This is an optimization exercise on Yosys and OpenROAD, whose aim is small area and a short achievable clock period, not a production implementation.
Not every run is shown, and edits may drop behaviour that the tests do not exercise.
Function was not checked in any run shown here: the RTL went through the layout flow alone.
Power figures rest on the tool's default switching activity, not on a simulated workload.

==> flow/design.v <==
module cmul(input clk, input [22:0] xm, input [4:0] xe, input xs, input [22:0] wm, input [7:0] we, input ws,
            output reg [31:0] p);
  reg t1_213;
  reg t1_214;
  reg t1_215;
  reg t1_216;
  reg t1_217;
  reg t1_218;
  reg t1_219;
  reg t1_220;
  reg t1_221;
  reg t1_222;
  reg t1_223;
  reg t1_224;
  reg t1_225;
  reg t1_226;
  reg t1_227;
  reg t1_228;
  reg t1_229;
  reg t1_230;
  reg t1_231;
  reg t1_232;
  reg t1_233;
  reg t1_234;
  reg t1_235;
  reg t1_236;
  reg t1_237;
  reg t1_238;
  reg t1_239;
  reg t1_240;
  reg t1_241;
  reg t1_242;
  reg t1_243;
  reg t1_244;
  reg t1_245;
  reg t1_246;
  reg t1_247;
  reg t1_248;
  reg t1_249;
  reg t1_250;
  reg t1_251;
  reg t1_252;
  reg t1_253;
  reg t1_254;
  reg t1_255;
  reg t1_256;
  reg t1_257;
  reg t1_258;
  reg t1_259;
  reg t1_260;
  reg t1_261;
  reg t1_262;
  reg t1_263;
  reg t1_264;
  reg t1_265;
  reg t1_266;
  reg t1_267;
  reg t1_268;
  reg t1_269;
  reg t1_270;
  reg t1_271;
  reg t1_272;
  reg t1_273;
  reg t1_274;
  reg t1_275;
  reg t1_276;
  reg t1_277;
  reg t1_278;
  reg t1_279;
  reg t1_280;
  reg t1_281;
  reg t1_282;
  reg t1_283;
  reg t1_284;
  reg t1_285;
  reg t1_286;
  reg t1_287;
  reg t1_288;
  reg t1_289;
  reg t1_290;
  reg t1_291;
  reg t1_292;
  reg t1_293;
  reg t1_294;
  reg t1_295;
  reg t1_296;
  reg t1_297;
  reg t1_298;
  reg t1_299;
  reg t1_300;
  reg t1_301;
  reg t1_302;
  reg t1_303;
  reg t1_304;
  reg t1_305;
  reg t1_306;
  reg t1_307;
  reg t1_308;
  reg t1_309;
  reg t1_310;
  reg t1_311;
  reg t1_312;
  reg t1_313;
  reg t1_314;
  reg t1_315;
  reg t1_316;
  reg t1_317;
  reg t1_318;
  reg t1_319;
  reg t1_320;
  reg t1_321;
  reg t1_322;
  reg t1_323;
  reg t1_324;
  reg t1_325;
  reg t1_326;
  reg t1_327;
  reg t1_328;
  reg t1_329;
  reg t1_330;
  reg t1_331;
  reg t1_332;
  reg t1_333;
  reg t1_334;
  reg t1_335;
  reg t1_336;
  reg t1_337;
  reg t1_338;
  reg t1_339;
  reg t1_340;
  reg t1_341;
  reg t1_342;
  reg t1_343;
  reg t1_344;
  reg t1_345;
  reg t1_346;
  reg t1_347;
  reg t1_348;
  reg t1_349;
  reg t1_350;
  reg t1_351;
  reg t1_352;
  reg t1_353;
  reg t2_lk;
  reg [6:0] t2_la;
  reg [6:0] t2_lb;
  reg [24:0] t2_ha;
  reg [24:0] t2_hb;
  reg [22:0] xh;
  reg xs1, xs2; reg [4:0] xe1, xe2;
  wire one0 = wm[0] ^ 1'b0;
  wire two0 = (wm[1] & ~wm[0] & ~1'b0) | (~wm[1] & wm[0] & 1'b0);
  wire neg0 = wm[1] & ~(wm[0] & 1'b0);
  wire pp0_0 = neg0 ^ ((one0 & xm[0]));
  wire pp0_1 = neg0 ^ ((one0 & xm[1]) | (two0 & xm[0]));
  wire pp0_2 = neg0 ^ ((one0 & xm[2]) | (two0 & xm[1]));
  wire pp0_3 = neg0 ^ ((one0 & xm[3]) | (two0 & xm[2]));
  wire pp0_4 = neg0 ^ ((one0 & xm[4]) | (two0 & xm[3]));
  wire pp0_5 = neg0 ^ ((one0 & xm[5]) | (two0 & xm[4]));
  wire pp0_6 = neg0 ^ ((one0 & xm[6]) | (two0 & xm[5]));
  wire pp0_7 = neg0 ^ ((one0 & xm[7]) | (two0 & xm[6]));
  wire pp0_8 = neg0 ^ ((one0 & xm[8]) | (two0 & xm[7]));
  wire pp0_9 = neg0 ^ ((one0 & xm[9]) | (two0 & xm[8]));
  wire pp0_10 = neg0 ^ ((one0 & xm[10]) | (two0 & xm[9]));
  wire pp0_11 = neg0 ^ ((one0 & xm[11]) | (two0 & xm[10]));
  wire pp0_12 = neg0 ^ ((one0 & xm[12]) | (two0 & xm[11]));
  wire pp0_13 = neg0 ^ ((one0 & xm[13]) | (two0 & xm[12]));
  wire pp0_14 = neg0 ^ ((one0 & xm[14]) | (two0 & xm[13]));
  wire pp0_15 = neg0 ^ ((one0 & xm[15]) | (two0 & xm[14]));
  wire pp0_16 = neg0 ^ ((one0 & xm[16]) | (two0 & xm[15]));
  wire pp0_17 = neg0 ^ ((one0 & xm[17]) | (two0 & xm[16]));
  wire pp0_18 = neg0 ^ ((one0 & xm[18]) | (two0 & xm[17]));
  wire pp0_19 = neg0 ^ ((one0 & xm[19]) | (two0 & xm[18]));
  wire pp0_20 = neg0 ^ ((one0 & xm[20]) | (two0 & xm[19]));
  wire pp0_21 = neg0 ^ ((one0 & xm[21]) | (two0 & xm[20]));
  wire pp0_22 = neg0 ^ ((one0 & xm[22]) | (two0 & xm[21]));
  wire pp0_23 = neg0 ^ ((one0 & 1'b1) | (two0 & xm[22]));
  wire pp0_24 = neg0 ^ ((two0 & 1'b1));
  wire one1 = wm[2] ^ wm[1];
  wire two1 = (wm[3] & ~wm[2] & ~wm[1]) | (~wm[3] & wm[2] & wm[1]);
  wire neg1 = wm[3] & ~(wm[2] & wm[1]);
  wire pp1_0 = neg1 ^ ((one1 & xm[0]));
  wire pp1_1 = neg1 ^ ((one1 & xm[1]) | (two1 & xm[0]));
  wire pp1_2 = neg1 ^ ((one1 & xm[2]) | (two1 & xm[1]));
  wire pp1_3 = neg1 ^ ((one1 & xm[3]) | (two1 & xm[2]));
  wire pp1_4 = neg1 ^ ((one1 & xm[4]) | (two1 & xm[3]));
  wire pp1_5 = neg1 ^ ((one1 & xm[5]) | (two1 & xm[4]));
  wire pp1_6 = neg1 ^ ((one1 & xm[6]) | (two1 & xm[5]));
  wire pp1_7 = neg1 ^ ((one1 & xm[7]) | (two1 & xm[6]));
  wire pp1_8 = neg1 ^ ((one1 & xm[8]) | (two1 & xm[7]));
  wire pp1_9 = neg1 ^ ((one1 & xm[9]) | (two1 & xm[8]));
  wire pp1_10 = neg1 ^ ((one1 & xm[10]) | (two1 & xm[9]));
  wire pp1_11 = neg1 ^ ((one1 & xm[11]) | (two1 & xm[10]));
  wire pp1_12 = neg1 ^ ((one1 & xm[12]) | (two1 & xm[11]));
  wire pp1_13 = neg1 ^ ((one1 & xm[13]) | (two1 & xm[12]));
  wire pp1_14 = neg1 ^ ((one1 & xm[14]) | (two1 & xm[13]));
  wire pp1_15 = neg1 ^ ((one1 & xm[15]) | (two1 & xm[14]));
  wire pp1_16 = neg1 ^ ((one1 & xm[16]) | (two1 & xm[15]));
  wire pp1_17 = neg1 ^ ((one1 & xm[17]) | (two1 & xm[16]));
  wire pp1_18 = neg1 ^ ((one1 & xm[18]) | (two1 & xm[17]));
  wire pp1_19 = neg1 ^ ((one1 & xm[19]) | (two1 & xm[18]));
  wire pp1_20 = neg1 ^ ((one1 & xm[20]) | (two1 & xm[19]));
  wire pp1_21 = neg1 ^ ((one1 & xm[21]) | (two1 & xm[20]));
  wire pp1_22 = neg1 ^ ((one1 & xm[22]) | (two1 & xm[21]));
  wire pp1_23 = neg1 ^ ((one1 & 1'b1) | (two1 & xm[22]));
  wire pp1_24 = neg1 ^ ((two1 & 1'b1));
  wire one2 = wm[4] ^ wm[3];
  wire two2 = (wm[5] & ~wm[4] & ~wm[3]) | (~wm[5] & wm[4] & wm[3]);
  wire neg2 = wm[5] & ~(wm[4] & wm[3]);
  wire pp2_0 = neg2 ^ ((one2 & xm[0]));
  wire pp2_1 = neg2 ^ ((one2 & xm[1]) | (two2 & xm[0]));
  wire pp2_2 = neg2 ^ ((one2 & xm[2]) | (two2 & xm[1]));
  wire pp2_3 = neg2 ^ ((one2 & xm[3]) | (two2 & xm[2]));
  wire pp2_4 = neg2 ^ ((one2 & xm[4]) | (two2 & xm[3]));
  wire pp2_5 = neg2 ^ ((one2 & xm[5]) | (two2 & xm[4]));
  wire pp2_6 = neg2 ^ ((one2 & xm[6]) | (two2 & xm[5]));
  wire pp2_7 = neg2 ^ ((one2 & xm[7]) | (two2 & xm[6]));
  wire pp2_8 = neg2 ^ ((one2 & xm[8]) | (two2 & xm[7]));
  wire pp2_9 = neg2 ^ ((one2 & xm[9]) | (two2 & xm[8]));
  wire pp2_10 = neg2 ^ ((one2 & xm[10]) | (two2 & xm[9]));
  wire pp2_11 = neg2 ^ ((one2 & xm[11]) | (two2 & xm[10]));
  wire pp2_12 = neg2 ^ ((one2 & xm[12]) | (two2 & xm[11]));
  wire pp2_13 = neg2 ^ ((one2 & xm[13]) | (two2 & xm[12]));
  wire pp2_14 = neg2 ^ ((one2 & xm[14]) | (two2 & xm[13]));
  wire pp2_15 = neg2 ^ ((one2 & xm[15]) | (two2 & xm[14]));
  wire pp2_16 = neg2 ^ ((one2 & xm[16]) | (two2 & xm[15]));
  wire pp2_17 = neg2 ^ ((one2 & xm[17]) | (two2 & xm[16]));
  wire pp2_18 = neg2 ^ ((one2 & xm[18]) | (two2 & xm[17]));
  wire pp2_19 = neg2 ^ ((one2 & xm[19]) | (two2 & xm[18]));
  wire pp2_20 = neg2 ^ ((one2 & xm[20]) | (two2 & xm[19]));
  wire pp2_21 = neg2 ^ ((one2 & xm[21]) | (two2 & xm[20]));
  wire pp2_22 = neg2 ^ ((one2 & xm[22]) | (two2 & xm[21]));
  wire pp2_23 = neg2 ^ ((one2 & 1'b1) | (two2 & xm[22]));
  wire pp2_24 = neg2 ^ ((two2 & 1'b1));
  wire one3 = wm[6] ^ wm[5];
  wire two3 = (wm[7] & ~wm[6] & ~wm[5]) | (~wm[7] & wm[6] & wm[5]);
  wire neg3 = wm[7] & ~(wm[6] & wm[5]);
  wire pp3_0 = neg3 ^ ((one3 & xm[0]));
  wire pp3_1 = neg3 ^ ((one3 & xm[1]) | (two3 & xm[0]));
  wire pp3_2 = neg3 ^ ((one3 & xm[2]) | (two3 & xm[1]));
  wire pp3_3 = neg3 ^ ((one3 & xm[3]) | (two3 & xm[2]));
  wire pp3_4 = neg3 ^ ((one3 & xm[4]) | (two3 & xm[3]));
  wire pp3_5 = neg3 ^ ((one3 & xm[5]) | (two3 & xm[4]));
  wire pp3_6 = neg3 ^ ((one3 & xm[6]) | (two3 & xm[5]));
  wire pp3_7 = neg3 ^ ((one3 & xm[7]) | (two3 & xm[6]));
  wire pp3_8 = neg3 ^ ((one3 & xm[8]) | (two3 & xm[7]));
  wire pp3_9 = neg3 ^ ((one3 & xm[9]) | (two3 & xm[8]));
  wire pp3_10 = neg3 ^ ((one3 & xm[10]) | (two3 & xm[9]));
  wire pp3_11 = neg3 ^ ((one3 & xm[11]) | (two3 & xm[10]));
  wire pp3_12 = neg3 ^ ((one3 & xm[12]) | (two3 & xm[11]));
  wire pp3_13 = neg3 ^ ((one3 & xm[13]) | (two3 & xm[12]));
  wire pp3_14 = neg3 ^ ((one3 & xm[14]) | (two3 & xm[13]));
  wire pp3_15 = neg3 ^ ((one3 & xm[15]) | (two3 & xm[14]));
  wire pp3_16 = neg3 ^ ((one3 & xm[16]) | (two3 & xm[15]));
  wire pp3_17 = neg3 ^ ((one3 & xm[17]) | (two3 & xm[16]));
  wire pp3_18 = neg3 ^ ((one3 & xm[18]) | (two3 & xm[17]));
  wire pp3_19 = neg3 ^ ((one3 & xm[19]) | (two3 & xm[18]));
  wire pp3_20 = neg3 ^ ((one3 & xm[20]) | (two3 & xm[19]));
  wire pp3_21 = neg3 ^ ((one3 & xm[21]) | (two3 & xm[20]));
  wire pp3_22 = neg3 ^ ((one3 & xm[22]) | (two3 & xm[21]));
  wire pp3_23 = neg3 ^ ((one3 & 1'b1) | (two3 & xm[22]));
  wire pp3_24 = neg3 ^ ((two3 & 1'b1));
  wire one4 = wm[8] ^ wm[7];
  wire two4 = (wm[9] & ~wm[8] & ~wm[7]) | (~wm[9] & wm[8] & wm[7]);
  wire neg4 = wm[9] & ~(wm[8] & wm[7]);
  wire pp4_0 = neg4 ^ ((one4 & xm[0]));
  wire pp4_1 = neg4 ^ ((one4 & xm[1]) | (two4 & xm[0]));
  wire pp4_2 = neg4 ^ ((one4 & xm[2]) | (two4 & xm[1]));
  wire pp4_3 = neg4 ^ ((one4 & xm[3]) | (two4 & xm[2]));
  wire pp4_4 = neg4 ^ ((one4 & xm[4]) | (two4 & xm[3]));
  wire pp4_5 = neg4 ^ ((one4 & xm[5]) | (two4 & xm[4]));
  wire pp4_6 = neg4 ^ ((one4 & xm[6]) | (two4 & xm[5]));
  wire pp4_7 = neg4 ^ ((one4 & xm[7]) | (two4 & xm[6]));
  wire pp4_8 = neg4 ^ ((one4 & xm[8]) | (two4 & xm[7]));
  wire pp4_9 = neg4 ^ ((one4 & xm[9]) | (two4 & xm[8]));
  wire pp4_10 = neg4 ^ ((one4 & xm[10]) | (two4 & xm[9]));
  wire pp4_11 = neg4 ^ ((one4 & xm[11]) | (two4 & xm[10]));
  wire pp4_12 = neg4 ^ ((one4 & xm[12]) | (two4 & xm[11]));
  wire pp4_13 = neg4 ^ ((one4 & xm[13]) | (two4 & xm[12]));
  wire pp4_14 = neg4 ^ ((one4 & xm[14]) | (two4 & xm[13]));
  wire pp4_15 = neg4 ^ ((one4 & xm[15]) | (two4 & xm[14]));
  wire pp4_16 = neg4 ^ ((one4 & xm[16]) | (two4 & xm[15]));
  wire pp4_17 = neg4 ^ ((one4 & xm[17]) | (two4 & xm[16]));
  wire pp4_18 = neg4 ^ ((one4 & xm[18]) | (two4 & xm[17]));
  wire pp4_19 = neg4 ^ ((one4 & xm[19]) | (two4 & xm[18]));
  wire pp4_20 = neg4 ^ ((one4 & xm[20]) | (two4 & xm[19]));
  wire pp4_21 = neg4 ^ ((one4 & xm[21]) | (two4 & xm[20]));
  wire pp4_22 = neg4 ^ ((one4 & xm[22]) | (two4 & xm[21]));
  wire pp4_23 = neg4 ^ ((one4 & 1'b1) | (two4 & xm[22]));
  wire pp4_24 = neg4 ^ ((two4 & 1'b1));
  wire one5 = wm[10] ^ wm[9];
  wire two5 = (wm[11] & ~wm[10] & ~wm[9]) | (~wm[11] & wm[10] & wm[9]);
  wire neg5 = wm[11] & ~(wm[10] & wm[9]);
  wire pp5_0 = neg5 ^ ((one5 & xm[0]));
  wire pp5_1 = neg5 ^ ((one5 & xm[1]) | (two5 & xm[0]));
  wire pp5_2 = neg5 ^ ((one5 & xm[2]) | (two5 & xm[1]));
  wire pp5_3 = neg5 ^ ((one5 & xm[3]) | (two5 & xm[2]));
  wire pp5_4 = neg5 ^ ((one5 & xm[4]) | (two5 & xm[3]));
  wire pp5_5 = neg5 ^ ((one5 & xm[5]) | (two5 & xm[4]));
  wire pp5_6 = neg5 ^ ((one5 & xm[6]) | (two5 & xm[5]));
  wire pp5_7 = neg5 ^ ((one5 & xm[7]) | (two5 & xm[6]));
  wire pp5_8 = neg5 ^ ((one5 & xm[8]) | (two5 & xm[7]));
  wire pp5_9 = neg5 ^ ((one5 & xm[9]) | (two5 & xm[8]));
  wire pp5_10 = neg5 ^ ((one5 & xm[10]) | (two5 & xm[9]));
  wire pp5_11 = neg5 ^ ((one5 & xm[11]) | (two5 & xm[10]));
  wire pp5_12 = neg5 ^ ((one5 & xm[12]) | (two5 & xm[11]));
  wire pp5_13 = neg5 ^ ((one5 & xm[13]) | (two5 & xm[12]));
  wire pp5_14 = neg5 ^ ((one5 & xm[14]) | (two5 & xm[13]));
  wire pp5_15 = neg5 ^ ((one5 & xm[15]) | (two5 & xm[14]));
  wire pp5_16 = neg5 ^ ((one5 & xm[16]) | (two5 & xm[15]));
  wire pp5_17 = neg5 ^ ((one5 & xm[17]) | (two5 & xm[16]));
  wire pp5_18 = neg5 ^ ((one5 & xm[18]) | (two5 & xm[17]));
  wire pp5_19 = neg5 ^ ((one5 & xm[19]) | (two5 & xm[18]));
  wire pp5_20 = neg5 ^ ((one5 & xm[20]) | (two5 & xm[19]));
  wire pp5_21 = neg5 ^ ((one5 & xm[21]) | (two5 & xm[20]));
  wire pp5_22 = neg5 ^ ((one5 & xm[22]) | (two5 & xm[21]));
  wire pp5_23 = neg5 ^ ((one5 & 1'b1) | (two5 & xm[22]));
  wire pp5_24 = neg5 ^ ((two5 & 1'b1));
  wire one6 = wm[12] ^ wm[11];
  wire two6 = (wm[13] & ~wm[12] & ~wm[11]) | (~wm[13] & wm[12] & wm[11]);
  wire neg6 = wm[13] & ~(wm[12] & wm[11]);
  wire pp6_0 = neg6 ^ ((one6 & xm[0]));
  wire pp6_1 = neg6 ^ ((one6 & xm[1]) | (two6 & xm[0]));
  wire pp6_2 = neg6 ^ ((one6 & xm[2]) | (two6 & xm[1]));
  wire pp6_3 = neg6 ^ ((one6 & xm[3]) | (two6 & xm[2]));
  wire pp6_4 = neg6 ^ ((one6 & xm[4]) | (two6 & xm[3]));
  wire pp6_5 = neg6 ^ ((one6 & xm[5]) | (two6 & xm[4]));
  wire pp6_6 = neg6 ^ ((one6 & xm[6]) | (two6 & xm[5]));
  wire pp6_7 = neg6 ^ ((one6 & xm[7]) | (two6 & xm[6]));
  wire pp6_8 = neg6 ^ ((one6 & xm[8]) | (two6 & xm[7]));
  wire pp6_9 = neg6 ^ ((one6 & xm[9]) | (two6 & xm[8]));
  wire pp6_10 = neg6 ^ ((one6 & xm[10]) | (two6 & xm[9]));
  wire pp6_11 = neg6 ^ ((one6 & xm[11]) | (two6 & xm[10]));
  wire pp6_12 = neg6 ^ ((one6 & xm[12]) | (two6 & xm[11]));
  wire pp6_13 = neg6 ^ ((one6 & xm[13]) | (two6 & xm[12]));
  wire pp6_14 = neg6 ^ ((one6 & xm[14]) | (two6 & xm[13]));
  wire pp6_15 = neg6 ^ ((one6 & xm[15]) | (two6 & xm[14]));
  wire pp6_16 = neg6 ^ ((one6 & xm[16]) | (two6 & xm[15]));
  wire pp6_17 = neg6 ^ ((one6 & xm[17]) | (two6 & xm[16]));
  wire pp6_18 = neg6 ^ ((one6 & xm[18]) | (two6 & xm[17]));
  wire pp6_19 = neg6 ^ ((one6 & xm[19]) | (two6 & xm[18]));
  wire pp6_20 = neg6 ^ ((one6 & xm[20]) | (two6 & xm[19]));
  wire pp6_21 = neg6 ^ ((one6 & xm[21]) | (two6 & xm[20]));
  wire pp6_22 = neg6 ^ ((one6 & xm[22]) | (two6 & xm[21]));
  wire pp6_23 = neg6 ^ ((one6 & 1'b1) | (two6 & xm[22]));
  wire pp6_24 = neg6 ^ ((two6 & 1'b1));
  wire one7 = wm[14] ^ wm[13];
  wire two7 = (wm[15] & ~wm[14] & ~wm[13]) | (~wm[15] & wm[14] & wm[13]);
  wire neg7 = wm[15] & ~(wm[14] & wm[13]);
  wire pp7_0 = neg7 ^ ((one7 & xm[0]));
  wire pp7_1 = neg7 ^ ((one7 & xm[1]) | (two7 & xm[0]));
  wire pp7_2 = neg7 ^ ((one7 & xm[2]) | (two7 & xm[1]));
  wire pp7_3 = neg7 ^ ((one7 & xm[3]) | (two7 & xm[2]));
  wire pp7_4 = neg7 ^ ((one7 & xm[4]) | (two7 & xm[3]));
  wire pp7_5 = neg7 ^ ((one7 & xm[5]) | (two7 & xm[4]));
  wire pp7_6 = neg7 ^ ((one7 & xm[6]) | (two7 & xm[5]));
  wire pp7_7 = neg7 ^ ((one7 & xm[7]) | (two7 & xm[6]));
  wire pp7_8 = neg7 ^ ((one7 & xm[8]) | (two7 & xm[7]));
  wire pp7_9 = neg7 ^ ((one7 & xm[9]) | (two7 & xm[8]));
  wire pp7_10 = neg7 ^ ((one7 & xm[10]) | (two7 & xm[9]));
  wire pp7_11 = neg7 ^ ((one7 & xm[11]) | (two7 & xm[10]));
  wire pp7_12 = neg7 ^ ((one7 & xm[12]) | (two7 & xm[11]));
  wire pp7_13 = neg7 ^ ((one7 & xm[13]) | (two7 & xm[12]));
  wire pp7_14 = neg7 ^ ((one7 & xm[14]) | (two7 & xm[13]));
  wire pp7_15 = neg7 ^ ((one7 & xm[15]) | (two7 & xm[14]));
  wire pp7_16 = neg7 ^ ((one7 & xm[16]) | (two7 & xm[15]));
  wire pp7_17 = neg7 ^ ((one7 & xm[17]) | (two7 & xm[16]));
  wire pp7_18 = neg7 ^ ((one7 & xm[18]) | (two7 & xm[17]));
  wire pp7_19 = neg7 ^ ((one7 & xm[19]) | (two7 & xm[18]));
  wire pp7_20 = neg7 ^ ((one7 & xm[20]) | (two7 & xm[19]));
  wire pp7_21 = neg7 ^ ((one7 & xm[21]) | (two7 & xm[20]));
  wire pp7_22 = neg7 ^ ((one7 & xm[22]) | (two7 & xm[21]));
  wire pp7_23 = neg7 ^ ((one7 & 1'b1) | (two7 & xm[22]));
  wire pp7_24 = neg7 ^ ((two7 & 1'b1));
  wire s1 = pp0_10 ^ pp1_8;
  wire c2 = pp0_10 & pp1_8;
  wire s3 = pp0_11 ^ pp1_9;
  wire c4 = pp0_11 & pp1_9;
  wire s5 = pp0_12 ^ pp1_10 ^ pp2_8;
  wire c6 = (pp0_12 & pp1_10) | (pp0_12 & pp2_8) | (pp1_10 & pp2_8);
  wire s7 = pp3_6 ^ pp4_4;
  wire c8 = pp3_6 & pp4_4;
  wire s9 = pp0_13 ^ pp1_11 ^ pp2_9;
  wire c10 = (pp0_13 & pp1_11) | (pp0_13 & pp2_9) | (pp1_11 & pp2_9);
  wire s11 = pp3_7 ^ pp4_5;
  wire c12 = pp3_7 & pp4_5;
  wire s13 = pp0_14 ^ pp1_12 ^ pp2_10;
  wire c14 = (pp0_14 & pp1_12) | (pp0_14 & pp2_10) | (pp1_12 & pp2_10);
  wire s15 = pp3_8 ^ pp4_6 ^ pp5_4;
  wire c16 = (pp3_8 & pp4_6) | (pp3_8 & pp5_4) | (pp4_6 & pp5_4);
  wire s17 = pp6_2 ^ pp7_0;
  wire c18 = pp6_2 & pp7_0;
  wire s19 = pp0_15 ^ pp1_13 ^ pp2_11;
  wire c20 = (pp0_15 & pp1_13) | (pp0_15 & pp2_11) | (pp1_13 & pp2_11);
  wire s21 = pp3_9 ^ pp4_7 ^ pp5_5;
  wire c22 = (pp3_9 & pp4_7) | (pp3_9 & pp5_5) | (pp4_7 & pp5_5);
  wire s23 = pp6_3 ^ pp7_1;
  wire c24 = pp6_3 & pp7_1;
  wire s25 = pp0_16 ^ pp1_14 ^ pp2_12;
  wire c26 = (pp0_16 & pp1_14) | (pp0_16 & pp2_12) | (pp1_14 & pp2_12);
  wire s27 = pp3_10 ^ pp4_8 ^ pp5_6;
  wire c28 = (pp3_10 & pp4_8) | (pp3_10 & pp5_6) | (pp4_8 & pp5_6);
  wire s29 = pp6_4 ^ pp7_2;
  wire c30 = pp6_4 & pp7_2;
  wire s31 = pp0_17 ^ pp1_15 ^ pp2_13;
  wire c32 = (pp0_17 & pp1_15) | (pp0_17 & pp2_13) | (pp1_15 & pp2_13);
  wire s33 = pp3_11 ^ pp4_9 ^ pp5_7;
  wire c34 = (pp3_11 & pp4_9) | (pp3_11 & pp5_7) | (pp4_9 & pp5_7);
  wire s35 = pp6_5 ^ pp7_3;
  wire c36 = pp6_5 & pp7_3;
  wire s37 = pp0_18 ^ pp1_16 ^ pp2_14;
  wire c38 = (pp0_18 & pp1_16) | (pp0_18 & pp2_14) | (pp1_16 & pp2_14);
  wire s39 = pp3_12 ^ pp4_10 ^ pp5_8;
  wire c40 = (pp3_12 & pp4_10) | (pp3_12 & pp5_8) | (pp4_10 & pp5_8);
  wire s41 = pp6_6 ^ pp7_4;
  wire c42 = pp6_6 & pp7_4;
  wire s43 = pp0_19 ^ pp1_17 ^ pp2_15;
  wire c44 = (pp0_19 & pp1_17) | (pp0_19 & pp2_15) | (pp1_17 & pp2_15);
  wire s45 = pp3_13 ^ pp4_11 ^ pp5_9;
  wire c46 = (pp3_13 & pp4_11) | (pp3_13 & pp5_9) | (pp4_11 & pp5_9);
  wire s47 = pp6_7 ^ pp7_5;
  wire c48 = pp6_7 & pp7_5;
  wire s49 = pp0_20 ^ pp1_18 ^ pp2_16;
  wire c50 = (pp0_20 & pp1_18) | (pp0_20 & pp2_16) | (pp1_18 & pp2_16);
  wire s51 = pp3_14 ^ pp4_12 ^ pp5_10;
  wire c52 = (pp3_14 & pp4_12) | (pp3_14 & pp5_10) | (pp4_12 & pp5_10);
  wire s53 = pp6_8 ^ pp7_6;
  wire c54 = pp6_8 & pp7_6;
  wire s55 = pp0_21 ^ pp1_19 ^ pp2_17;
  wire c56 = (pp0_21 & pp1_19) | (pp0_21 & pp2_17) | (pp1_19 & pp2_17);
  wire s57 = pp3_15 ^ pp4_13 ^ pp5_11;
  wire c58 = (pp3_15 & pp4_13) | (pp3_15 & pp5_11) | (pp4_13 & pp5_11);
  wire s59 = pp6_9 ^ pp7_7;
  wire c60 = pp6_9 & pp7_7;
  wire s61 = pp0_22 ^ pp1_20 ^ pp2_18;
  wire c62 = (pp0_22 & pp1_20) | (pp0_22 & pp2_18) | (pp1_20 & pp2_18);
  wire s63 = pp3_16 ^ pp4_14 ^ pp5_12;
  wire c64 = (pp3_16 & pp4_14) | (pp3_16 & pp5_12) | (pp4_14 & pp5_12);
  wire s65 = pp6_10 ^ pp7_8;
  wire c66 = pp6_10 & pp7_8;
  wire s67 = pp0_23 ^ pp1_21 ^ pp2_19;
  wire c68 = (pp0_23 & pp1_21) | (pp0_23 & pp2_19) | (pp1_21 & pp2_19);
  wire s69 = pp3_17 ^ pp4_15 ^ pp5_13;
  wire c70 = (pp3_17 & pp4_15) | (pp3_17 & pp5_13) | (pp4_15 & pp5_13);
  wire s71 = pp6_11 ^ pp7_9;
  wire c72 = pp6_11 & pp7_9;
  wire s73 = pp0_24 ^ pp1_22 ^ pp2_20;
  wire c74 = (pp0_24 & pp1_22) | (pp0_24 & pp2_20) | (pp1_22 & pp2_20);
  wire s75 = pp3_18 ^ pp4_16 ^ pp5_14;
  wire c76 = (pp3_18 & pp4_16) | (pp3_18 & pp5_14) | (pp4_16 & pp5_14);
  wire s77 = pp6_12 ^ pp7_10;
  wire c78 = pp6_12 & pp7_10;
  wire s79 = neg0 ^ pp1_23 ^ pp2_21;
  wire c80 = (neg0 & pp1_23) | (neg0 & pp2_21) | (pp1_23 & pp2_21);
  wire s81 = pp3_19 ^ pp4_17 ^ pp5_15;
  wire c82 = (pp3_19 & pp4_17) | (pp3_19 & pp5_15) | (pp4_17 & pp5_15);
  wire s83 = pp6_13 ^ pp7_11;
  wire c84 = pp6_13 & pp7_11;
  wire s85 = neg0 ^ pp1_24 ^ pp2_22;
  wire c86 = (neg0 & pp1_24) | (neg0 & pp2_22) | (pp1_24 & pp2_22);
  wire s87 = pp3_20 ^ pp4_18 ^ pp5_16;
  wire c88 = (pp3_20 & pp4_18) | (pp3_20 & pp5_16) | (pp4_18 & pp5_16);
  wire s89 = pp6_14 ^ pp7_12;
  wire c90 = pp6_14 & pp7_12;
  wire s91 = ~neg0 ^ ~neg1 ^ pp2_23;
  wire c92 = (~neg0 & ~neg1) | (~neg0 & pp2_23) | (~neg1 & pp2_23);
  wire s93 = pp3_21 ^ pp4_19 ^ pp5_17;
  wire c94 = (pp3_21 & pp4_19) | (pp3_21 & pp5_17) | (pp4_19 & pp5_17);
  wire s95 = pp6_15 ^ pp7_13;
  wire c96 = pp6_15 & pp7_13;
  wire s97 = 1'b1 ^ pp2_24 ^ pp3_22;
  wire c98 = (1'b1 & pp2_24) | (1'b1 & pp3_22) | (pp2_24 & pp3_22);
  wire s99 = pp4_20 ^ pp5_18 ^ pp6_16;
  wire c100 = (pp4_20 & pp5_18) | (pp4_20 & pp6_16) | (pp5_18 & pp6_16);
  wire s101 = ~neg2 ^ pp3_23 ^ pp4_21;
  wire c102 = (~neg2 & pp3_23) | (~neg2 & pp4_21) | (pp3_23 & pp4_21);
  wire s103 = 1'b1 ^ pp3_24;
  wire c104 = 1'b1 & pp3_24;
  wire s105 = pp0_6 ^ pp1_4;
  wire c106 = pp0_6 & pp1_4;
  wire s107 = pp0_7 ^ pp1_5;
  wire c108 = pp0_7 & pp1_5;
  wire s109 = pp0_8 ^ pp1_6 ^ pp2_4;
  wire c110 = (pp0_8 & pp1_6) | (pp0_8 & pp2_4) | (pp1_6 & pp2_4);
  wire s111 = pp3_2 ^ pp4_0;
  wire c112 = pp3_2 & pp4_0;
  wire s113 = pp0_9 ^ pp1_7 ^ pp2_5;
  wire c114 = (pp0_9 & pp1_7) | (pp0_9 & pp2_5) | (pp1_7 & pp2_5);
  wire s115 = pp3_3 ^ pp4_1;
  wire c116 = pp3_3 & pp4_1;
  wire s117 = pp2_6 ^ pp3_4 ^ pp4_2;
  wire c118 = (pp2_6 & pp3_4) | (pp2_6 & pp4_2) | (pp3_4 & pp4_2);
  wire s119 = pp5_0 ^ neg5 ^ s1;
  wire c120 = (pp5_0 & neg5) | (pp5_0 & s1) | (neg5 & s1);
  wire s121 = pp2_7 ^ pp3_5 ^ pp4_3;
  wire c122 = (pp2_7 & pp3_5) | (pp2_7 & pp4_3) | (pp3_5 & pp4_3);
  wire s123 = pp5_1 ^ c2 ^ s3;
  wire c124 = (pp5_1 & c2) | (pp5_1 & s3) | (c2 & s3);
  wire s125 = pp5_2 ^ pp6_0 ^ neg6;
  wire c126 = (pp5_2 & pp6_0) | (pp5_2 & neg6) | (pp6_0 & neg6);
  wire s127 = c4 ^ s5 ^ s7;
  wire c128 = (c4 & s5) | (c4 & s7) | (s5 & s7);
  wire s129 = pp5_3 ^ pp6_1 ^ c6;
  wire c130 = (pp5_3 & pp6_1) | (pp5_3 & c6) | (pp6_1 & c6);
  wire s131 = c8 ^ s9 ^ s11;
  wire c132 = (c8 & s9) | (c8 & s11) | (s9 & s11);
  wire s133 = neg7 ^ c10 ^ c12;
  wire c134 = (neg7 & c10) | (neg7 & c12) | (c10 & c12);
  wire s135 = s13 ^ s15 ^ s17;
  wire c136 = (s13 & s15) | (s13 & s17) | (s15 & s17);
  wire s137 = c14 ^ c16 ^ c18;
  wire c138 = (c14 & c16) | (c14 & c18) | (c16 & c18);
  wire s139 = s19 ^ s21 ^ s23;
  wire c140 = (s19 & s21) | (s19 & s23) | (s21 & s23);
  wire s141 = c20 ^ c22 ^ c24;
  wire c142 = (c20 & c22) | (c20 & c24) | (c22 & c24);
  wire s143 = s25 ^ s27 ^ s29;
  wire c144 = (s25 & s27) | (s25 & s29) | (s27 & s29);
  wire s145 = c26 ^ c28 ^ c30;
  wire c146 = (c26 & c28) | (c26 & c30) | (c28 & c30);
  wire s147 = s31 ^ s33 ^ s35;
  wire c148 = (s31 & s33) | (s31 & s35) | (s33 & s35);
  wire s149 = c32 ^ c34 ^ c36;
  wire c150 = (c32 & c34) | (c32 & c36) | (c34 & c36);
  wire s151 = s37 ^ s39 ^ s41;
  wire c152 = (s37 & s39) | (s37 & s41) | (s39 & s41);
  wire s153 = c38 ^ c40 ^ c42;
  wire c154 = (c38 & c40) | (c38 & c42) | (c40 & c42);
  wire s155 = s43 ^ s45 ^ s47;
  wire c156 = (s43 & s45) | (s43 & s47) | (s45 & s47);
  wire s157 = c44 ^ c46 ^ c48;
  wire c158 = (c44 & c46) | (c44 & c48) | (c46 & c48);
  wire s159 = s49 ^ s51 ^ s53;
  wire c160 = (s49 & s51) | (s49 & s53) | (s51 & s53);
  wire s161 = c50 ^ c52 ^ c54;
  wire c162 = (c50 & c52) | (c50 & c54) | (c52 & c54);
  wire s163 = s55 ^ s57 ^ s59;
  wire c164 = (s55 & s57) | (s55 & s59) | (s57 & s59);
  wire s165 = c56 ^ c58 ^ c60;
  wire c166 = (c56 & c58) | (c56 & c60) | (c58 & c60);
  wire s167 = s61 ^ s63 ^ s65;
  wire c168 = (s61 & s63) | (s61 & s65) | (s63 & s65);
  wire s169 = c62 ^ c64 ^ c66;
  wire c170 = (c62 & c64) | (c62 & c66) | (c64 & c66);
  wire s171 = s67 ^ s69 ^ s71;
  wire c172 = (s67 & s69) | (s67 & s71) | (s69 & s71);
  wire s173 = c68 ^ c70 ^ c72;
  wire c174 = (c68 & c70) | (c68 & c72) | (c70 & c72);
  wire s175 = s73 ^ s75 ^ s77;
  wire c176 = (s73 & s75) | (s73 & s77) | (s75 & s77);
  wire s177 = c74 ^ c76 ^ c78;
  wire c178 = (c74 & c76) | (c74 & c78) | (c76 & c78);
  wire s179 = s79 ^ s81 ^ s83;
  wire c180 = (s79 & s81) | (s79 & s83) | (s81 & s83);
  wire s181 = c80 ^ c82 ^ c84;
  wire c182 = (c80 & c82) | (c80 & c84) | (c82 & c84);
  wire s183 = s85 ^ s87 ^ s89;
  wire c184 = (s85 & s87) | (s85 & s89) | (s87 & s89);
  wire s185 = c86 ^ c88 ^ c90;
  wire c186 = (c86 & c88) | (c86 & c90) | (c88 & c90);
  wire s187 = s91 ^ s93 ^ s95;
  wire c188 = (s91 & s93) | (s91 & s95) | (s93 & s95);
  wire s189 = pp7_14 ^ c92 ^ c94;
  wire c190 = (pp7_14 & c92) | (pp7_14 & c94) | (c92 & c94);
  wire s191 = c96 ^ s97 ^ s99;
  wire c192 = (c96 & s97) | (c96 & s99) | (s97 & s99);
  wire s193 = pp5_19 ^ pp6_17 ^ pp7_15;
  wire c194 = (pp5_19 & pp6_17) | (pp5_19 & pp7_15) | (pp6_17 & pp7_15);
  wire s195 = c98 ^ c100 ^ s101;
  wire c196 = (c98 & c100) | (c98 & s101) | (c100 & s101);
  wire s197 = pp4_22 ^ pp5_20 ^ pp6_18;
  wire c198 = (pp4_22 & pp5_20) | (pp4_22 & pp6_18) | (pp5_20 & pp6_18);
  wire s199 = pp7_16 ^ c102 ^ s103;
  wire c200 = (pp7_16 & c102) | (pp7_16 & s103) | (c102 & s103);
  wire s201 = ~neg3 ^ pp4_23 ^ pp5_21;
  wire c202 = (~neg3 & pp4_23) | (~neg3 & pp5_21) | (pp4_23 & pp5_21);
  wire s203 = pp6_19 ^ pp7_17 ^ c104;
  wire c204 = (pp6_19 & pp7_17) | (pp6_19 & c104) | (pp7_17 & c104);
  wire s205 = 1'b1 ^ pp4_24 ^ pp5_22;
  wire c206 = (1'b1 & pp4_24) | (1'b1 & pp5_22) | (pp4_24 & pp5_22);
  wire s207 = pp6_20 ^ pp7_18;
  wire c208 = pp6_20 & pp7_18;
  wire s209 = ~neg4 ^ pp5_23 ^ pp6_21;
  wire c210 = (~neg4 & pp5_23) | (~neg4 & pp6_21) | (pp5_23 & pp6_21);
  wire s211 = 1'b1 ^ pp5_24;
  wire c212 = 1'b1 & pp5_24;
  wire one8 = wm[16] ^ wm[15];
  wire two8 = (wm[17] & ~wm[16] & ~wm[15]) | (~wm[17] & wm[16] & wm[15]);
  wire neg8 = wm[17] & ~(wm[16] & wm[15]);
  wire pp8_0 = neg8 ^ ((one8 & xh[0]));
  wire pp8_1 = neg8 ^ ((one8 & xh[1]) | (two8 & xh[0]));
  wire pp8_2 = neg8 ^ ((one8 & xh[2]) | (two8 & xh[1]));
  wire pp8_3 = neg8 ^ ((one8 & xh[3]) | (two8 & xh[2]));
  wire pp8_4 = neg8 ^ ((one8 & xh[4]) | (two8 & xh[3]));
  wire pp8_5 = neg8 ^ ((one8 & xh[5]) | (two8 & xh[4]));
  wire pp8_6 = neg8 ^ ((one8 & xh[6]) | (two8 & xh[5]));
  wire pp8_7 = neg8 ^ ((one8 & xh[7]) | (two8 & xh[6]));
  wire pp8_8 = neg8 ^ ((one8 & xh[8]) | (two8 & xh[7]));
  wire pp8_9 = neg8 ^ ((one8 & xh[9]) | (two8 & xh[8]));
  wire pp8_10 = neg8 ^ ((one8 & xh[10]) | (two8 & xh[9]));
  wire pp8_11 = neg8 ^ ((one8 & xh[11]) | (two8 & xh[10]));
  wire pp8_12 = neg8 ^ ((one8 & xh[12]) | (two8 & xh[11]));
  wire pp8_13 = neg8 ^ ((one8 & xh[13]) | (two8 & xh[12]));
  wire pp8_14 = neg8 ^ ((one8 & xh[14]) | (two8 & xh[13]));
  wire pp8_15 = neg8 ^ ((one8 & xh[15]) | (two8 & xh[14]));
  wire pp8_16 = neg8 ^ ((one8 & xh[16]) | (two8 & xh[15]));
  wire pp8_17 = neg8 ^ ((one8 & xh[17]) | (two8 & xh[16]));
  wire pp8_18 = neg8 ^ ((one8 & xh[18]) | (two8 & xh[17]));
  wire pp8_19 = neg8 ^ ((one8 & xh[19]) | (two8 & xh[18]));
  wire pp8_20 = neg8 ^ ((one8 & xh[20]) | (two8 & xh[19]));
  wire pp8_21 = neg8 ^ ((one8 & xh[21]) | (two8 & xh[20]));
  wire pp8_22 = neg8 ^ ((one8 & xh[22]) | (two8 & xh[21]));
  wire pp8_23 = neg8 ^ ((one8 & 1'b1) | (two8 & xh[22]));
  wire pp8_24 = neg8 ^ ((two8 & 1'b1));
  wire one9 = wm[18] ^ wm[17];
  wire two9 = (wm[19] & ~wm[18] & ~wm[17]) | (~wm[19] & wm[18] & wm[17]);
  wire neg9 = wm[19] & ~(wm[18] & wm[17]);
  wire pp9_0 = neg9 ^ ((one9 & xh[0]));
  wire pp9_1 = neg9 ^ ((one9 & xh[1]) | (two9 & xh[0]));
  wire pp9_2 = neg9 ^ ((one9 & xh[2]) | (two9 & xh[1]));
  wire pp9_3 = neg9 ^ ((one9 & xh[3]) | (two9 & xh[2]));
  wire pp9_4 = neg9 ^ ((one9 & xh[4]) | (two9 & xh[3]));
  wire pp9_5 = neg9 ^ ((one9 & xh[5]) | (two9 & xh[4]));
  wire pp9_6 = neg9 ^ ((one9 & xh[6]) | (two9 & xh[5]));
  wire pp9_7 = neg9 ^ ((one9 & xh[7]) | (two9 & xh[6]));
  wire pp9_8 = neg9 ^ ((one9 & xh[8]) | (two9 & xh[7]));
  wire pp9_9 = neg9 ^ ((one9 & xh[9]) | (two9 & xh[8]));
  wire pp9_10 = neg9 ^ ((one9 & xh[10]) | (two9 & xh[9]));
  wire pp9_11 = neg9 ^ ((one9 & xh[11]) | (two9 & xh[10]));
  wire pp9_12 = neg9 ^ ((one9 & xh[12]) | (two9 & xh[11]));
  wire pp9_13 = neg9 ^ ((one9 & xh[13]) | (two9 & xh[12]));
  wire pp9_14 = neg9 ^ ((one9 & xh[14]) | (two9 & xh[13]));
  wire pp9_15 = neg9 ^ ((one9 & xh[15]) | (two9 & xh[14]));
  wire pp9_16 = neg9 ^ ((one9 & xh[16]) | (two9 & xh[15]));
  wire pp9_17 = neg9 ^ ((one9 & xh[17]) | (two9 & xh[16]));
  wire pp9_18 = neg9 ^ ((one9 & xh[18]) | (two9 & xh[17]));
  wire pp9_19 = neg9 ^ ((one9 & xh[19]) | (two9 & xh[18]));
  wire pp9_20 = neg9 ^ ((one9 & xh[20]) | (two9 & xh[19]));
  wire pp9_21 = neg9 ^ ((one9 & xh[21]) | (two9 & xh[20]));
  wire pp9_22 = neg9 ^ ((one9 & xh[22]) | (two9 & xh[21]));
  wire pp9_23 = neg9 ^ ((one9 & 1'b1) | (two9 & xh[22]));
  wire pp9_24 = neg9 ^ ((two9 & 1'b1));
  wire one10 = wm[20] ^ wm[19];
  wire two10 = (wm[21] & ~wm[20] & ~wm[19]) | (~wm[21] & wm[20] & wm[19]);
  wire neg10 = wm[21] & ~(wm[20] & wm[19]);
  wire pp10_0 = neg10 ^ ((one10 & xh[0]));
  wire pp10_1 = neg10 ^ ((one10 & xh[1]) | (two10 & xh[0]));
  wire pp10_2 = neg10 ^ ((one10 & xh[2]) | (two10 & xh[1]));
  wire pp10_3 = neg10 ^ ((one10 & xh[3]) | (two10 & xh[2]));
  wire pp10_4 = neg10 ^ ((one10 & xh[4]) | (two10 & xh[3]));
  wire pp10_5 = neg10 ^ ((one10 & xh[5]) | (two10 & xh[4]));
  wire pp10_6 = neg10 ^ ((one10 & xh[6]) | (two10 & xh[5]));
  wire pp10_7 = neg10 ^ ((one10 & xh[7]) | (two10 & xh[6]));
  wire pp10_8 = neg10 ^ ((one10 & xh[8]) | (two10 & xh[7]));
  wire pp10_9 = neg10 ^ ((one10 & xh[9]) | (two10 & xh[8]));
  wire pp10_10 = neg10 ^ ((one10 & xh[10]) | (two10 & xh[9]));
  wire pp10_11 = neg10 ^ ((one10 & xh[11]) | (two10 & xh[10]));
  wire pp10_12 = neg10 ^ ((one10 & xh[12]) | (two10 & xh[11]));
  wire pp10_13 = neg10 ^ ((one10 & xh[13]) | (two10 & xh[12]));
  wire pp10_14 = neg10 ^ ((one10 & xh[14]) | (two10 & xh[13]));
  wire pp10_15 = neg10 ^ ((one10 & xh[15]) | (two10 & xh[14]));
  wire pp10_16 = neg10 ^ ((one10 & xh[16]) | (two10 & xh[15]));
  wire pp10_17 = neg10 ^ ((one10 & xh[17]) | (two10 & xh[16]));
  wire pp10_18 = neg10 ^ ((one10 & xh[18]) | (two10 & xh[17]));
  wire pp10_19 = neg10 ^ ((one10 & xh[19]) | (two10 & xh[18]));
  wire pp10_20 = neg10 ^ ((one10 & xh[20]) | (two10 & xh[19]));
  wire pp10_21 = neg10 ^ ((one10 & xh[21]) | (two10 & xh[20]));
  wire pp10_22 = neg10 ^ ((one10 & xh[22]) | (two10 & xh[21]));
  wire pp10_23 = neg10 ^ ((one10 & 1'b1) | (two10 & xh[22]));
  wire pp10_24 = neg10 ^ ((two10 & 1'b1));
  wire one11 = wm[22] ^ wm[21];
  wire two11 = (1'b1 & ~wm[22] & ~wm[21]) | (~1'b1 & wm[22] & wm[21]);
  wire neg11 = 1'b1 & ~(wm[22] & wm[21]);
  wire pp11_0 = neg11 ^ ((one11 & xh[0]));
  wire pp11_1 = neg11 ^ ((one11 & xh[1]) | (two11 & xh[0]));
  wire pp11_2 = neg11 ^ ((one11 & xh[2]) | (two11 & xh[1]));
  wire pp11_3 = neg11 ^ ((one11 & xh[3]) | (two11 & xh[2]));
  wire pp11_4 = neg11 ^ ((one11 & xh[4]) | (two11 & xh[3]));
  wire pp11_5 = neg11 ^ ((one11 & xh[5]) | (two11 & xh[4]));
  wire pp11_6 = neg11 ^ ((one11 & xh[6]) | (two11 & xh[5]));
  wire pp11_7 = neg11 ^ ((one11 & xh[7]) | (two11 & xh[6]));
  wire pp11_8 = neg11 ^ ((one11 & xh[8]) | (two11 & xh[7]));
  wire pp11_9 = neg11 ^ ((one11 & xh[9]) | (two11 & xh[8]));
  wire pp11_10 = neg11 ^ ((one11 & xh[10]) | (two11 & xh[9]));
  wire pp11_11 = neg11 ^ ((one11 & xh[11]) | (two11 & xh[10]));
  wire pp11_12 = neg11 ^ ((one11 & xh[12]) | (two11 & xh[11]));
  wire pp11_13 = neg11 ^ ((one11 & xh[13]) | (two11 & xh[12]));
  wire pp11_14 = neg11 ^ ((one11 & xh[14]) | (two11 & xh[13]));
  wire pp11_15 = neg11 ^ ((one11 & xh[15]) | (two11 & xh[14]));
  wire pp11_16 = neg11 ^ ((one11 & xh[16]) | (two11 & xh[15]));
  wire pp11_17 = neg11 ^ ((one11 & xh[17]) | (two11 & xh[16]));
  wire pp11_18 = neg11 ^ ((one11 & xh[18]) | (two11 & xh[17]));
  wire pp11_19 = neg11 ^ ((one11 & xh[19]) | (two11 & xh[18]));
  wire pp11_20 = neg11 ^ ((one11 & xh[20]) | (two11 & xh[19]));
  wire pp11_21 = neg11 ^ ((one11 & xh[21]) | (two11 & xh[20]));
  wire pp11_22 = neg11 ^ ((one11 & xh[22]) | (two11 & xh[21]));
  wire pp11_23 = neg11 ^ ((one11 & 1'b1) | (two11 & xh[22]));
  wire pp11_24 = neg11 ^ ((two11 & 1'b1));
  wire s354 = t1_276 ^ t1_277;
  wire c355 = t1_276 & t1_277;
  wire s356 = t1_280 ^ t1_281;
  wire c357 = t1_280 & t1_281;
  wire s358 = t1_284 ^ t1_285 ^ t1_286;
  wire c359 = (t1_284 & t1_285) | (t1_284 & t1_286) | (t1_285 & t1_286);
  wire s360 = t1_287 ^ pp8_4;
  wire c361 = t1_287 & pp8_4;
  wire s362 = t1_288 ^ t1_289 ^ t1_290;
  wire c363 = (t1_288 & t1_289) | (t1_288 & t1_290) | (t1_289 & t1_290);
  wire s364 = t1_291 ^ pp8_5;
  wire c365 = t1_291 & pp8_5;
  wire s366 = t1_292 ^ t1_293 ^ t1_294;
  wire c367 = (t1_292 & t1_293) | (t1_292 & t1_294) | (t1_293 & t1_294);
  wire s368 = t1_295 ^ pp8_6 ^ pp9_4;
  wire c369 = (t1_295 & pp8_6) | (t1_295 & pp9_4) | (pp8_6 & pp9_4);
  wire s370 = pp10_2 ^ pp11_0;
  wire c371 = pp10_2 & pp11_0;
  wire s372 = t1_296 ^ t1_297 ^ t1_298;
  wire c373 = (t1_296 & t1_297) | (t1_296 & t1_298) | (t1_297 & t1_298);
  wire s374 = t1_299 ^ pp8_7 ^ pp9_5;
  wire c375 = (t1_299 & pp8_7) | (t1_299 & pp9_5) | (pp8_7 & pp9_5);
  wire s376 = pp10_3 ^ pp11_1;
  wire c377 = pp10_3 & pp11_1;
  wire s378 = t1_300 ^ t1_301 ^ t1_302;
  wire c379 = (t1_300 & t1_301) | (t1_300 & t1_302) | (t1_301 & t1_302);
  wire s380 = t1_303 ^ pp8_8 ^ pp9_6;
  wire c381 = (t1_303 & pp8_8) | (t1_303 & pp9_6) | (pp8_8 & pp9_6);
  wire s382 = pp10_4 ^ pp11_2 ^ xh[0];
  wire c383 = (pp10_4 & pp11_2) | (pp10_4 & xh[0]) | (pp11_2 & xh[0]);
  wire s384 = t1_304 ^ t1_305 ^ t1_306;
  wire c385 = (t1_304 & t1_305) | (t1_304 & t1_306) | (t1_305 & t1_306);
  wire s386 = t1_307 ^ pp8_9 ^ pp9_7;
  wire c387 = (t1_307 & pp8_9) | (t1_307 & pp9_7) | (pp8_9 & pp9_7);
  wire s388 = pp10_5 ^ pp11_3 ^ xh[1];
  wire c389 = (pp10_5 & pp11_3) | (pp10_5 & xh[1]) | (pp11_3 & xh[1]);
  wire s390 = t1_308 ^ t1_309 ^ t1_310;
  wire c391 = (t1_308 & t1_309) | (t1_308 & t1_310) | (t1_309 & t1_310);
  wire s392 = t1_311 ^ pp8_10 ^ pp9_8;
  wire c393 = (t1_311 & pp8_10) | (t1_311 & pp9_8) | (pp8_10 & pp9_8);
  wire s394 = pp10_6 ^ pp11_4 ^ xh[2];
  wire c395 = (pp10_6 & pp11_4) | (pp10_6 & xh[2]) | (pp11_4 & xh[2]);
  wire s396 = t1_312 ^ t1_313 ^ t1_314;
  wire c397 = (t1_312 & t1_313) | (t1_312 & t1_314) | (t1_313 & t1_314);
  wire s398 = t1_315 ^ pp8_11 ^ pp9_9;
  wire c399 = (t1_315 & pp8_11) | (t1_315 & pp9_9) | (pp8_11 & pp9_9);
  wire s400 = pp10_7 ^ pp11_5 ^ xh[3];
  wire c401 = (pp10_7 & pp11_5) | (pp10_7 & xh[3]) | (pp11_5 & xh[3]);
  wire s402 = t1_316 ^ t1_317 ^ t1_318;
  wire c403 = (t1_316 & t1_317) | (t1_316 & t1_318) | (t1_317 & t1_318);
  wire s404 = t1_319 ^ pp8_12 ^ pp9_10;
  wire c405 = (t1_319 & pp8_12) | (t1_319 & pp9_10) | (pp8_12 & pp9_10);
  wire s406 = pp10_8 ^ pp11_6 ^ xh[4];
  wire c407 = (pp10_8 & pp11_6) | (pp10_8 & xh[4]) | (pp11_6 & xh[4]);
  wire s408 = t1_320 ^ t1_321 ^ t1_322;
  wire c409 = (t1_320 & t1_321) | (t1_320 & t1_322) | (t1_321 & t1_322);
  wire s410 = t1_323 ^ pp8_13 ^ pp9_11;
  wire c411 = (t1_323 & pp8_13) | (t1_323 & pp9_11) | (pp8_13 & pp9_11);
  wire s412 = pp10_9 ^ pp11_7 ^ xh[5];
  wire c413 = (pp10_9 & pp11_7) | (pp10_9 & xh[5]) | (pp11_7 & xh[5]);
  wire s414 = t1_324 ^ t1_325 ^ t1_326;
  wire c415 = (t1_324 & t1_325) | (t1_324 & t1_326) | (t1_325 & t1_326);
  wire s416 = t1_327 ^ pp8_14 ^ pp9_12;
  wire c417 = (t1_327 & pp8_14) | (t1_327 & pp9_12) | (pp8_14 & pp9_12);
  wire s418 = pp10_10 ^ pp11_8 ^ xh[6];
  wire c419 = (pp10_10 & pp11_8) | (pp10_10 & xh[6]) | (pp11_8 & xh[6]);
  wire s420 = t1_328 ^ t1_329 ^ t1_330;
  wire c421 = (t1_328 & t1_329) | (t1_328 & t1_330) | (t1_329 & t1_330);
  wire s422 = t1_331 ^ pp8_15 ^ pp9_13;
  wire c423 = (t1_331 & pp8_15) | (t1_331 & pp9_13) | (pp8_15 & pp9_13);
  wire s424 = pp10_11 ^ pp11_9 ^ xh[7];
  wire c425 = (pp10_11 & pp11_9) | (pp10_11 & xh[7]) | (pp11_9 & xh[7]);
  wire s426 = t1_332 ^ t1_333 ^ t1_334;
  wire c427 = (t1_332 & t1_333) | (t1_332 & t1_334) | (t1_333 & t1_334);
  wire s428 = t1_335 ^ pp8_16 ^ pp9_14;
  wire c429 = (t1_335 & pp8_16) | (t1_335 & pp9_14) | (pp8_16 & pp9_14);
  wire s430 = pp10_12 ^ pp11_10 ^ xh[8];
  wire c431 = (pp10_12 & pp11_10) | (pp10_12 & xh[8]) | (pp11_10 & xh[8]);
  wire s432 = t1_336 ^ t1_337 ^ t1_338;
  wire c433 = (t1_336 & t1_337) | (t1_336 & t1_338) | (t1_337 & t1_338);
  wire s434 = t1_339 ^ pp8_17 ^ pp9_15;
  wire c435 = (t1_339 & pp8_17) | (t1_339 & pp9_15) | (pp8_17 & pp9_15);
  wire s436 = pp10_13 ^ pp11_11 ^ xh[9];
  wire c437 = (pp10_13 & pp11_11) | (pp10_13 & xh[9]) | (pp11_11 & xh[9]);
  wire s438 = t1_340 ^ t1_341 ^ t1_342;
  wire c439 = (t1_340 & t1_341) | (t1_340 & t1_342) | (t1_341 & t1_342);
  wire s440 = t1_343 ^ pp8_18 ^ pp9_16;
  wire c441 = (t1_343 & pp8_18) | (t1_343 & pp9_16) | (pp8_18 & pp9_16);
  wire s442 = pp10_14 ^ pp11_12 ^ xh[10];
  wire c443 = (pp10_14 & pp11_12) | (pp10_14 & xh[10]) | (pp11_12 & xh[10]);
  wire s444 = t1_344 ^ t1_345 ^ t1_346;
  wire c445 = (t1_344 & t1_345) | (t1_344 & t1_346) | (t1_345 & t1_346);
  wire s446 = t1_347 ^ pp8_19 ^ pp9_17;
  wire c447 = (t1_347 & pp8_19) | (t1_347 & pp9_17) | (pp8_19 & pp9_17);
  wire s448 = pp10_15 ^ pp11_13 ^ xh[11];
  wire c449 = (pp10_15 & pp11_13) | (pp10_15 & xh[11]) | (pp11_13 & xh[11]);
  wire s450 = 1'b1 ^ t1_348 ^ t1_349;
  wire c451 = (1'b1 & t1_348) | (1'b1 & t1_349) | (t1_348 & t1_349);
  wire s452 = pp8_20 ^ pp9_18 ^ pp10_16;
  wire c453 = (pp8_20 & pp9_18) | (pp8_20 & pp10_16) | (pp9_18 & pp10_16);
  wire s454 = pp11_14 ^ xh[12];
  wire c455 = pp11_14 & xh[12];
  wire s456 = t1_350 ^ t1_351 ^ pp8_21;
  wire c457 = (t1_350 & t1_351) | (t1_350 & pp8_21) | (t1_351 & pp8_21);
  wire s458 = pp9_19 ^ pp10_17 ^ pp11_15;
  wire c459 = (pp9_19 & pp10_17) | (pp9_19 & pp11_15) | (pp10_17 & pp11_15);
  wire s460 = 1'b1 ^ t1_352 ^ pp8_22;
  wire c461 = (1'b1 & t1_352) | (1'b1 & pp8_22) | (t1_352 & pp8_22);
  wire s462 = pp9_20 ^ pp10_18;
  wire c463 = pp9_20 & pp10_18;
  wire s464 = t1_353 ^ pp8_23 ^ pp9_21;
  wire c465 = (t1_353 & pp8_23) | (t1_353 & pp9_21) | (pp8_23 & pp9_21);
  wire s466 = 1'b1 ^ pp8_24;
  wire c467 = 1'b1 & pp8_24;
  wire s468 = t1_268 ^ t1_269 ^ t1_270;
  wire c469 = (t1_268 & t1_269) | (t1_268 & t1_270) | (t1_269 & t1_270);
  wire s470 = t1_272 ^ t1_273 ^ t1_274;
  wire c471 = (t1_272 & t1_273) | (t1_272 & t1_274) | (t1_273 & t1_274);
  wire s472 = t1_278 ^ t1_279 ^ pp8_2;
  wire c473 = (t1_278 & t1_279) | (t1_278 & pp8_2) | (t1_279 & pp8_2);
  wire s474 = pp9_0 ^ neg9;
  wire c475 = pp9_0 & neg9;
  wire s476 = t1_282 ^ t1_283 ^ pp8_3;
  wire c477 = (t1_282 & t1_283) | (t1_282 & pp8_3) | (t1_283 & pp8_3);
  wire s478 = pp9_1 ^ c355 ^ s356;
  wire c479 = (pp9_1 & c355) | (pp9_1 & s356) | (c355 & s356);
  wire s480 = pp9_2 ^ pp10_0 ^ neg10;
  wire c481 = (pp9_2 & pp10_0) | (pp9_2 & neg10) | (pp10_0 & neg10);
  wire s482 = c357 ^ s358 ^ s360;
  wire c483 = (c357 & s358) | (c357 & s360) | (s358 & s360);
  wire s484 = pp9_3 ^ pp10_1 ^ c359;
  wire c485 = (pp9_3 & pp10_1) | (pp9_3 & c359) | (pp10_1 & c359);
  wire s486 = c361 ^ s362 ^ s364;
  wire c487 = (c361 & s362) | (c361 & s364) | (s362 & s364);
  wire s488 = neg11 ^ c363 ^ c365;
  wire c489 = (neg11 & c363) | (neg11 & c365) | (c363 & c365);
  wire s490 = s366 ^ s368 ^ s370;
  wire c491 = (s366 & s368) | (s366 & s370) | (s368 & s370);
  wire s492 = c367 ^ c369 ^ c371;
  wire c493 = (c367 & c369) | (c367 & c371) | (c369 & c371);
  wire s494 = s372 ^ s374 ^ s376;
  wire c495 = (s372 & s374) | (s372 & s376) | (s374 & s376);
  wire s496 = c373 ^ c375 ^ c377;
  wire c497 = (c373 & c375) | (c373 & c377) | (c375 & c377);
  wire s498 = s378 ^ s380 ^ s382;
  wire c499 = (s378 & s380) | (s378 & s382) | (s380 & s382);
  wire s500 = c379 ^ c381 ^ c383;
  wire c501 = (c379 & c381) | (c379 & c383) | (c381 & c383);
  wire s502 = s384 ^ s386 ^ s388;
  wire c503 = (s384 & s386) | (s384 & s388) | (s386 & s388);
  wire s504 = c385 ^ c387 ^ c389;
  wire c505 = (c385 & c387) | (c385 & c389) | (c387 & c389);
  wire s506 = s390 ^ s392 ^ s394;
  wire c507 = (s390 & s392) | (s390 & s394) | (s392 & s394);
  wire s508 = c391 ^ c393 ^ c395;
  wire c509 = (c391 & c393) | (c391 & c395) | (c393 & c395);
  wire s510 = s396 ^ s398 ^ s400;
  wire c511 = (s396 & s398) | (s396 & s400) | (s398 & s400);
  wire s512 = c397 ^ c399 ^ c401;
  wire c513 = (c397 & c399) | (c397 & c401) | (c399 & c401);
  wire s514 = s402 ^ s404 ^ s406;
  wire c515 = (s402 & s404) | (s402 & s406) | (s404 & s406);
  wire s516 = c403 ^ c405 ^ c407;
  wire c517 = (c403 & c405) | (c403 & c407) | (c405 & c407);
  wire s518 = s408 ^ s410 ^ s412;
  wire c519 = (s408 & s410) | (s408 & s412) | (s410 & s412);
  wire s520 = c409 ^ c411 ^ c413;
  wire c521 = (c409 & c411) | (c409 & c413) | (c411 & c413);
  wire s522 = s414 ^ s416 ^ s418;
  wire c523 = (s414 & s416) | (s414 & s418) | (s416 & s418);
  wire s524 = c415 ^ c417 ^ c419;
  wire c525 = (c415 & c417) | (c415 & c419) | (c417 & c419);
  wire s526 = s420 ^ s422 ^ s424;
  wire c527 = (s420 & s422) | (s420 & s424) | (s422 & s424);
  wire s528 = c421 ^ c423 ^ c425;
  wire c529 = (c421 & c423) | (c421 & c425) | (c423 & c425);
  wire s530 = s426 ^ s428 ^ s430;
  wire c531 = (s426 & s428) | (s426 & s430) | (s428 & s430);
  wire s532 = c427 ^ c429 ^ c431;
  wire c533 = (c427 & c429) | (c427 & c431) | (c429 & c431);
  wire s534 = s432 ^ s434 ^ s436;
  wire c535 = (s432 & s434) | (s432 & s436) | (s434 & s436);
  wire s536 = c433 ^ c435 ^ c437;
  wire c537 = (c433 & c435) | (c433 & c437) | (c435 & c437);
  wire s538 = s438 ^ s440 ^ s442;
  wire c539 = (s438 & s440) | (s438 & s442) | (s440 & s442);
  wire s540 = c439 ^ c441 ^ c443;
  wire c541 = (c439 & c441) | (c439 & c443) | (c441 & c443);
  wire s542 = s444 ^ s446 ^ s448;
  wire c543 = (s444 & s446) | (s444 & s448) | (s446 & s448);
  wire s544 = c445 ^ c447 ^ c449;
  wire c545 = (c445 & c447) | (c445 & c449) | (c447 & c449);
  wire s546 = s450 ^ s452 ^ s454;
  wire c547 = (s450 & s452) | (s450 & s454) | (s452 & s454);
  wire s548 = xh[13] ^ c451 ^ c453;
  wire c549 = (xh[13] & c451) | (xh[13] & c453) | (c451 & c453);
  wire s550 = c455 ^ s456 ^ s458;
  wire c551 = (c455 & s456) | (c455 & s458) | (s456 & s458);
  wire s552 = pp11_16 ^ xh[14] ^ c457;
  wire c553 = (pp11_16 & xh[14]) | (pp11_16 & c457) | (xh[14] & c457);
  wire s554 = c459 ^ s460 ^ s462;
  wire c555 = (c459 & s460) | (c459 & s462) | (s460 & s462);
  wire s556 = pp10_19 ^ pp11_17 ^ xh[15];
  wire c557 = (pp10_19 & pp11_17) | (pp10_19 & xh[15]) | (pp11_17 & xh[15]);
  wire s558 = c461 ^ c463 ^ s464;
  wire c559 = (c461 & c463) | (c461 & s464) | (c463 & s464);
  wire s560 = pp9_22 ^ pp10_20 ^ pp11_18;
  wire c561 = (pp9_22 & pp10_20) | (pp9_22 & pp11_18) | (pp10_20 & pp11_18);
  wire s562 = xh[16] ^ c465 ^ s466;
  wire c563 = (xh[16] & c465) | (xh[16] & s466) | (c465 & s466);
  wire s564 = ~neg8 ^ pp9_23 ^ pp10_21;
  wire c565 = (~neg8 & pp9_23) | (~neg8 & pp10_21) | (pp9_23 & pp10_21);
  wire s566 = pp11_19 ^ xh[17] ^ c467;
  wire c567 = (pp11_19 & xh[17]) | (pp11_19 & c467) | (xh[17] & c467);
  wire s568 = 1'b1 ^ pp9_24 ^ pp10_22;
  wire c569 = (1'b1 & pp9_24) | (1'b1 & pp10_22) | (pp9_24 & pp10_22);
  wire s570 = pp11_20 ^ xh[18];
  wire c571 = pp11_20 & xh[18];
  wire s572 = ~neg9 ^ pp10_23 ^ pp11_21;
  wire c573 = (~neg9 & pp10_23) | (~neg9 & pp11_21) | (pp10_23 & pp11_21);
  wire s574 = 1'b1 ^ pp10_24;
  wire c575 = 1'b1 & pp10_24;
  wire s576 = t1_221 ^ t1_222;
  wire c577 = t1_221 & t1_222;
  wire s578 = t1_225 ^ t1_226;
  wire c579 = t1_225 & t1_226;
  wire s580 = t1_228 ^ t1_229 ^ t1_230;
  wire c581 = (t1_228 & t1_229) | (t1_228 & t1_230) | (t1_229 & t1_230);
  wire s582 = t1_232 ^ t1_233 ^ t1_234;
  wire c583 = (t1_232 & t1_233) | (t1_232 & t1_234) | (t1_233 & t1_234);
  wire s584 = t1_236 ^ t1_237 ^ t1_238;
  wire c585 = (t1_236 & t1_237) | (t1_236 & t1_238) | (t1_237 & t1_238);
  wire s586 = t1_240 ^ t1_241 ^ t1_242;
  wire c587 = (t1_240 & t1_241) | (t1_240 & t1_242) | (t1_241 & t1_242);
  wire s588 = t1_244 ^ t1_245 ^ t1_246;
  wire c589 = (t1_244 & t1_245) | (t1_244 & t1_246) | (t1_245 & t1_246);
  wire s590 = t1_248 ^ t1_249 ^ t1_250;
  wire c591 = (t1_248 & t1_249) | (t1_248 & t1_250) | (t1_249 & t1_250);
  wire s592 = t1_252 ^ t1_253 ^ t1_254;
  wire c593 = (t1_252 & t1_253) | (t1_252 & t1_254) | (t1_253 & t1_254);
  wire s594 = t1_256 ^ t1_257 ^ t1_258;
  wire c595 = (t1_256 & t1_257) | (t1_256 & t1_258) | (t1_257 & t1_258);
  wire s596 = t1_260 ^ t1_261 ^ t1_262;
  wire c597 = (t1_260 & t1_261) | (t1_260 & t1_262) | (t1_261 & t1_262);
  wire s598 = t1_264 ^ t1_265 ^ t1_266;
  wire c599 = (t1_264 & t1_265) | (t1_264 & t1_266) | (t1_265 & t1_266);
  wire s600 = t1_271 ^ pp8_0 ^ neg8;
  wire c601 = (t1_271 & pp8_0) | (t1_271 & neg8) | (pp8_0 & neg8);
  wire s602 = t1_275 ^ pp8_1 ^ c469;
  wire c603 = (t1_275 & pp8_1) | (t1_275 & c469) | (pp8_1 & c469);
  wire s604 = s354 ^ c471 ^ s472;
  wire c605 = (s354 & c471) | (s354 & s472) | (c471 & s472);
  wire s606 = c473 ^ c475 ^ s476;
  wire c607 = (c473 & c475) | (c473 & s476) | (c475 & s476);
  wire s608 = c477 ^ c479 ^ s480;
  wire c609 = (c477 & c479) | (c477 & s480) | (c479 & s480);
  wire s610 = c481 ^ c483 ^ s484;
  wire c611 = (c481 & c483) | (c481 & s484) | (c483 & s484);
  wire s612 = c485 ^ c487 ^ s488;
  wire c613 = (c485 & c487) | (c485 & s488) | (c487 & s488);
  wire s614 = c489 ^ c491 ^ s492;
  wire c615 = (c489 & c491) | (c489 & s492) | (c491 & s492);
  wire s616 = c493 ^ c495 ^ s496;
  wire c617 = (c493 & c495) | (c493 & s496) | (c495 & s496);
  wire s618 = c497 ^ c499 ^ s500;
  wire c619 = (c497 & c499) | (c497 & s500) | (c499 & s500);
  wire s620 = c501 ^ c503 ^ s504;
  wire c621 = (c501 & c503) | (c501 & s504) | (c503 & s504);
  wire s622 = c505 ^ c507 ^ s508;
  wire c623 = (c505 & c507) | (c505 & s508) | (c507 & s508);
  wire s624 = c509 ^ c511 ^ s512;
  wire c625 = (c509 & c511) | (c509 & s512) | (c511 & s512);
  wire s626 = c513 ^ c515 ^ s516;
  wire c627 = (c513 & c515) | (c513 & s516) | (c515 & s516);
  wire s628 = c517 ^ c519 ^ s520;
  wire c629 = (c517 & c519) | (c517 & s520) | (c519 & s520);
  wire s630 = c521 ^ c523 ^ s524;
  wire c631 = (c521 & c523) | (c521 & s524) | (c523 & s524);
  wire s632 = c525 ^ c527 ^ s528;
  wire c633 = (c525 & c527) | (c525 & s528) | (c527 & s528);
  wire s634 = c529 ^ c531 ^ s532;
  wire c635 = (c529 & c531) | (c529 & s532) | (c531 & s532);
  wire s636 = c533 ^ c535 ^ s536;
  wire c637 = (c533 & c535) | (c533 & s536) | (c535 & s536);
  wire s638 = c537 ^ c539 ^ s540;
  wire c639 = (c537 & c539) | (c537 & s540) | (c539 & s540);
  wire s640 = c541 ^ c543 ^ s544;
  wire c641 = (c541 & c543) | (c541 & s544) | (c543 & s544);
  wire s642 = c545 ^ c547 ^ s548;
  wire c643 = (c545 & c547) | (c545 & s548) | (c547 & s548);
  wire s644 = c549 ^ c551 ^ s552;
  wire c645 = (c549 & c551) | (c549 & s552) | (c551 & s552);
  wire s646 = c553 ^ c555 ^ s556;
  wire c647 = (c553 & c555) | (c553 & s556) | (c555 & s556);
  wire s648 = c557 ^ c559 ^ s560;
  wire c649 = (c557 & c559) | (c557 & s560) | (c559 & s560);
  wire s650 = c561 ^ c563 ^ s564;
  wire c651 = (c561 & c563) | (c561 & s564) | (c563 & s564);
  wire s652 = c565 ^ c567 ^ s568;
  wire c653 = (c565 & c567) | (c565 & s568) | (c567 & s568);
  wire s654 = xh[19] ^ c569 ^ c571;
  wire c655 = (xh[19] & c569) | (xh[19] & c571) | (c569 & c571);
  wire s656 = pp11_22 ^ xh[20] ^ c573;
  wire c657 = (pp11_22 & xh[20]) | (pp11_22 & c573) | (xh[20] & c573);
  wire s658 = ~neg10 ^ pp11_23 ^ xh[21];
  wire c659 = (~neg10 & pp11_23) | (~neg10 & xh[21]) | (pp11_23 & xh[21]);
  wire s660 = 1'b1 ^ pp11_24;
  wire c661 = 1'b1 & pp11_24;
  wire s662 = t1_216 ^ t1_217;
  wire c663 = t1_216 & t1_217;
  wire s664 = t1_219 ^ t1_220;
  wire c665 = t1_219 & t1_220;
  wire s666 = t1_223 ^ t1_224 ^ s576;
  wire c667 = (t1_223 & t1_224) | (t1_223 & s576) | (t1_224 & s576);
  wire s668 = t1_227 ^ c577 ^ s578;
  wire c669 = (t1_227 & c577) | (t1_227 & s578) | (c577 & s578);
  wire s670 = t1_231 ^ c579 ^ s580;
  wire c671 = (t1_231 & c579) | (t1_231 & s580) | (c579 & s580);
  wire s672 = t1_235 ^ c581 ^ s582;
  wire c673 = (t1_235 & c581) | (t1_235 & s582) | (c581 & s582);
  wire s674 = t1_239 ^ c583 ^ s584;
  wire c675 = (t1_239 & c583) | (t1_239 & s584) | (c583 & s584);
  wire s676 = t1_243 ^ c585 ^ s586;
  wire c677 = (t1_243 & c585) | (t1_243 & s586) | (c585 & s586);
  wire s678 = t1_247 ^ c587 ^ s588;
  wire c679 = (t1_247 & c587) | (t1_247 & s588) | (c587 & s588);
  wire s680 = t1_251 ^ c589 ^ s590;
  wire c681 = (t1_251 & c589) | (t1_251 & s590) | (c589 & s590);
  wire s682 = t1_255 ^ c591 ^ s592;
  wire c683 = (t1_255 & c591) | (t1_255 & s592) | (c591 & s592);
  wire s684 = t1_259 ^ c593 ^ s594;
  wire c685 = (t1_259 & c593) | (t1_259 & s594) | (c593 & s594);
  wire s686 = t1_263 ^ c595 ^ s596;
  wire c687 = (t1_263 & c595) | (t1_263 & s596) | (c595 & s596);
  wire s688 = t1_267 ^ c597 ^ s598;
  wire c689 = (t1_267 & c597) | (t1_267 & s598) | (c597 & s598);
  wire s690 = s468 ^ c599 ^ s600;
  wire c691 = (s468 & c599) | (s468 & s600) | (c599 & s600);
  wire s692 = s470 ^ c601 ^ s602;
  wire c693 = (s470 & c601) | (s470 & s602) | (c601 & s602);
  wire s694 = s474 ^ c603 ^ s604;
  wire c695 = (s474 & c603) | (s474 & s604) | (c603 & s604);
  wire s696 = s478 ^ c605 ^ s606;
  wire c697 = (s478 & c605) | (s478 & s606) | (c605 & s606);
  wire s698 = s482 ^ c607 ^ s608;
  wire c699 = (s482 & c607) | (s482 & s608) | (c607 & s608);
  wire s700 = s486 ^ c609 ^ s610;
  wire c701 = (s486 & c609) | (s486 & s610) | (c609 & s610);
  wire s702 = s490 ^ c611 ^ s612;
  wire c703 = (s490 & c611) | (s490 & s612) | (c611 & s612);
  wire s704 = s494 ^ c613 ^ s614;
  wire c705 = (s494 & c613) | (s494 & s614) | (c613 & s614);
  wire s706 = s498 ^ c615 ^ s616;
  wire c707 = (s498 & c615) | (s498 & s616) | (c615 & s616);
  wire s708 = s502 ^ c617 ^ s618;
  wire c709 = (s502 & c617) | (s502 & s618) | (c617 & s618);
  wire s710 = s506 ^ c619 ^ s620;
  wire c711 = (s506 & c619) | (s506 & s620) | (c619 & s620);
  wire s712 = s510 ^ c621 ^ s622;
  wire c713 = (s510 & c621) | (s510 & s622) | (c621 & s622);
  wire s714 = s514 ^ c623 ^ s624;
  wire c715 = (s514 & c623) | (s514 & s624) | (c623 & s624);
  wire s716 = s518 ^ c625 ^ s626;
  wire c717 = (s518 & c625) | (s518 & s626) | (c625 & s626);
  wire s718 = s522 ^ c627 ^ s628;
  wire c719 = (s522 & c627) | (s522 & s628) | (c627 & s628);
  wire s720 = s526 ^ c629 ^ s630;
  wire c721 = (s526 & c629) | (s526 & s630) | (c629 & s630);
  wire s722 = s530 ^ c631 ^ s632;
  wire c723 = (s530 & c631) | (s530 & s632) | (c631 & s632);
  wire s724 = s534 ^ c633 ^ s634;
  wire c725 = (s534 & c633) | (s534 & s634) | (c633 & s634);
  wire s726 = s538 ^ c635 ^ s636;
  wire c727 = (s538 & c635) | (s538 & s636) | (c635 & s636);
  wire s728 = s542 ^ c637 ^ s638;
  wire c729 = (s542 & c637) | (s542 & s638) | (c637 & s638);
  wire s730 = s546 ^ c639 ^ s640;
  wire c731 = (s546 & c639) | (s546 & s640) | (c639 & s640);
  wire s732 = s550 ^ c641 ^ s642;
  wire c733 = (s550 & c641) | (s550 & s642) | (c641 & s642);
  wire s734 = s554 ^ c643 ^ s644;
  wire c735 = (s554 & c643) | (s554 & s644) | (c643 & s644);
  wire s736 = s558 ^ c645 ^ s646;
  wire c737 = (s558 & c645) | (s558 & s646) | (c645 & s646);
  wire s738 = s562 ^ c647 ^ s648;
  wire c739 = (s562 & c647) | (s562 & s648) | (c647 & s648);
  wire s740 = s566 ^ c649 ^ s650;
  wire c741 = (s566 & c649) | (s566 & s650) | (c649 & s650);
  wire s742 = s570 ^ c651 ^ s652;
  wire c743 = (s570 & c651) | (s570 & s652) | (c651 & s652);
  wire s744 = s572 ^ c653 ^ s654;
  wire c745 = (s572 & c653) | (s572 & s654) | (c653 & s654);
  wire s746 = s574 ^ c655 ^ s656;
  wire c747 = (s574 & c655) | (s574 & s656) | (c655 & s656);
  wire s748 = c575 ^ c657 ^ s658;
  wire c749 = (c575 & c657) | (c575 & s658) | (c657 & s658);
  wire s750 = xh[22] ^ c659 ^ s660;
  wire c751 = (xh[22] & c659) | (xh[22] & s660) | (c659 & s660);
  wire s752 = ~neg11 ^ 1'b1 ^ c661;
  wire c753 = (~neg11 & 1'b1) | (~neg11 & c661) | (1'b1 & c661);
  wire [22:0] la = {c701, c699, c697, c695, c693, c691, c689, c687, c685, c683, c681, c679, c677, c675, c673, c671, c669, c667, c665, c663, t1_218, t1_215, t1_213};
  wire [22:0] lb_ = {s702, s700, s698, s696, s694, s692, s690, s688, s686, s684, s682, s680, s678, s676, s674, s672, s670, s668, s666, s664, s662, 1'b0, t1_214};
  wire lk_g0_0 = la[0] & lb_[0];
  wire lk_p0_0 = la[0] ^ lb_[0];
  wire lk_g0_1 = la[1] & lb_[1];
  wire lk_p0_1 = la[1] ^ lb_[1];
  wire lk_g0_2 = la[2] & lb_[2];
  wire lk_p0_2 = la[2] ^ lb_[2];
  wire lk_g0_3 = la[3] & lb_[3];
  wire lk_p0_3 = la[3] ^ lb_[3];
  wire lk_g0_4 = la[4] & lb_[4];
  wire lk_p0_4 = la[4] ^ lb_[4];
  wire lk_g0_5 = la[5] & lb_[5];
  wire lk_p0_5 = la[5] ^ lb_[5];
  wire lk_g0_6 = la[6] & lb_[6];
  wire lk_p0_6 = la[6] ^ lb_[6];
  wire lk_g0_7 = la[7] & lb_[7];
  wire lk_p0_7 = la[7] ^ lb_[7];
  wire lk_g0_8 = la[8] & lb_[8];
  wire lk_p0_8 = la[8] ^ lb_[8];
  wire lk_g0_9 = la[9] & lb_[9];
  wire lk_p0_9 = la[9] ^ lb_[9];
  wire lk_g0_10 = la[10] & lb_[10];
  wire lk_p0_10 = la[10] ^ lb_[10];
  wire lk_g0_11 = la[11] & lb_[11];
  wire lk_p0_11 = la[11] ^ lb_[11];
  wire lk_g0_12 = la[12] & lb_[12];
  wire lk_p0_12 = la[12] ^ lb_[12];
  wire lk_g0_13 = la[13] & lb_[13];
  wire lk_p0_13 = la[13] ^ lb_[13];
  wire lk_g0_14 = la[14] & lb_[14];
  wire lk_p0_14 = la[14] ^ lb_[14];
  wire lk_g0_15 = la[15] & lb_[15];
  wire lk_p0_15 = la[15] ^ lb_[15];
  wire lk_g1_1 = lk_g0_1 | (lk_p0_1 & lk_g0_0);
  wire lk_p1_1 = lk_p0_1 & lk_p0_0;
  wire lk_g1_3 = lk_g0_3 | (lk_p0_3 & lk_g0_2);
  wire lk_p1_3 = lk_p0_3 & lk_p0_2;
  wire lk_g1_5 = lk_g0_5 | (lk_p0_5 & lk_g0_4);
  wire lk_p1_5 = lk_p0_5 & lk_p0_4;
  wire lk_g1_7 = lk_g0_7 | (lk_p0_7 & lk_g0_6);
  wire lk_p1_7 = lk_p0_7 & lk_p0_6;
  wire lk_g1_9 = lk_g0_9 | (lk_p0_9 & lk_g0_8);
  wire lk_p1_9 = lk_p0_9 & lk_p0_8;
  wire lk_g1_11 = lk_g0_11 | (lk_p0_11 & lk_g0_10);
  wire lk_p1_11 = lk_p0_11 & lk_p0_10;
  wire lk_g1_13 = lk_g0_13 | (lk_p0_13 & lk_g0_12);
  wire lk_p1_13 = lk_p0_13 & lk_p0_12;
  wire lk_g1_15 = lk_g0_15 | (lk_p0_15 & lk_g0_14);
  wire lk_p1_15 = lk_p0_15 & lk_p0_14;
  wire lk_g2_2 = lk_g0_2 | (lk_p0_2 & lk_g1_1);
  wire lk_p2_2 = lk_p0_2 & lk_p1_1;
  wire lk_g2_3 = lk_g1_3 | (lk_p1_3 & lk_g1_1);
  wire lk_p2_3 = lk_p1_3 & lk_p1_1;
  wire lk_g2_6 = lk_g0_6 | (lk_p0_6 & lk_g1_5);
  wire lk_p2_6 = lk_p0_6 & lk_p1_5;
  wire lk_g2_7 = lk_g1_7 | (lk_p1_7 & lk_g1_5);
  wire lk_p2_7 = lk_p1_7 & lk_p1_5;
  wire lk_g2_10 = lk_g0_10 | (lk_p0_10 & lk_g1_9);
  wire lk_p2_10 = lk_p0_10 & lk_p1_9;
  wire lk_g2_11 = lk_g1_11 | (lk_p1_11 & lk_g1_9);
  wire lk_p2_11 = lk_p1_11 & lk_p1_9;
  wire lk_g2_14 = lk_g0_14 | (lk_p0_14 & lk_g1_13);
  wire lk_p2_14 = lk_p0_14 & lk_p1_13;
  wire lk_g2_15 = lk_g1_15 | (lk_p1_15 & lk_g1_13);
  wire lk_p2_15 = lk_p1_15 & lk_p1_13;
  wire lk_g3_4 = lk_g0_4 | (lk_p0_4 & lk_g2_3);
  wire lk_p3_4 = lk_p0_4 & lk_p2_3;
  wire lk_g3_5 = lk_g1_5 | (lk_p1_5 & lk_g2_3);
  wire lk_p3_5 = lk_p1_5 & lk_p2_3;
  wire lk_g3_6 = lk_g2_6 | (lk_p2_6 & lk_g2_3);
  wire lk_p3_6 = lk_p2_6 & lk_p2_3;
  wire lk_g3_7 = lk_g2_7 | (lk_p2_7 & lk_g2_3);
  wire lk_p3_7 = lk_p2_7 & lk_p2_3;
  wire lk_g3_12 = lk_g0_12 | (lk_p0_12 & lk_g2_11);
  wire lk_p3_12 = lk_p0_12 & lk_p2_11;
  wire lk_g3_13 = lk_g1_13 | (lk_p1_13 & lk_g2_11);
  wire lk_p3_13 = lk_p1_13 & lk_p2_11;
  wire lk_g3_14 = lk_g2_14 | (lk_p2_14 & lk_g2_11);
  wire lk_p3_14 = lk_p2_14 & lk_p2_11;
  wire lk_g3_15 = lk_g2_15 | (lk_p2_15 & lk_g2_11);
  wire lk_p3_15 = lk_p2_15 & lk_p2_11;
  wire lk_g4_8 = lk_g0_8 | (lk_p0_8 & lk_g3_7);
  wire lk_p4_8 = lk_p0_8 & lk_p3_7;
  wire lk_g4_9 = lk_g1_9 | (lk_p1_9 & lk_g3_7);
  wire lk_p4_9 = lk_p1_9 & lk_p3_7;
  wire lk_g4_10 = lk_g2_10 | (lk_p2_10 & lk_g3_7);
  wire lk_p4_10 = lk_p2_10 & lk_p3_7;
  wire lk_g4_11 = lk_g2_11 | (lk_p2_11 & lk_g3_7);
  wire lk_p4_11 = lk_p2_11 & lk_p3_7;
  wire lk_g4_12 = lk_g3_12 | (lk_p3_12 & lk_g3_7);
  wire lk_p4_12 = lk_p3_12 & lk_p3_7;
  wire lk_g4_13 = lk_g3_13 | (lk_p3_13 & lk_g3_7);
  wire lk_p4_13 = lk_p3_13 & lk_p3_7;
  wire lk_g4_14 = lk_g3_14 | (lk_p3_14 & lk_g3_7);
  wire lk_p4_14 = lk_p3_14 & lk_p3_7;
  wire lk_g4_15 = lk_g3_15 | (lk_p3_15 & lk_g3_7);
  wire lk_p4_15 = lk_p3_15 & lk_p3_7;
  wire lk = lk_g4_15;
  wire [24:0] ha = {c751, c749, c747, c745, c743, c741, c739, c737, c735, c733, c731, c729, c727, c725, c723, c721, c719, c717, c715, c713, c711, c709, c707, c705, c703};
  wire [24:0] hb = {s752, s750, s748, s746, s744, s742, s740, s738, s736, s734, s732, s730, s728, s726, s724, s722, s720, s718, s716, s714, s712, s710, s708, s706, s704};
  always @(posedge clk) begin
    t1_213 <= pp0_0;
    t1_214 <= neg0;
    t1_215 <= pp0_1;
    t1_216 <= pp0_2;
    t1_217 <= pp1_0;
    t1_218 <= neg1;
    t1_219 <= pp0_3;
    t1_220 <= pp1_1;
    t1_221 <= pp0_4;
    t1_222 <= pp1_2;
    t1_223 <= pp2_0;
    t1_224 <= neg2;
    t1_225 <= pp0_5;
    t1_226 <= pp1_3;
    t1_227 <= pp2_1;
    t1_228 <= pp2_2;
    t1_229 <= pp3_0;
    t1_230 <= neg3;
    t1_231 <= s105;
    t1_232 <= pp2_3;
    t1_233 <= pp3_1;
    t1_234 <= c106;
    t1_235 <= s107;
    t1_236 <= neg4;
    t1_237 <= c108;
    t1_238 <= s109;
    t1_239 <= s111;
    t1_240 <= c110;
    t1_241 <= c112;
    t1_242 <= s113;
    t1_243 <= s115;
    t1_244 <= c114;
    t1_245 <= c116;
    t1_246 <= s117;
    t1_247 <= s119;
    t1_248 <= c118;
    t1_249 <= c120;
    t1_250 <= s121;
    t1_251 <= s123;
    t1_252 <= c122;
    t1_253 <= c124;
    t1_254 <= s125;
    t1_255 <= s127;
    t1_256 <= c126;
    t1_257 <= c128;
    t1_258 <= s129;
    t1_259 <= s131;
    t1_260 <= c130;
    t1_261 <= c132;
    t1_262 <= s133;
    t1_263 <= s135;
    t1_264 <= c134;
    t1_265 <= c136;
    t1_266 <= s137;
    t1_267 <= s139;
    t1_268 <= c138;
    t1_269 <= c140;
    t1_270 <= s141;
    t1_271 <= s143;
    t1_272 <= c142;
    t1_273 <= c144;
    t1_274 <= s145;
    t1_275 <= s147;
    t1_276 <= c146;
    t1_277 <= c148;
    t1_278 <= s149;
    t1_279 <= s151;
    t1_280 <= c150;
    t1_281 <= c152;
    t1_282 <= s153;
    t1_283 <= s155;
    t1_284 <= c154;
    t1_285 <= c156;
    t1_286 <= s157;
    t1_287 <= s159;
    t1_288 <= c158;
    t1_289 <= c160;
    t1_290 <= s161;
    t1_291 <= s163;
    t1_292 <= c162;
    t1_293 <= c164;
    t1_294 <= s165;
    t1_295 <= s167;
    t1_296 <= c166;
    t1_297 <= c168;
    t1_298 <= s169;
    t1_299 <= s171;
    t1_300 <= c170;
    t1_301 <= c172;
    t1_302 <= s173;
    t1_303 <= s175;
    t1_304 <= c174;
    t1_305 <= c176;
    t1_306 <= s177;
    t1_307 <= s179;
    t1_308 <= c178;
    t1_309 <= c180;
    t1_310 <= s181;
    t1_311 <= s183;
    t1_312 <= c182;
    t1_313 <= c184;
    t1_314 <= s185;
    t1_315 <= s187;
    t1_316 <= c186;
    t1_317 <= c188;
    t1_318 <= s189;
    t1_319 <= s191;
    t1_320 <= c190;
    t1_321 <= c192;
    t1_322 <= s193;
    t1_323 <= s195;
    t1_324 <= c194;
    t1_325 <= c196;
    t1_326 <= s197;
    t1_327 <= s199;
    t1_328 <= c198;
    t1_329 <= c200;
    t1_330 <= s201;
    t1_331 <= s203;
    t1_332 <= c202;
    t1_333 <= c204;
    t1_334 <= s205;
    t1_335 <= s207;
    t1_336 <= pp7_19;
    t1_337 <= c206;
    t1_338 <= c208;
    t1_339 <= s209;
    t1_340 <= pp6_22;
    t1_341 <= pp7_20;
    t1_342 <= c210;
    t1_343 <= s211;
    t1_344 <= ~neg5;
    t1_345 <= pp6_23;
    t1_346 <= pp7_21;
    t1_347 <= c212;
    t1_348 <= pp6_24;
    t1_349 <= pp7_22;
    t1_350 <= ~neg6;
    t1_351 <= pp7_23;
    t1_352 <= pp7_24;
    t1_353 <= ~neg7;
    xh <= xm[22:0];
    xs1 <= xs; xe1 <= xe;
    t2_lk <= lk;
    t2_la <= la[22:16];
    t2_lb <= lb_[22:16];
    t2_ha <= ha;
    t2_hb <= hb;
    xs2 <= xs1; xe2 <= xe1;
  end
  wire lc_g0_0 = t2_la[0] & t2_lb[0];
  wire lc_p0_0 = t2_la[0] ^ t2_lb[0];
  wire lc_g0_1 = t2_la[1] & t2_lb[1];
  wire lc_p0_1 = t2_la[1] ^ t2_lb[1];
  wire lc_g0_2 = t2_la[2] & t2_lb[2];
  wire lc_p0_2 = t2_la[2] ^ t2_lb[2];
  wire lc_g0_3 = t2_la[3] & t2_lb[3];
  wire lc_p0_3 = t2_la[3] ^ t2_lb[3];
  wire lc_g0_4 = t2_la[4] & t2_lb[4];
  wire lc_p0_4 = t2_la[4] ^ t2_lb[4];
  wire lc_g0_5 = t2_la[5] & t2_lb[5];
  wire lc_p0_5 = t2_la[5] ^ t2_lb[5];
  wire lc_g0_6 = t2_la[6] & t2_lb[6];
  wire lc_p0_6 = t2_la[6] ^ t2_lb[6];
  wire lc_gc = lc_g0_0 | (lc_p0_0 & t2_lk);
  wire lc_g1_1 = lc_g0_1 | (lc_p0_1 & lc_gc);
  wire lc_p1_1 = lc_p0_1 & lc_p0_0;
  wire lc_g1_3 = lc_g0_3 | (lc_p0_3 & lc_g0_2);
  wire lc_p1_3 = lc_p0_3 & lc_p0_2;
  wire lc_g1_5 = lc_g0_5 | (lc_p0_5 & lc_g0_4);
  wire lc_p1_5 = lc_p0_5 & lc_p0_4;
  wire lc_g2_2 = lc_g0_2 | (lc_p0_2 & lc_g1_1);
  wire lc_p2_2 = lc_p0_2 & lc_p1_1;
  wire lc_g2_3 = lc_g1_3 | (lc_p1_3 & lc_g1_1);
  wire lc_p2_3 = lc_p1_3 & lc_p1_1;
  wire lc_g2_6 = lc_g0_6 | (lc_p0_6 & lc_g1_5);
  wire lc_p2_6 = lc_p0_6 & lc_p1_5;
  wire lc_g3_4 = lc_g0_4 | (lc_p0_4 & lc_g2_3);
  wire lc_p3_4 = lc_p0_4 & lc_p2_3;
  wire lc_g3_5 = lc_g1_5 | (lc_p1_5 & lc_g2_3);
  wire lc_p3_5 = lc_p1_5 & lc_p2_3;
  wire lc_g3_6 = lc_g2_6 | (lc_p2_6 & lc_g2_3);
  wire lc_p3_6 = lc_p2_6 & lc_p2_3;
  wire t2_lc = lc_g3_6;
  wire hs_g0_0 = t2_ha[0] & t2_hb[0];
  wire hs_p0_0 = t2_ha[0] ^ t2_hb[0];
  wire hs_g0_1 = t2_ha[1] & t2_hb[1];
  wire hs_p0_1 = t2_ha[1] ^ t2_hb[1];
  wire hs_g0_2 = t2_ha[2] & t2_hb[2];
  wire hs_p0_2 = t2_ha[2] ^ t2_hb[2];
  wire hs_g0_3 = t2_ha[3] & t2_hb[3];
  wire hs_p0_3 = t2_ha[3] ^ t2_hb[3];
  wire hs_g0_4 = t2_ha[4] & t2_hb[4];
  wire hs_p0_4 = t2_ha[4] ^ t2_hb[4];
  wire hs_g0_5 = t2_ha[5] & t2_hb[5];
  wire hs_p0_5 = t2_ha[5] ^ t2_hb[5];
  wire hs_g0_6 = t2_ha[6] & t2_hb[6];
  wire hs_p0_6 = t2_ha[6] ^ t2_hb[6];
  wire hs_g0_7 = t2_ha[7] & t2_hb[7];
  wire hs_p0_7 = t2_ha[7] ^ t2_hb[7];
  wire hs_g0_8 = t2_ha[8] & t2_hb[8];
  wire hs_p0_8 = t2_ha[8] ^ t2_hb[8];
  wire hs_g0_9 = t2_ha[9] & t2_hb[9];
  wire hs_p0_9 = t2_ha[9] ^ t2_hb[9];
  wire hs_g0_10 = t2_ha[10] & t2_hb[10];
  wire hs_p0_10 = t2_ha[10] ^ t2_hb[10];
  wire hs_g0_11 = t2_ha[11] & t2_hb[11];
  wire hs_p0_11 = t2_ha[11] ^ t2_hb[11];
  wire hs_g0_12 = t2_ha[12] & t2_hb[12];
  wire hs_p0_12 = t2_ha[12] ^ t2_hb[12];
  wire hs_g0_13 = t2_ha[13] & t2_hb[13];
  wire hs_p0_13 = t2_ha[13] ^ t2_hb[13];
  wire hs_g0_14 = t2_ha[14] & t2_hb[14];
  wire hs_p0_14 = t2_ha[14] ^ t2_hb[14];
  wire hs_g0_15 = t2_ha[15] & t2_hb[15];
  wire hs_p0_15 = t2_ha[15] ^ t2_hb[15];
  wire hs_g0_16 = t2_ha[16] & t2_hb[16];
  wire hs_p0_16 = t2_ha[16] ^ t2_hb[16];
  wire hs_g0_17 = t2_ha[17] & t2_hb[17];
  wire hs_p0_17 = t2_ha[17] ^ t2_hb[17];
  wire hs_g0_18 = t2_ha[18] & t2_hb[18];
  wire hs_p0_18 = t2_ha[18] ^ t2_hb[18];
  wire hs_g0_19 = t2_ha[19] & t2_hb[19];
  wire hs_p0_19 = t2_ha[19] ^ t2_hb[19];
  wire hs_g0_20 = t2_ha[20] & t2_hb[20];
  wire hs_p0_20 = t2_ha[20] ^ t2_hb[20];
  wire hs_g0_21 = t2_ha[21] & t2_hb[21];
  wire hs_p0_21 = t2_ha[21] ^ t2_hb[21];
  wire hs_g0_22 = t2_ha[22] & t2_hb[22];
  wire hs_p0_22 = t2_ha[22] ^ t2_hb[22];
  wire hs_g0_23 = t2_ha[23] & t2_hb[23];
  wire hs_p0_23 = t2_ha[23] ^ t2_hb[23];
  wire hs_g0_24 = t2_ha[24] & t2_hb[24];
  wire hs_p0_24 = t2_ha[24] ^ t2_hb[24];
  wire hs_g1_1 = hs_g0_1 | (hs_p0_1 & hs_g0_0);
  wire hs_p1_1 = hs_p0_1 & hs_p0_0;
  wire hs_g1_3 = hs_g0_3 | (hs_p0_3 & hs_g0_2);
  wire hs_p1_3 = hs_p0_3 & hs_p0_2;
  wire hs_g1_5 = hs_g0_5 | (hs_p0_5 & hs_g0_4);
  wire hs_p1_5 = hs_p0_5 & hs_p0_4;
  wire hs_g1_7 = hs_g0_7 | (hs_p0_7 & hs_g0_6);
  wire hs_p1_7 = hs_p0_7 & hs_p0_6;
  wire hs_g1_9 = hs_g0_9 | (hs_p0_9 & hs_g0_8);
  wire hs_p1_9 = hs_p0_9 & hs_p0_8;
  wire hs_g1_11 = hs_g0_11 | (hs_p0_11 & hs_g0_10);
  wire hs_p1_11 = hs_p0_11 & hs_p0_10;
  wire hs_g1_13 = hs_g0_13 | (hs_p0_13 & hs_g0_12);
  wire hs_p1_13 = hs_p0_13 & hs_p0_12;
  wire hs_g1_15 = hs_g0_15 | (hs_p0_15 & hs_g0_14);
  wire hs_p1_15 = hs_p0_15 & hs_p0_14;
  wire hs_g1_17 = hs_g0_17 | (hs_p0_17 & hs_g0_16);
  wire hs_p1_17 = hs_p0_17 & hs_p0_16;
  wire hs_g1_19 = hs_g0_19 | (hs_p0_19 & hs_g0_18);
  wire hs_p1_19 = hs_p0_19 & hs_p0_18;
  wire hs_g1_21 = hs_g0_21 | (hs_p0_21 & hs_g0_20);
  wire hs_p1_21 = hs_p0_21 & hs_p0_20;
  wire hs_g1_23 = hs_g0_23 | (hs_p0_23 & hs_g0_22);
  wire hs_p1_23 = hs_p0_23 & hs_p0_22;
  wire hs_g2_2 = hs_g0_2 | (hs_p0_2 & hs_g1_1);
  wire hs_p2_2 = hs_p0_2 & hs_p1_1;
  wire hs_g2_3 = hs_g1_3 | (hs_p1_3 & hs_g1_1);
  wire hs_p2_3 = hs_p1_3 & hs_p1_1;
  wire hs_g2_6 = hs_g0_6 | (hs_p0_6 & hs_g1_5);
  wire hs_p2_6 = hs_p0_6 & hs_p1_5;
  wire hs_g2_7 = hs_g1_7 | (hs_p1_7 & hs_g1_5);
  wire hs_p2_7 = hs_p1_7 & hs_p1_5;
  wire hs_g2_10 = hs_g0_10 | (hs_p0_10 & hs_g1_9);
  wire hs_p2_10 = hs_p0_10 & hs_p1_9;
  wire hs_g2_11 = hs_g1_11 | (hs_p1_11 & hs_g1_9);
  wire hs_p2_11 = hs_p1_11 & hs_p1_9;
  wire hs_g2_14 = hs_g0_14 | (hs_p0_14 & hs_g1_13);
  wire hs_p2_14 = hs_p0_14 & hs_p1_13;
  wire hs_g2_15 = hs_g1_15 | (hs_p1_15 & hs_g1_13);
  wire hs_p2_15 = hs_p1_15 & hs_p1_13;
  wire hs_g2_18 = hs_g0_18 | (hs_p0_18 & hs_g1_17);
  wire hs_p2_18 = hs_p0_18 & hs_p1_17;
  wire hs_g2_19 = hs_g1_19 | (hs_p1_19 & hs_g1_17);
  wire hs_p2_19 = hs_p1_19 & hs_p1_17;
  wire hs_g2_22 = hs_g0_22 | (hs_p0_22 & hs_g1_21);
  wire hs_p2_22 = hs_p0_22 & hs_p1_21;
  wire hs_g2_23 = hs_g1_23 | (hs_p1_23 & hs_g1_21);
  wire hs_p2_23 = hs_p1_23 & hs_p1_21;
  wire hs_g3_4 = hs_g0_4 | (hs_p0_4 & hs_g2_3);
  wire hs_p3_4 = hs_p0_4 & hs_p2_3;
  wire hs_g3_5 = hs_g1_5 | (hs_p1_5 & hs_g2_3);
  wire hs_p3_5 = hs_p1_5 & hs_p2_3;
  wire hs_g3_6 = hs_g2_6 | (hs_p2_6 & hs_g2_3);
  wire hs_p3_6 = hs_p2_6 & hs_p2_3;
  wire hs_g3_7 = hs_g2_7 | (hs_p2_7 & hs_g2_3);
  wire hs_p3_7 = hs_p2_7 & hs_p2_3;
  wire hs_g3_12 = hs_g0_12 | (hs_p0_12 & hs_g2_11);
  wire hs_p3_12 = hs_p0_12 & hs_p2_11;
  wire hs_g3_13 = hs_g1_13 | (hs_p1_13 & hs_g2_11);
  wire hs_p3_13 = hs_p1_13 & hs_p2_11;
  wire hs_g3_14 = hs_g2_14 | (hs_p2_14 & hs_g2_11);
  wire hs_p3_14 = hs_p2_14 & hs_p2_11;
  wire hs_g3_15 = hs_g2_15 | (hs_p2_15 & hs_g2_11);
  wire hs_p3_15 = hs_p2_15 & hs_p2_11;
  wire hs_g3_20 = hs_g0_20 | (hs_p0_20 & hs_g2_19);
  wire hs_p3_20 = hs_p0_20 & hs_p2_19;
  wire hs_g3_21 = hs_g1_21 | (hs_p1_21 & hs_g2_19);
  wire hs_p3_21 = hs_p1_21 & hs_p2_19;
  wire hs_g3_22 = hs_g2_22 | (hs_p2_22 & hs_g2_19);
  wire hs_p3_22 = hs_p2_22 & hs_p2_19;
  wire hs_g3_23 = hs_g2_23 | (hs_p2_23 & hs_g2_19);
  wire hs_p3_23 = hs_p2_23 & hs_p2_19;
  wire hs_g4_8 = hs_g0_8 | (hs_p0_8 & hs_g3_7);
  wire hs_p4_8 = hs_p0_8 & hs_p3_7;
  wire hs_g4_9 = hs_g1_9 | (hs_p1_9 & hs_g3_7);
  wire hs_p4_9 = hs_p1_9 & hs_p3_7;
  wire hs_g4_10 = hs_g2_10 | (hs_p2_10 & hs_g3_7);
  wire hs_p4_10 = hs_p2_10 & hs_p3_7;
  wire hs_g4_11 = hs_g2_11 | (hs_p2_11 & hs_g3_7);
  wire hs_p4_11 = hs_p2_11 & hs_p3_7;
  wire hs_g4_12 = hs_g3_12 | (hs_p3_12 & hs_g3_7);
  wire hs_p4_12 = hs_p3_12 & hs_p3_7;
  wire hs_g4_13 = hs_g3_13 | (hs_p3_13 & hs_g3_7);
  wire hs_p4_13 = hs_p3_13 & hs_p3_7;
  wire hs_g4_14 = hs_g3_14 | (hs_p3_14 & hs_g3_7);
  wire hs_p4_14 = hs_p3_14 & hs_p3_7;
  wire hs_g4_15 = hs_g3_15 | (hs_p3_15 & hs_g3_7);
  wire hs_p4_15 = hs_p3_15 & hs_p3_7;
  wire hs_g4_24 = hs_g0_24 | (hs_p0_24 & hs_g3_23);
  wire hs_p4_24 = hs_p0_24 & hs_p3_23;
  wire hs_g5_16 = hs_g0_16 | (hs_p0_16 & hs_g4_15);
  wire hs_p5_16 = hs_p0_16 & hs_p4_15;
  wire hs_g5_17 = hs_g1_17 | (hs_p1_17 & hs_g4_15);
  wire hs_p5_17 = hs_p1_17 & hs_p4_15;
  wire hs_g5_18 = hs_g2_18 | (hs_p2_18 & hs_g4_15);
  wire hs_p5_18 = hs_p2_18 & hs_p4_15;
  wire hs_g5_19 = hs_g2_19 | (hs_p2_19 & hs_g4_15);
  wire hs_p5_19 = hs_p2_19 & hs_p4_15;
  wire hs_g5_20 = hs_g3_20 | (hs_p3_20 & hs_g4_15);
  wire hs_p5_20 = hs_p3_20 & hs_p4_15;
  wire hs_g5_21 = hs_g3_21 | (hs_p3_21 & hs_g4_15);
  wire hs_p5_21 = hs_p3_21 & hs_p4_15;
  wire hs_g5_22 = hs_g3_22 | (hs_p3_22 & hs_g4_15);
  wire hs_p5_22 = hs_p3_22 & hs_p4_15;
  wire hs_g5_23 = hs_g3_23 | (hs_p3_23 & hs_g4_15);
  wire hs_p5_23 = hs_p3_23 & hs_p4_15;
  wire hs_g5_24 = hs_g4_24 | (hs_p4_24 & hs_g4_15);
  wire hs_p5_24 = hs_p4_24 & hs_p4_15;
  wire hs_s0 = hs_p0_0 ^ t2_lc;
  wire hs_s1 = hs_p0_1 ^ (hs_g0_0 | (hs_p0_0 & t2_lc));
  wire hs_s2 = hs_p0_2 ^ (hs_g1_1 | (hs_p1_1 & t2_lc));
  wire hs_s3 = hs_p0_3 ^ (hs_g2_2 | (hs_p2_2 & t2_lc));
  wire hs_s4 = hs_p0_4 ^ (hs_g2_3 | (hs_p2_3 & t2_lc));
  wire hs_s5 = hs_p0_5 ^ (hs_g3_4 | (hs_p3_4 & t2_lc));
  wire hs_s6 = hs_p0_6 ^ (hs_g3_5 | (hs_p3_5 & t2_lc));
  wire hs_s7 = hs_p0_7 ^ (hs_g3_6 | (hs_p3_6 & t2_lc));
  wire hs_s8 = hs_p0_8 ^ (hs_g3_7 | (hs_p3_7 & t2_lc));
  wire hs_s9 = hs_p0_9 ^ (hs_g4_8 | (hs_p4_8 & t2_lc));
  wire hs_s10 = hs_p0_10 ^ (hs_g4_9 | (hs_p4_9 & t2_lc));
  wire hs_s11 = hs_p0_11 ^ (hs_g4_10 | (hs_p4_10 & t2_lc));
  wire hs_s12 = hs_p0_12 ^ (hs_g4_11 | (hs_p4_11 & t2_lc));
  wire hs_s13 = hs_p0_13 ^ (hs_g4_12 | (hs_p4_12 & t2_lc));
  wire hs_s14 = hs_p0_14 ^ (hs_g4_13 | (hs_p4_13 & t2_lc));
  wire hs_s15 = hs_p0_15 ^ (hs_g4_14 | (hs_p4_14 & t2_lc));
  wire hs_s16 = hs_p0_16 ^ (hs_g4_15 | (hs_p4_15 & t2_lc));
  wire hs_s17 = hs_p0_17 ^ (hs_g5_16 | (hs_p5_16 & t2_lc));
  wire hs_s18 = hs_p0_18 ^ (hs_g5_17 | (hs_p5_17 & t2_lc));
  wire hs_s19 = hs_p0_19 ^ (hs_g5_18 | (hs_p5_18 & t2_lc));
  wire hs_s20 = hs_p0_20 ^ (hs_g5_19 | (hs_p5_19 & t2_lc));
  wire hs_s21 = hs_p0_21 ^ (hs_g5_20 | (hs_p5_20 & t2_lc));
  wire hs_s22 = hs_p0_22 ^ (hs_g5_21 | (hs_p5_21 & t2_lc));
  wire hs_s23 = hs_p0_23 ^ (hs_g5_22 | (hs_p5_22 & t2_lc));
  wire hs_s24 = hs_p0_24 ^ (hs_g5_23 | (hs_p5_23 & t2_lc));
  wire [24:0] hs = {hs_s24, hs_s23, hs_s22, hs_s21, hs_s20, hs_s19, hs_s18, hs_s17, hs_s16, hs_s15, hs_s14, hs_s13, hs_s12, hs_s11, hs_s10, hs_s9, hs_s8, hs_s7, hs_s6, hs_s5, hs_s4, hs_s3, hs_s2, hs_s1, hs_s0};
  wire pz = (xe2 == 5'd0) | (we == 8'd0), ps = xs2 ^ ws;
  wire [7:0] pe = {3'b0, xe2} + we - 8'd16;    
  wire [31:0] pn = pz ? 32'd0 : hs[24] ? {ps, pe + 8'd1, hs[23:1]} : {ps, pe, hs[22:0]};
  always @(posedge clk) p <= pn;
endmodule
module fadd(input clk, input [31:0] a, input [31:0] b, output reg [31:0] y);
  wire [7:0] ea = a[30:23], eb = b[30:23];
  wire cmp_g0_0 = a[0] & ~b[0];
  wire cmp_p0_0 = a[0] ^ ~b[0];
  wire cmp_g0_1 = a[1] & ~b[1];
  wire cmp_p0_1 = a[1] ^ ~b[1];
  wire cmp_g0_2 = a[2] & ~b[2];
  wire cmp_p0_2 = a[2] ^ ~b[2];
  wire cmp_g0_3 = a[3] & ~b[3];
  wire cmp_p0_3 = a[3] ^ ~b[3];
  wire cmp_g0_4 = a[4] & ~b[4];
  wire cmp_p0_4 = a[4] ^ ~b[4];
  wire cmp_g0_5 = a[5] & ~b[5];
  wire cmp_p0_5 = a[5] ^ ~b[5];
  wire cmp_g0_6 = a[6] & ~b[6];
  wire cmp_p0_6 = a[6] ^ ~b[6];
  wire cmp_g0_7 = a[7] & ~b[7];
  wire cmp_p0_7 = a[7] ^ ~b[7];
  wire cmp_g0_8 = a[8] & ~b[8];
  wire cmp_p0_8 = a[8] ^ ~b[8];
  wire cmp_g0_9 = a[9] & ~b[9];
  wire cmp_p0_9 = a[9] ^ ~b[9];
  wire cmp_g0_10 = a[10] & ~b[10];
  wire cmp_p0_10 = a[10] ^ ~b[10];
  wire cmp_g0_11 = a[11] & ~b[11];
  wire cmp_p0_11 = a[11] ^ ~b[11];
  wire cmp_g0_12 = a[12] & ~b[12];
  wire cmp_p0_12 = a[12] ^ ~b[12];
  wire cmp_g0_13 = a[13] & ~b[13];
  wire cmp_p0_13 = a[13] ^ ~b[13];
  wire cmp_g0_14 = a[14] & ~b[14];
  wire cmp_p0_14 = a[14] ^ ~b[14];
  wire cmp_g0_15 = a[15] & ~b[15];
  wire cmp_p0_15 = a[15] ^ ~b[15];
  wire cmp_g0_16 = a[16] & ~b[16];
  wire cmp_p0_16 = a[16] ^ ~b[16];
  wire cmp_g0_17 = a[17] & ~b[17];
  wire cmp_p0_17 = a[17] ^ ~b[17];
  wire cmp_g0_18 = a[18] & ~b[18];
  wire cmp_p0_18 = a[18] ^ ~b[18];
  wire cmp_g0_19 = a[19] & ~b[19];
  wire cmp_p0_19 = a[19] ^ ~b[19];
  wire cmp_g0_20 = a[20] & ~b[20];
  wire cmp_p0_20 = a[20] ^ ~b[20];
  wire cmp_g0_21 = a[21] & ~b[21];
  wire cmp_p0_21 = a[21] ^ ~b[21];
  wire cmp_g0_22 = a[22] & ~b[22];
  wire cmp_p0_22 = a[22] ^ ~b[22];
  wire cmp_g0_23 = a[23] & ~b[23];
  wire cmp_p0_23 = a[23] ^ ~b[23];
  wire cmp_g0_24 = a[24] & ~b[24];
  wire cmp_p0_24 = a[24] ^ ~b[24];
  wire cmp_g0_25 = a[25] & ~b[25];
  wire cmp_p0_25 = a[25] ^ ~b[25];
  wire cmp_g0_26 = a[26] & ~b[26];
  wire cmp_p0_26 = a[26] ^ ~b[26];
  wire cmp_g0_27 = a[27] & ~b[27];
  wire cmp_p0_27 = a[27] ^ ~b[27];
  wire cmp_g0_28 = a[28] & ~b[28];
  wire cmp_p0_28 = a[28] ^ ~b[28];
  wire cmp_g0_29 = a[29] & ~b[29];
  wire cmp_p0_29 = a[29] ^ ~b[29];
  wire cmp_g0_30 = a[30] & ~b[30];
  wire cmp_p0_30 = a[30] ^ ~b[30];
  wire cmp_gc = cmp_g0_0 | (cmp_p0_0 & 1'b1);
  wire cmp_g1_1 = cmp_g0_1 | (cmp_p0_1 & cmp_gc);
  wire cmp_p1_1 = cmp_p0_1 & cmp_p0_0;
  wire cmp_g1_3 = cmp_g0_3 | (cmp_p0_3 & cmp_g0_2);
  wire cmp_p1_3 = cmp_p0_3 & cmp_p0_2;
  wire cmp_g1_5 = cmp_g0_5 | (cmp_p0_5 & cmp_g0_4);
  wire cmp_p1_5 = cmp_p0_5 & cmp_p0_4;
  wire cmp_g1_7 = cmp_g0_7 | (cmp_p0_7 & cmp_g0_6);
  wire cmp_p1_7 = cmp_p0_7 & cmp_p0_6;
  wire cmp_g1_9 = cmp_g0_9 | (cmp_p0_9 & cmp_g0_8);
  wire cmp_p1_9 = cmp_p0_9 & cmp_p0_8;
  wire cmp_g1_11 = cmp_g0_11 | (cmp_p0_11 & cmp_g0_10);
  wire cmp_p1_11 = cmp_p0_11 & cmp_p0_10;
  wire cmp_g1_13 = cmp_g0_13 | (cmp_p0_13 & cmp_g0_12);
  wire cmp_p1_13 = cmp_p0_13 & cmp_p0_12;
  wire cmp_g1_15 = cmp_g0_15 | (cmp_p0_15 & cmp_g0_14);
  wire cmp_p1_15 = cmp_p0_15 & cmp_p0_14;
  wire cmp_g1_17 = cmp_g0_17 | (cmp_p0_17 & cmp_g0_16);
  wire cmp_p1_17 = cmp_p0_17 & cmp_p0_16;
  wire cmp_g1_19 = cmp_g0_19 | (cmp_p0_19 & cmp_g0_18);
  wire cmp_p1_19 = cmp_p0_19 & cmp_p0_18;
  wire cmp_g1_21 = cmp_g0_21 | (cmp_p0_21 & cmp_g0_20);
  wire cmp_p1_21 = cmp_p0_21 & cmp_p0_20;
  wire cmp_g1_23 = cmp_g0_23 | (cmp_p0_23 & cmp_g0_22);
  wire cmp_p1_23 = cmp_p0_23 & cmp_p0_22;
  wire cmp_g1_25 = cmp_g0_25 | (cmp_p0_25 & cmp_g0_24);
  wire cmp_p1_25 = cmp_p0_25 & cmp_p0_24;
  wire cmp_g1_27 = cmp_g0_27 | (cmp_p0_27 & cmp_g0_26);
  wire cmp_p1_27 = cmp_p0_27 & cmp_p0_26;
  wire cmp_g1_29 = cmp_g0_29 | (cmp_p0_29 & cmp_g0_28);
  wire cmp_p1_29 = cmp_p0_29 & cmp_p0_28;
  wire cmp_g2_2 = cmp_g0_2 | (cmp_p0_2 & cmp_g1_1);
  wire cmp_p2_2 = cmp_p0_2 & cmp_p1_1;
  wire cmp_g2_3 = cmp_g1_3 | (cmp_p1_3 & cmp_g1_1);
  wire cmp_p2_3 = cmp_p1_3 & cmp_p1_1;
  wire cmp_g2_6 = cmp_g0_6 | (cmp_p0_6 & cmp_g1_5);
  wire cmp_p2_6 = cmp_p0_6 & cmp_p1_5;
  wire cmp_g2_7 = cmp_g1_7 | (cmp_p1_7 & cmp_g1_5);
  wire cmp_p2_7 = cmp_p1_7 & cmp_p1_5;
  wire cmp_g2_10 = cmp_g0_10 | (cmp_p0_10 & cmp_g1_9);
  wire cmp_p2_10 = cmp_p0_10 & cmp_p1_9;
  wire cmp_g2_11 = cmp_g1_11 | (cmp_p1_11 & cmp_g1_9);
  wire cmp_p2_11 = cmp_p1_11 & cmp_p1_9;
  wire cmp_g2_14 = cmp_g0_14 | (cmp_p0_14 & cmp_g1_13);
  wire cmp_p2_14 = cmp_p0_14 & cmp_p1_13;
  wire cmp_g2_15 = cmp_g1_15 | (cmp_p1_15 & cmp_g1_13);
  wire cmp_p2_15 = cmp_p1_15 & cmp_p1_13;
  wire cmp_g2_18 = cmp_g0_18 | (cmp_p0_18 & cmp_g1_17);
  wire cmp_p2_18 = cmp_p0_18 & cmp_p1_17;
  wire cmp_g2_19 = cmp_g1_19 | (cmp_p1_19 & cmp_g1_17);
  wire cmp_p2_19 = cmp_p1_19 & cmp_p1_17;
  wire cmp_g2_22 = cmp_g0_22 | (cmp_p0_22 & cmp_g1_21);
  wire cmp_p2_22 = cmp_p0_22 & cmp_p1_21;
  wire cmp_g2_23 = cmp_g1_23 | (cmp_p1_23 & cmp_g1_21);
  wire cmp_p2_23 = cmp_p1_23 & cmp_p1_21;
  wire cmp_g2_26 = cmp_g0_26 | (cmp_p0_26 & cmp_g1_25);
  wire cmp_p2_26 = cmp_p0_26 & cmp_p1_25;
  wire cmp_g2_27 = cmp_g1_27 | (cmp_p1_27 & cmp_g1_25);
  wire cmp_p2_27 = cmp_p1_27 & cmp_p1_25;
  wire cmp_g2_30 = cmp_g0_30 | (cmp_p0_30 & cmp_g1_29);
  wire cmp_p2_30 = cmp_p0_30 & cmp_p1_29;
  wire cmp_g3_4 = cmp_g0_4 | (cmp_p0_4 & cmp_g2_3);
  wire cmp_p3_4 = cmp_p0_4 & cmp_p2_3;
  wire cmp_g3_5 = cmp_g1_5 | (cmp_p1_5 & cmp_g2_3);
  wire cmp_p3_5 = cmp_p1_5 & cmp_p2_3;
  wire cmp_g3_6 = cmp_g2_6 | (cmp_p2_6 & cmp_g2_3);
  wire cmp_p3_6 = cmp_p2_6 & cmp_p2_3;
  wire cmp_g3_7 = cmp_g2_7 | (cmp_p2_7 & cmp_g2_3);
  wire cmp_p3_7 = cmp_p2_7 & cmp_p2_3;
  wire cmp_g3_12 = cmp_g0_12 | (cmp_p0_12 & cmp_g2_11);
  wire cmp_p3_12 = cmp_p0_12 & cmp_p2_11;
  wire cmp_g3_13 = cmp_g1_13 | (cmp_p1_13 & cmp_g2_11);
  wire cmp_p3_13 = cmp_p1_13 & cmp_p2_11;
  wire cmp_g3_14 = cmp_g2_14 | (cmp_p2_14 & cmp_g2_11);
  wire cmp_p3_14 = cmp_p2_14 & cmp_p2_11;
  wire cmp_g3_15 = cmp_g2_15 | (cmp_p2_15 & cmp_g2_11);
  wire cmp_p3_15 = cmp_p2_15 & cmp_p2_11;
  wire cmp_g3_20 = cmp_g0_20 | (cmp_p0_20 & cmp_g2_19);
  wire cmp_p3_20 = cmp_p0_20 & cmp_p2_19;
  wire cmp_g3_21 = cmp_g1_21 | (cmp_p1_21 & cmp_g2_19);
  wire cmp_p3_21 = cmp_p1_21 & cmp_p2_19;
  wire cmp_g3_22 = cmp_g2_22 | (cmp_p2_22 & cmp_g2_19);
  wire cmp_p3_22 = cmp_p2_22 & cmp_p2_19;
  wire cmp_g3_23 = cmp_g2_23 | (cmp_p2_23 & cmp_g2_19);
  wire cmp_p3_23 = cmp_p2_23 & cmp_p2_19;
  wire cmp_g3_28 = cmp_g0_28 | (cmp_p0_28 & cmp_g2_27);
  wire cmp_p3_28 = cmp_p0_28 & cmp_p2_27;
  wire cmp_g3_29 = cmp_g1_29 | (cmp_p1_29 & cmp_g2_27);
  wire cmp_p3_29 = cmp_p1_29 & cmp_p2_27;
  wire cmp_g3_30 = cmp_g2_30 | (cmp_p2_30 & cmp_g2_27);
  wire cmp_p3_30 = cmp_p2_30 & cmp_p2_27;
  wire cmp_g4_8 = cmp_g0_8 | (cmp_p0_8 & cmp_g3_7);
  wire cmp_p4_8 = cmp_p0_8 & cmp_p3_7;
  wire cmp_g4_9 = cmp_g1_9 | (cmp_p1_9 & cmp_g3_7);
  wire cmp_p4_9 = cmp_p1_9 & cmp_p3_7;
  wire cmp_g4_10 = cmp_g2_10 | (cmp_p2_10 & cmp_g3_7);
  wire cmp_p4_10 = cmp_p2_10 & cmp_p3_7;
  wire cmp_g4_11 = cmp_g2_11 | (cmp_p2_11 & cmp_g3_7);
  wire cmp_p4_11 = cmp_p2_11 & cmp_p3_7;
  wire cmp_g4_12 = cmp_g3_12 | (cmp_p3_12 & cmp_g3_7);
  wire cmp_p4_12 = cmp_p3_12 & cmp_p3_7;
  wire cmp_g4_13 = cmp_g3_13 | (cmp_p3_13 & cmp_g3_7);
  wire cmp_p4_13 = cmp_p3_13 & cmp_p3_7;
  wire cmp_g4_14 = cmp_g3_14 | (cmp_p3_14 & cmp_g3_7);
  wire cmp_p4_14 = cmp_p3_14 & cmp_p3_7;
  wire cmp_g4_15 = cmp_g3_15 | (cmp_p3_15 & cmp_g3_7);
  wire cmp_p4_15 = cmp_p3_15 & cmp_p3_7;
  wire cmp_g4_24 = cmp_g0_24 | (cmp_p0_24 & cmp_g3_23);
  wire cmp_p4_24 = cmp_p0_24 & cmp_p3_23;
  wire cmp_g4_25 = cmp_g1_25 | (cmp_p1_25 & cmp_g3_23);
  wire cmp_p4_25 = cmp_p1_25 & cmp_p3_23;
  wire cmp_g4_26 = cmp_g2_26 | (cmp_p2_26 & cmp_g3_23);
  wire cmp_p4_26 = cmp_p2_26 & cmp_p3_23;
  wire cmp_g4_27 = cmp_g2_27 | (cmp_p2_27 & cmp_g3_23);
  wire cmp_p4_27 = cmp_p2_27 & cmp_p3_23;
  wire cmp_g4_28 = cmp_g3_28 | (cmp_p3_28 & cmp_g3_23);
  wire cmp_p4_28 = cmp_p3_28 & cmp_p3_23;
  wire cmp_g4_29 = cmp_g3_29 | (cmp_p3_29 & cmp_g3_23);
  wire cmp_p4_29 = cmp_p3_29 & cmp_p3_23;
  wire cmp_g4_30 = cmp_g3_30 | (cmp_p3_30 & cmp_g3_23);
  wire cmp_p4_30 = cmp_p3_30 & cmp_p3_23;
  wire cmp_g5_16 = cmp_g0_16 | (cmp_p0_16 & cmp_g4_15);
  wire cmp_p5_16 = cmp_p0_16 & cmp_p4_15;
  wire cmp_g5_17 = cmp_g1_17 | (cmp_p1_17 & cmp_g4_15);
  wire cmp_p5_17 = cmp_p1_17 & cmp_p4_15;
  wire cmp_g5_18 = cmp_g2_18 | (cmp_p2_18 & cmp_g4_15);
  wire cmp_p5_18 = cmp_p2_18 & cmp_p4_15;
  wire cmp_g5_19 = cmp_g2_19 | (cmp_p2_19 & cmp_g4_15);
  wire cmp_p5_19 = cmp_p2_19 & cmp_p4_15;
  wire cmp_g5_20 = cmp_g3_20 | (cmp_p3_20 & cmp_g4_15);
  wire cmp_p5_20 = cmp_p3_20 & cmp_p4_15;
  wire cmp_g5_21 = cmp_g3_21 | (cmp_p3_21 & cmp_g4_15);
  wire cmp_p5_21 = cmp_p3_21 & cmp_p4_15;
  wire cmp_g5_22 = cmp_g3_22 | (cmp_p3_22 & cmp_g4_15);
  wire cmp_p5_22 = cmp_p3_22 & cmp_p4_15;
  wire cmp_g5_23 = cmp_g3_23 | (cmp_p3_23 & cmp_g4_15);
  wire cmp_p5_23 = cmp_p3_23 & cmp_p4_15;
  wire cmp_g5_24 = cmp_g4_24 | (cmp_p4_24 & cmp_g4_15);
  wire cmp_p5_24 = cmp_p4_24 & cmp_p4_15;
  wire cmp_g5_25 = cmp_g4_25 | (cmp_p4_25 & cmp_g4_15);
  wire cmp_p5_25 = cmp_p4_25 & cmp_p4_15;
  wire cmp_g5_26 = cmp_g4_26 | (cmp_p4_26 & cmp_g4_15);
  wire cmp_p5_26 = cmp_p4_26 & cmp_p4_15;
  wire cmp_g5_27 = cmp_g4_27 | (cmp_p4_27 & cmp_g4_15);
  wire cmp_p5_27 = cmp_p4_27 & cmp_p4_15;
  wire cmp_g5_28 = cmp_g4_28 | (cmp_p4_28 & cmp_g4_15);
  wire cmp_p5_28 = cmp_p4_28 & cmp_p4_15;
  wire cmp_g5_29 = cmp_g4_29 | (cmp_p4_29 & cmp_g4_15);
  wire cmp_p5_29 = cmp_p4_29 & cmp_p4_15;
  wire cmp_g5_30 = cmp_g4_30 | (cmp_p4_30 & cmp_g4_15);
  wire cmp_p5_30 = cmp_p4_30 & cmp_p4_15;
  wire agb = cmp_g5_30;
  wire [7:0] dab = ea - eb, dba = eb - ea;
  wire [7:0] d0 = agb ? dab : dba;
  wire [30:0] big0 = agb ? a[30:0] : b[30:0];
  wire [22:0] sm0 = agb ? b[22:0] : a[22:0];
  wire [7:0] es0 = agb ? eb : ea;
  wire kab = (dab > 8'd23) | (eb == 8'd0), kba = (dba > 8'd23) | (ea == 8'd0);
  wire kill0 = agb ? kab : kba;
  wire sgn0 = agb ? a[31] : b[31];
  wire sub0 = a[31] ^ b[31];
  wire [23:0] msa0 = {1'b1, sm0};
  reg [22:0] mb1; reg [7:0] eb1; reg [23:0] ms1; reg [4:0] d1; reg kill1, sub1, sgn1;
  always @(posedge clk) begin
    mb1 <= big0[22:0]; eb1 <= big0[30:23]; ms1 <= msa0; d1 <= d0[4:0]; kill1 <= kill0; sub1 <= sub0; sgn1 <= sgn0;
  end
  wire [23:0] sh1 = kill1 ? 24'd0 : (ms1 >> d1);
  wire [24:0] bx1 = {1'b0, sh1} ^ {25{sub1}};
  wire [23:0] mh1 = {eb1 != 8'd0, mb1};
  wire [24:0] gb1 = {1'b0, mh1} & bx1, pb1 = {1'b0, mh1} ^ bx1;
  reg [24:0] gq, pq; reg [7:0] ebq; reg subq, sgnq;
  always @(posedge clk) begin gq <= gb1; pq <= pb1; ebq <= eb1; subq <= sub1; sgnq <= sgn1; end
  wire add_gc = gq[0] | (pq[0] & subq);
  wire add_g1_1 = gq[1] | (pq[1] & add_gc);
  wire add_p1_1 = pq[1] & pq[0];
  wire add_g1_3 = gq[3] | (pq[3] & gq[2]);
  wire add_p1_3 = pq[3] & pq[2];
  wire add_g1_5 = gq[5] | (pq[5] & gq[4]);
  wire add_p1_5 = pq[5] & pq[4];
  wire add_g1_7 = gq[7] | (pq[7] & gq[6]);
  wire add_p1_7 = pq[7] & pq[6];
  wire add_g1_9 = gq[9] | (pq[9] & gq[8]);
  wire add_p1_9 = pq[9] & pq[8];
  wire add_g1_11 = gq[11] | (pq[11] & gq[10]);
  wire add_p1_11 = pq[11] & pq[10];
  wire add_g1_13 = gq[13] | (pq[13] & gq[12]);
  wire add_p1_13 = pq[13] & pq[12];
  wire add_g1_15 = gq[15] | (pq[15] & gq[14]);
  wire add_p1_15 = pq[15] & pq[14];
  wire add_g1_17 = gq[17] | (pq[17] & gq[16]);
  wire add_p1_17 = pq[17] & pq[16];
  wire add_g1_19 = gq[19] | (pq[19] & gq[18]);
  wire add_p1_19 = pq[19] & pq[18];
  wire add_g1_21 = gq[21] | (pq[21] & gq[20]);
  wire add_p1_21 = pq[21] & pq[20];
  wire add_g1_23 = gq[23] | (pq[23] & gq[22]);
  wire add_p1_23 = pq[23] & pq[22];
  wire add_g2_2 = gq[2] | (pq[2] & add_g1_1);
  wire add_p2_2 = pq[2] & add_p1_1;
  wire add_g2_3 = add_g1_3 | (add_p1_3 & add_g1_1);
  wire add_p2_3 = add_p1_3 & add_p1_1;
  wire add_g2_6 = gq[6] | (pq[6] & add_g1_5);
  wire add_p2_6 = pq[6] & add_p1_5;
  wire add_g2_7 = add_g1_7 | (add_p1_7 & add_g1_5);
  wire add_p2_7 = add_p1_7 & add_p1_5;
  wire add_g2_10 = gq[10] | (pq[10] & add_g1_9);
  wire add_p2_10 = pq[10] & add_p1_9;
  wire add_g2_11 = add_g1_11 | (add_p1_11 & add_g1_9);
  wire add_p2_11 = add_p1_11 & add_p1_9;
  wire add_g2_14 = gq[14] | (pq[14] & add_g1_13);
  wire add_p2_14 = pq[14] & add_p1_13;
  wire add_g2_15 = add_g1_15 | (add_p1_15 & add_g1_13);
  wire add_p2_15 = add_p1_15 & add_p1_13;
  wire add_g2_18 = gq[18] | (pq[18] & add_g1_17);
  wire add_p2_18 = pq[18] & add_p1_17;
  wire add_g2_19 = add_g1_19 | (add_p1_19 & add_g1_17);
  wire add_p2_19 = add_p1_19 & add_p1_17;
  wire add_g2_22 = gq[22] | (pq[22] & add_g1_21);
  wire add_p2_22 = pq[22] & add_p1_21;
  wire add_g2_23 = add_g1_23 | (add_p1_23 & add_g1_21);
  wire add_p2_23 = add_p1_23 & add_p1_21;
  wire add_g3_4 = gq[4] | (pq[4] & add_g2_3);
  wire add_p3_4 = pq[4] & add_p2_3;
  wire add_g3_5 = add_g1_5 | (add_p1_5 & add_g2_3);
  wire add_p3_5 = add_p1_5 & add_p2_3;
  wire add_g3_6 = add_g2_6 | (add_p2_6 & add_g2_3);
  wire add_p3_6 = add_p2_6 & add_p2_3;
  wire add_g3_7 = add_g2_7 | (add_p2_7 & add_g2_3);
  wire add_p3_7 = add_p2_7 & add_p2_3;
  wire add_g3_12 = gq[12] | (pq[12] & add_g2_11);
  wire add_p3_12 = pq[12] & add_p2_11;
  wire add_g3_13 = add_g1_13 | (add_p1_13 & add_g2_11);
  wire add_p3_13 = add_p1_13 & add_p2_11;
  wire add_g3_14 = add_g2_14 | (add_p2_14 & add_g2_11);
  wire add_p3_14 = add_p2_14 & add_p2_11;
  wire add_g3_15 = add_g2_15 | (add_p2_15 & add_g2_11);
  wire add_p3_15 = add_p2_15 & add_p2_11;
  wire add_g3_20 = gq[20] | (pq[20] & add_g2_19);
  wire add_p3_20 = pq[20] & add_p2_19;
  wire add_g3_21 = add_g1_21 | (add_p1_21 & add_g2_19);
  wire add_p3_21 = add_p1_21 & add_p2_19;
  wire add_g3_22 = add_g2_22 | (add_p2_22 & add_g2_19);
  wire add_p3_22 = add_p2_22 & add_p2_19;
  wire add_g3_23 = add_g2_23 | (add_p2_23 & add_g2_19);
  wire add_p3_23 = add_p2_23 & add_p2_19;
  wire add_g4_8 = gq[8] | (pq[8] & add_g3_7);
  wire add_p4_8 = pq[8] & add_p3_7;
  wire add_g4_9 = add_g1_9 | (add_p1_9 & add_g3_7);
  wire add_p4_9 = add_p1_9 & add_p3_7;
  wire add_g4_10 = add_g2_10 | (add_p2_10 & add_g3_7);
  wire add_p4_10 = add_p2_10 & add_p3_7;
  wire add_g4_11 = add_g2_11 | (add_p2_11 & add_g3_7);
  wire add_p4_11 = add_p2_11 & add_p3_7;
  wire add_g4_12 = add_g3_12 | (add_p3_12 & add_g3_7);
  wire add_p4_12 = add_p3_12 & add_p3_7;
  wire add_g4_13 = add_g3_13 | (add_p3_13 & add_g3_7);
  wire add_p4_13 = add_p3_13 & add_p3_7;
  wire add_g4_14 = add_g3_14 | (add_p3_14 & add_g3_7);
  wire add_p4_14 = add_p3_14 & add_p3_7;
  wire add_g4_15 = add_g3_15 | (add_p3_15 & add_g3_7);
  wire add_p4_15 = add_p3_15 & add_p3_7;
  wire add_g4_24 = gq[24] | (pq[24] & add_g3_23);
  wire add_p4_24 = pq[24] & add_p3_23;
  wire add_g5_16 = gq[16] | (pq[16] & add_g4_15);
  wire add_p5_16 = pq[16] & add_p4_15;
  wire add_g5_17 = add_g1_17 | (add_p1_17 & add_g4_15);
  wire add_p5_17 = add_p1_17 & add_p4_15;
  wire add_g5_18 = add_g2_18 | (add_p2_18 & add_g4_15);
  wire add_p5_18 = add_p2_18 & add_p4_15;
  wire add_g5_19 = add_g2_19 | (add_p2_19 & add_g4_15);
  wire add_p5_19 = add_p2_19 & add_p4_15;
  wire add_g5_20 = add_g3_20 | (add_p3_20 & add_g4_15);
  wire add_p5_20 = add_p3_20 & add_p4_15;
  wire add_g5_21 = add_g3_21 | (add_p3_21 & add_g4_15);
  wire add_p5_21 = add_p3_21 & add_p4_15;
  wire add_g5_22 = add_g3_22 | (add_p3_22 & add_g4_15);
  wire add_p5_22 = add_p3_22 & add_p4_15;
  wire add_g5_23 = add_g3_23 | (add_p3_23 & add_g4_15);
  wire add_p5_23 = add_p3_23 & add_p4_15;
  wire add_g5_24 = add_g4_24 | (add_p4_24 & add_g4_15);
  wire add_p5_24 = add_p4_24 & add_p4_15;
  wire add_s0 = pq[0] ^ subq;
  wire add_s1 = pq[1] ^ add_gc;
  wire add_s2 = pq[2] ^ add_g1_1;
  wire add_s3 = pq[3] ^ add_g2_2;
  wire add_s4 = pq[4] ^ add_g2_3;
  wire add_s5 = pq[5] ^ add_g3_4;
  wire add_s6 = pq[6] ^ add_g3_5;
  wire add_s7 = pq[7] ^ add_g3_6;
  wire add_s8 = pq[8] ^ add_g3_7;
  wire add_s9 = pq[9] ^ add_g4_8;
  wire add_s10 = pq[10] ^ add_g4_9;
  wire add_s11 = pq[11] ^ add_g4_10;
  wire add_s12 = pq[12] ^ add_g4_11;
  wire add_s13 = pq[13] ^ add_g4_12;
  wire add_s14 = pq[14] ^ add_g4_13;
  wire add_s15 = pq[15] ^ add_g4_14;
  wire add_s16 = pq[16] ^ add_g4_15;
  wire add_s17 = pq[17] ^ add_g5_16;
  wire add_s18 = pq[18] ^ add_g5_17;
  wire add_s19 = pq[19] ^ add_g5_18;
  wire add_s20 = pq[20] ^ add_g5_19;
  wire add_s21 = pq[21] ^ add_g5_20;
  wire add_s22 = pq[22] ^ add_g5_21;
  wire add_s23 = pq[23] ^ add_g5_22;
  wire add_s24 = pq[24] ^ add_g5_23;
  wire [24:0] r1 = {add_s24, add_s23, add_s22, add_s21, add_s20, add_s19, add_s18, add_s17, add_s16, add_s15, add_s14, add_s13, add_s12, add_s11, add_s10, add_s9, add_s8, add_s7, add_s6, add_s5, add_s4, add_s3, add_s2, add_s1, add_s0};
  reg [24:0] r2; reg [7:0] eb2; reg sgn2;
  always @(posedge clk) begin r2 <= r1; eb2 <= ebq; sgn2 <= sgnq; end
  reg [4:0] lz2; integer i;
  always @* begin lz2 = 5'd0; for (i = 0; i < 24; i = i + 1) if (r2[i]) lz2 = 5'd23 - i[4:0]; end
  wire z2 = (r2 == 25'd0);
  wire [23:0] nl = r2[23:0] << lz2;
  wire [31:0] yn = r2[24] ? {sgn2, eb2 + 8'd1, r2[23:1]} : z2 ? 32'd0 : {sgn2, eb2 - {3'b0, lz2}, nl[22:0]};
  always @(posedge clk) y <= yn;
endmodule
module conv3x3_fp32(
    input         clk,
    input         resetn,
    input         valid_in,
    input  [31:0] data,
    input  [31:0] w1, w2, w3, w4, w5, w6, w7, w8, w9,
    output        valid_out,
    output [31:0] data_out
);
  reg [3:0] col, row;
  always @(posedge clk or negedge resetn) begin
    if (!resetn) begin col <= 4'd0; row <= 4'd0; end
    else if (valid_in) begin
      if (col == 4'd13) begin col <= 4'd0; row <= (row == 4'd13) ? 4'd0 : row + 4'd1; end
      else col <= col + 4'd1;
    end
  end
  wire win = valid_in & (row >= 4'd2) & (col >= 4'd2);
  reg [19:0] vp;
  always @(posedge clk or negedge resetn) begin
    if (!resetn) vp <= 20'd0;
    else vp <= {vp[18:0], win};
  end
  assign valid_out = vp[19];
  wire [4:0] de = (data[30:23] == 8'd0) ? 5'd0 : data[27:23] + 5'd17;
  wire [28:0] din = {data[31], de, data[22:0]};
  reg [28:0] lb [1:31];
  integer k;
  always @(posedge clk) if (valid_in) begin
    lb[1] <= din;
    for (k = 2; k <= 31; k = k + 1) lb[k] <= lb[k-1];
  end
  wire [22:0] wm1 = w1[22:0];
  wire [22:0] wm2 = w2[22:0];
  wire [22:0] wm3 = w3[22:0];
  wire [22:0] wm4 = w4[22:0];
  wire [22:0] wm5 = w5[22:0];
  wire [22:0] wm6 = w6[22:0];
  wire [22:0] wm7 = w7[22:0];
  wire [22:0] wm8 = w8[22:0];
  wire [22:0] wm9 = w9[22:0];
  reg [28:0] p1d [1:12];
  always @(posedge clk) begin
    p1d[1] <= lb[31];
    for (k = 2; k <= 12; k = k + 1) p1d[k] <= p1d[k-1];
  end
  wire [31:0] P1;
  cmul u_m1(.clk(clk), .xm(p1d[12][22:0]), .xe(p1d[12][27:23]), .xs(p1d[12][28]), .wm(wm1), .we(w1[30:23]), .ws(w1[31]), .p(P1));
  wire [31:0] P2;
  cmul u_m2(.clk(clk), .xm(lb[30][22:0]), .xe(lb[30][27:23]), .xs(lb[30][28]), .wm(wm2), .we(w2[30:23]), .ws(w2[31]), .p(P2));
  wire [31:0] P3;
  cmul u_m3(.clk(clk), .xm(lb[29][22:0]), .xe(lb[29][27:23]), .xs(lb[29][28]), .wm(wm3), .we(w3[30:23]), .ws(w3[31]), .p(P3));
  wire [31:0] P4;
  cmul u_m4(.clk(clk), .xm(lb[17][22:0]), .xe(lb[17][27:23]), .xs(lb[17][28]), .wm(wm4), .we(w4[30:23]), .ws(w4[31]), .p(P4));
  wire [31:0] P5;
  cmul u_m5(.clk(clk), .xm(lb[16][22:0]), .xe(lb[16][27:23]), .xs(lb[16][28]), .wm(wm5), .we(w5[30:23]), .ws(w5[31]), .p(P5));
  wire [31:0] P6;
  cmul u_m6(.clk(clk), .xm(lb[15][22:0]), .xe(lb[15][27:23]), .xs(lb[15][28]), .wm(wm6), .we(w6[30:23]), .ws(w6[31]), .p(P6));
  wire [31:0] P7;
  cmul u_m7(.clk(clk), .xm(lb[3][22:0]), .xe(lb[3][27:23]), .xs(lb[3][28]), .wm(wm7), .we(w7[30:23]), .ws(w7[31]), .p(P7));
  wire [31:0] P8;
  cmul u_m8(.clk(clk), .xm(lb[2][22:0]), .xe(lb[2][27:23]), .xs(lb[2][28]), .wm(wm8), .we(w8[30:23]), .ws(w8[31]), .p(P8));
  wire [31:0] P9;
  cmul u_m9(.clk(clk), .xm(lb[1][22:0]), .xe(lb[1][27:23]), .xs(lb[1][28]), .wm(wm9), .we(w9[30:23]), .ws(w9[31]), .p(P9));
  wire [31:0] s98, s76, s54, s32, s9876, s5432, s8, y;
  fadd a0(.clk(clk), .a(P9), .b(P8), .y(s98));
  fadd a1(.clk(clk), .a(P7), .b(P6), .y(s76));
  fadd a2(.clk(clk), .a(P5), .b(P4), .y(s54));
  fadd a3(.clk(clk), .a(P3), .b(P2), .y(s32));
  fadd a4(.clk(clk), .a(s98), .b(s76), .y(s9876));
  fadd a5(.clk(clk), .a(s54), .b(s32), .y(s5432));
  fadd a6(.clk(clk), .a(s5432), .b(s9876), .y(s8));
  fadd a7(.clk(clk), .a(s8), .b(P1), .y(y));
  assign data_out = y;
endmodule
==> flow/constraint.sdc <==
create_clock -name core_clock -period 8.0 [get_ports {clk}]
set_input_delay 1.6000 -clock core_clock [delete_from_list [all_inputs] [get_ports {clk}]]
set_output_delay 1.6000 -clock core_clock [all_outputs]
set_load 0.01 [all_outputs]
==> flow/standard.sh <==
#!/bin/bash
# synth_recipe.tcl (not shown) runs the flow's synth.tcl, then flattens the netlist and writes it again
# the make line also repeats each setting of config.mk as NAME=value (left out here)
make -C /OpenROAD-flow-scripts/flow DESIGN_CONFIG=/design/flow/config.mk WORK_HOME=/design/flow/orfs CLKGATE_MAP_FILE= SYNTH_SCRIPT=/design/flow/synth_recipe.tcl "${@:-finish}"
==> flow/config.mk <==
export PLATFORM = sky130hd
export DESIGN_NAME = conv3x3_fp32
export DESIGN_NICKNAME = conv3x3_fp32
export VERILOG_FILES = /design/flow/design.v
export SDC_FILE = /design/flow/constraint.sdc
export NUM_CORES = 8
export LEC_CHECK = 0
export CAP_MARGIN = 30
export CORE_MARGIN = 2
export CORE_UTILIZATION = 55
export SETUP_SLACK_MARGIN = 4.2
export SLEW_MARGIN = 20
==> flow/flow/run.sh <==
#!/bin/bash
set -euo pipefail
export BUFFER_PORTS_ARGS="-buffer_cell sky130_fd_sc_hd__buf_4"
bash standard.sh > standard_flow.log 2>&1
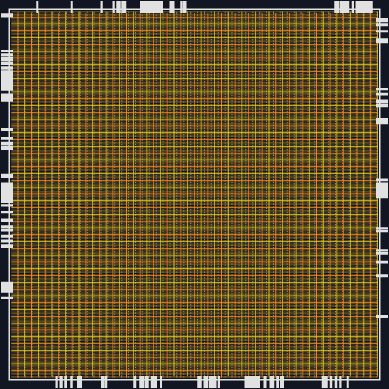
Run 1: PDN straps and rails
Drawn at 0.5 px/µm. Pins as bars on the die edge. Tap cells in gray.
| net | color |
|---|---|
| VSS | orange |
| VDD | yellow |
met1 rails: 270
rows: 269
signal pins: 356
tap cells: 7,181

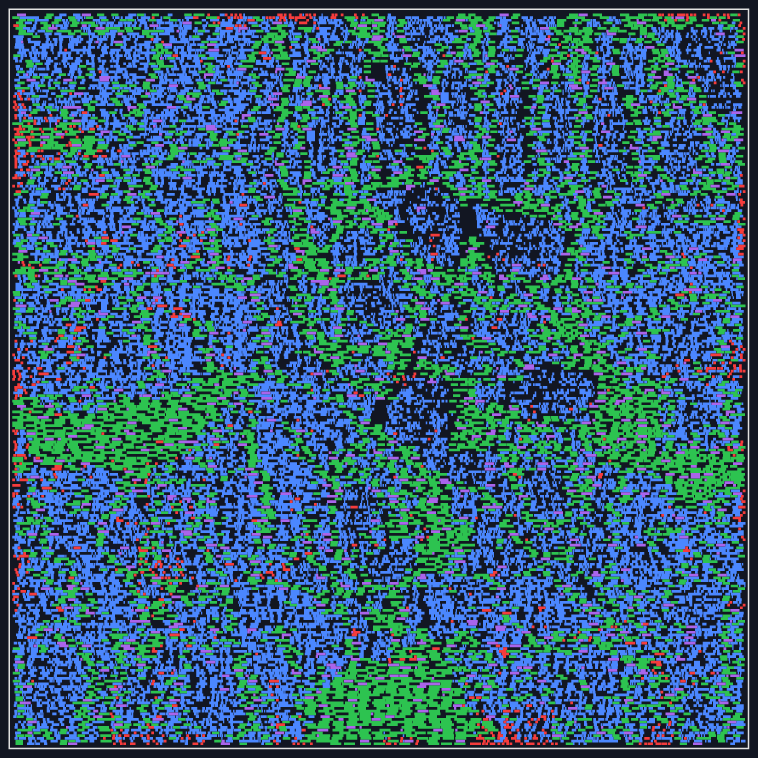
Run 1: cells colored by class
Drawn at 1 px/µm.
| class | color | cells | share of their area |
|---|---|---|---|
| combinational and other logic | blue | 20,957 | 56% |
| remaining buffers and delay cells | red | 968 | 2.7% |
| clock drivers and dummy loads | purple | 1,053 | 6.1% |
| sequential cells | green | 5,220 | 35% |

==> impl_metrics.csv, run 1 <==
group,metric,value,unit
pwr,switchingPower,0.06365,W
outcome,status,"timing/DRC/antenna clean",
synth,synth.area.top_cells,"dfxtp_1, fa_1, edfxtp_1, ha_1, xnor2_1",
global_routing,antenna_found_initial,42,
synth,syn_nets,32333,
worst_setup_path,startpoint,"w8[19]",
cells_and_area,multi_input_area,0.1707,mm²
cells_and_area,reg_top3,"lb (899), p1d (348)",
sta,finalHoldViolCount,0,
cts,clk_pin_slew_worst_paths,60,ps
synth,synth_compound_area_frac,0.1321,
placement,post-dp-hpwl,561900,µm
detailed_routing,drt_first_pass_iters,7,
cells_and_area,top_register,"lb",
sta,rsz0062_at_grt,"true",
worst_setup_path,cp-end-kind,"flip-flop",
worst_setup_path,critPathTopFamily,"adder cells",
cts,clk_latency,1120,ps
cells_and_area,inverters,3012,
pwr,vdd_drop_max,306.2,µV
cells_and_area,antenna-diode-count,15,
synth,synthAdderAreaFrac,0.2251,
worst_setup_path,cp.required,9010,ps
cts,ctsLongestPathBuffers,4,
worst_setup_path,reg2reg_depth,12,
detailed_routing,routed_wl,803800,µm
cts,ctsHoldBuffers,0,
cells_and_area,regArea,0.1137,mm²
floorplanning,die_w,737.8,µm
sta,slew_viol_final,0,
sta,worst_pin_slew,1114,ps
synth,synth_top_area_share,0.2902,
pwr,p_leak,140.2,nW
synth,synthCells,28072,
pwr,power_leader,"combinational cells",
cells_and_area,nets,31981,
worst_setup_path,r2r_end,"u_m5.p[3]",
detailed_routing,route.detailed.wl_per_inst,22.71,µm
cells_and_area,fillCellCount,44167,
synth,synthSimpleGateAreaFrac,0.06282,
floorplanning,fp.dieArea,0.5444,mm²
synth,yosysTopAreaCell,"dfxtp_1",
synth,synthMuxAreaShare,0.03183,
cells_and_area,final_cell_mix,"dfxtp_1, inv_1, xnor2_1, a22oi_1, fa_1",
global_routing,grt_pass1_vias,208773,
worst_setup_path,critPathKind,"input pin to flip-flop",
cells_and_area,buffers_excl_clock,968,
worst_setup_path,path_max_fanout,6,
cells_and_area,final-clk-cell-share,0.05933,
global_routing,use_met1,0.3818,
cells_and_area,largest_reg_flops,899,
sta,tns,0,ps
cells_and_area,drive_above_1_share,0.1466,
worst_setup_path,r2r_start,"u_m5.t2_hb[17]",
synth,async_flop_share,0.005364,
pwr,comb_power_share,0.523,
worst_setup_path,cp_cell_sequence,"buf_4 > or3_4 > o21ai_4 > clkbuf_16 > buf_12 > buf_4 > a22oi_2 > xor2_1 > fa_2 > inv_2 > fa_1 > fa_1 > inv_1 > fa_2",
cells_and_area,layout.nonclk_buf_frac,0.02637,
cells_and_area,area_growth,12.64,%
sta,setup_viol,0,
cts,cts_tree,"yes",
cts,cts_buffers,573,
floorplanning,nWellTaps,7181,
cells_and_area,multi_input_gates,17945,
pwr,p_comb,0.0791,W
cells_and_area,layout_commonest_cell,"dfxtp_1",
synth,yosysWarnings,7,
synth,ys_seq_elements,5220,
synth,synthFlopType,"dfxtp_1",
cells_and_area,seqAreaFraction,0.3407,
synth,ys_types,102,
pwr,pg_clk,0.0274,W
worst_setup_path,cp_data_arrival_time,4800,ps
worst_hold_path,hold_path_class,"flip-flop to flip-flop",
pwr,sequentialPowerShare,0.295,
global_routing,grt_overflow,0,
floorplanning,start_util,0.5521,
global_routing,met2_usage,0.4808,
detailed_routing,first_iter_violations,15438,
floorplanning,pin_count,356,
synth,synth.avg_cell_area,10.55,µm²
cts,htreeDepth,6,
synth,synth_seq_area_share,0.3837,
placement,post-place-ws,2624,ps
pwr,switching_share,0.4214,
placement,io_buffers,355,
detailed_routing,drc,0,
global_routing,grt_use_met3,0.04590,
synth,synth_xor_xnor_area_share,0.1009,
pwr,p_int,0.08740,W
floorplanning,die_h,737.8,µm
pwr,clkPwrFrac,0.181,
cells_and_area,nFlopsAndLatches,5220,
global_routing,grt_max_degree,193,
global_routing,grt_pass1_wl,1235000,µm
worst_hold_path,hp-start,"p1d[11][18]",
worst_setup_path,cp-endpoint,"u_m8.t2_hb[12]",
pwr,fin_total_pwr,0.1510,W
placement,gp_congestion,0.8943,
cts,cts-root-buf,"clkbuf_16",
worst_setup_path,ff2ff_setup_slack,4290,ps
sta,setup_ws,4213,ps
detailed_routing,ant_nets,0,
sta,period_share,0.4734,
pwr,power_density,452.7,mW/mm²
synth,synth_edf_count,899,
cts,clock_sinks,5220,
worst_setup_path,critPathLaunchType,"input pin",
sta,clock_skew,72.14,ps
worst_hold_path,whs_path_depth,0,
worst_setup_path,path_depth,14,
sta,period_needed,3787,ps
cells_and_area,multi_input_area_share,0.5117,
synth,synth_top_family_by_area,"adder cells",
floorplanning,rows,269,
worst_hold_path,holdPathEnd,"p1d[12][18]",
cells_and_area,n_clock_buffer,766,
pwr,seq_power,0.0446,W
sta,max_slew_margin,0.2547,
detailed_routing,vias_per_cell,5.722,
sta,fmaxAchievable,264.1,MHz
synth,syn_area,0.2962,mm²
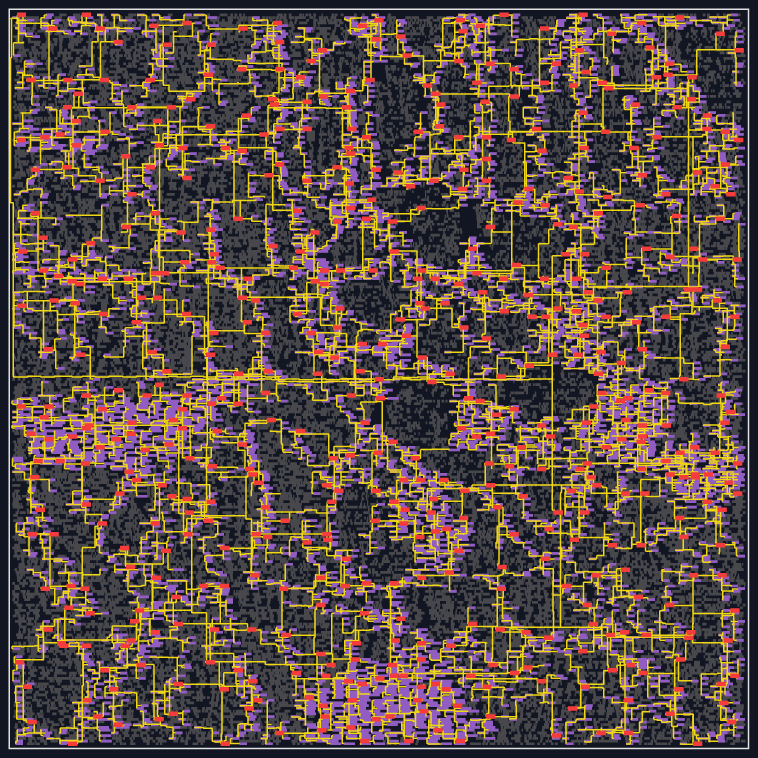
Run 1: routed clock nets over the placement
Drawn at 1 px/µm.
[clock drivers] red | count: 573
[flip-flops] purple | count: 5,220
[clock wires] yellow | length: 65.2 mm
flops lie: all over the die

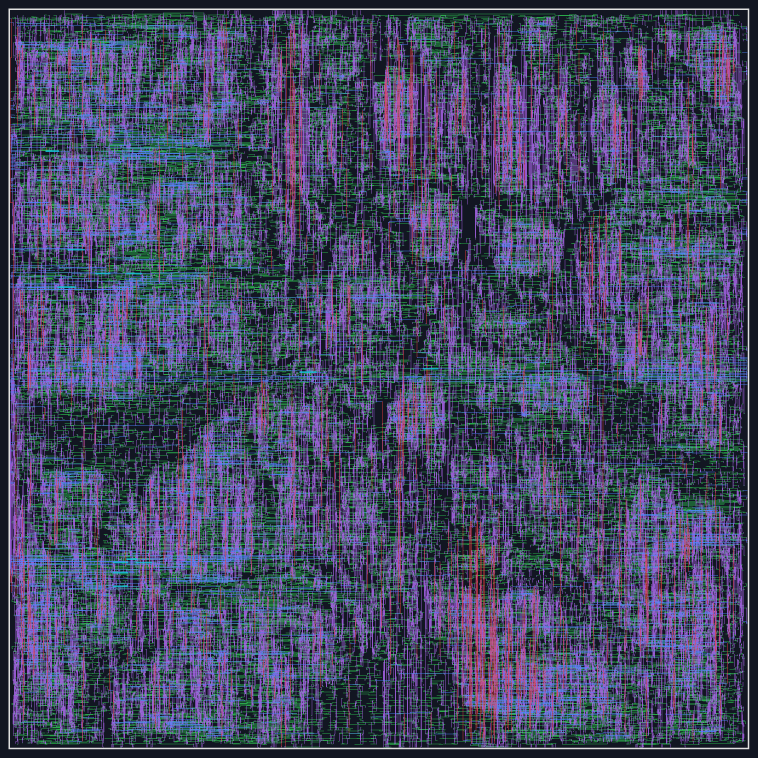
Run 1: signal wires by layer
Drawn at 1 px/µm.
| layer | color | wire length |
|---|---|---|
| metal 4 | red | 32.1 mm |
| metal 2 | purple | 377 mm |
| metal 5 | cyan | 167 µm |
| metal 1 | green | 341 mm |
| metal 3 | blue | 53.6 mm |

[run 1: Yosys cell counts (168+ instances only)]
library cell,n
a21o_1,299
a211oi_1,195
nand2_1,1554
nor2b_1,168
edfxtp_1,899
buf_1,286
dfxtp_1,4293
a21oi_1,932
inv_1,2920
clkbuf_1,1442
mux2i_1,421
nand2b_1,260
o31ai_1,252
nor2_1,919
fa_1,2319
o21ai_0,781
mux2_2,351
a22oi_1,2205
nor3_1,266
ha_1,1619
nand3_1,221
xor2_1,1166
xnor2_1,2232
[run 1: per-layer routing]
metal / wire, µm / part of all wire
met2: 377200 / 0.47
met3: 53610 / 0.067
met4: 32150 / 0.040
met1: 340700 / 0.42
met5: 166 / 0.00021
[run 1: through the flow]
step	cell area (µm²)	std cells	utilization	hold WS, ps
finish	333600	35394	0.6219	272.5
global route	333600	35384	0.6218	283.4
CTS	330900	35210	0.6169	288.1
detailed placement	310100	34110	0.5779	312.1
global placement	309100	34054	0.5761	309.6
floorplan	304000	28072	-	309.6
[run 1: what timing repair did]
action | in CTS | in global routing
pin swaps | 34 | 53
gates resized for setup | 124 | 220
endpoints found under the setup margin | 618 | 592
buffers inserted | 26 | 130
gates cloned | 21 | 18
Run 1, CTS result over the die:
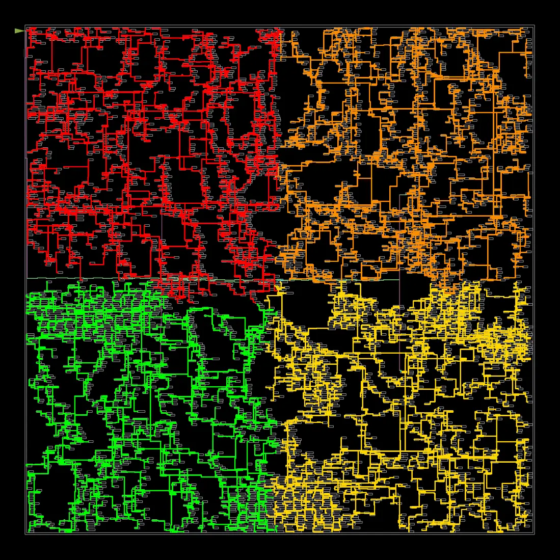

## Run 2: large edit since run 1, in outline
flow/design.v: 2028 -> 1892 lines; modules unchanged: 2
  cmul: edited, 1573 -> 1437 lines
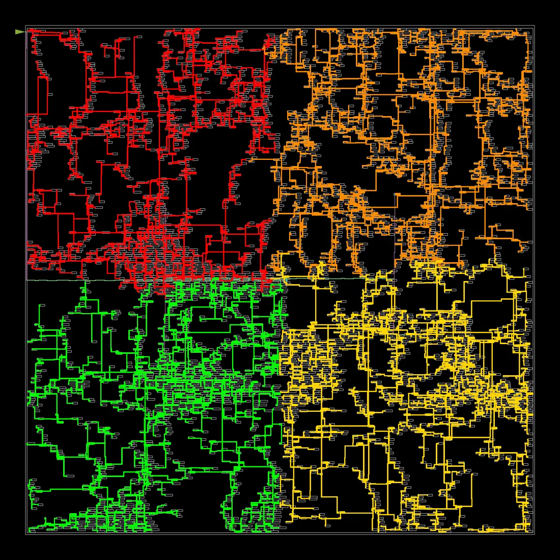
Run 2: CTS result over the die
total CTS buffers: 476
Root Driver: clkbuf_16

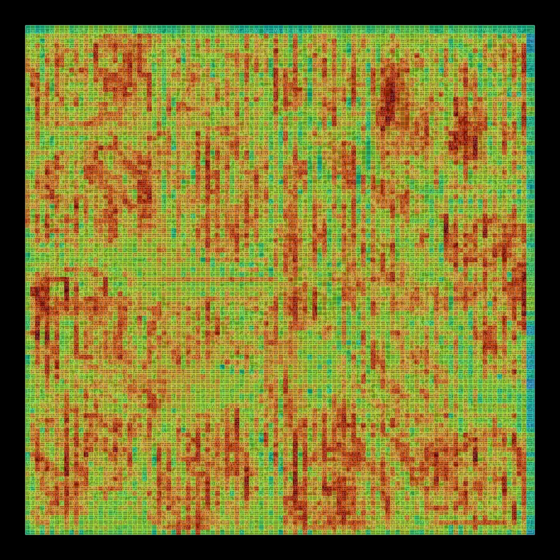
Run 2: congestion heat map
Total GRT Usage: 0.2909
Util after Layout: 0.6179
met2 usage in global routing: 0.4836

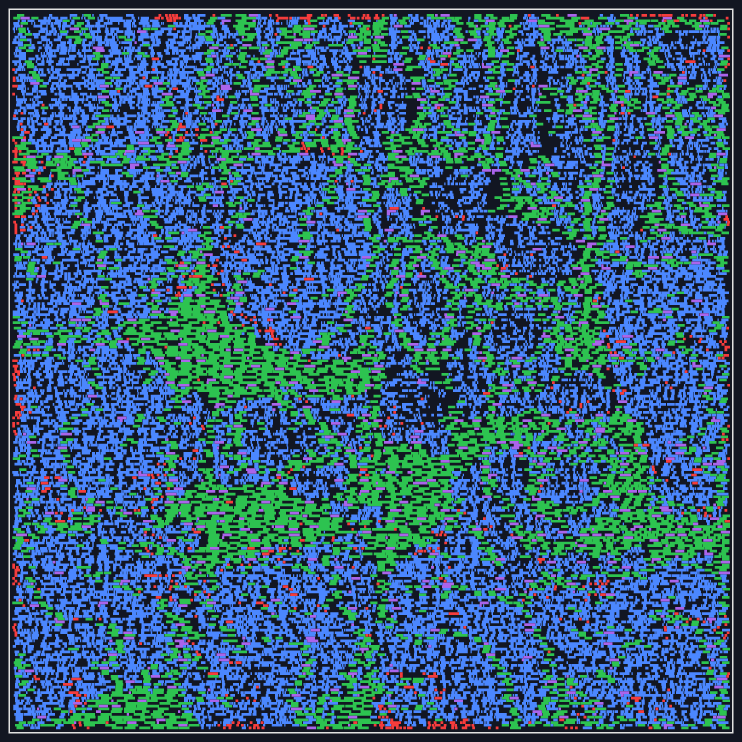
Run 2: cells colored by class
Drawn at 1 px/µm.
| class | color | cells | share of their area |
|---|---|---|---|
| sequential cells | green | 4,563 | 33% |
| remaining buffers and delay cells | red | 836 | 2.4% |
| combinational and other logic | blue | 21,162 | 60% |
| clock drivers and dummy loads | purple | 902 | 5.4% |

==> run 2 against run 1 <==
  * Wire length decreased by 4.5%
  * Global-route usage increased by 0.13 points
  * Clock-buffer cell count decreased by 134
  * Final cell count decreased by 3.3%
  * Critical path depth decreased by 4
  * Flip-flop and latch count decreased by 657
  * Combinational power decreased by 0.8%
  * Via count decreased by 3.1%
  * Synthesized area decreased by 4.3%
  * Design area decreased by 4.9%
==> impl_metrics.csv, run 2 <==
group,metric,value,unit
synth,yosys-top-cells-count,"dfxtp_1, inv_1, fa_1",
cts,cts_tree,"yes",
cts,cts_setup_buffers,21,
placement,post-dp-hpwl,553900,µm
sta,max_slew_margin,0.3111,
synth,ys_seq_elements,4563,
pwr,switchingPower,0.06093,W
cts,htreeDepth,5,
floorplanning,die_w,722.0,µm
cells_and_area,largest_class,"multi-input gates",
cts,clock_sinks,4563,
pwr,power_density,445.3,mW/mm²
synth,synthMostInstantiatedCell,"dfxtp_1",
worst_setup_path,cp_cell_sequence,"nand2b_1 > o21ai_4 > a22oi_2 > xor2_1 > fa_2 > inv_1 > fa_2 > fa_2 > inv_1 > fa_2",
detailed_routing,routed_wl,767600,µm
cells_and_area,antenna-diode-count,15,
cells_and_area,buffers_excl_clock,836,
pwr,vdd_drop_max,311.9,µV
sta,clock_skew,66.27,ps
synth,yosysWarnings,7,
global_routing,use_met1,0.3860,
floorplanning,die_h,722.0,µm
sta,rsz0062_at_grt,"true",
worst_hold_path,hp-start,"a4.ebq[7]",
detailed_routing,vias_per_cell,5.731,
detailed_routing,route.detailed.wl_per_inst,22.42,µm
floorplanning,start_util,0.5524,
floorplanning,nWellTaps,6757,
global_routing,grt_max_degree,151,
sta,fmaxAchievable,266.6,MHz
floorplanning,fp.dieArea,0.5213,mm²
cells_and_area,top_register,"lb",
cells_and_area,seqAreaFraction,0.3169,
sta,slew_viol_final,0,
synth,ys_types,98,
floorplanning,core_area,0.5133,mm²
worst_hold_path,holdPathEnd,"a4.eb2[7]",
synth,synth_seq_area_share,0.3544,
floorplanning,rows,263,
synth,synthFlopType,"dfxtp_1",
cells_and_area,multi_input_area_share,0.5401,
worst_setup_path,path_depth,10,
cells_and_area,nFlopsAndLatches,4563,
pwr,seq_power,0.0397,W
cells_and_area,final-clk-cell-share,0.05208,
sta,setup_viol,0,
cells_and_area,n_clock_buffer,632,
worst_setup_path,cp_data_arrival_time,4690,ps
synth,synth_top_area_share,0.2567,
cts,clk_latency,1050,ps
pwr,p_leak,134.3,nW
worst_hold_path,whs_path_depth,0,
worst_setup_path,r2r_end,"u_m5.t2_hb[15]",
worst_setup_path,slowest_delay,590,ps
worst_setup_path,critPathLaunchType,"flip-flop",
pwr,pg_clk,0.0230,W
pwr,switching_share,0.4313,
synth,yosysTopAreaCell,"dfxtp_1",
synth,synthSimpleGateAreaFrac,0.06542,
synth,synthMuxAreaShare,0.04198,
detailed_routing,first_iter_violations,14458,
cts,cts_resized,157,
synth,synth.avg_cell_area,10.35,µm²
cells_and_area,inverters,3403,
cells_and_area,multi_input_gates,17759,
cells_and_area,fin_cells,34235,
outcome,status,"timing/DRC/antenna clean",
placement,io_buffers,355,
sta,whs,293.1,ps
sta,period_share,0.4689,
cells_and_area,nets,31327,
detailed_routing,wl_met1,329300,µm
placement,gp_congestion,0.9147,
synth,synth_top_family_by_area,"adder cells",
cells_and_area,fillCellCount,42889,
global_routing,grt_pass1_vias,200921,
pwr,p_comb,0.0785,W
pwr,comb_power_share,0.556,
worst_setup_path,reg2reg_depth,10,
worst_setup_path,critPathKind,"flip-flop to flip-flop",
synth,synth.area.top_cells,"dfxtp_1, fa_1, edfxtp_1, ha_1, xnor2_1",
pwr,sequentialPowerShare,0.281,
floorplanning,pin_count,356,
cts,ctsLongestPathBuffers,4,
synth,syn_nets,31683,
synth,synth_xor_xnor_area_share,0.1020,
pwr,power_leader,"combinational cells",
cells_and_area,area_growth,11.86,%
sta,period_needed,3751,ps
synth,async_flop_share,0.006136,
run,cap_violations,0,
cells_and_area,largest_reg_flops,899,
cts,ctsHoldBuffers,0,
sta,finalHoldViolCount,0,
cells_and_area,regArea,0.1005,mm²
global_routing,grt_use_met3,0.04293,
placement,dp.cells,33201,
worst_setup_path,crit_buf_inv,2,
detailed_routing,ant_nets,0,
sta,setup_ws,4249,ps
detailed_routing,vias,196195,
cells_and_area,reg_top3,"lb (899), p1d (348)",
cts,clk_pin_slew_worst_paths,60,ps
worst_setup_path,cp-endpoint,"u_m5.t2_hb[15]",
worst_setup_path,cp-end-kind,"flip-flop",
synth,syn_area,0.2836,mm²
worst_setup_path,slowest_stage,"o21ai_4",
detailed_routing,highest_layer,"met5",
worst_setup_path,critPathTopFamily,"adder cells",
worst_setup_path,path_common_cell,"fa_2",
cells_and_area,layout.nonclk_buf_frac,0.02322,
synth,synthCells,27395,
worst_setup_path,r2r_start,"u_m5.xh[21]",
global_routing,grt_overflow,0,
global_routing,grt_pass1_wl,1193000,µm
worst_setup_path,startpoint,"u_m5.xh[21]",
detailed_routing,wl_met2,361100,µm
synth,synth_compound_area_frac,0.1327,
cells_and_area,multi_input_area,0.1713,mm²
placement,post-place-ws,3248,ps
worst_setup_path,path_max_fanout,12,
detailed_routing,drc,0,
worst_setup_path,ff2ff_setup_slack,4250,ps
sta,tns,0,ps
worst_hold_path,hold_path_class,"flip-flop to flip-flop",
sta,worst_pin_slew,1025,ps
pwr,clkPwrFrac,0.163,
detailed_routing,met3_length,46290,µm
detailed_routing,drt_first_pass_iters,9,
synth,synth_edf_count,899,
cells_and_area,drive_above_1_share,0.1546,
cells_and_area,layout_commonest_cell,"dfxtp_1",
pwr,p_int,0.08033,W
global_routing,antenna_found_initial,48,
synth,synthAdderAreaFrac,0.2361,
cells_and_area,final_cell_mix,"dfxtp_1, inv_1, xnor2_1, ha_1, fa_1",
global_routing,top_usage_layer,"met2",
worst_setup_path,cp.required,8940,ps
run 2: changes by cell type in the layout (fill, tap and decap cells not counted), sizes merged, moves of 119 or more:
cell / before / now
xor2: 1173 / 1054
dfxtp: 4293 / 3636
buf: 955 / 825
inv: 3007 / 3422
nand2: 1554 / 1274
clkbuf: 778 / 643
run 2: cells by family (layout without fill, tap and decap cells):
kind of cell / count (synthesis) / count (layout)
AOI/OAI and AO/OA: 5502 / 5511
xor gates and xnor gates: 3302 / 3302
and+or+nand+nor: 3937 / 3938
adders and majority gates: 3965 / 3965
muxes: 1043 / 1043
buffers and inverters: 5083 / 5141
DFF: 4563 / 4563
other: 0 / 15
run 2: through the flow:
| stage | cell area (µm²) | utilization | power, W |
|---|---|---|---|
| after floorplan | 293300 | - | 0.09399 |
| after global routing | 317200 | 0.6179 | 0.1543 |
| final | 317200 | 0.6179 | 0.1413 |
| after detailed placement | 298100 | 0.5807 | 0.1175 |
| after CTS | 315500 | 0.6145 | 0.1414 |
| after global placement | 297200 | 0.5789 | 0.1157 |

re-timing with driven ports:
Ports are ideal in the flow. The routed layouts listed here were re-timed in OpenROAD. Step 1: set_driving_cell puts a clkbuf_16 on clk and a buf_2 on each other input, an assumption about the parent block. Step 2 adds t to the input delays and takes it off the output delays; t is the mean of the earliest and latest rising clock arrival at the registers after step 1. Input paths then give back, and output paths get back, about the clock's delay inside the block. Three values: ideal, step 1, step 2; two values: the first two.
run	t (ns)	slack for setup (ns)	slew at the worst register clock pin (ns)
run 1	1.209	4.213 / 4.189 / 2.980	0.07 / 0.07
run 2	1.146	4.249 / 4.249 / 3.350	0.08 / 0.08
After both steps setup and hold are still met in every run listed. The setup slack of run 1, which loses most, moves by -0.024 ns with the drivers and by -1.233 ns with both steps.
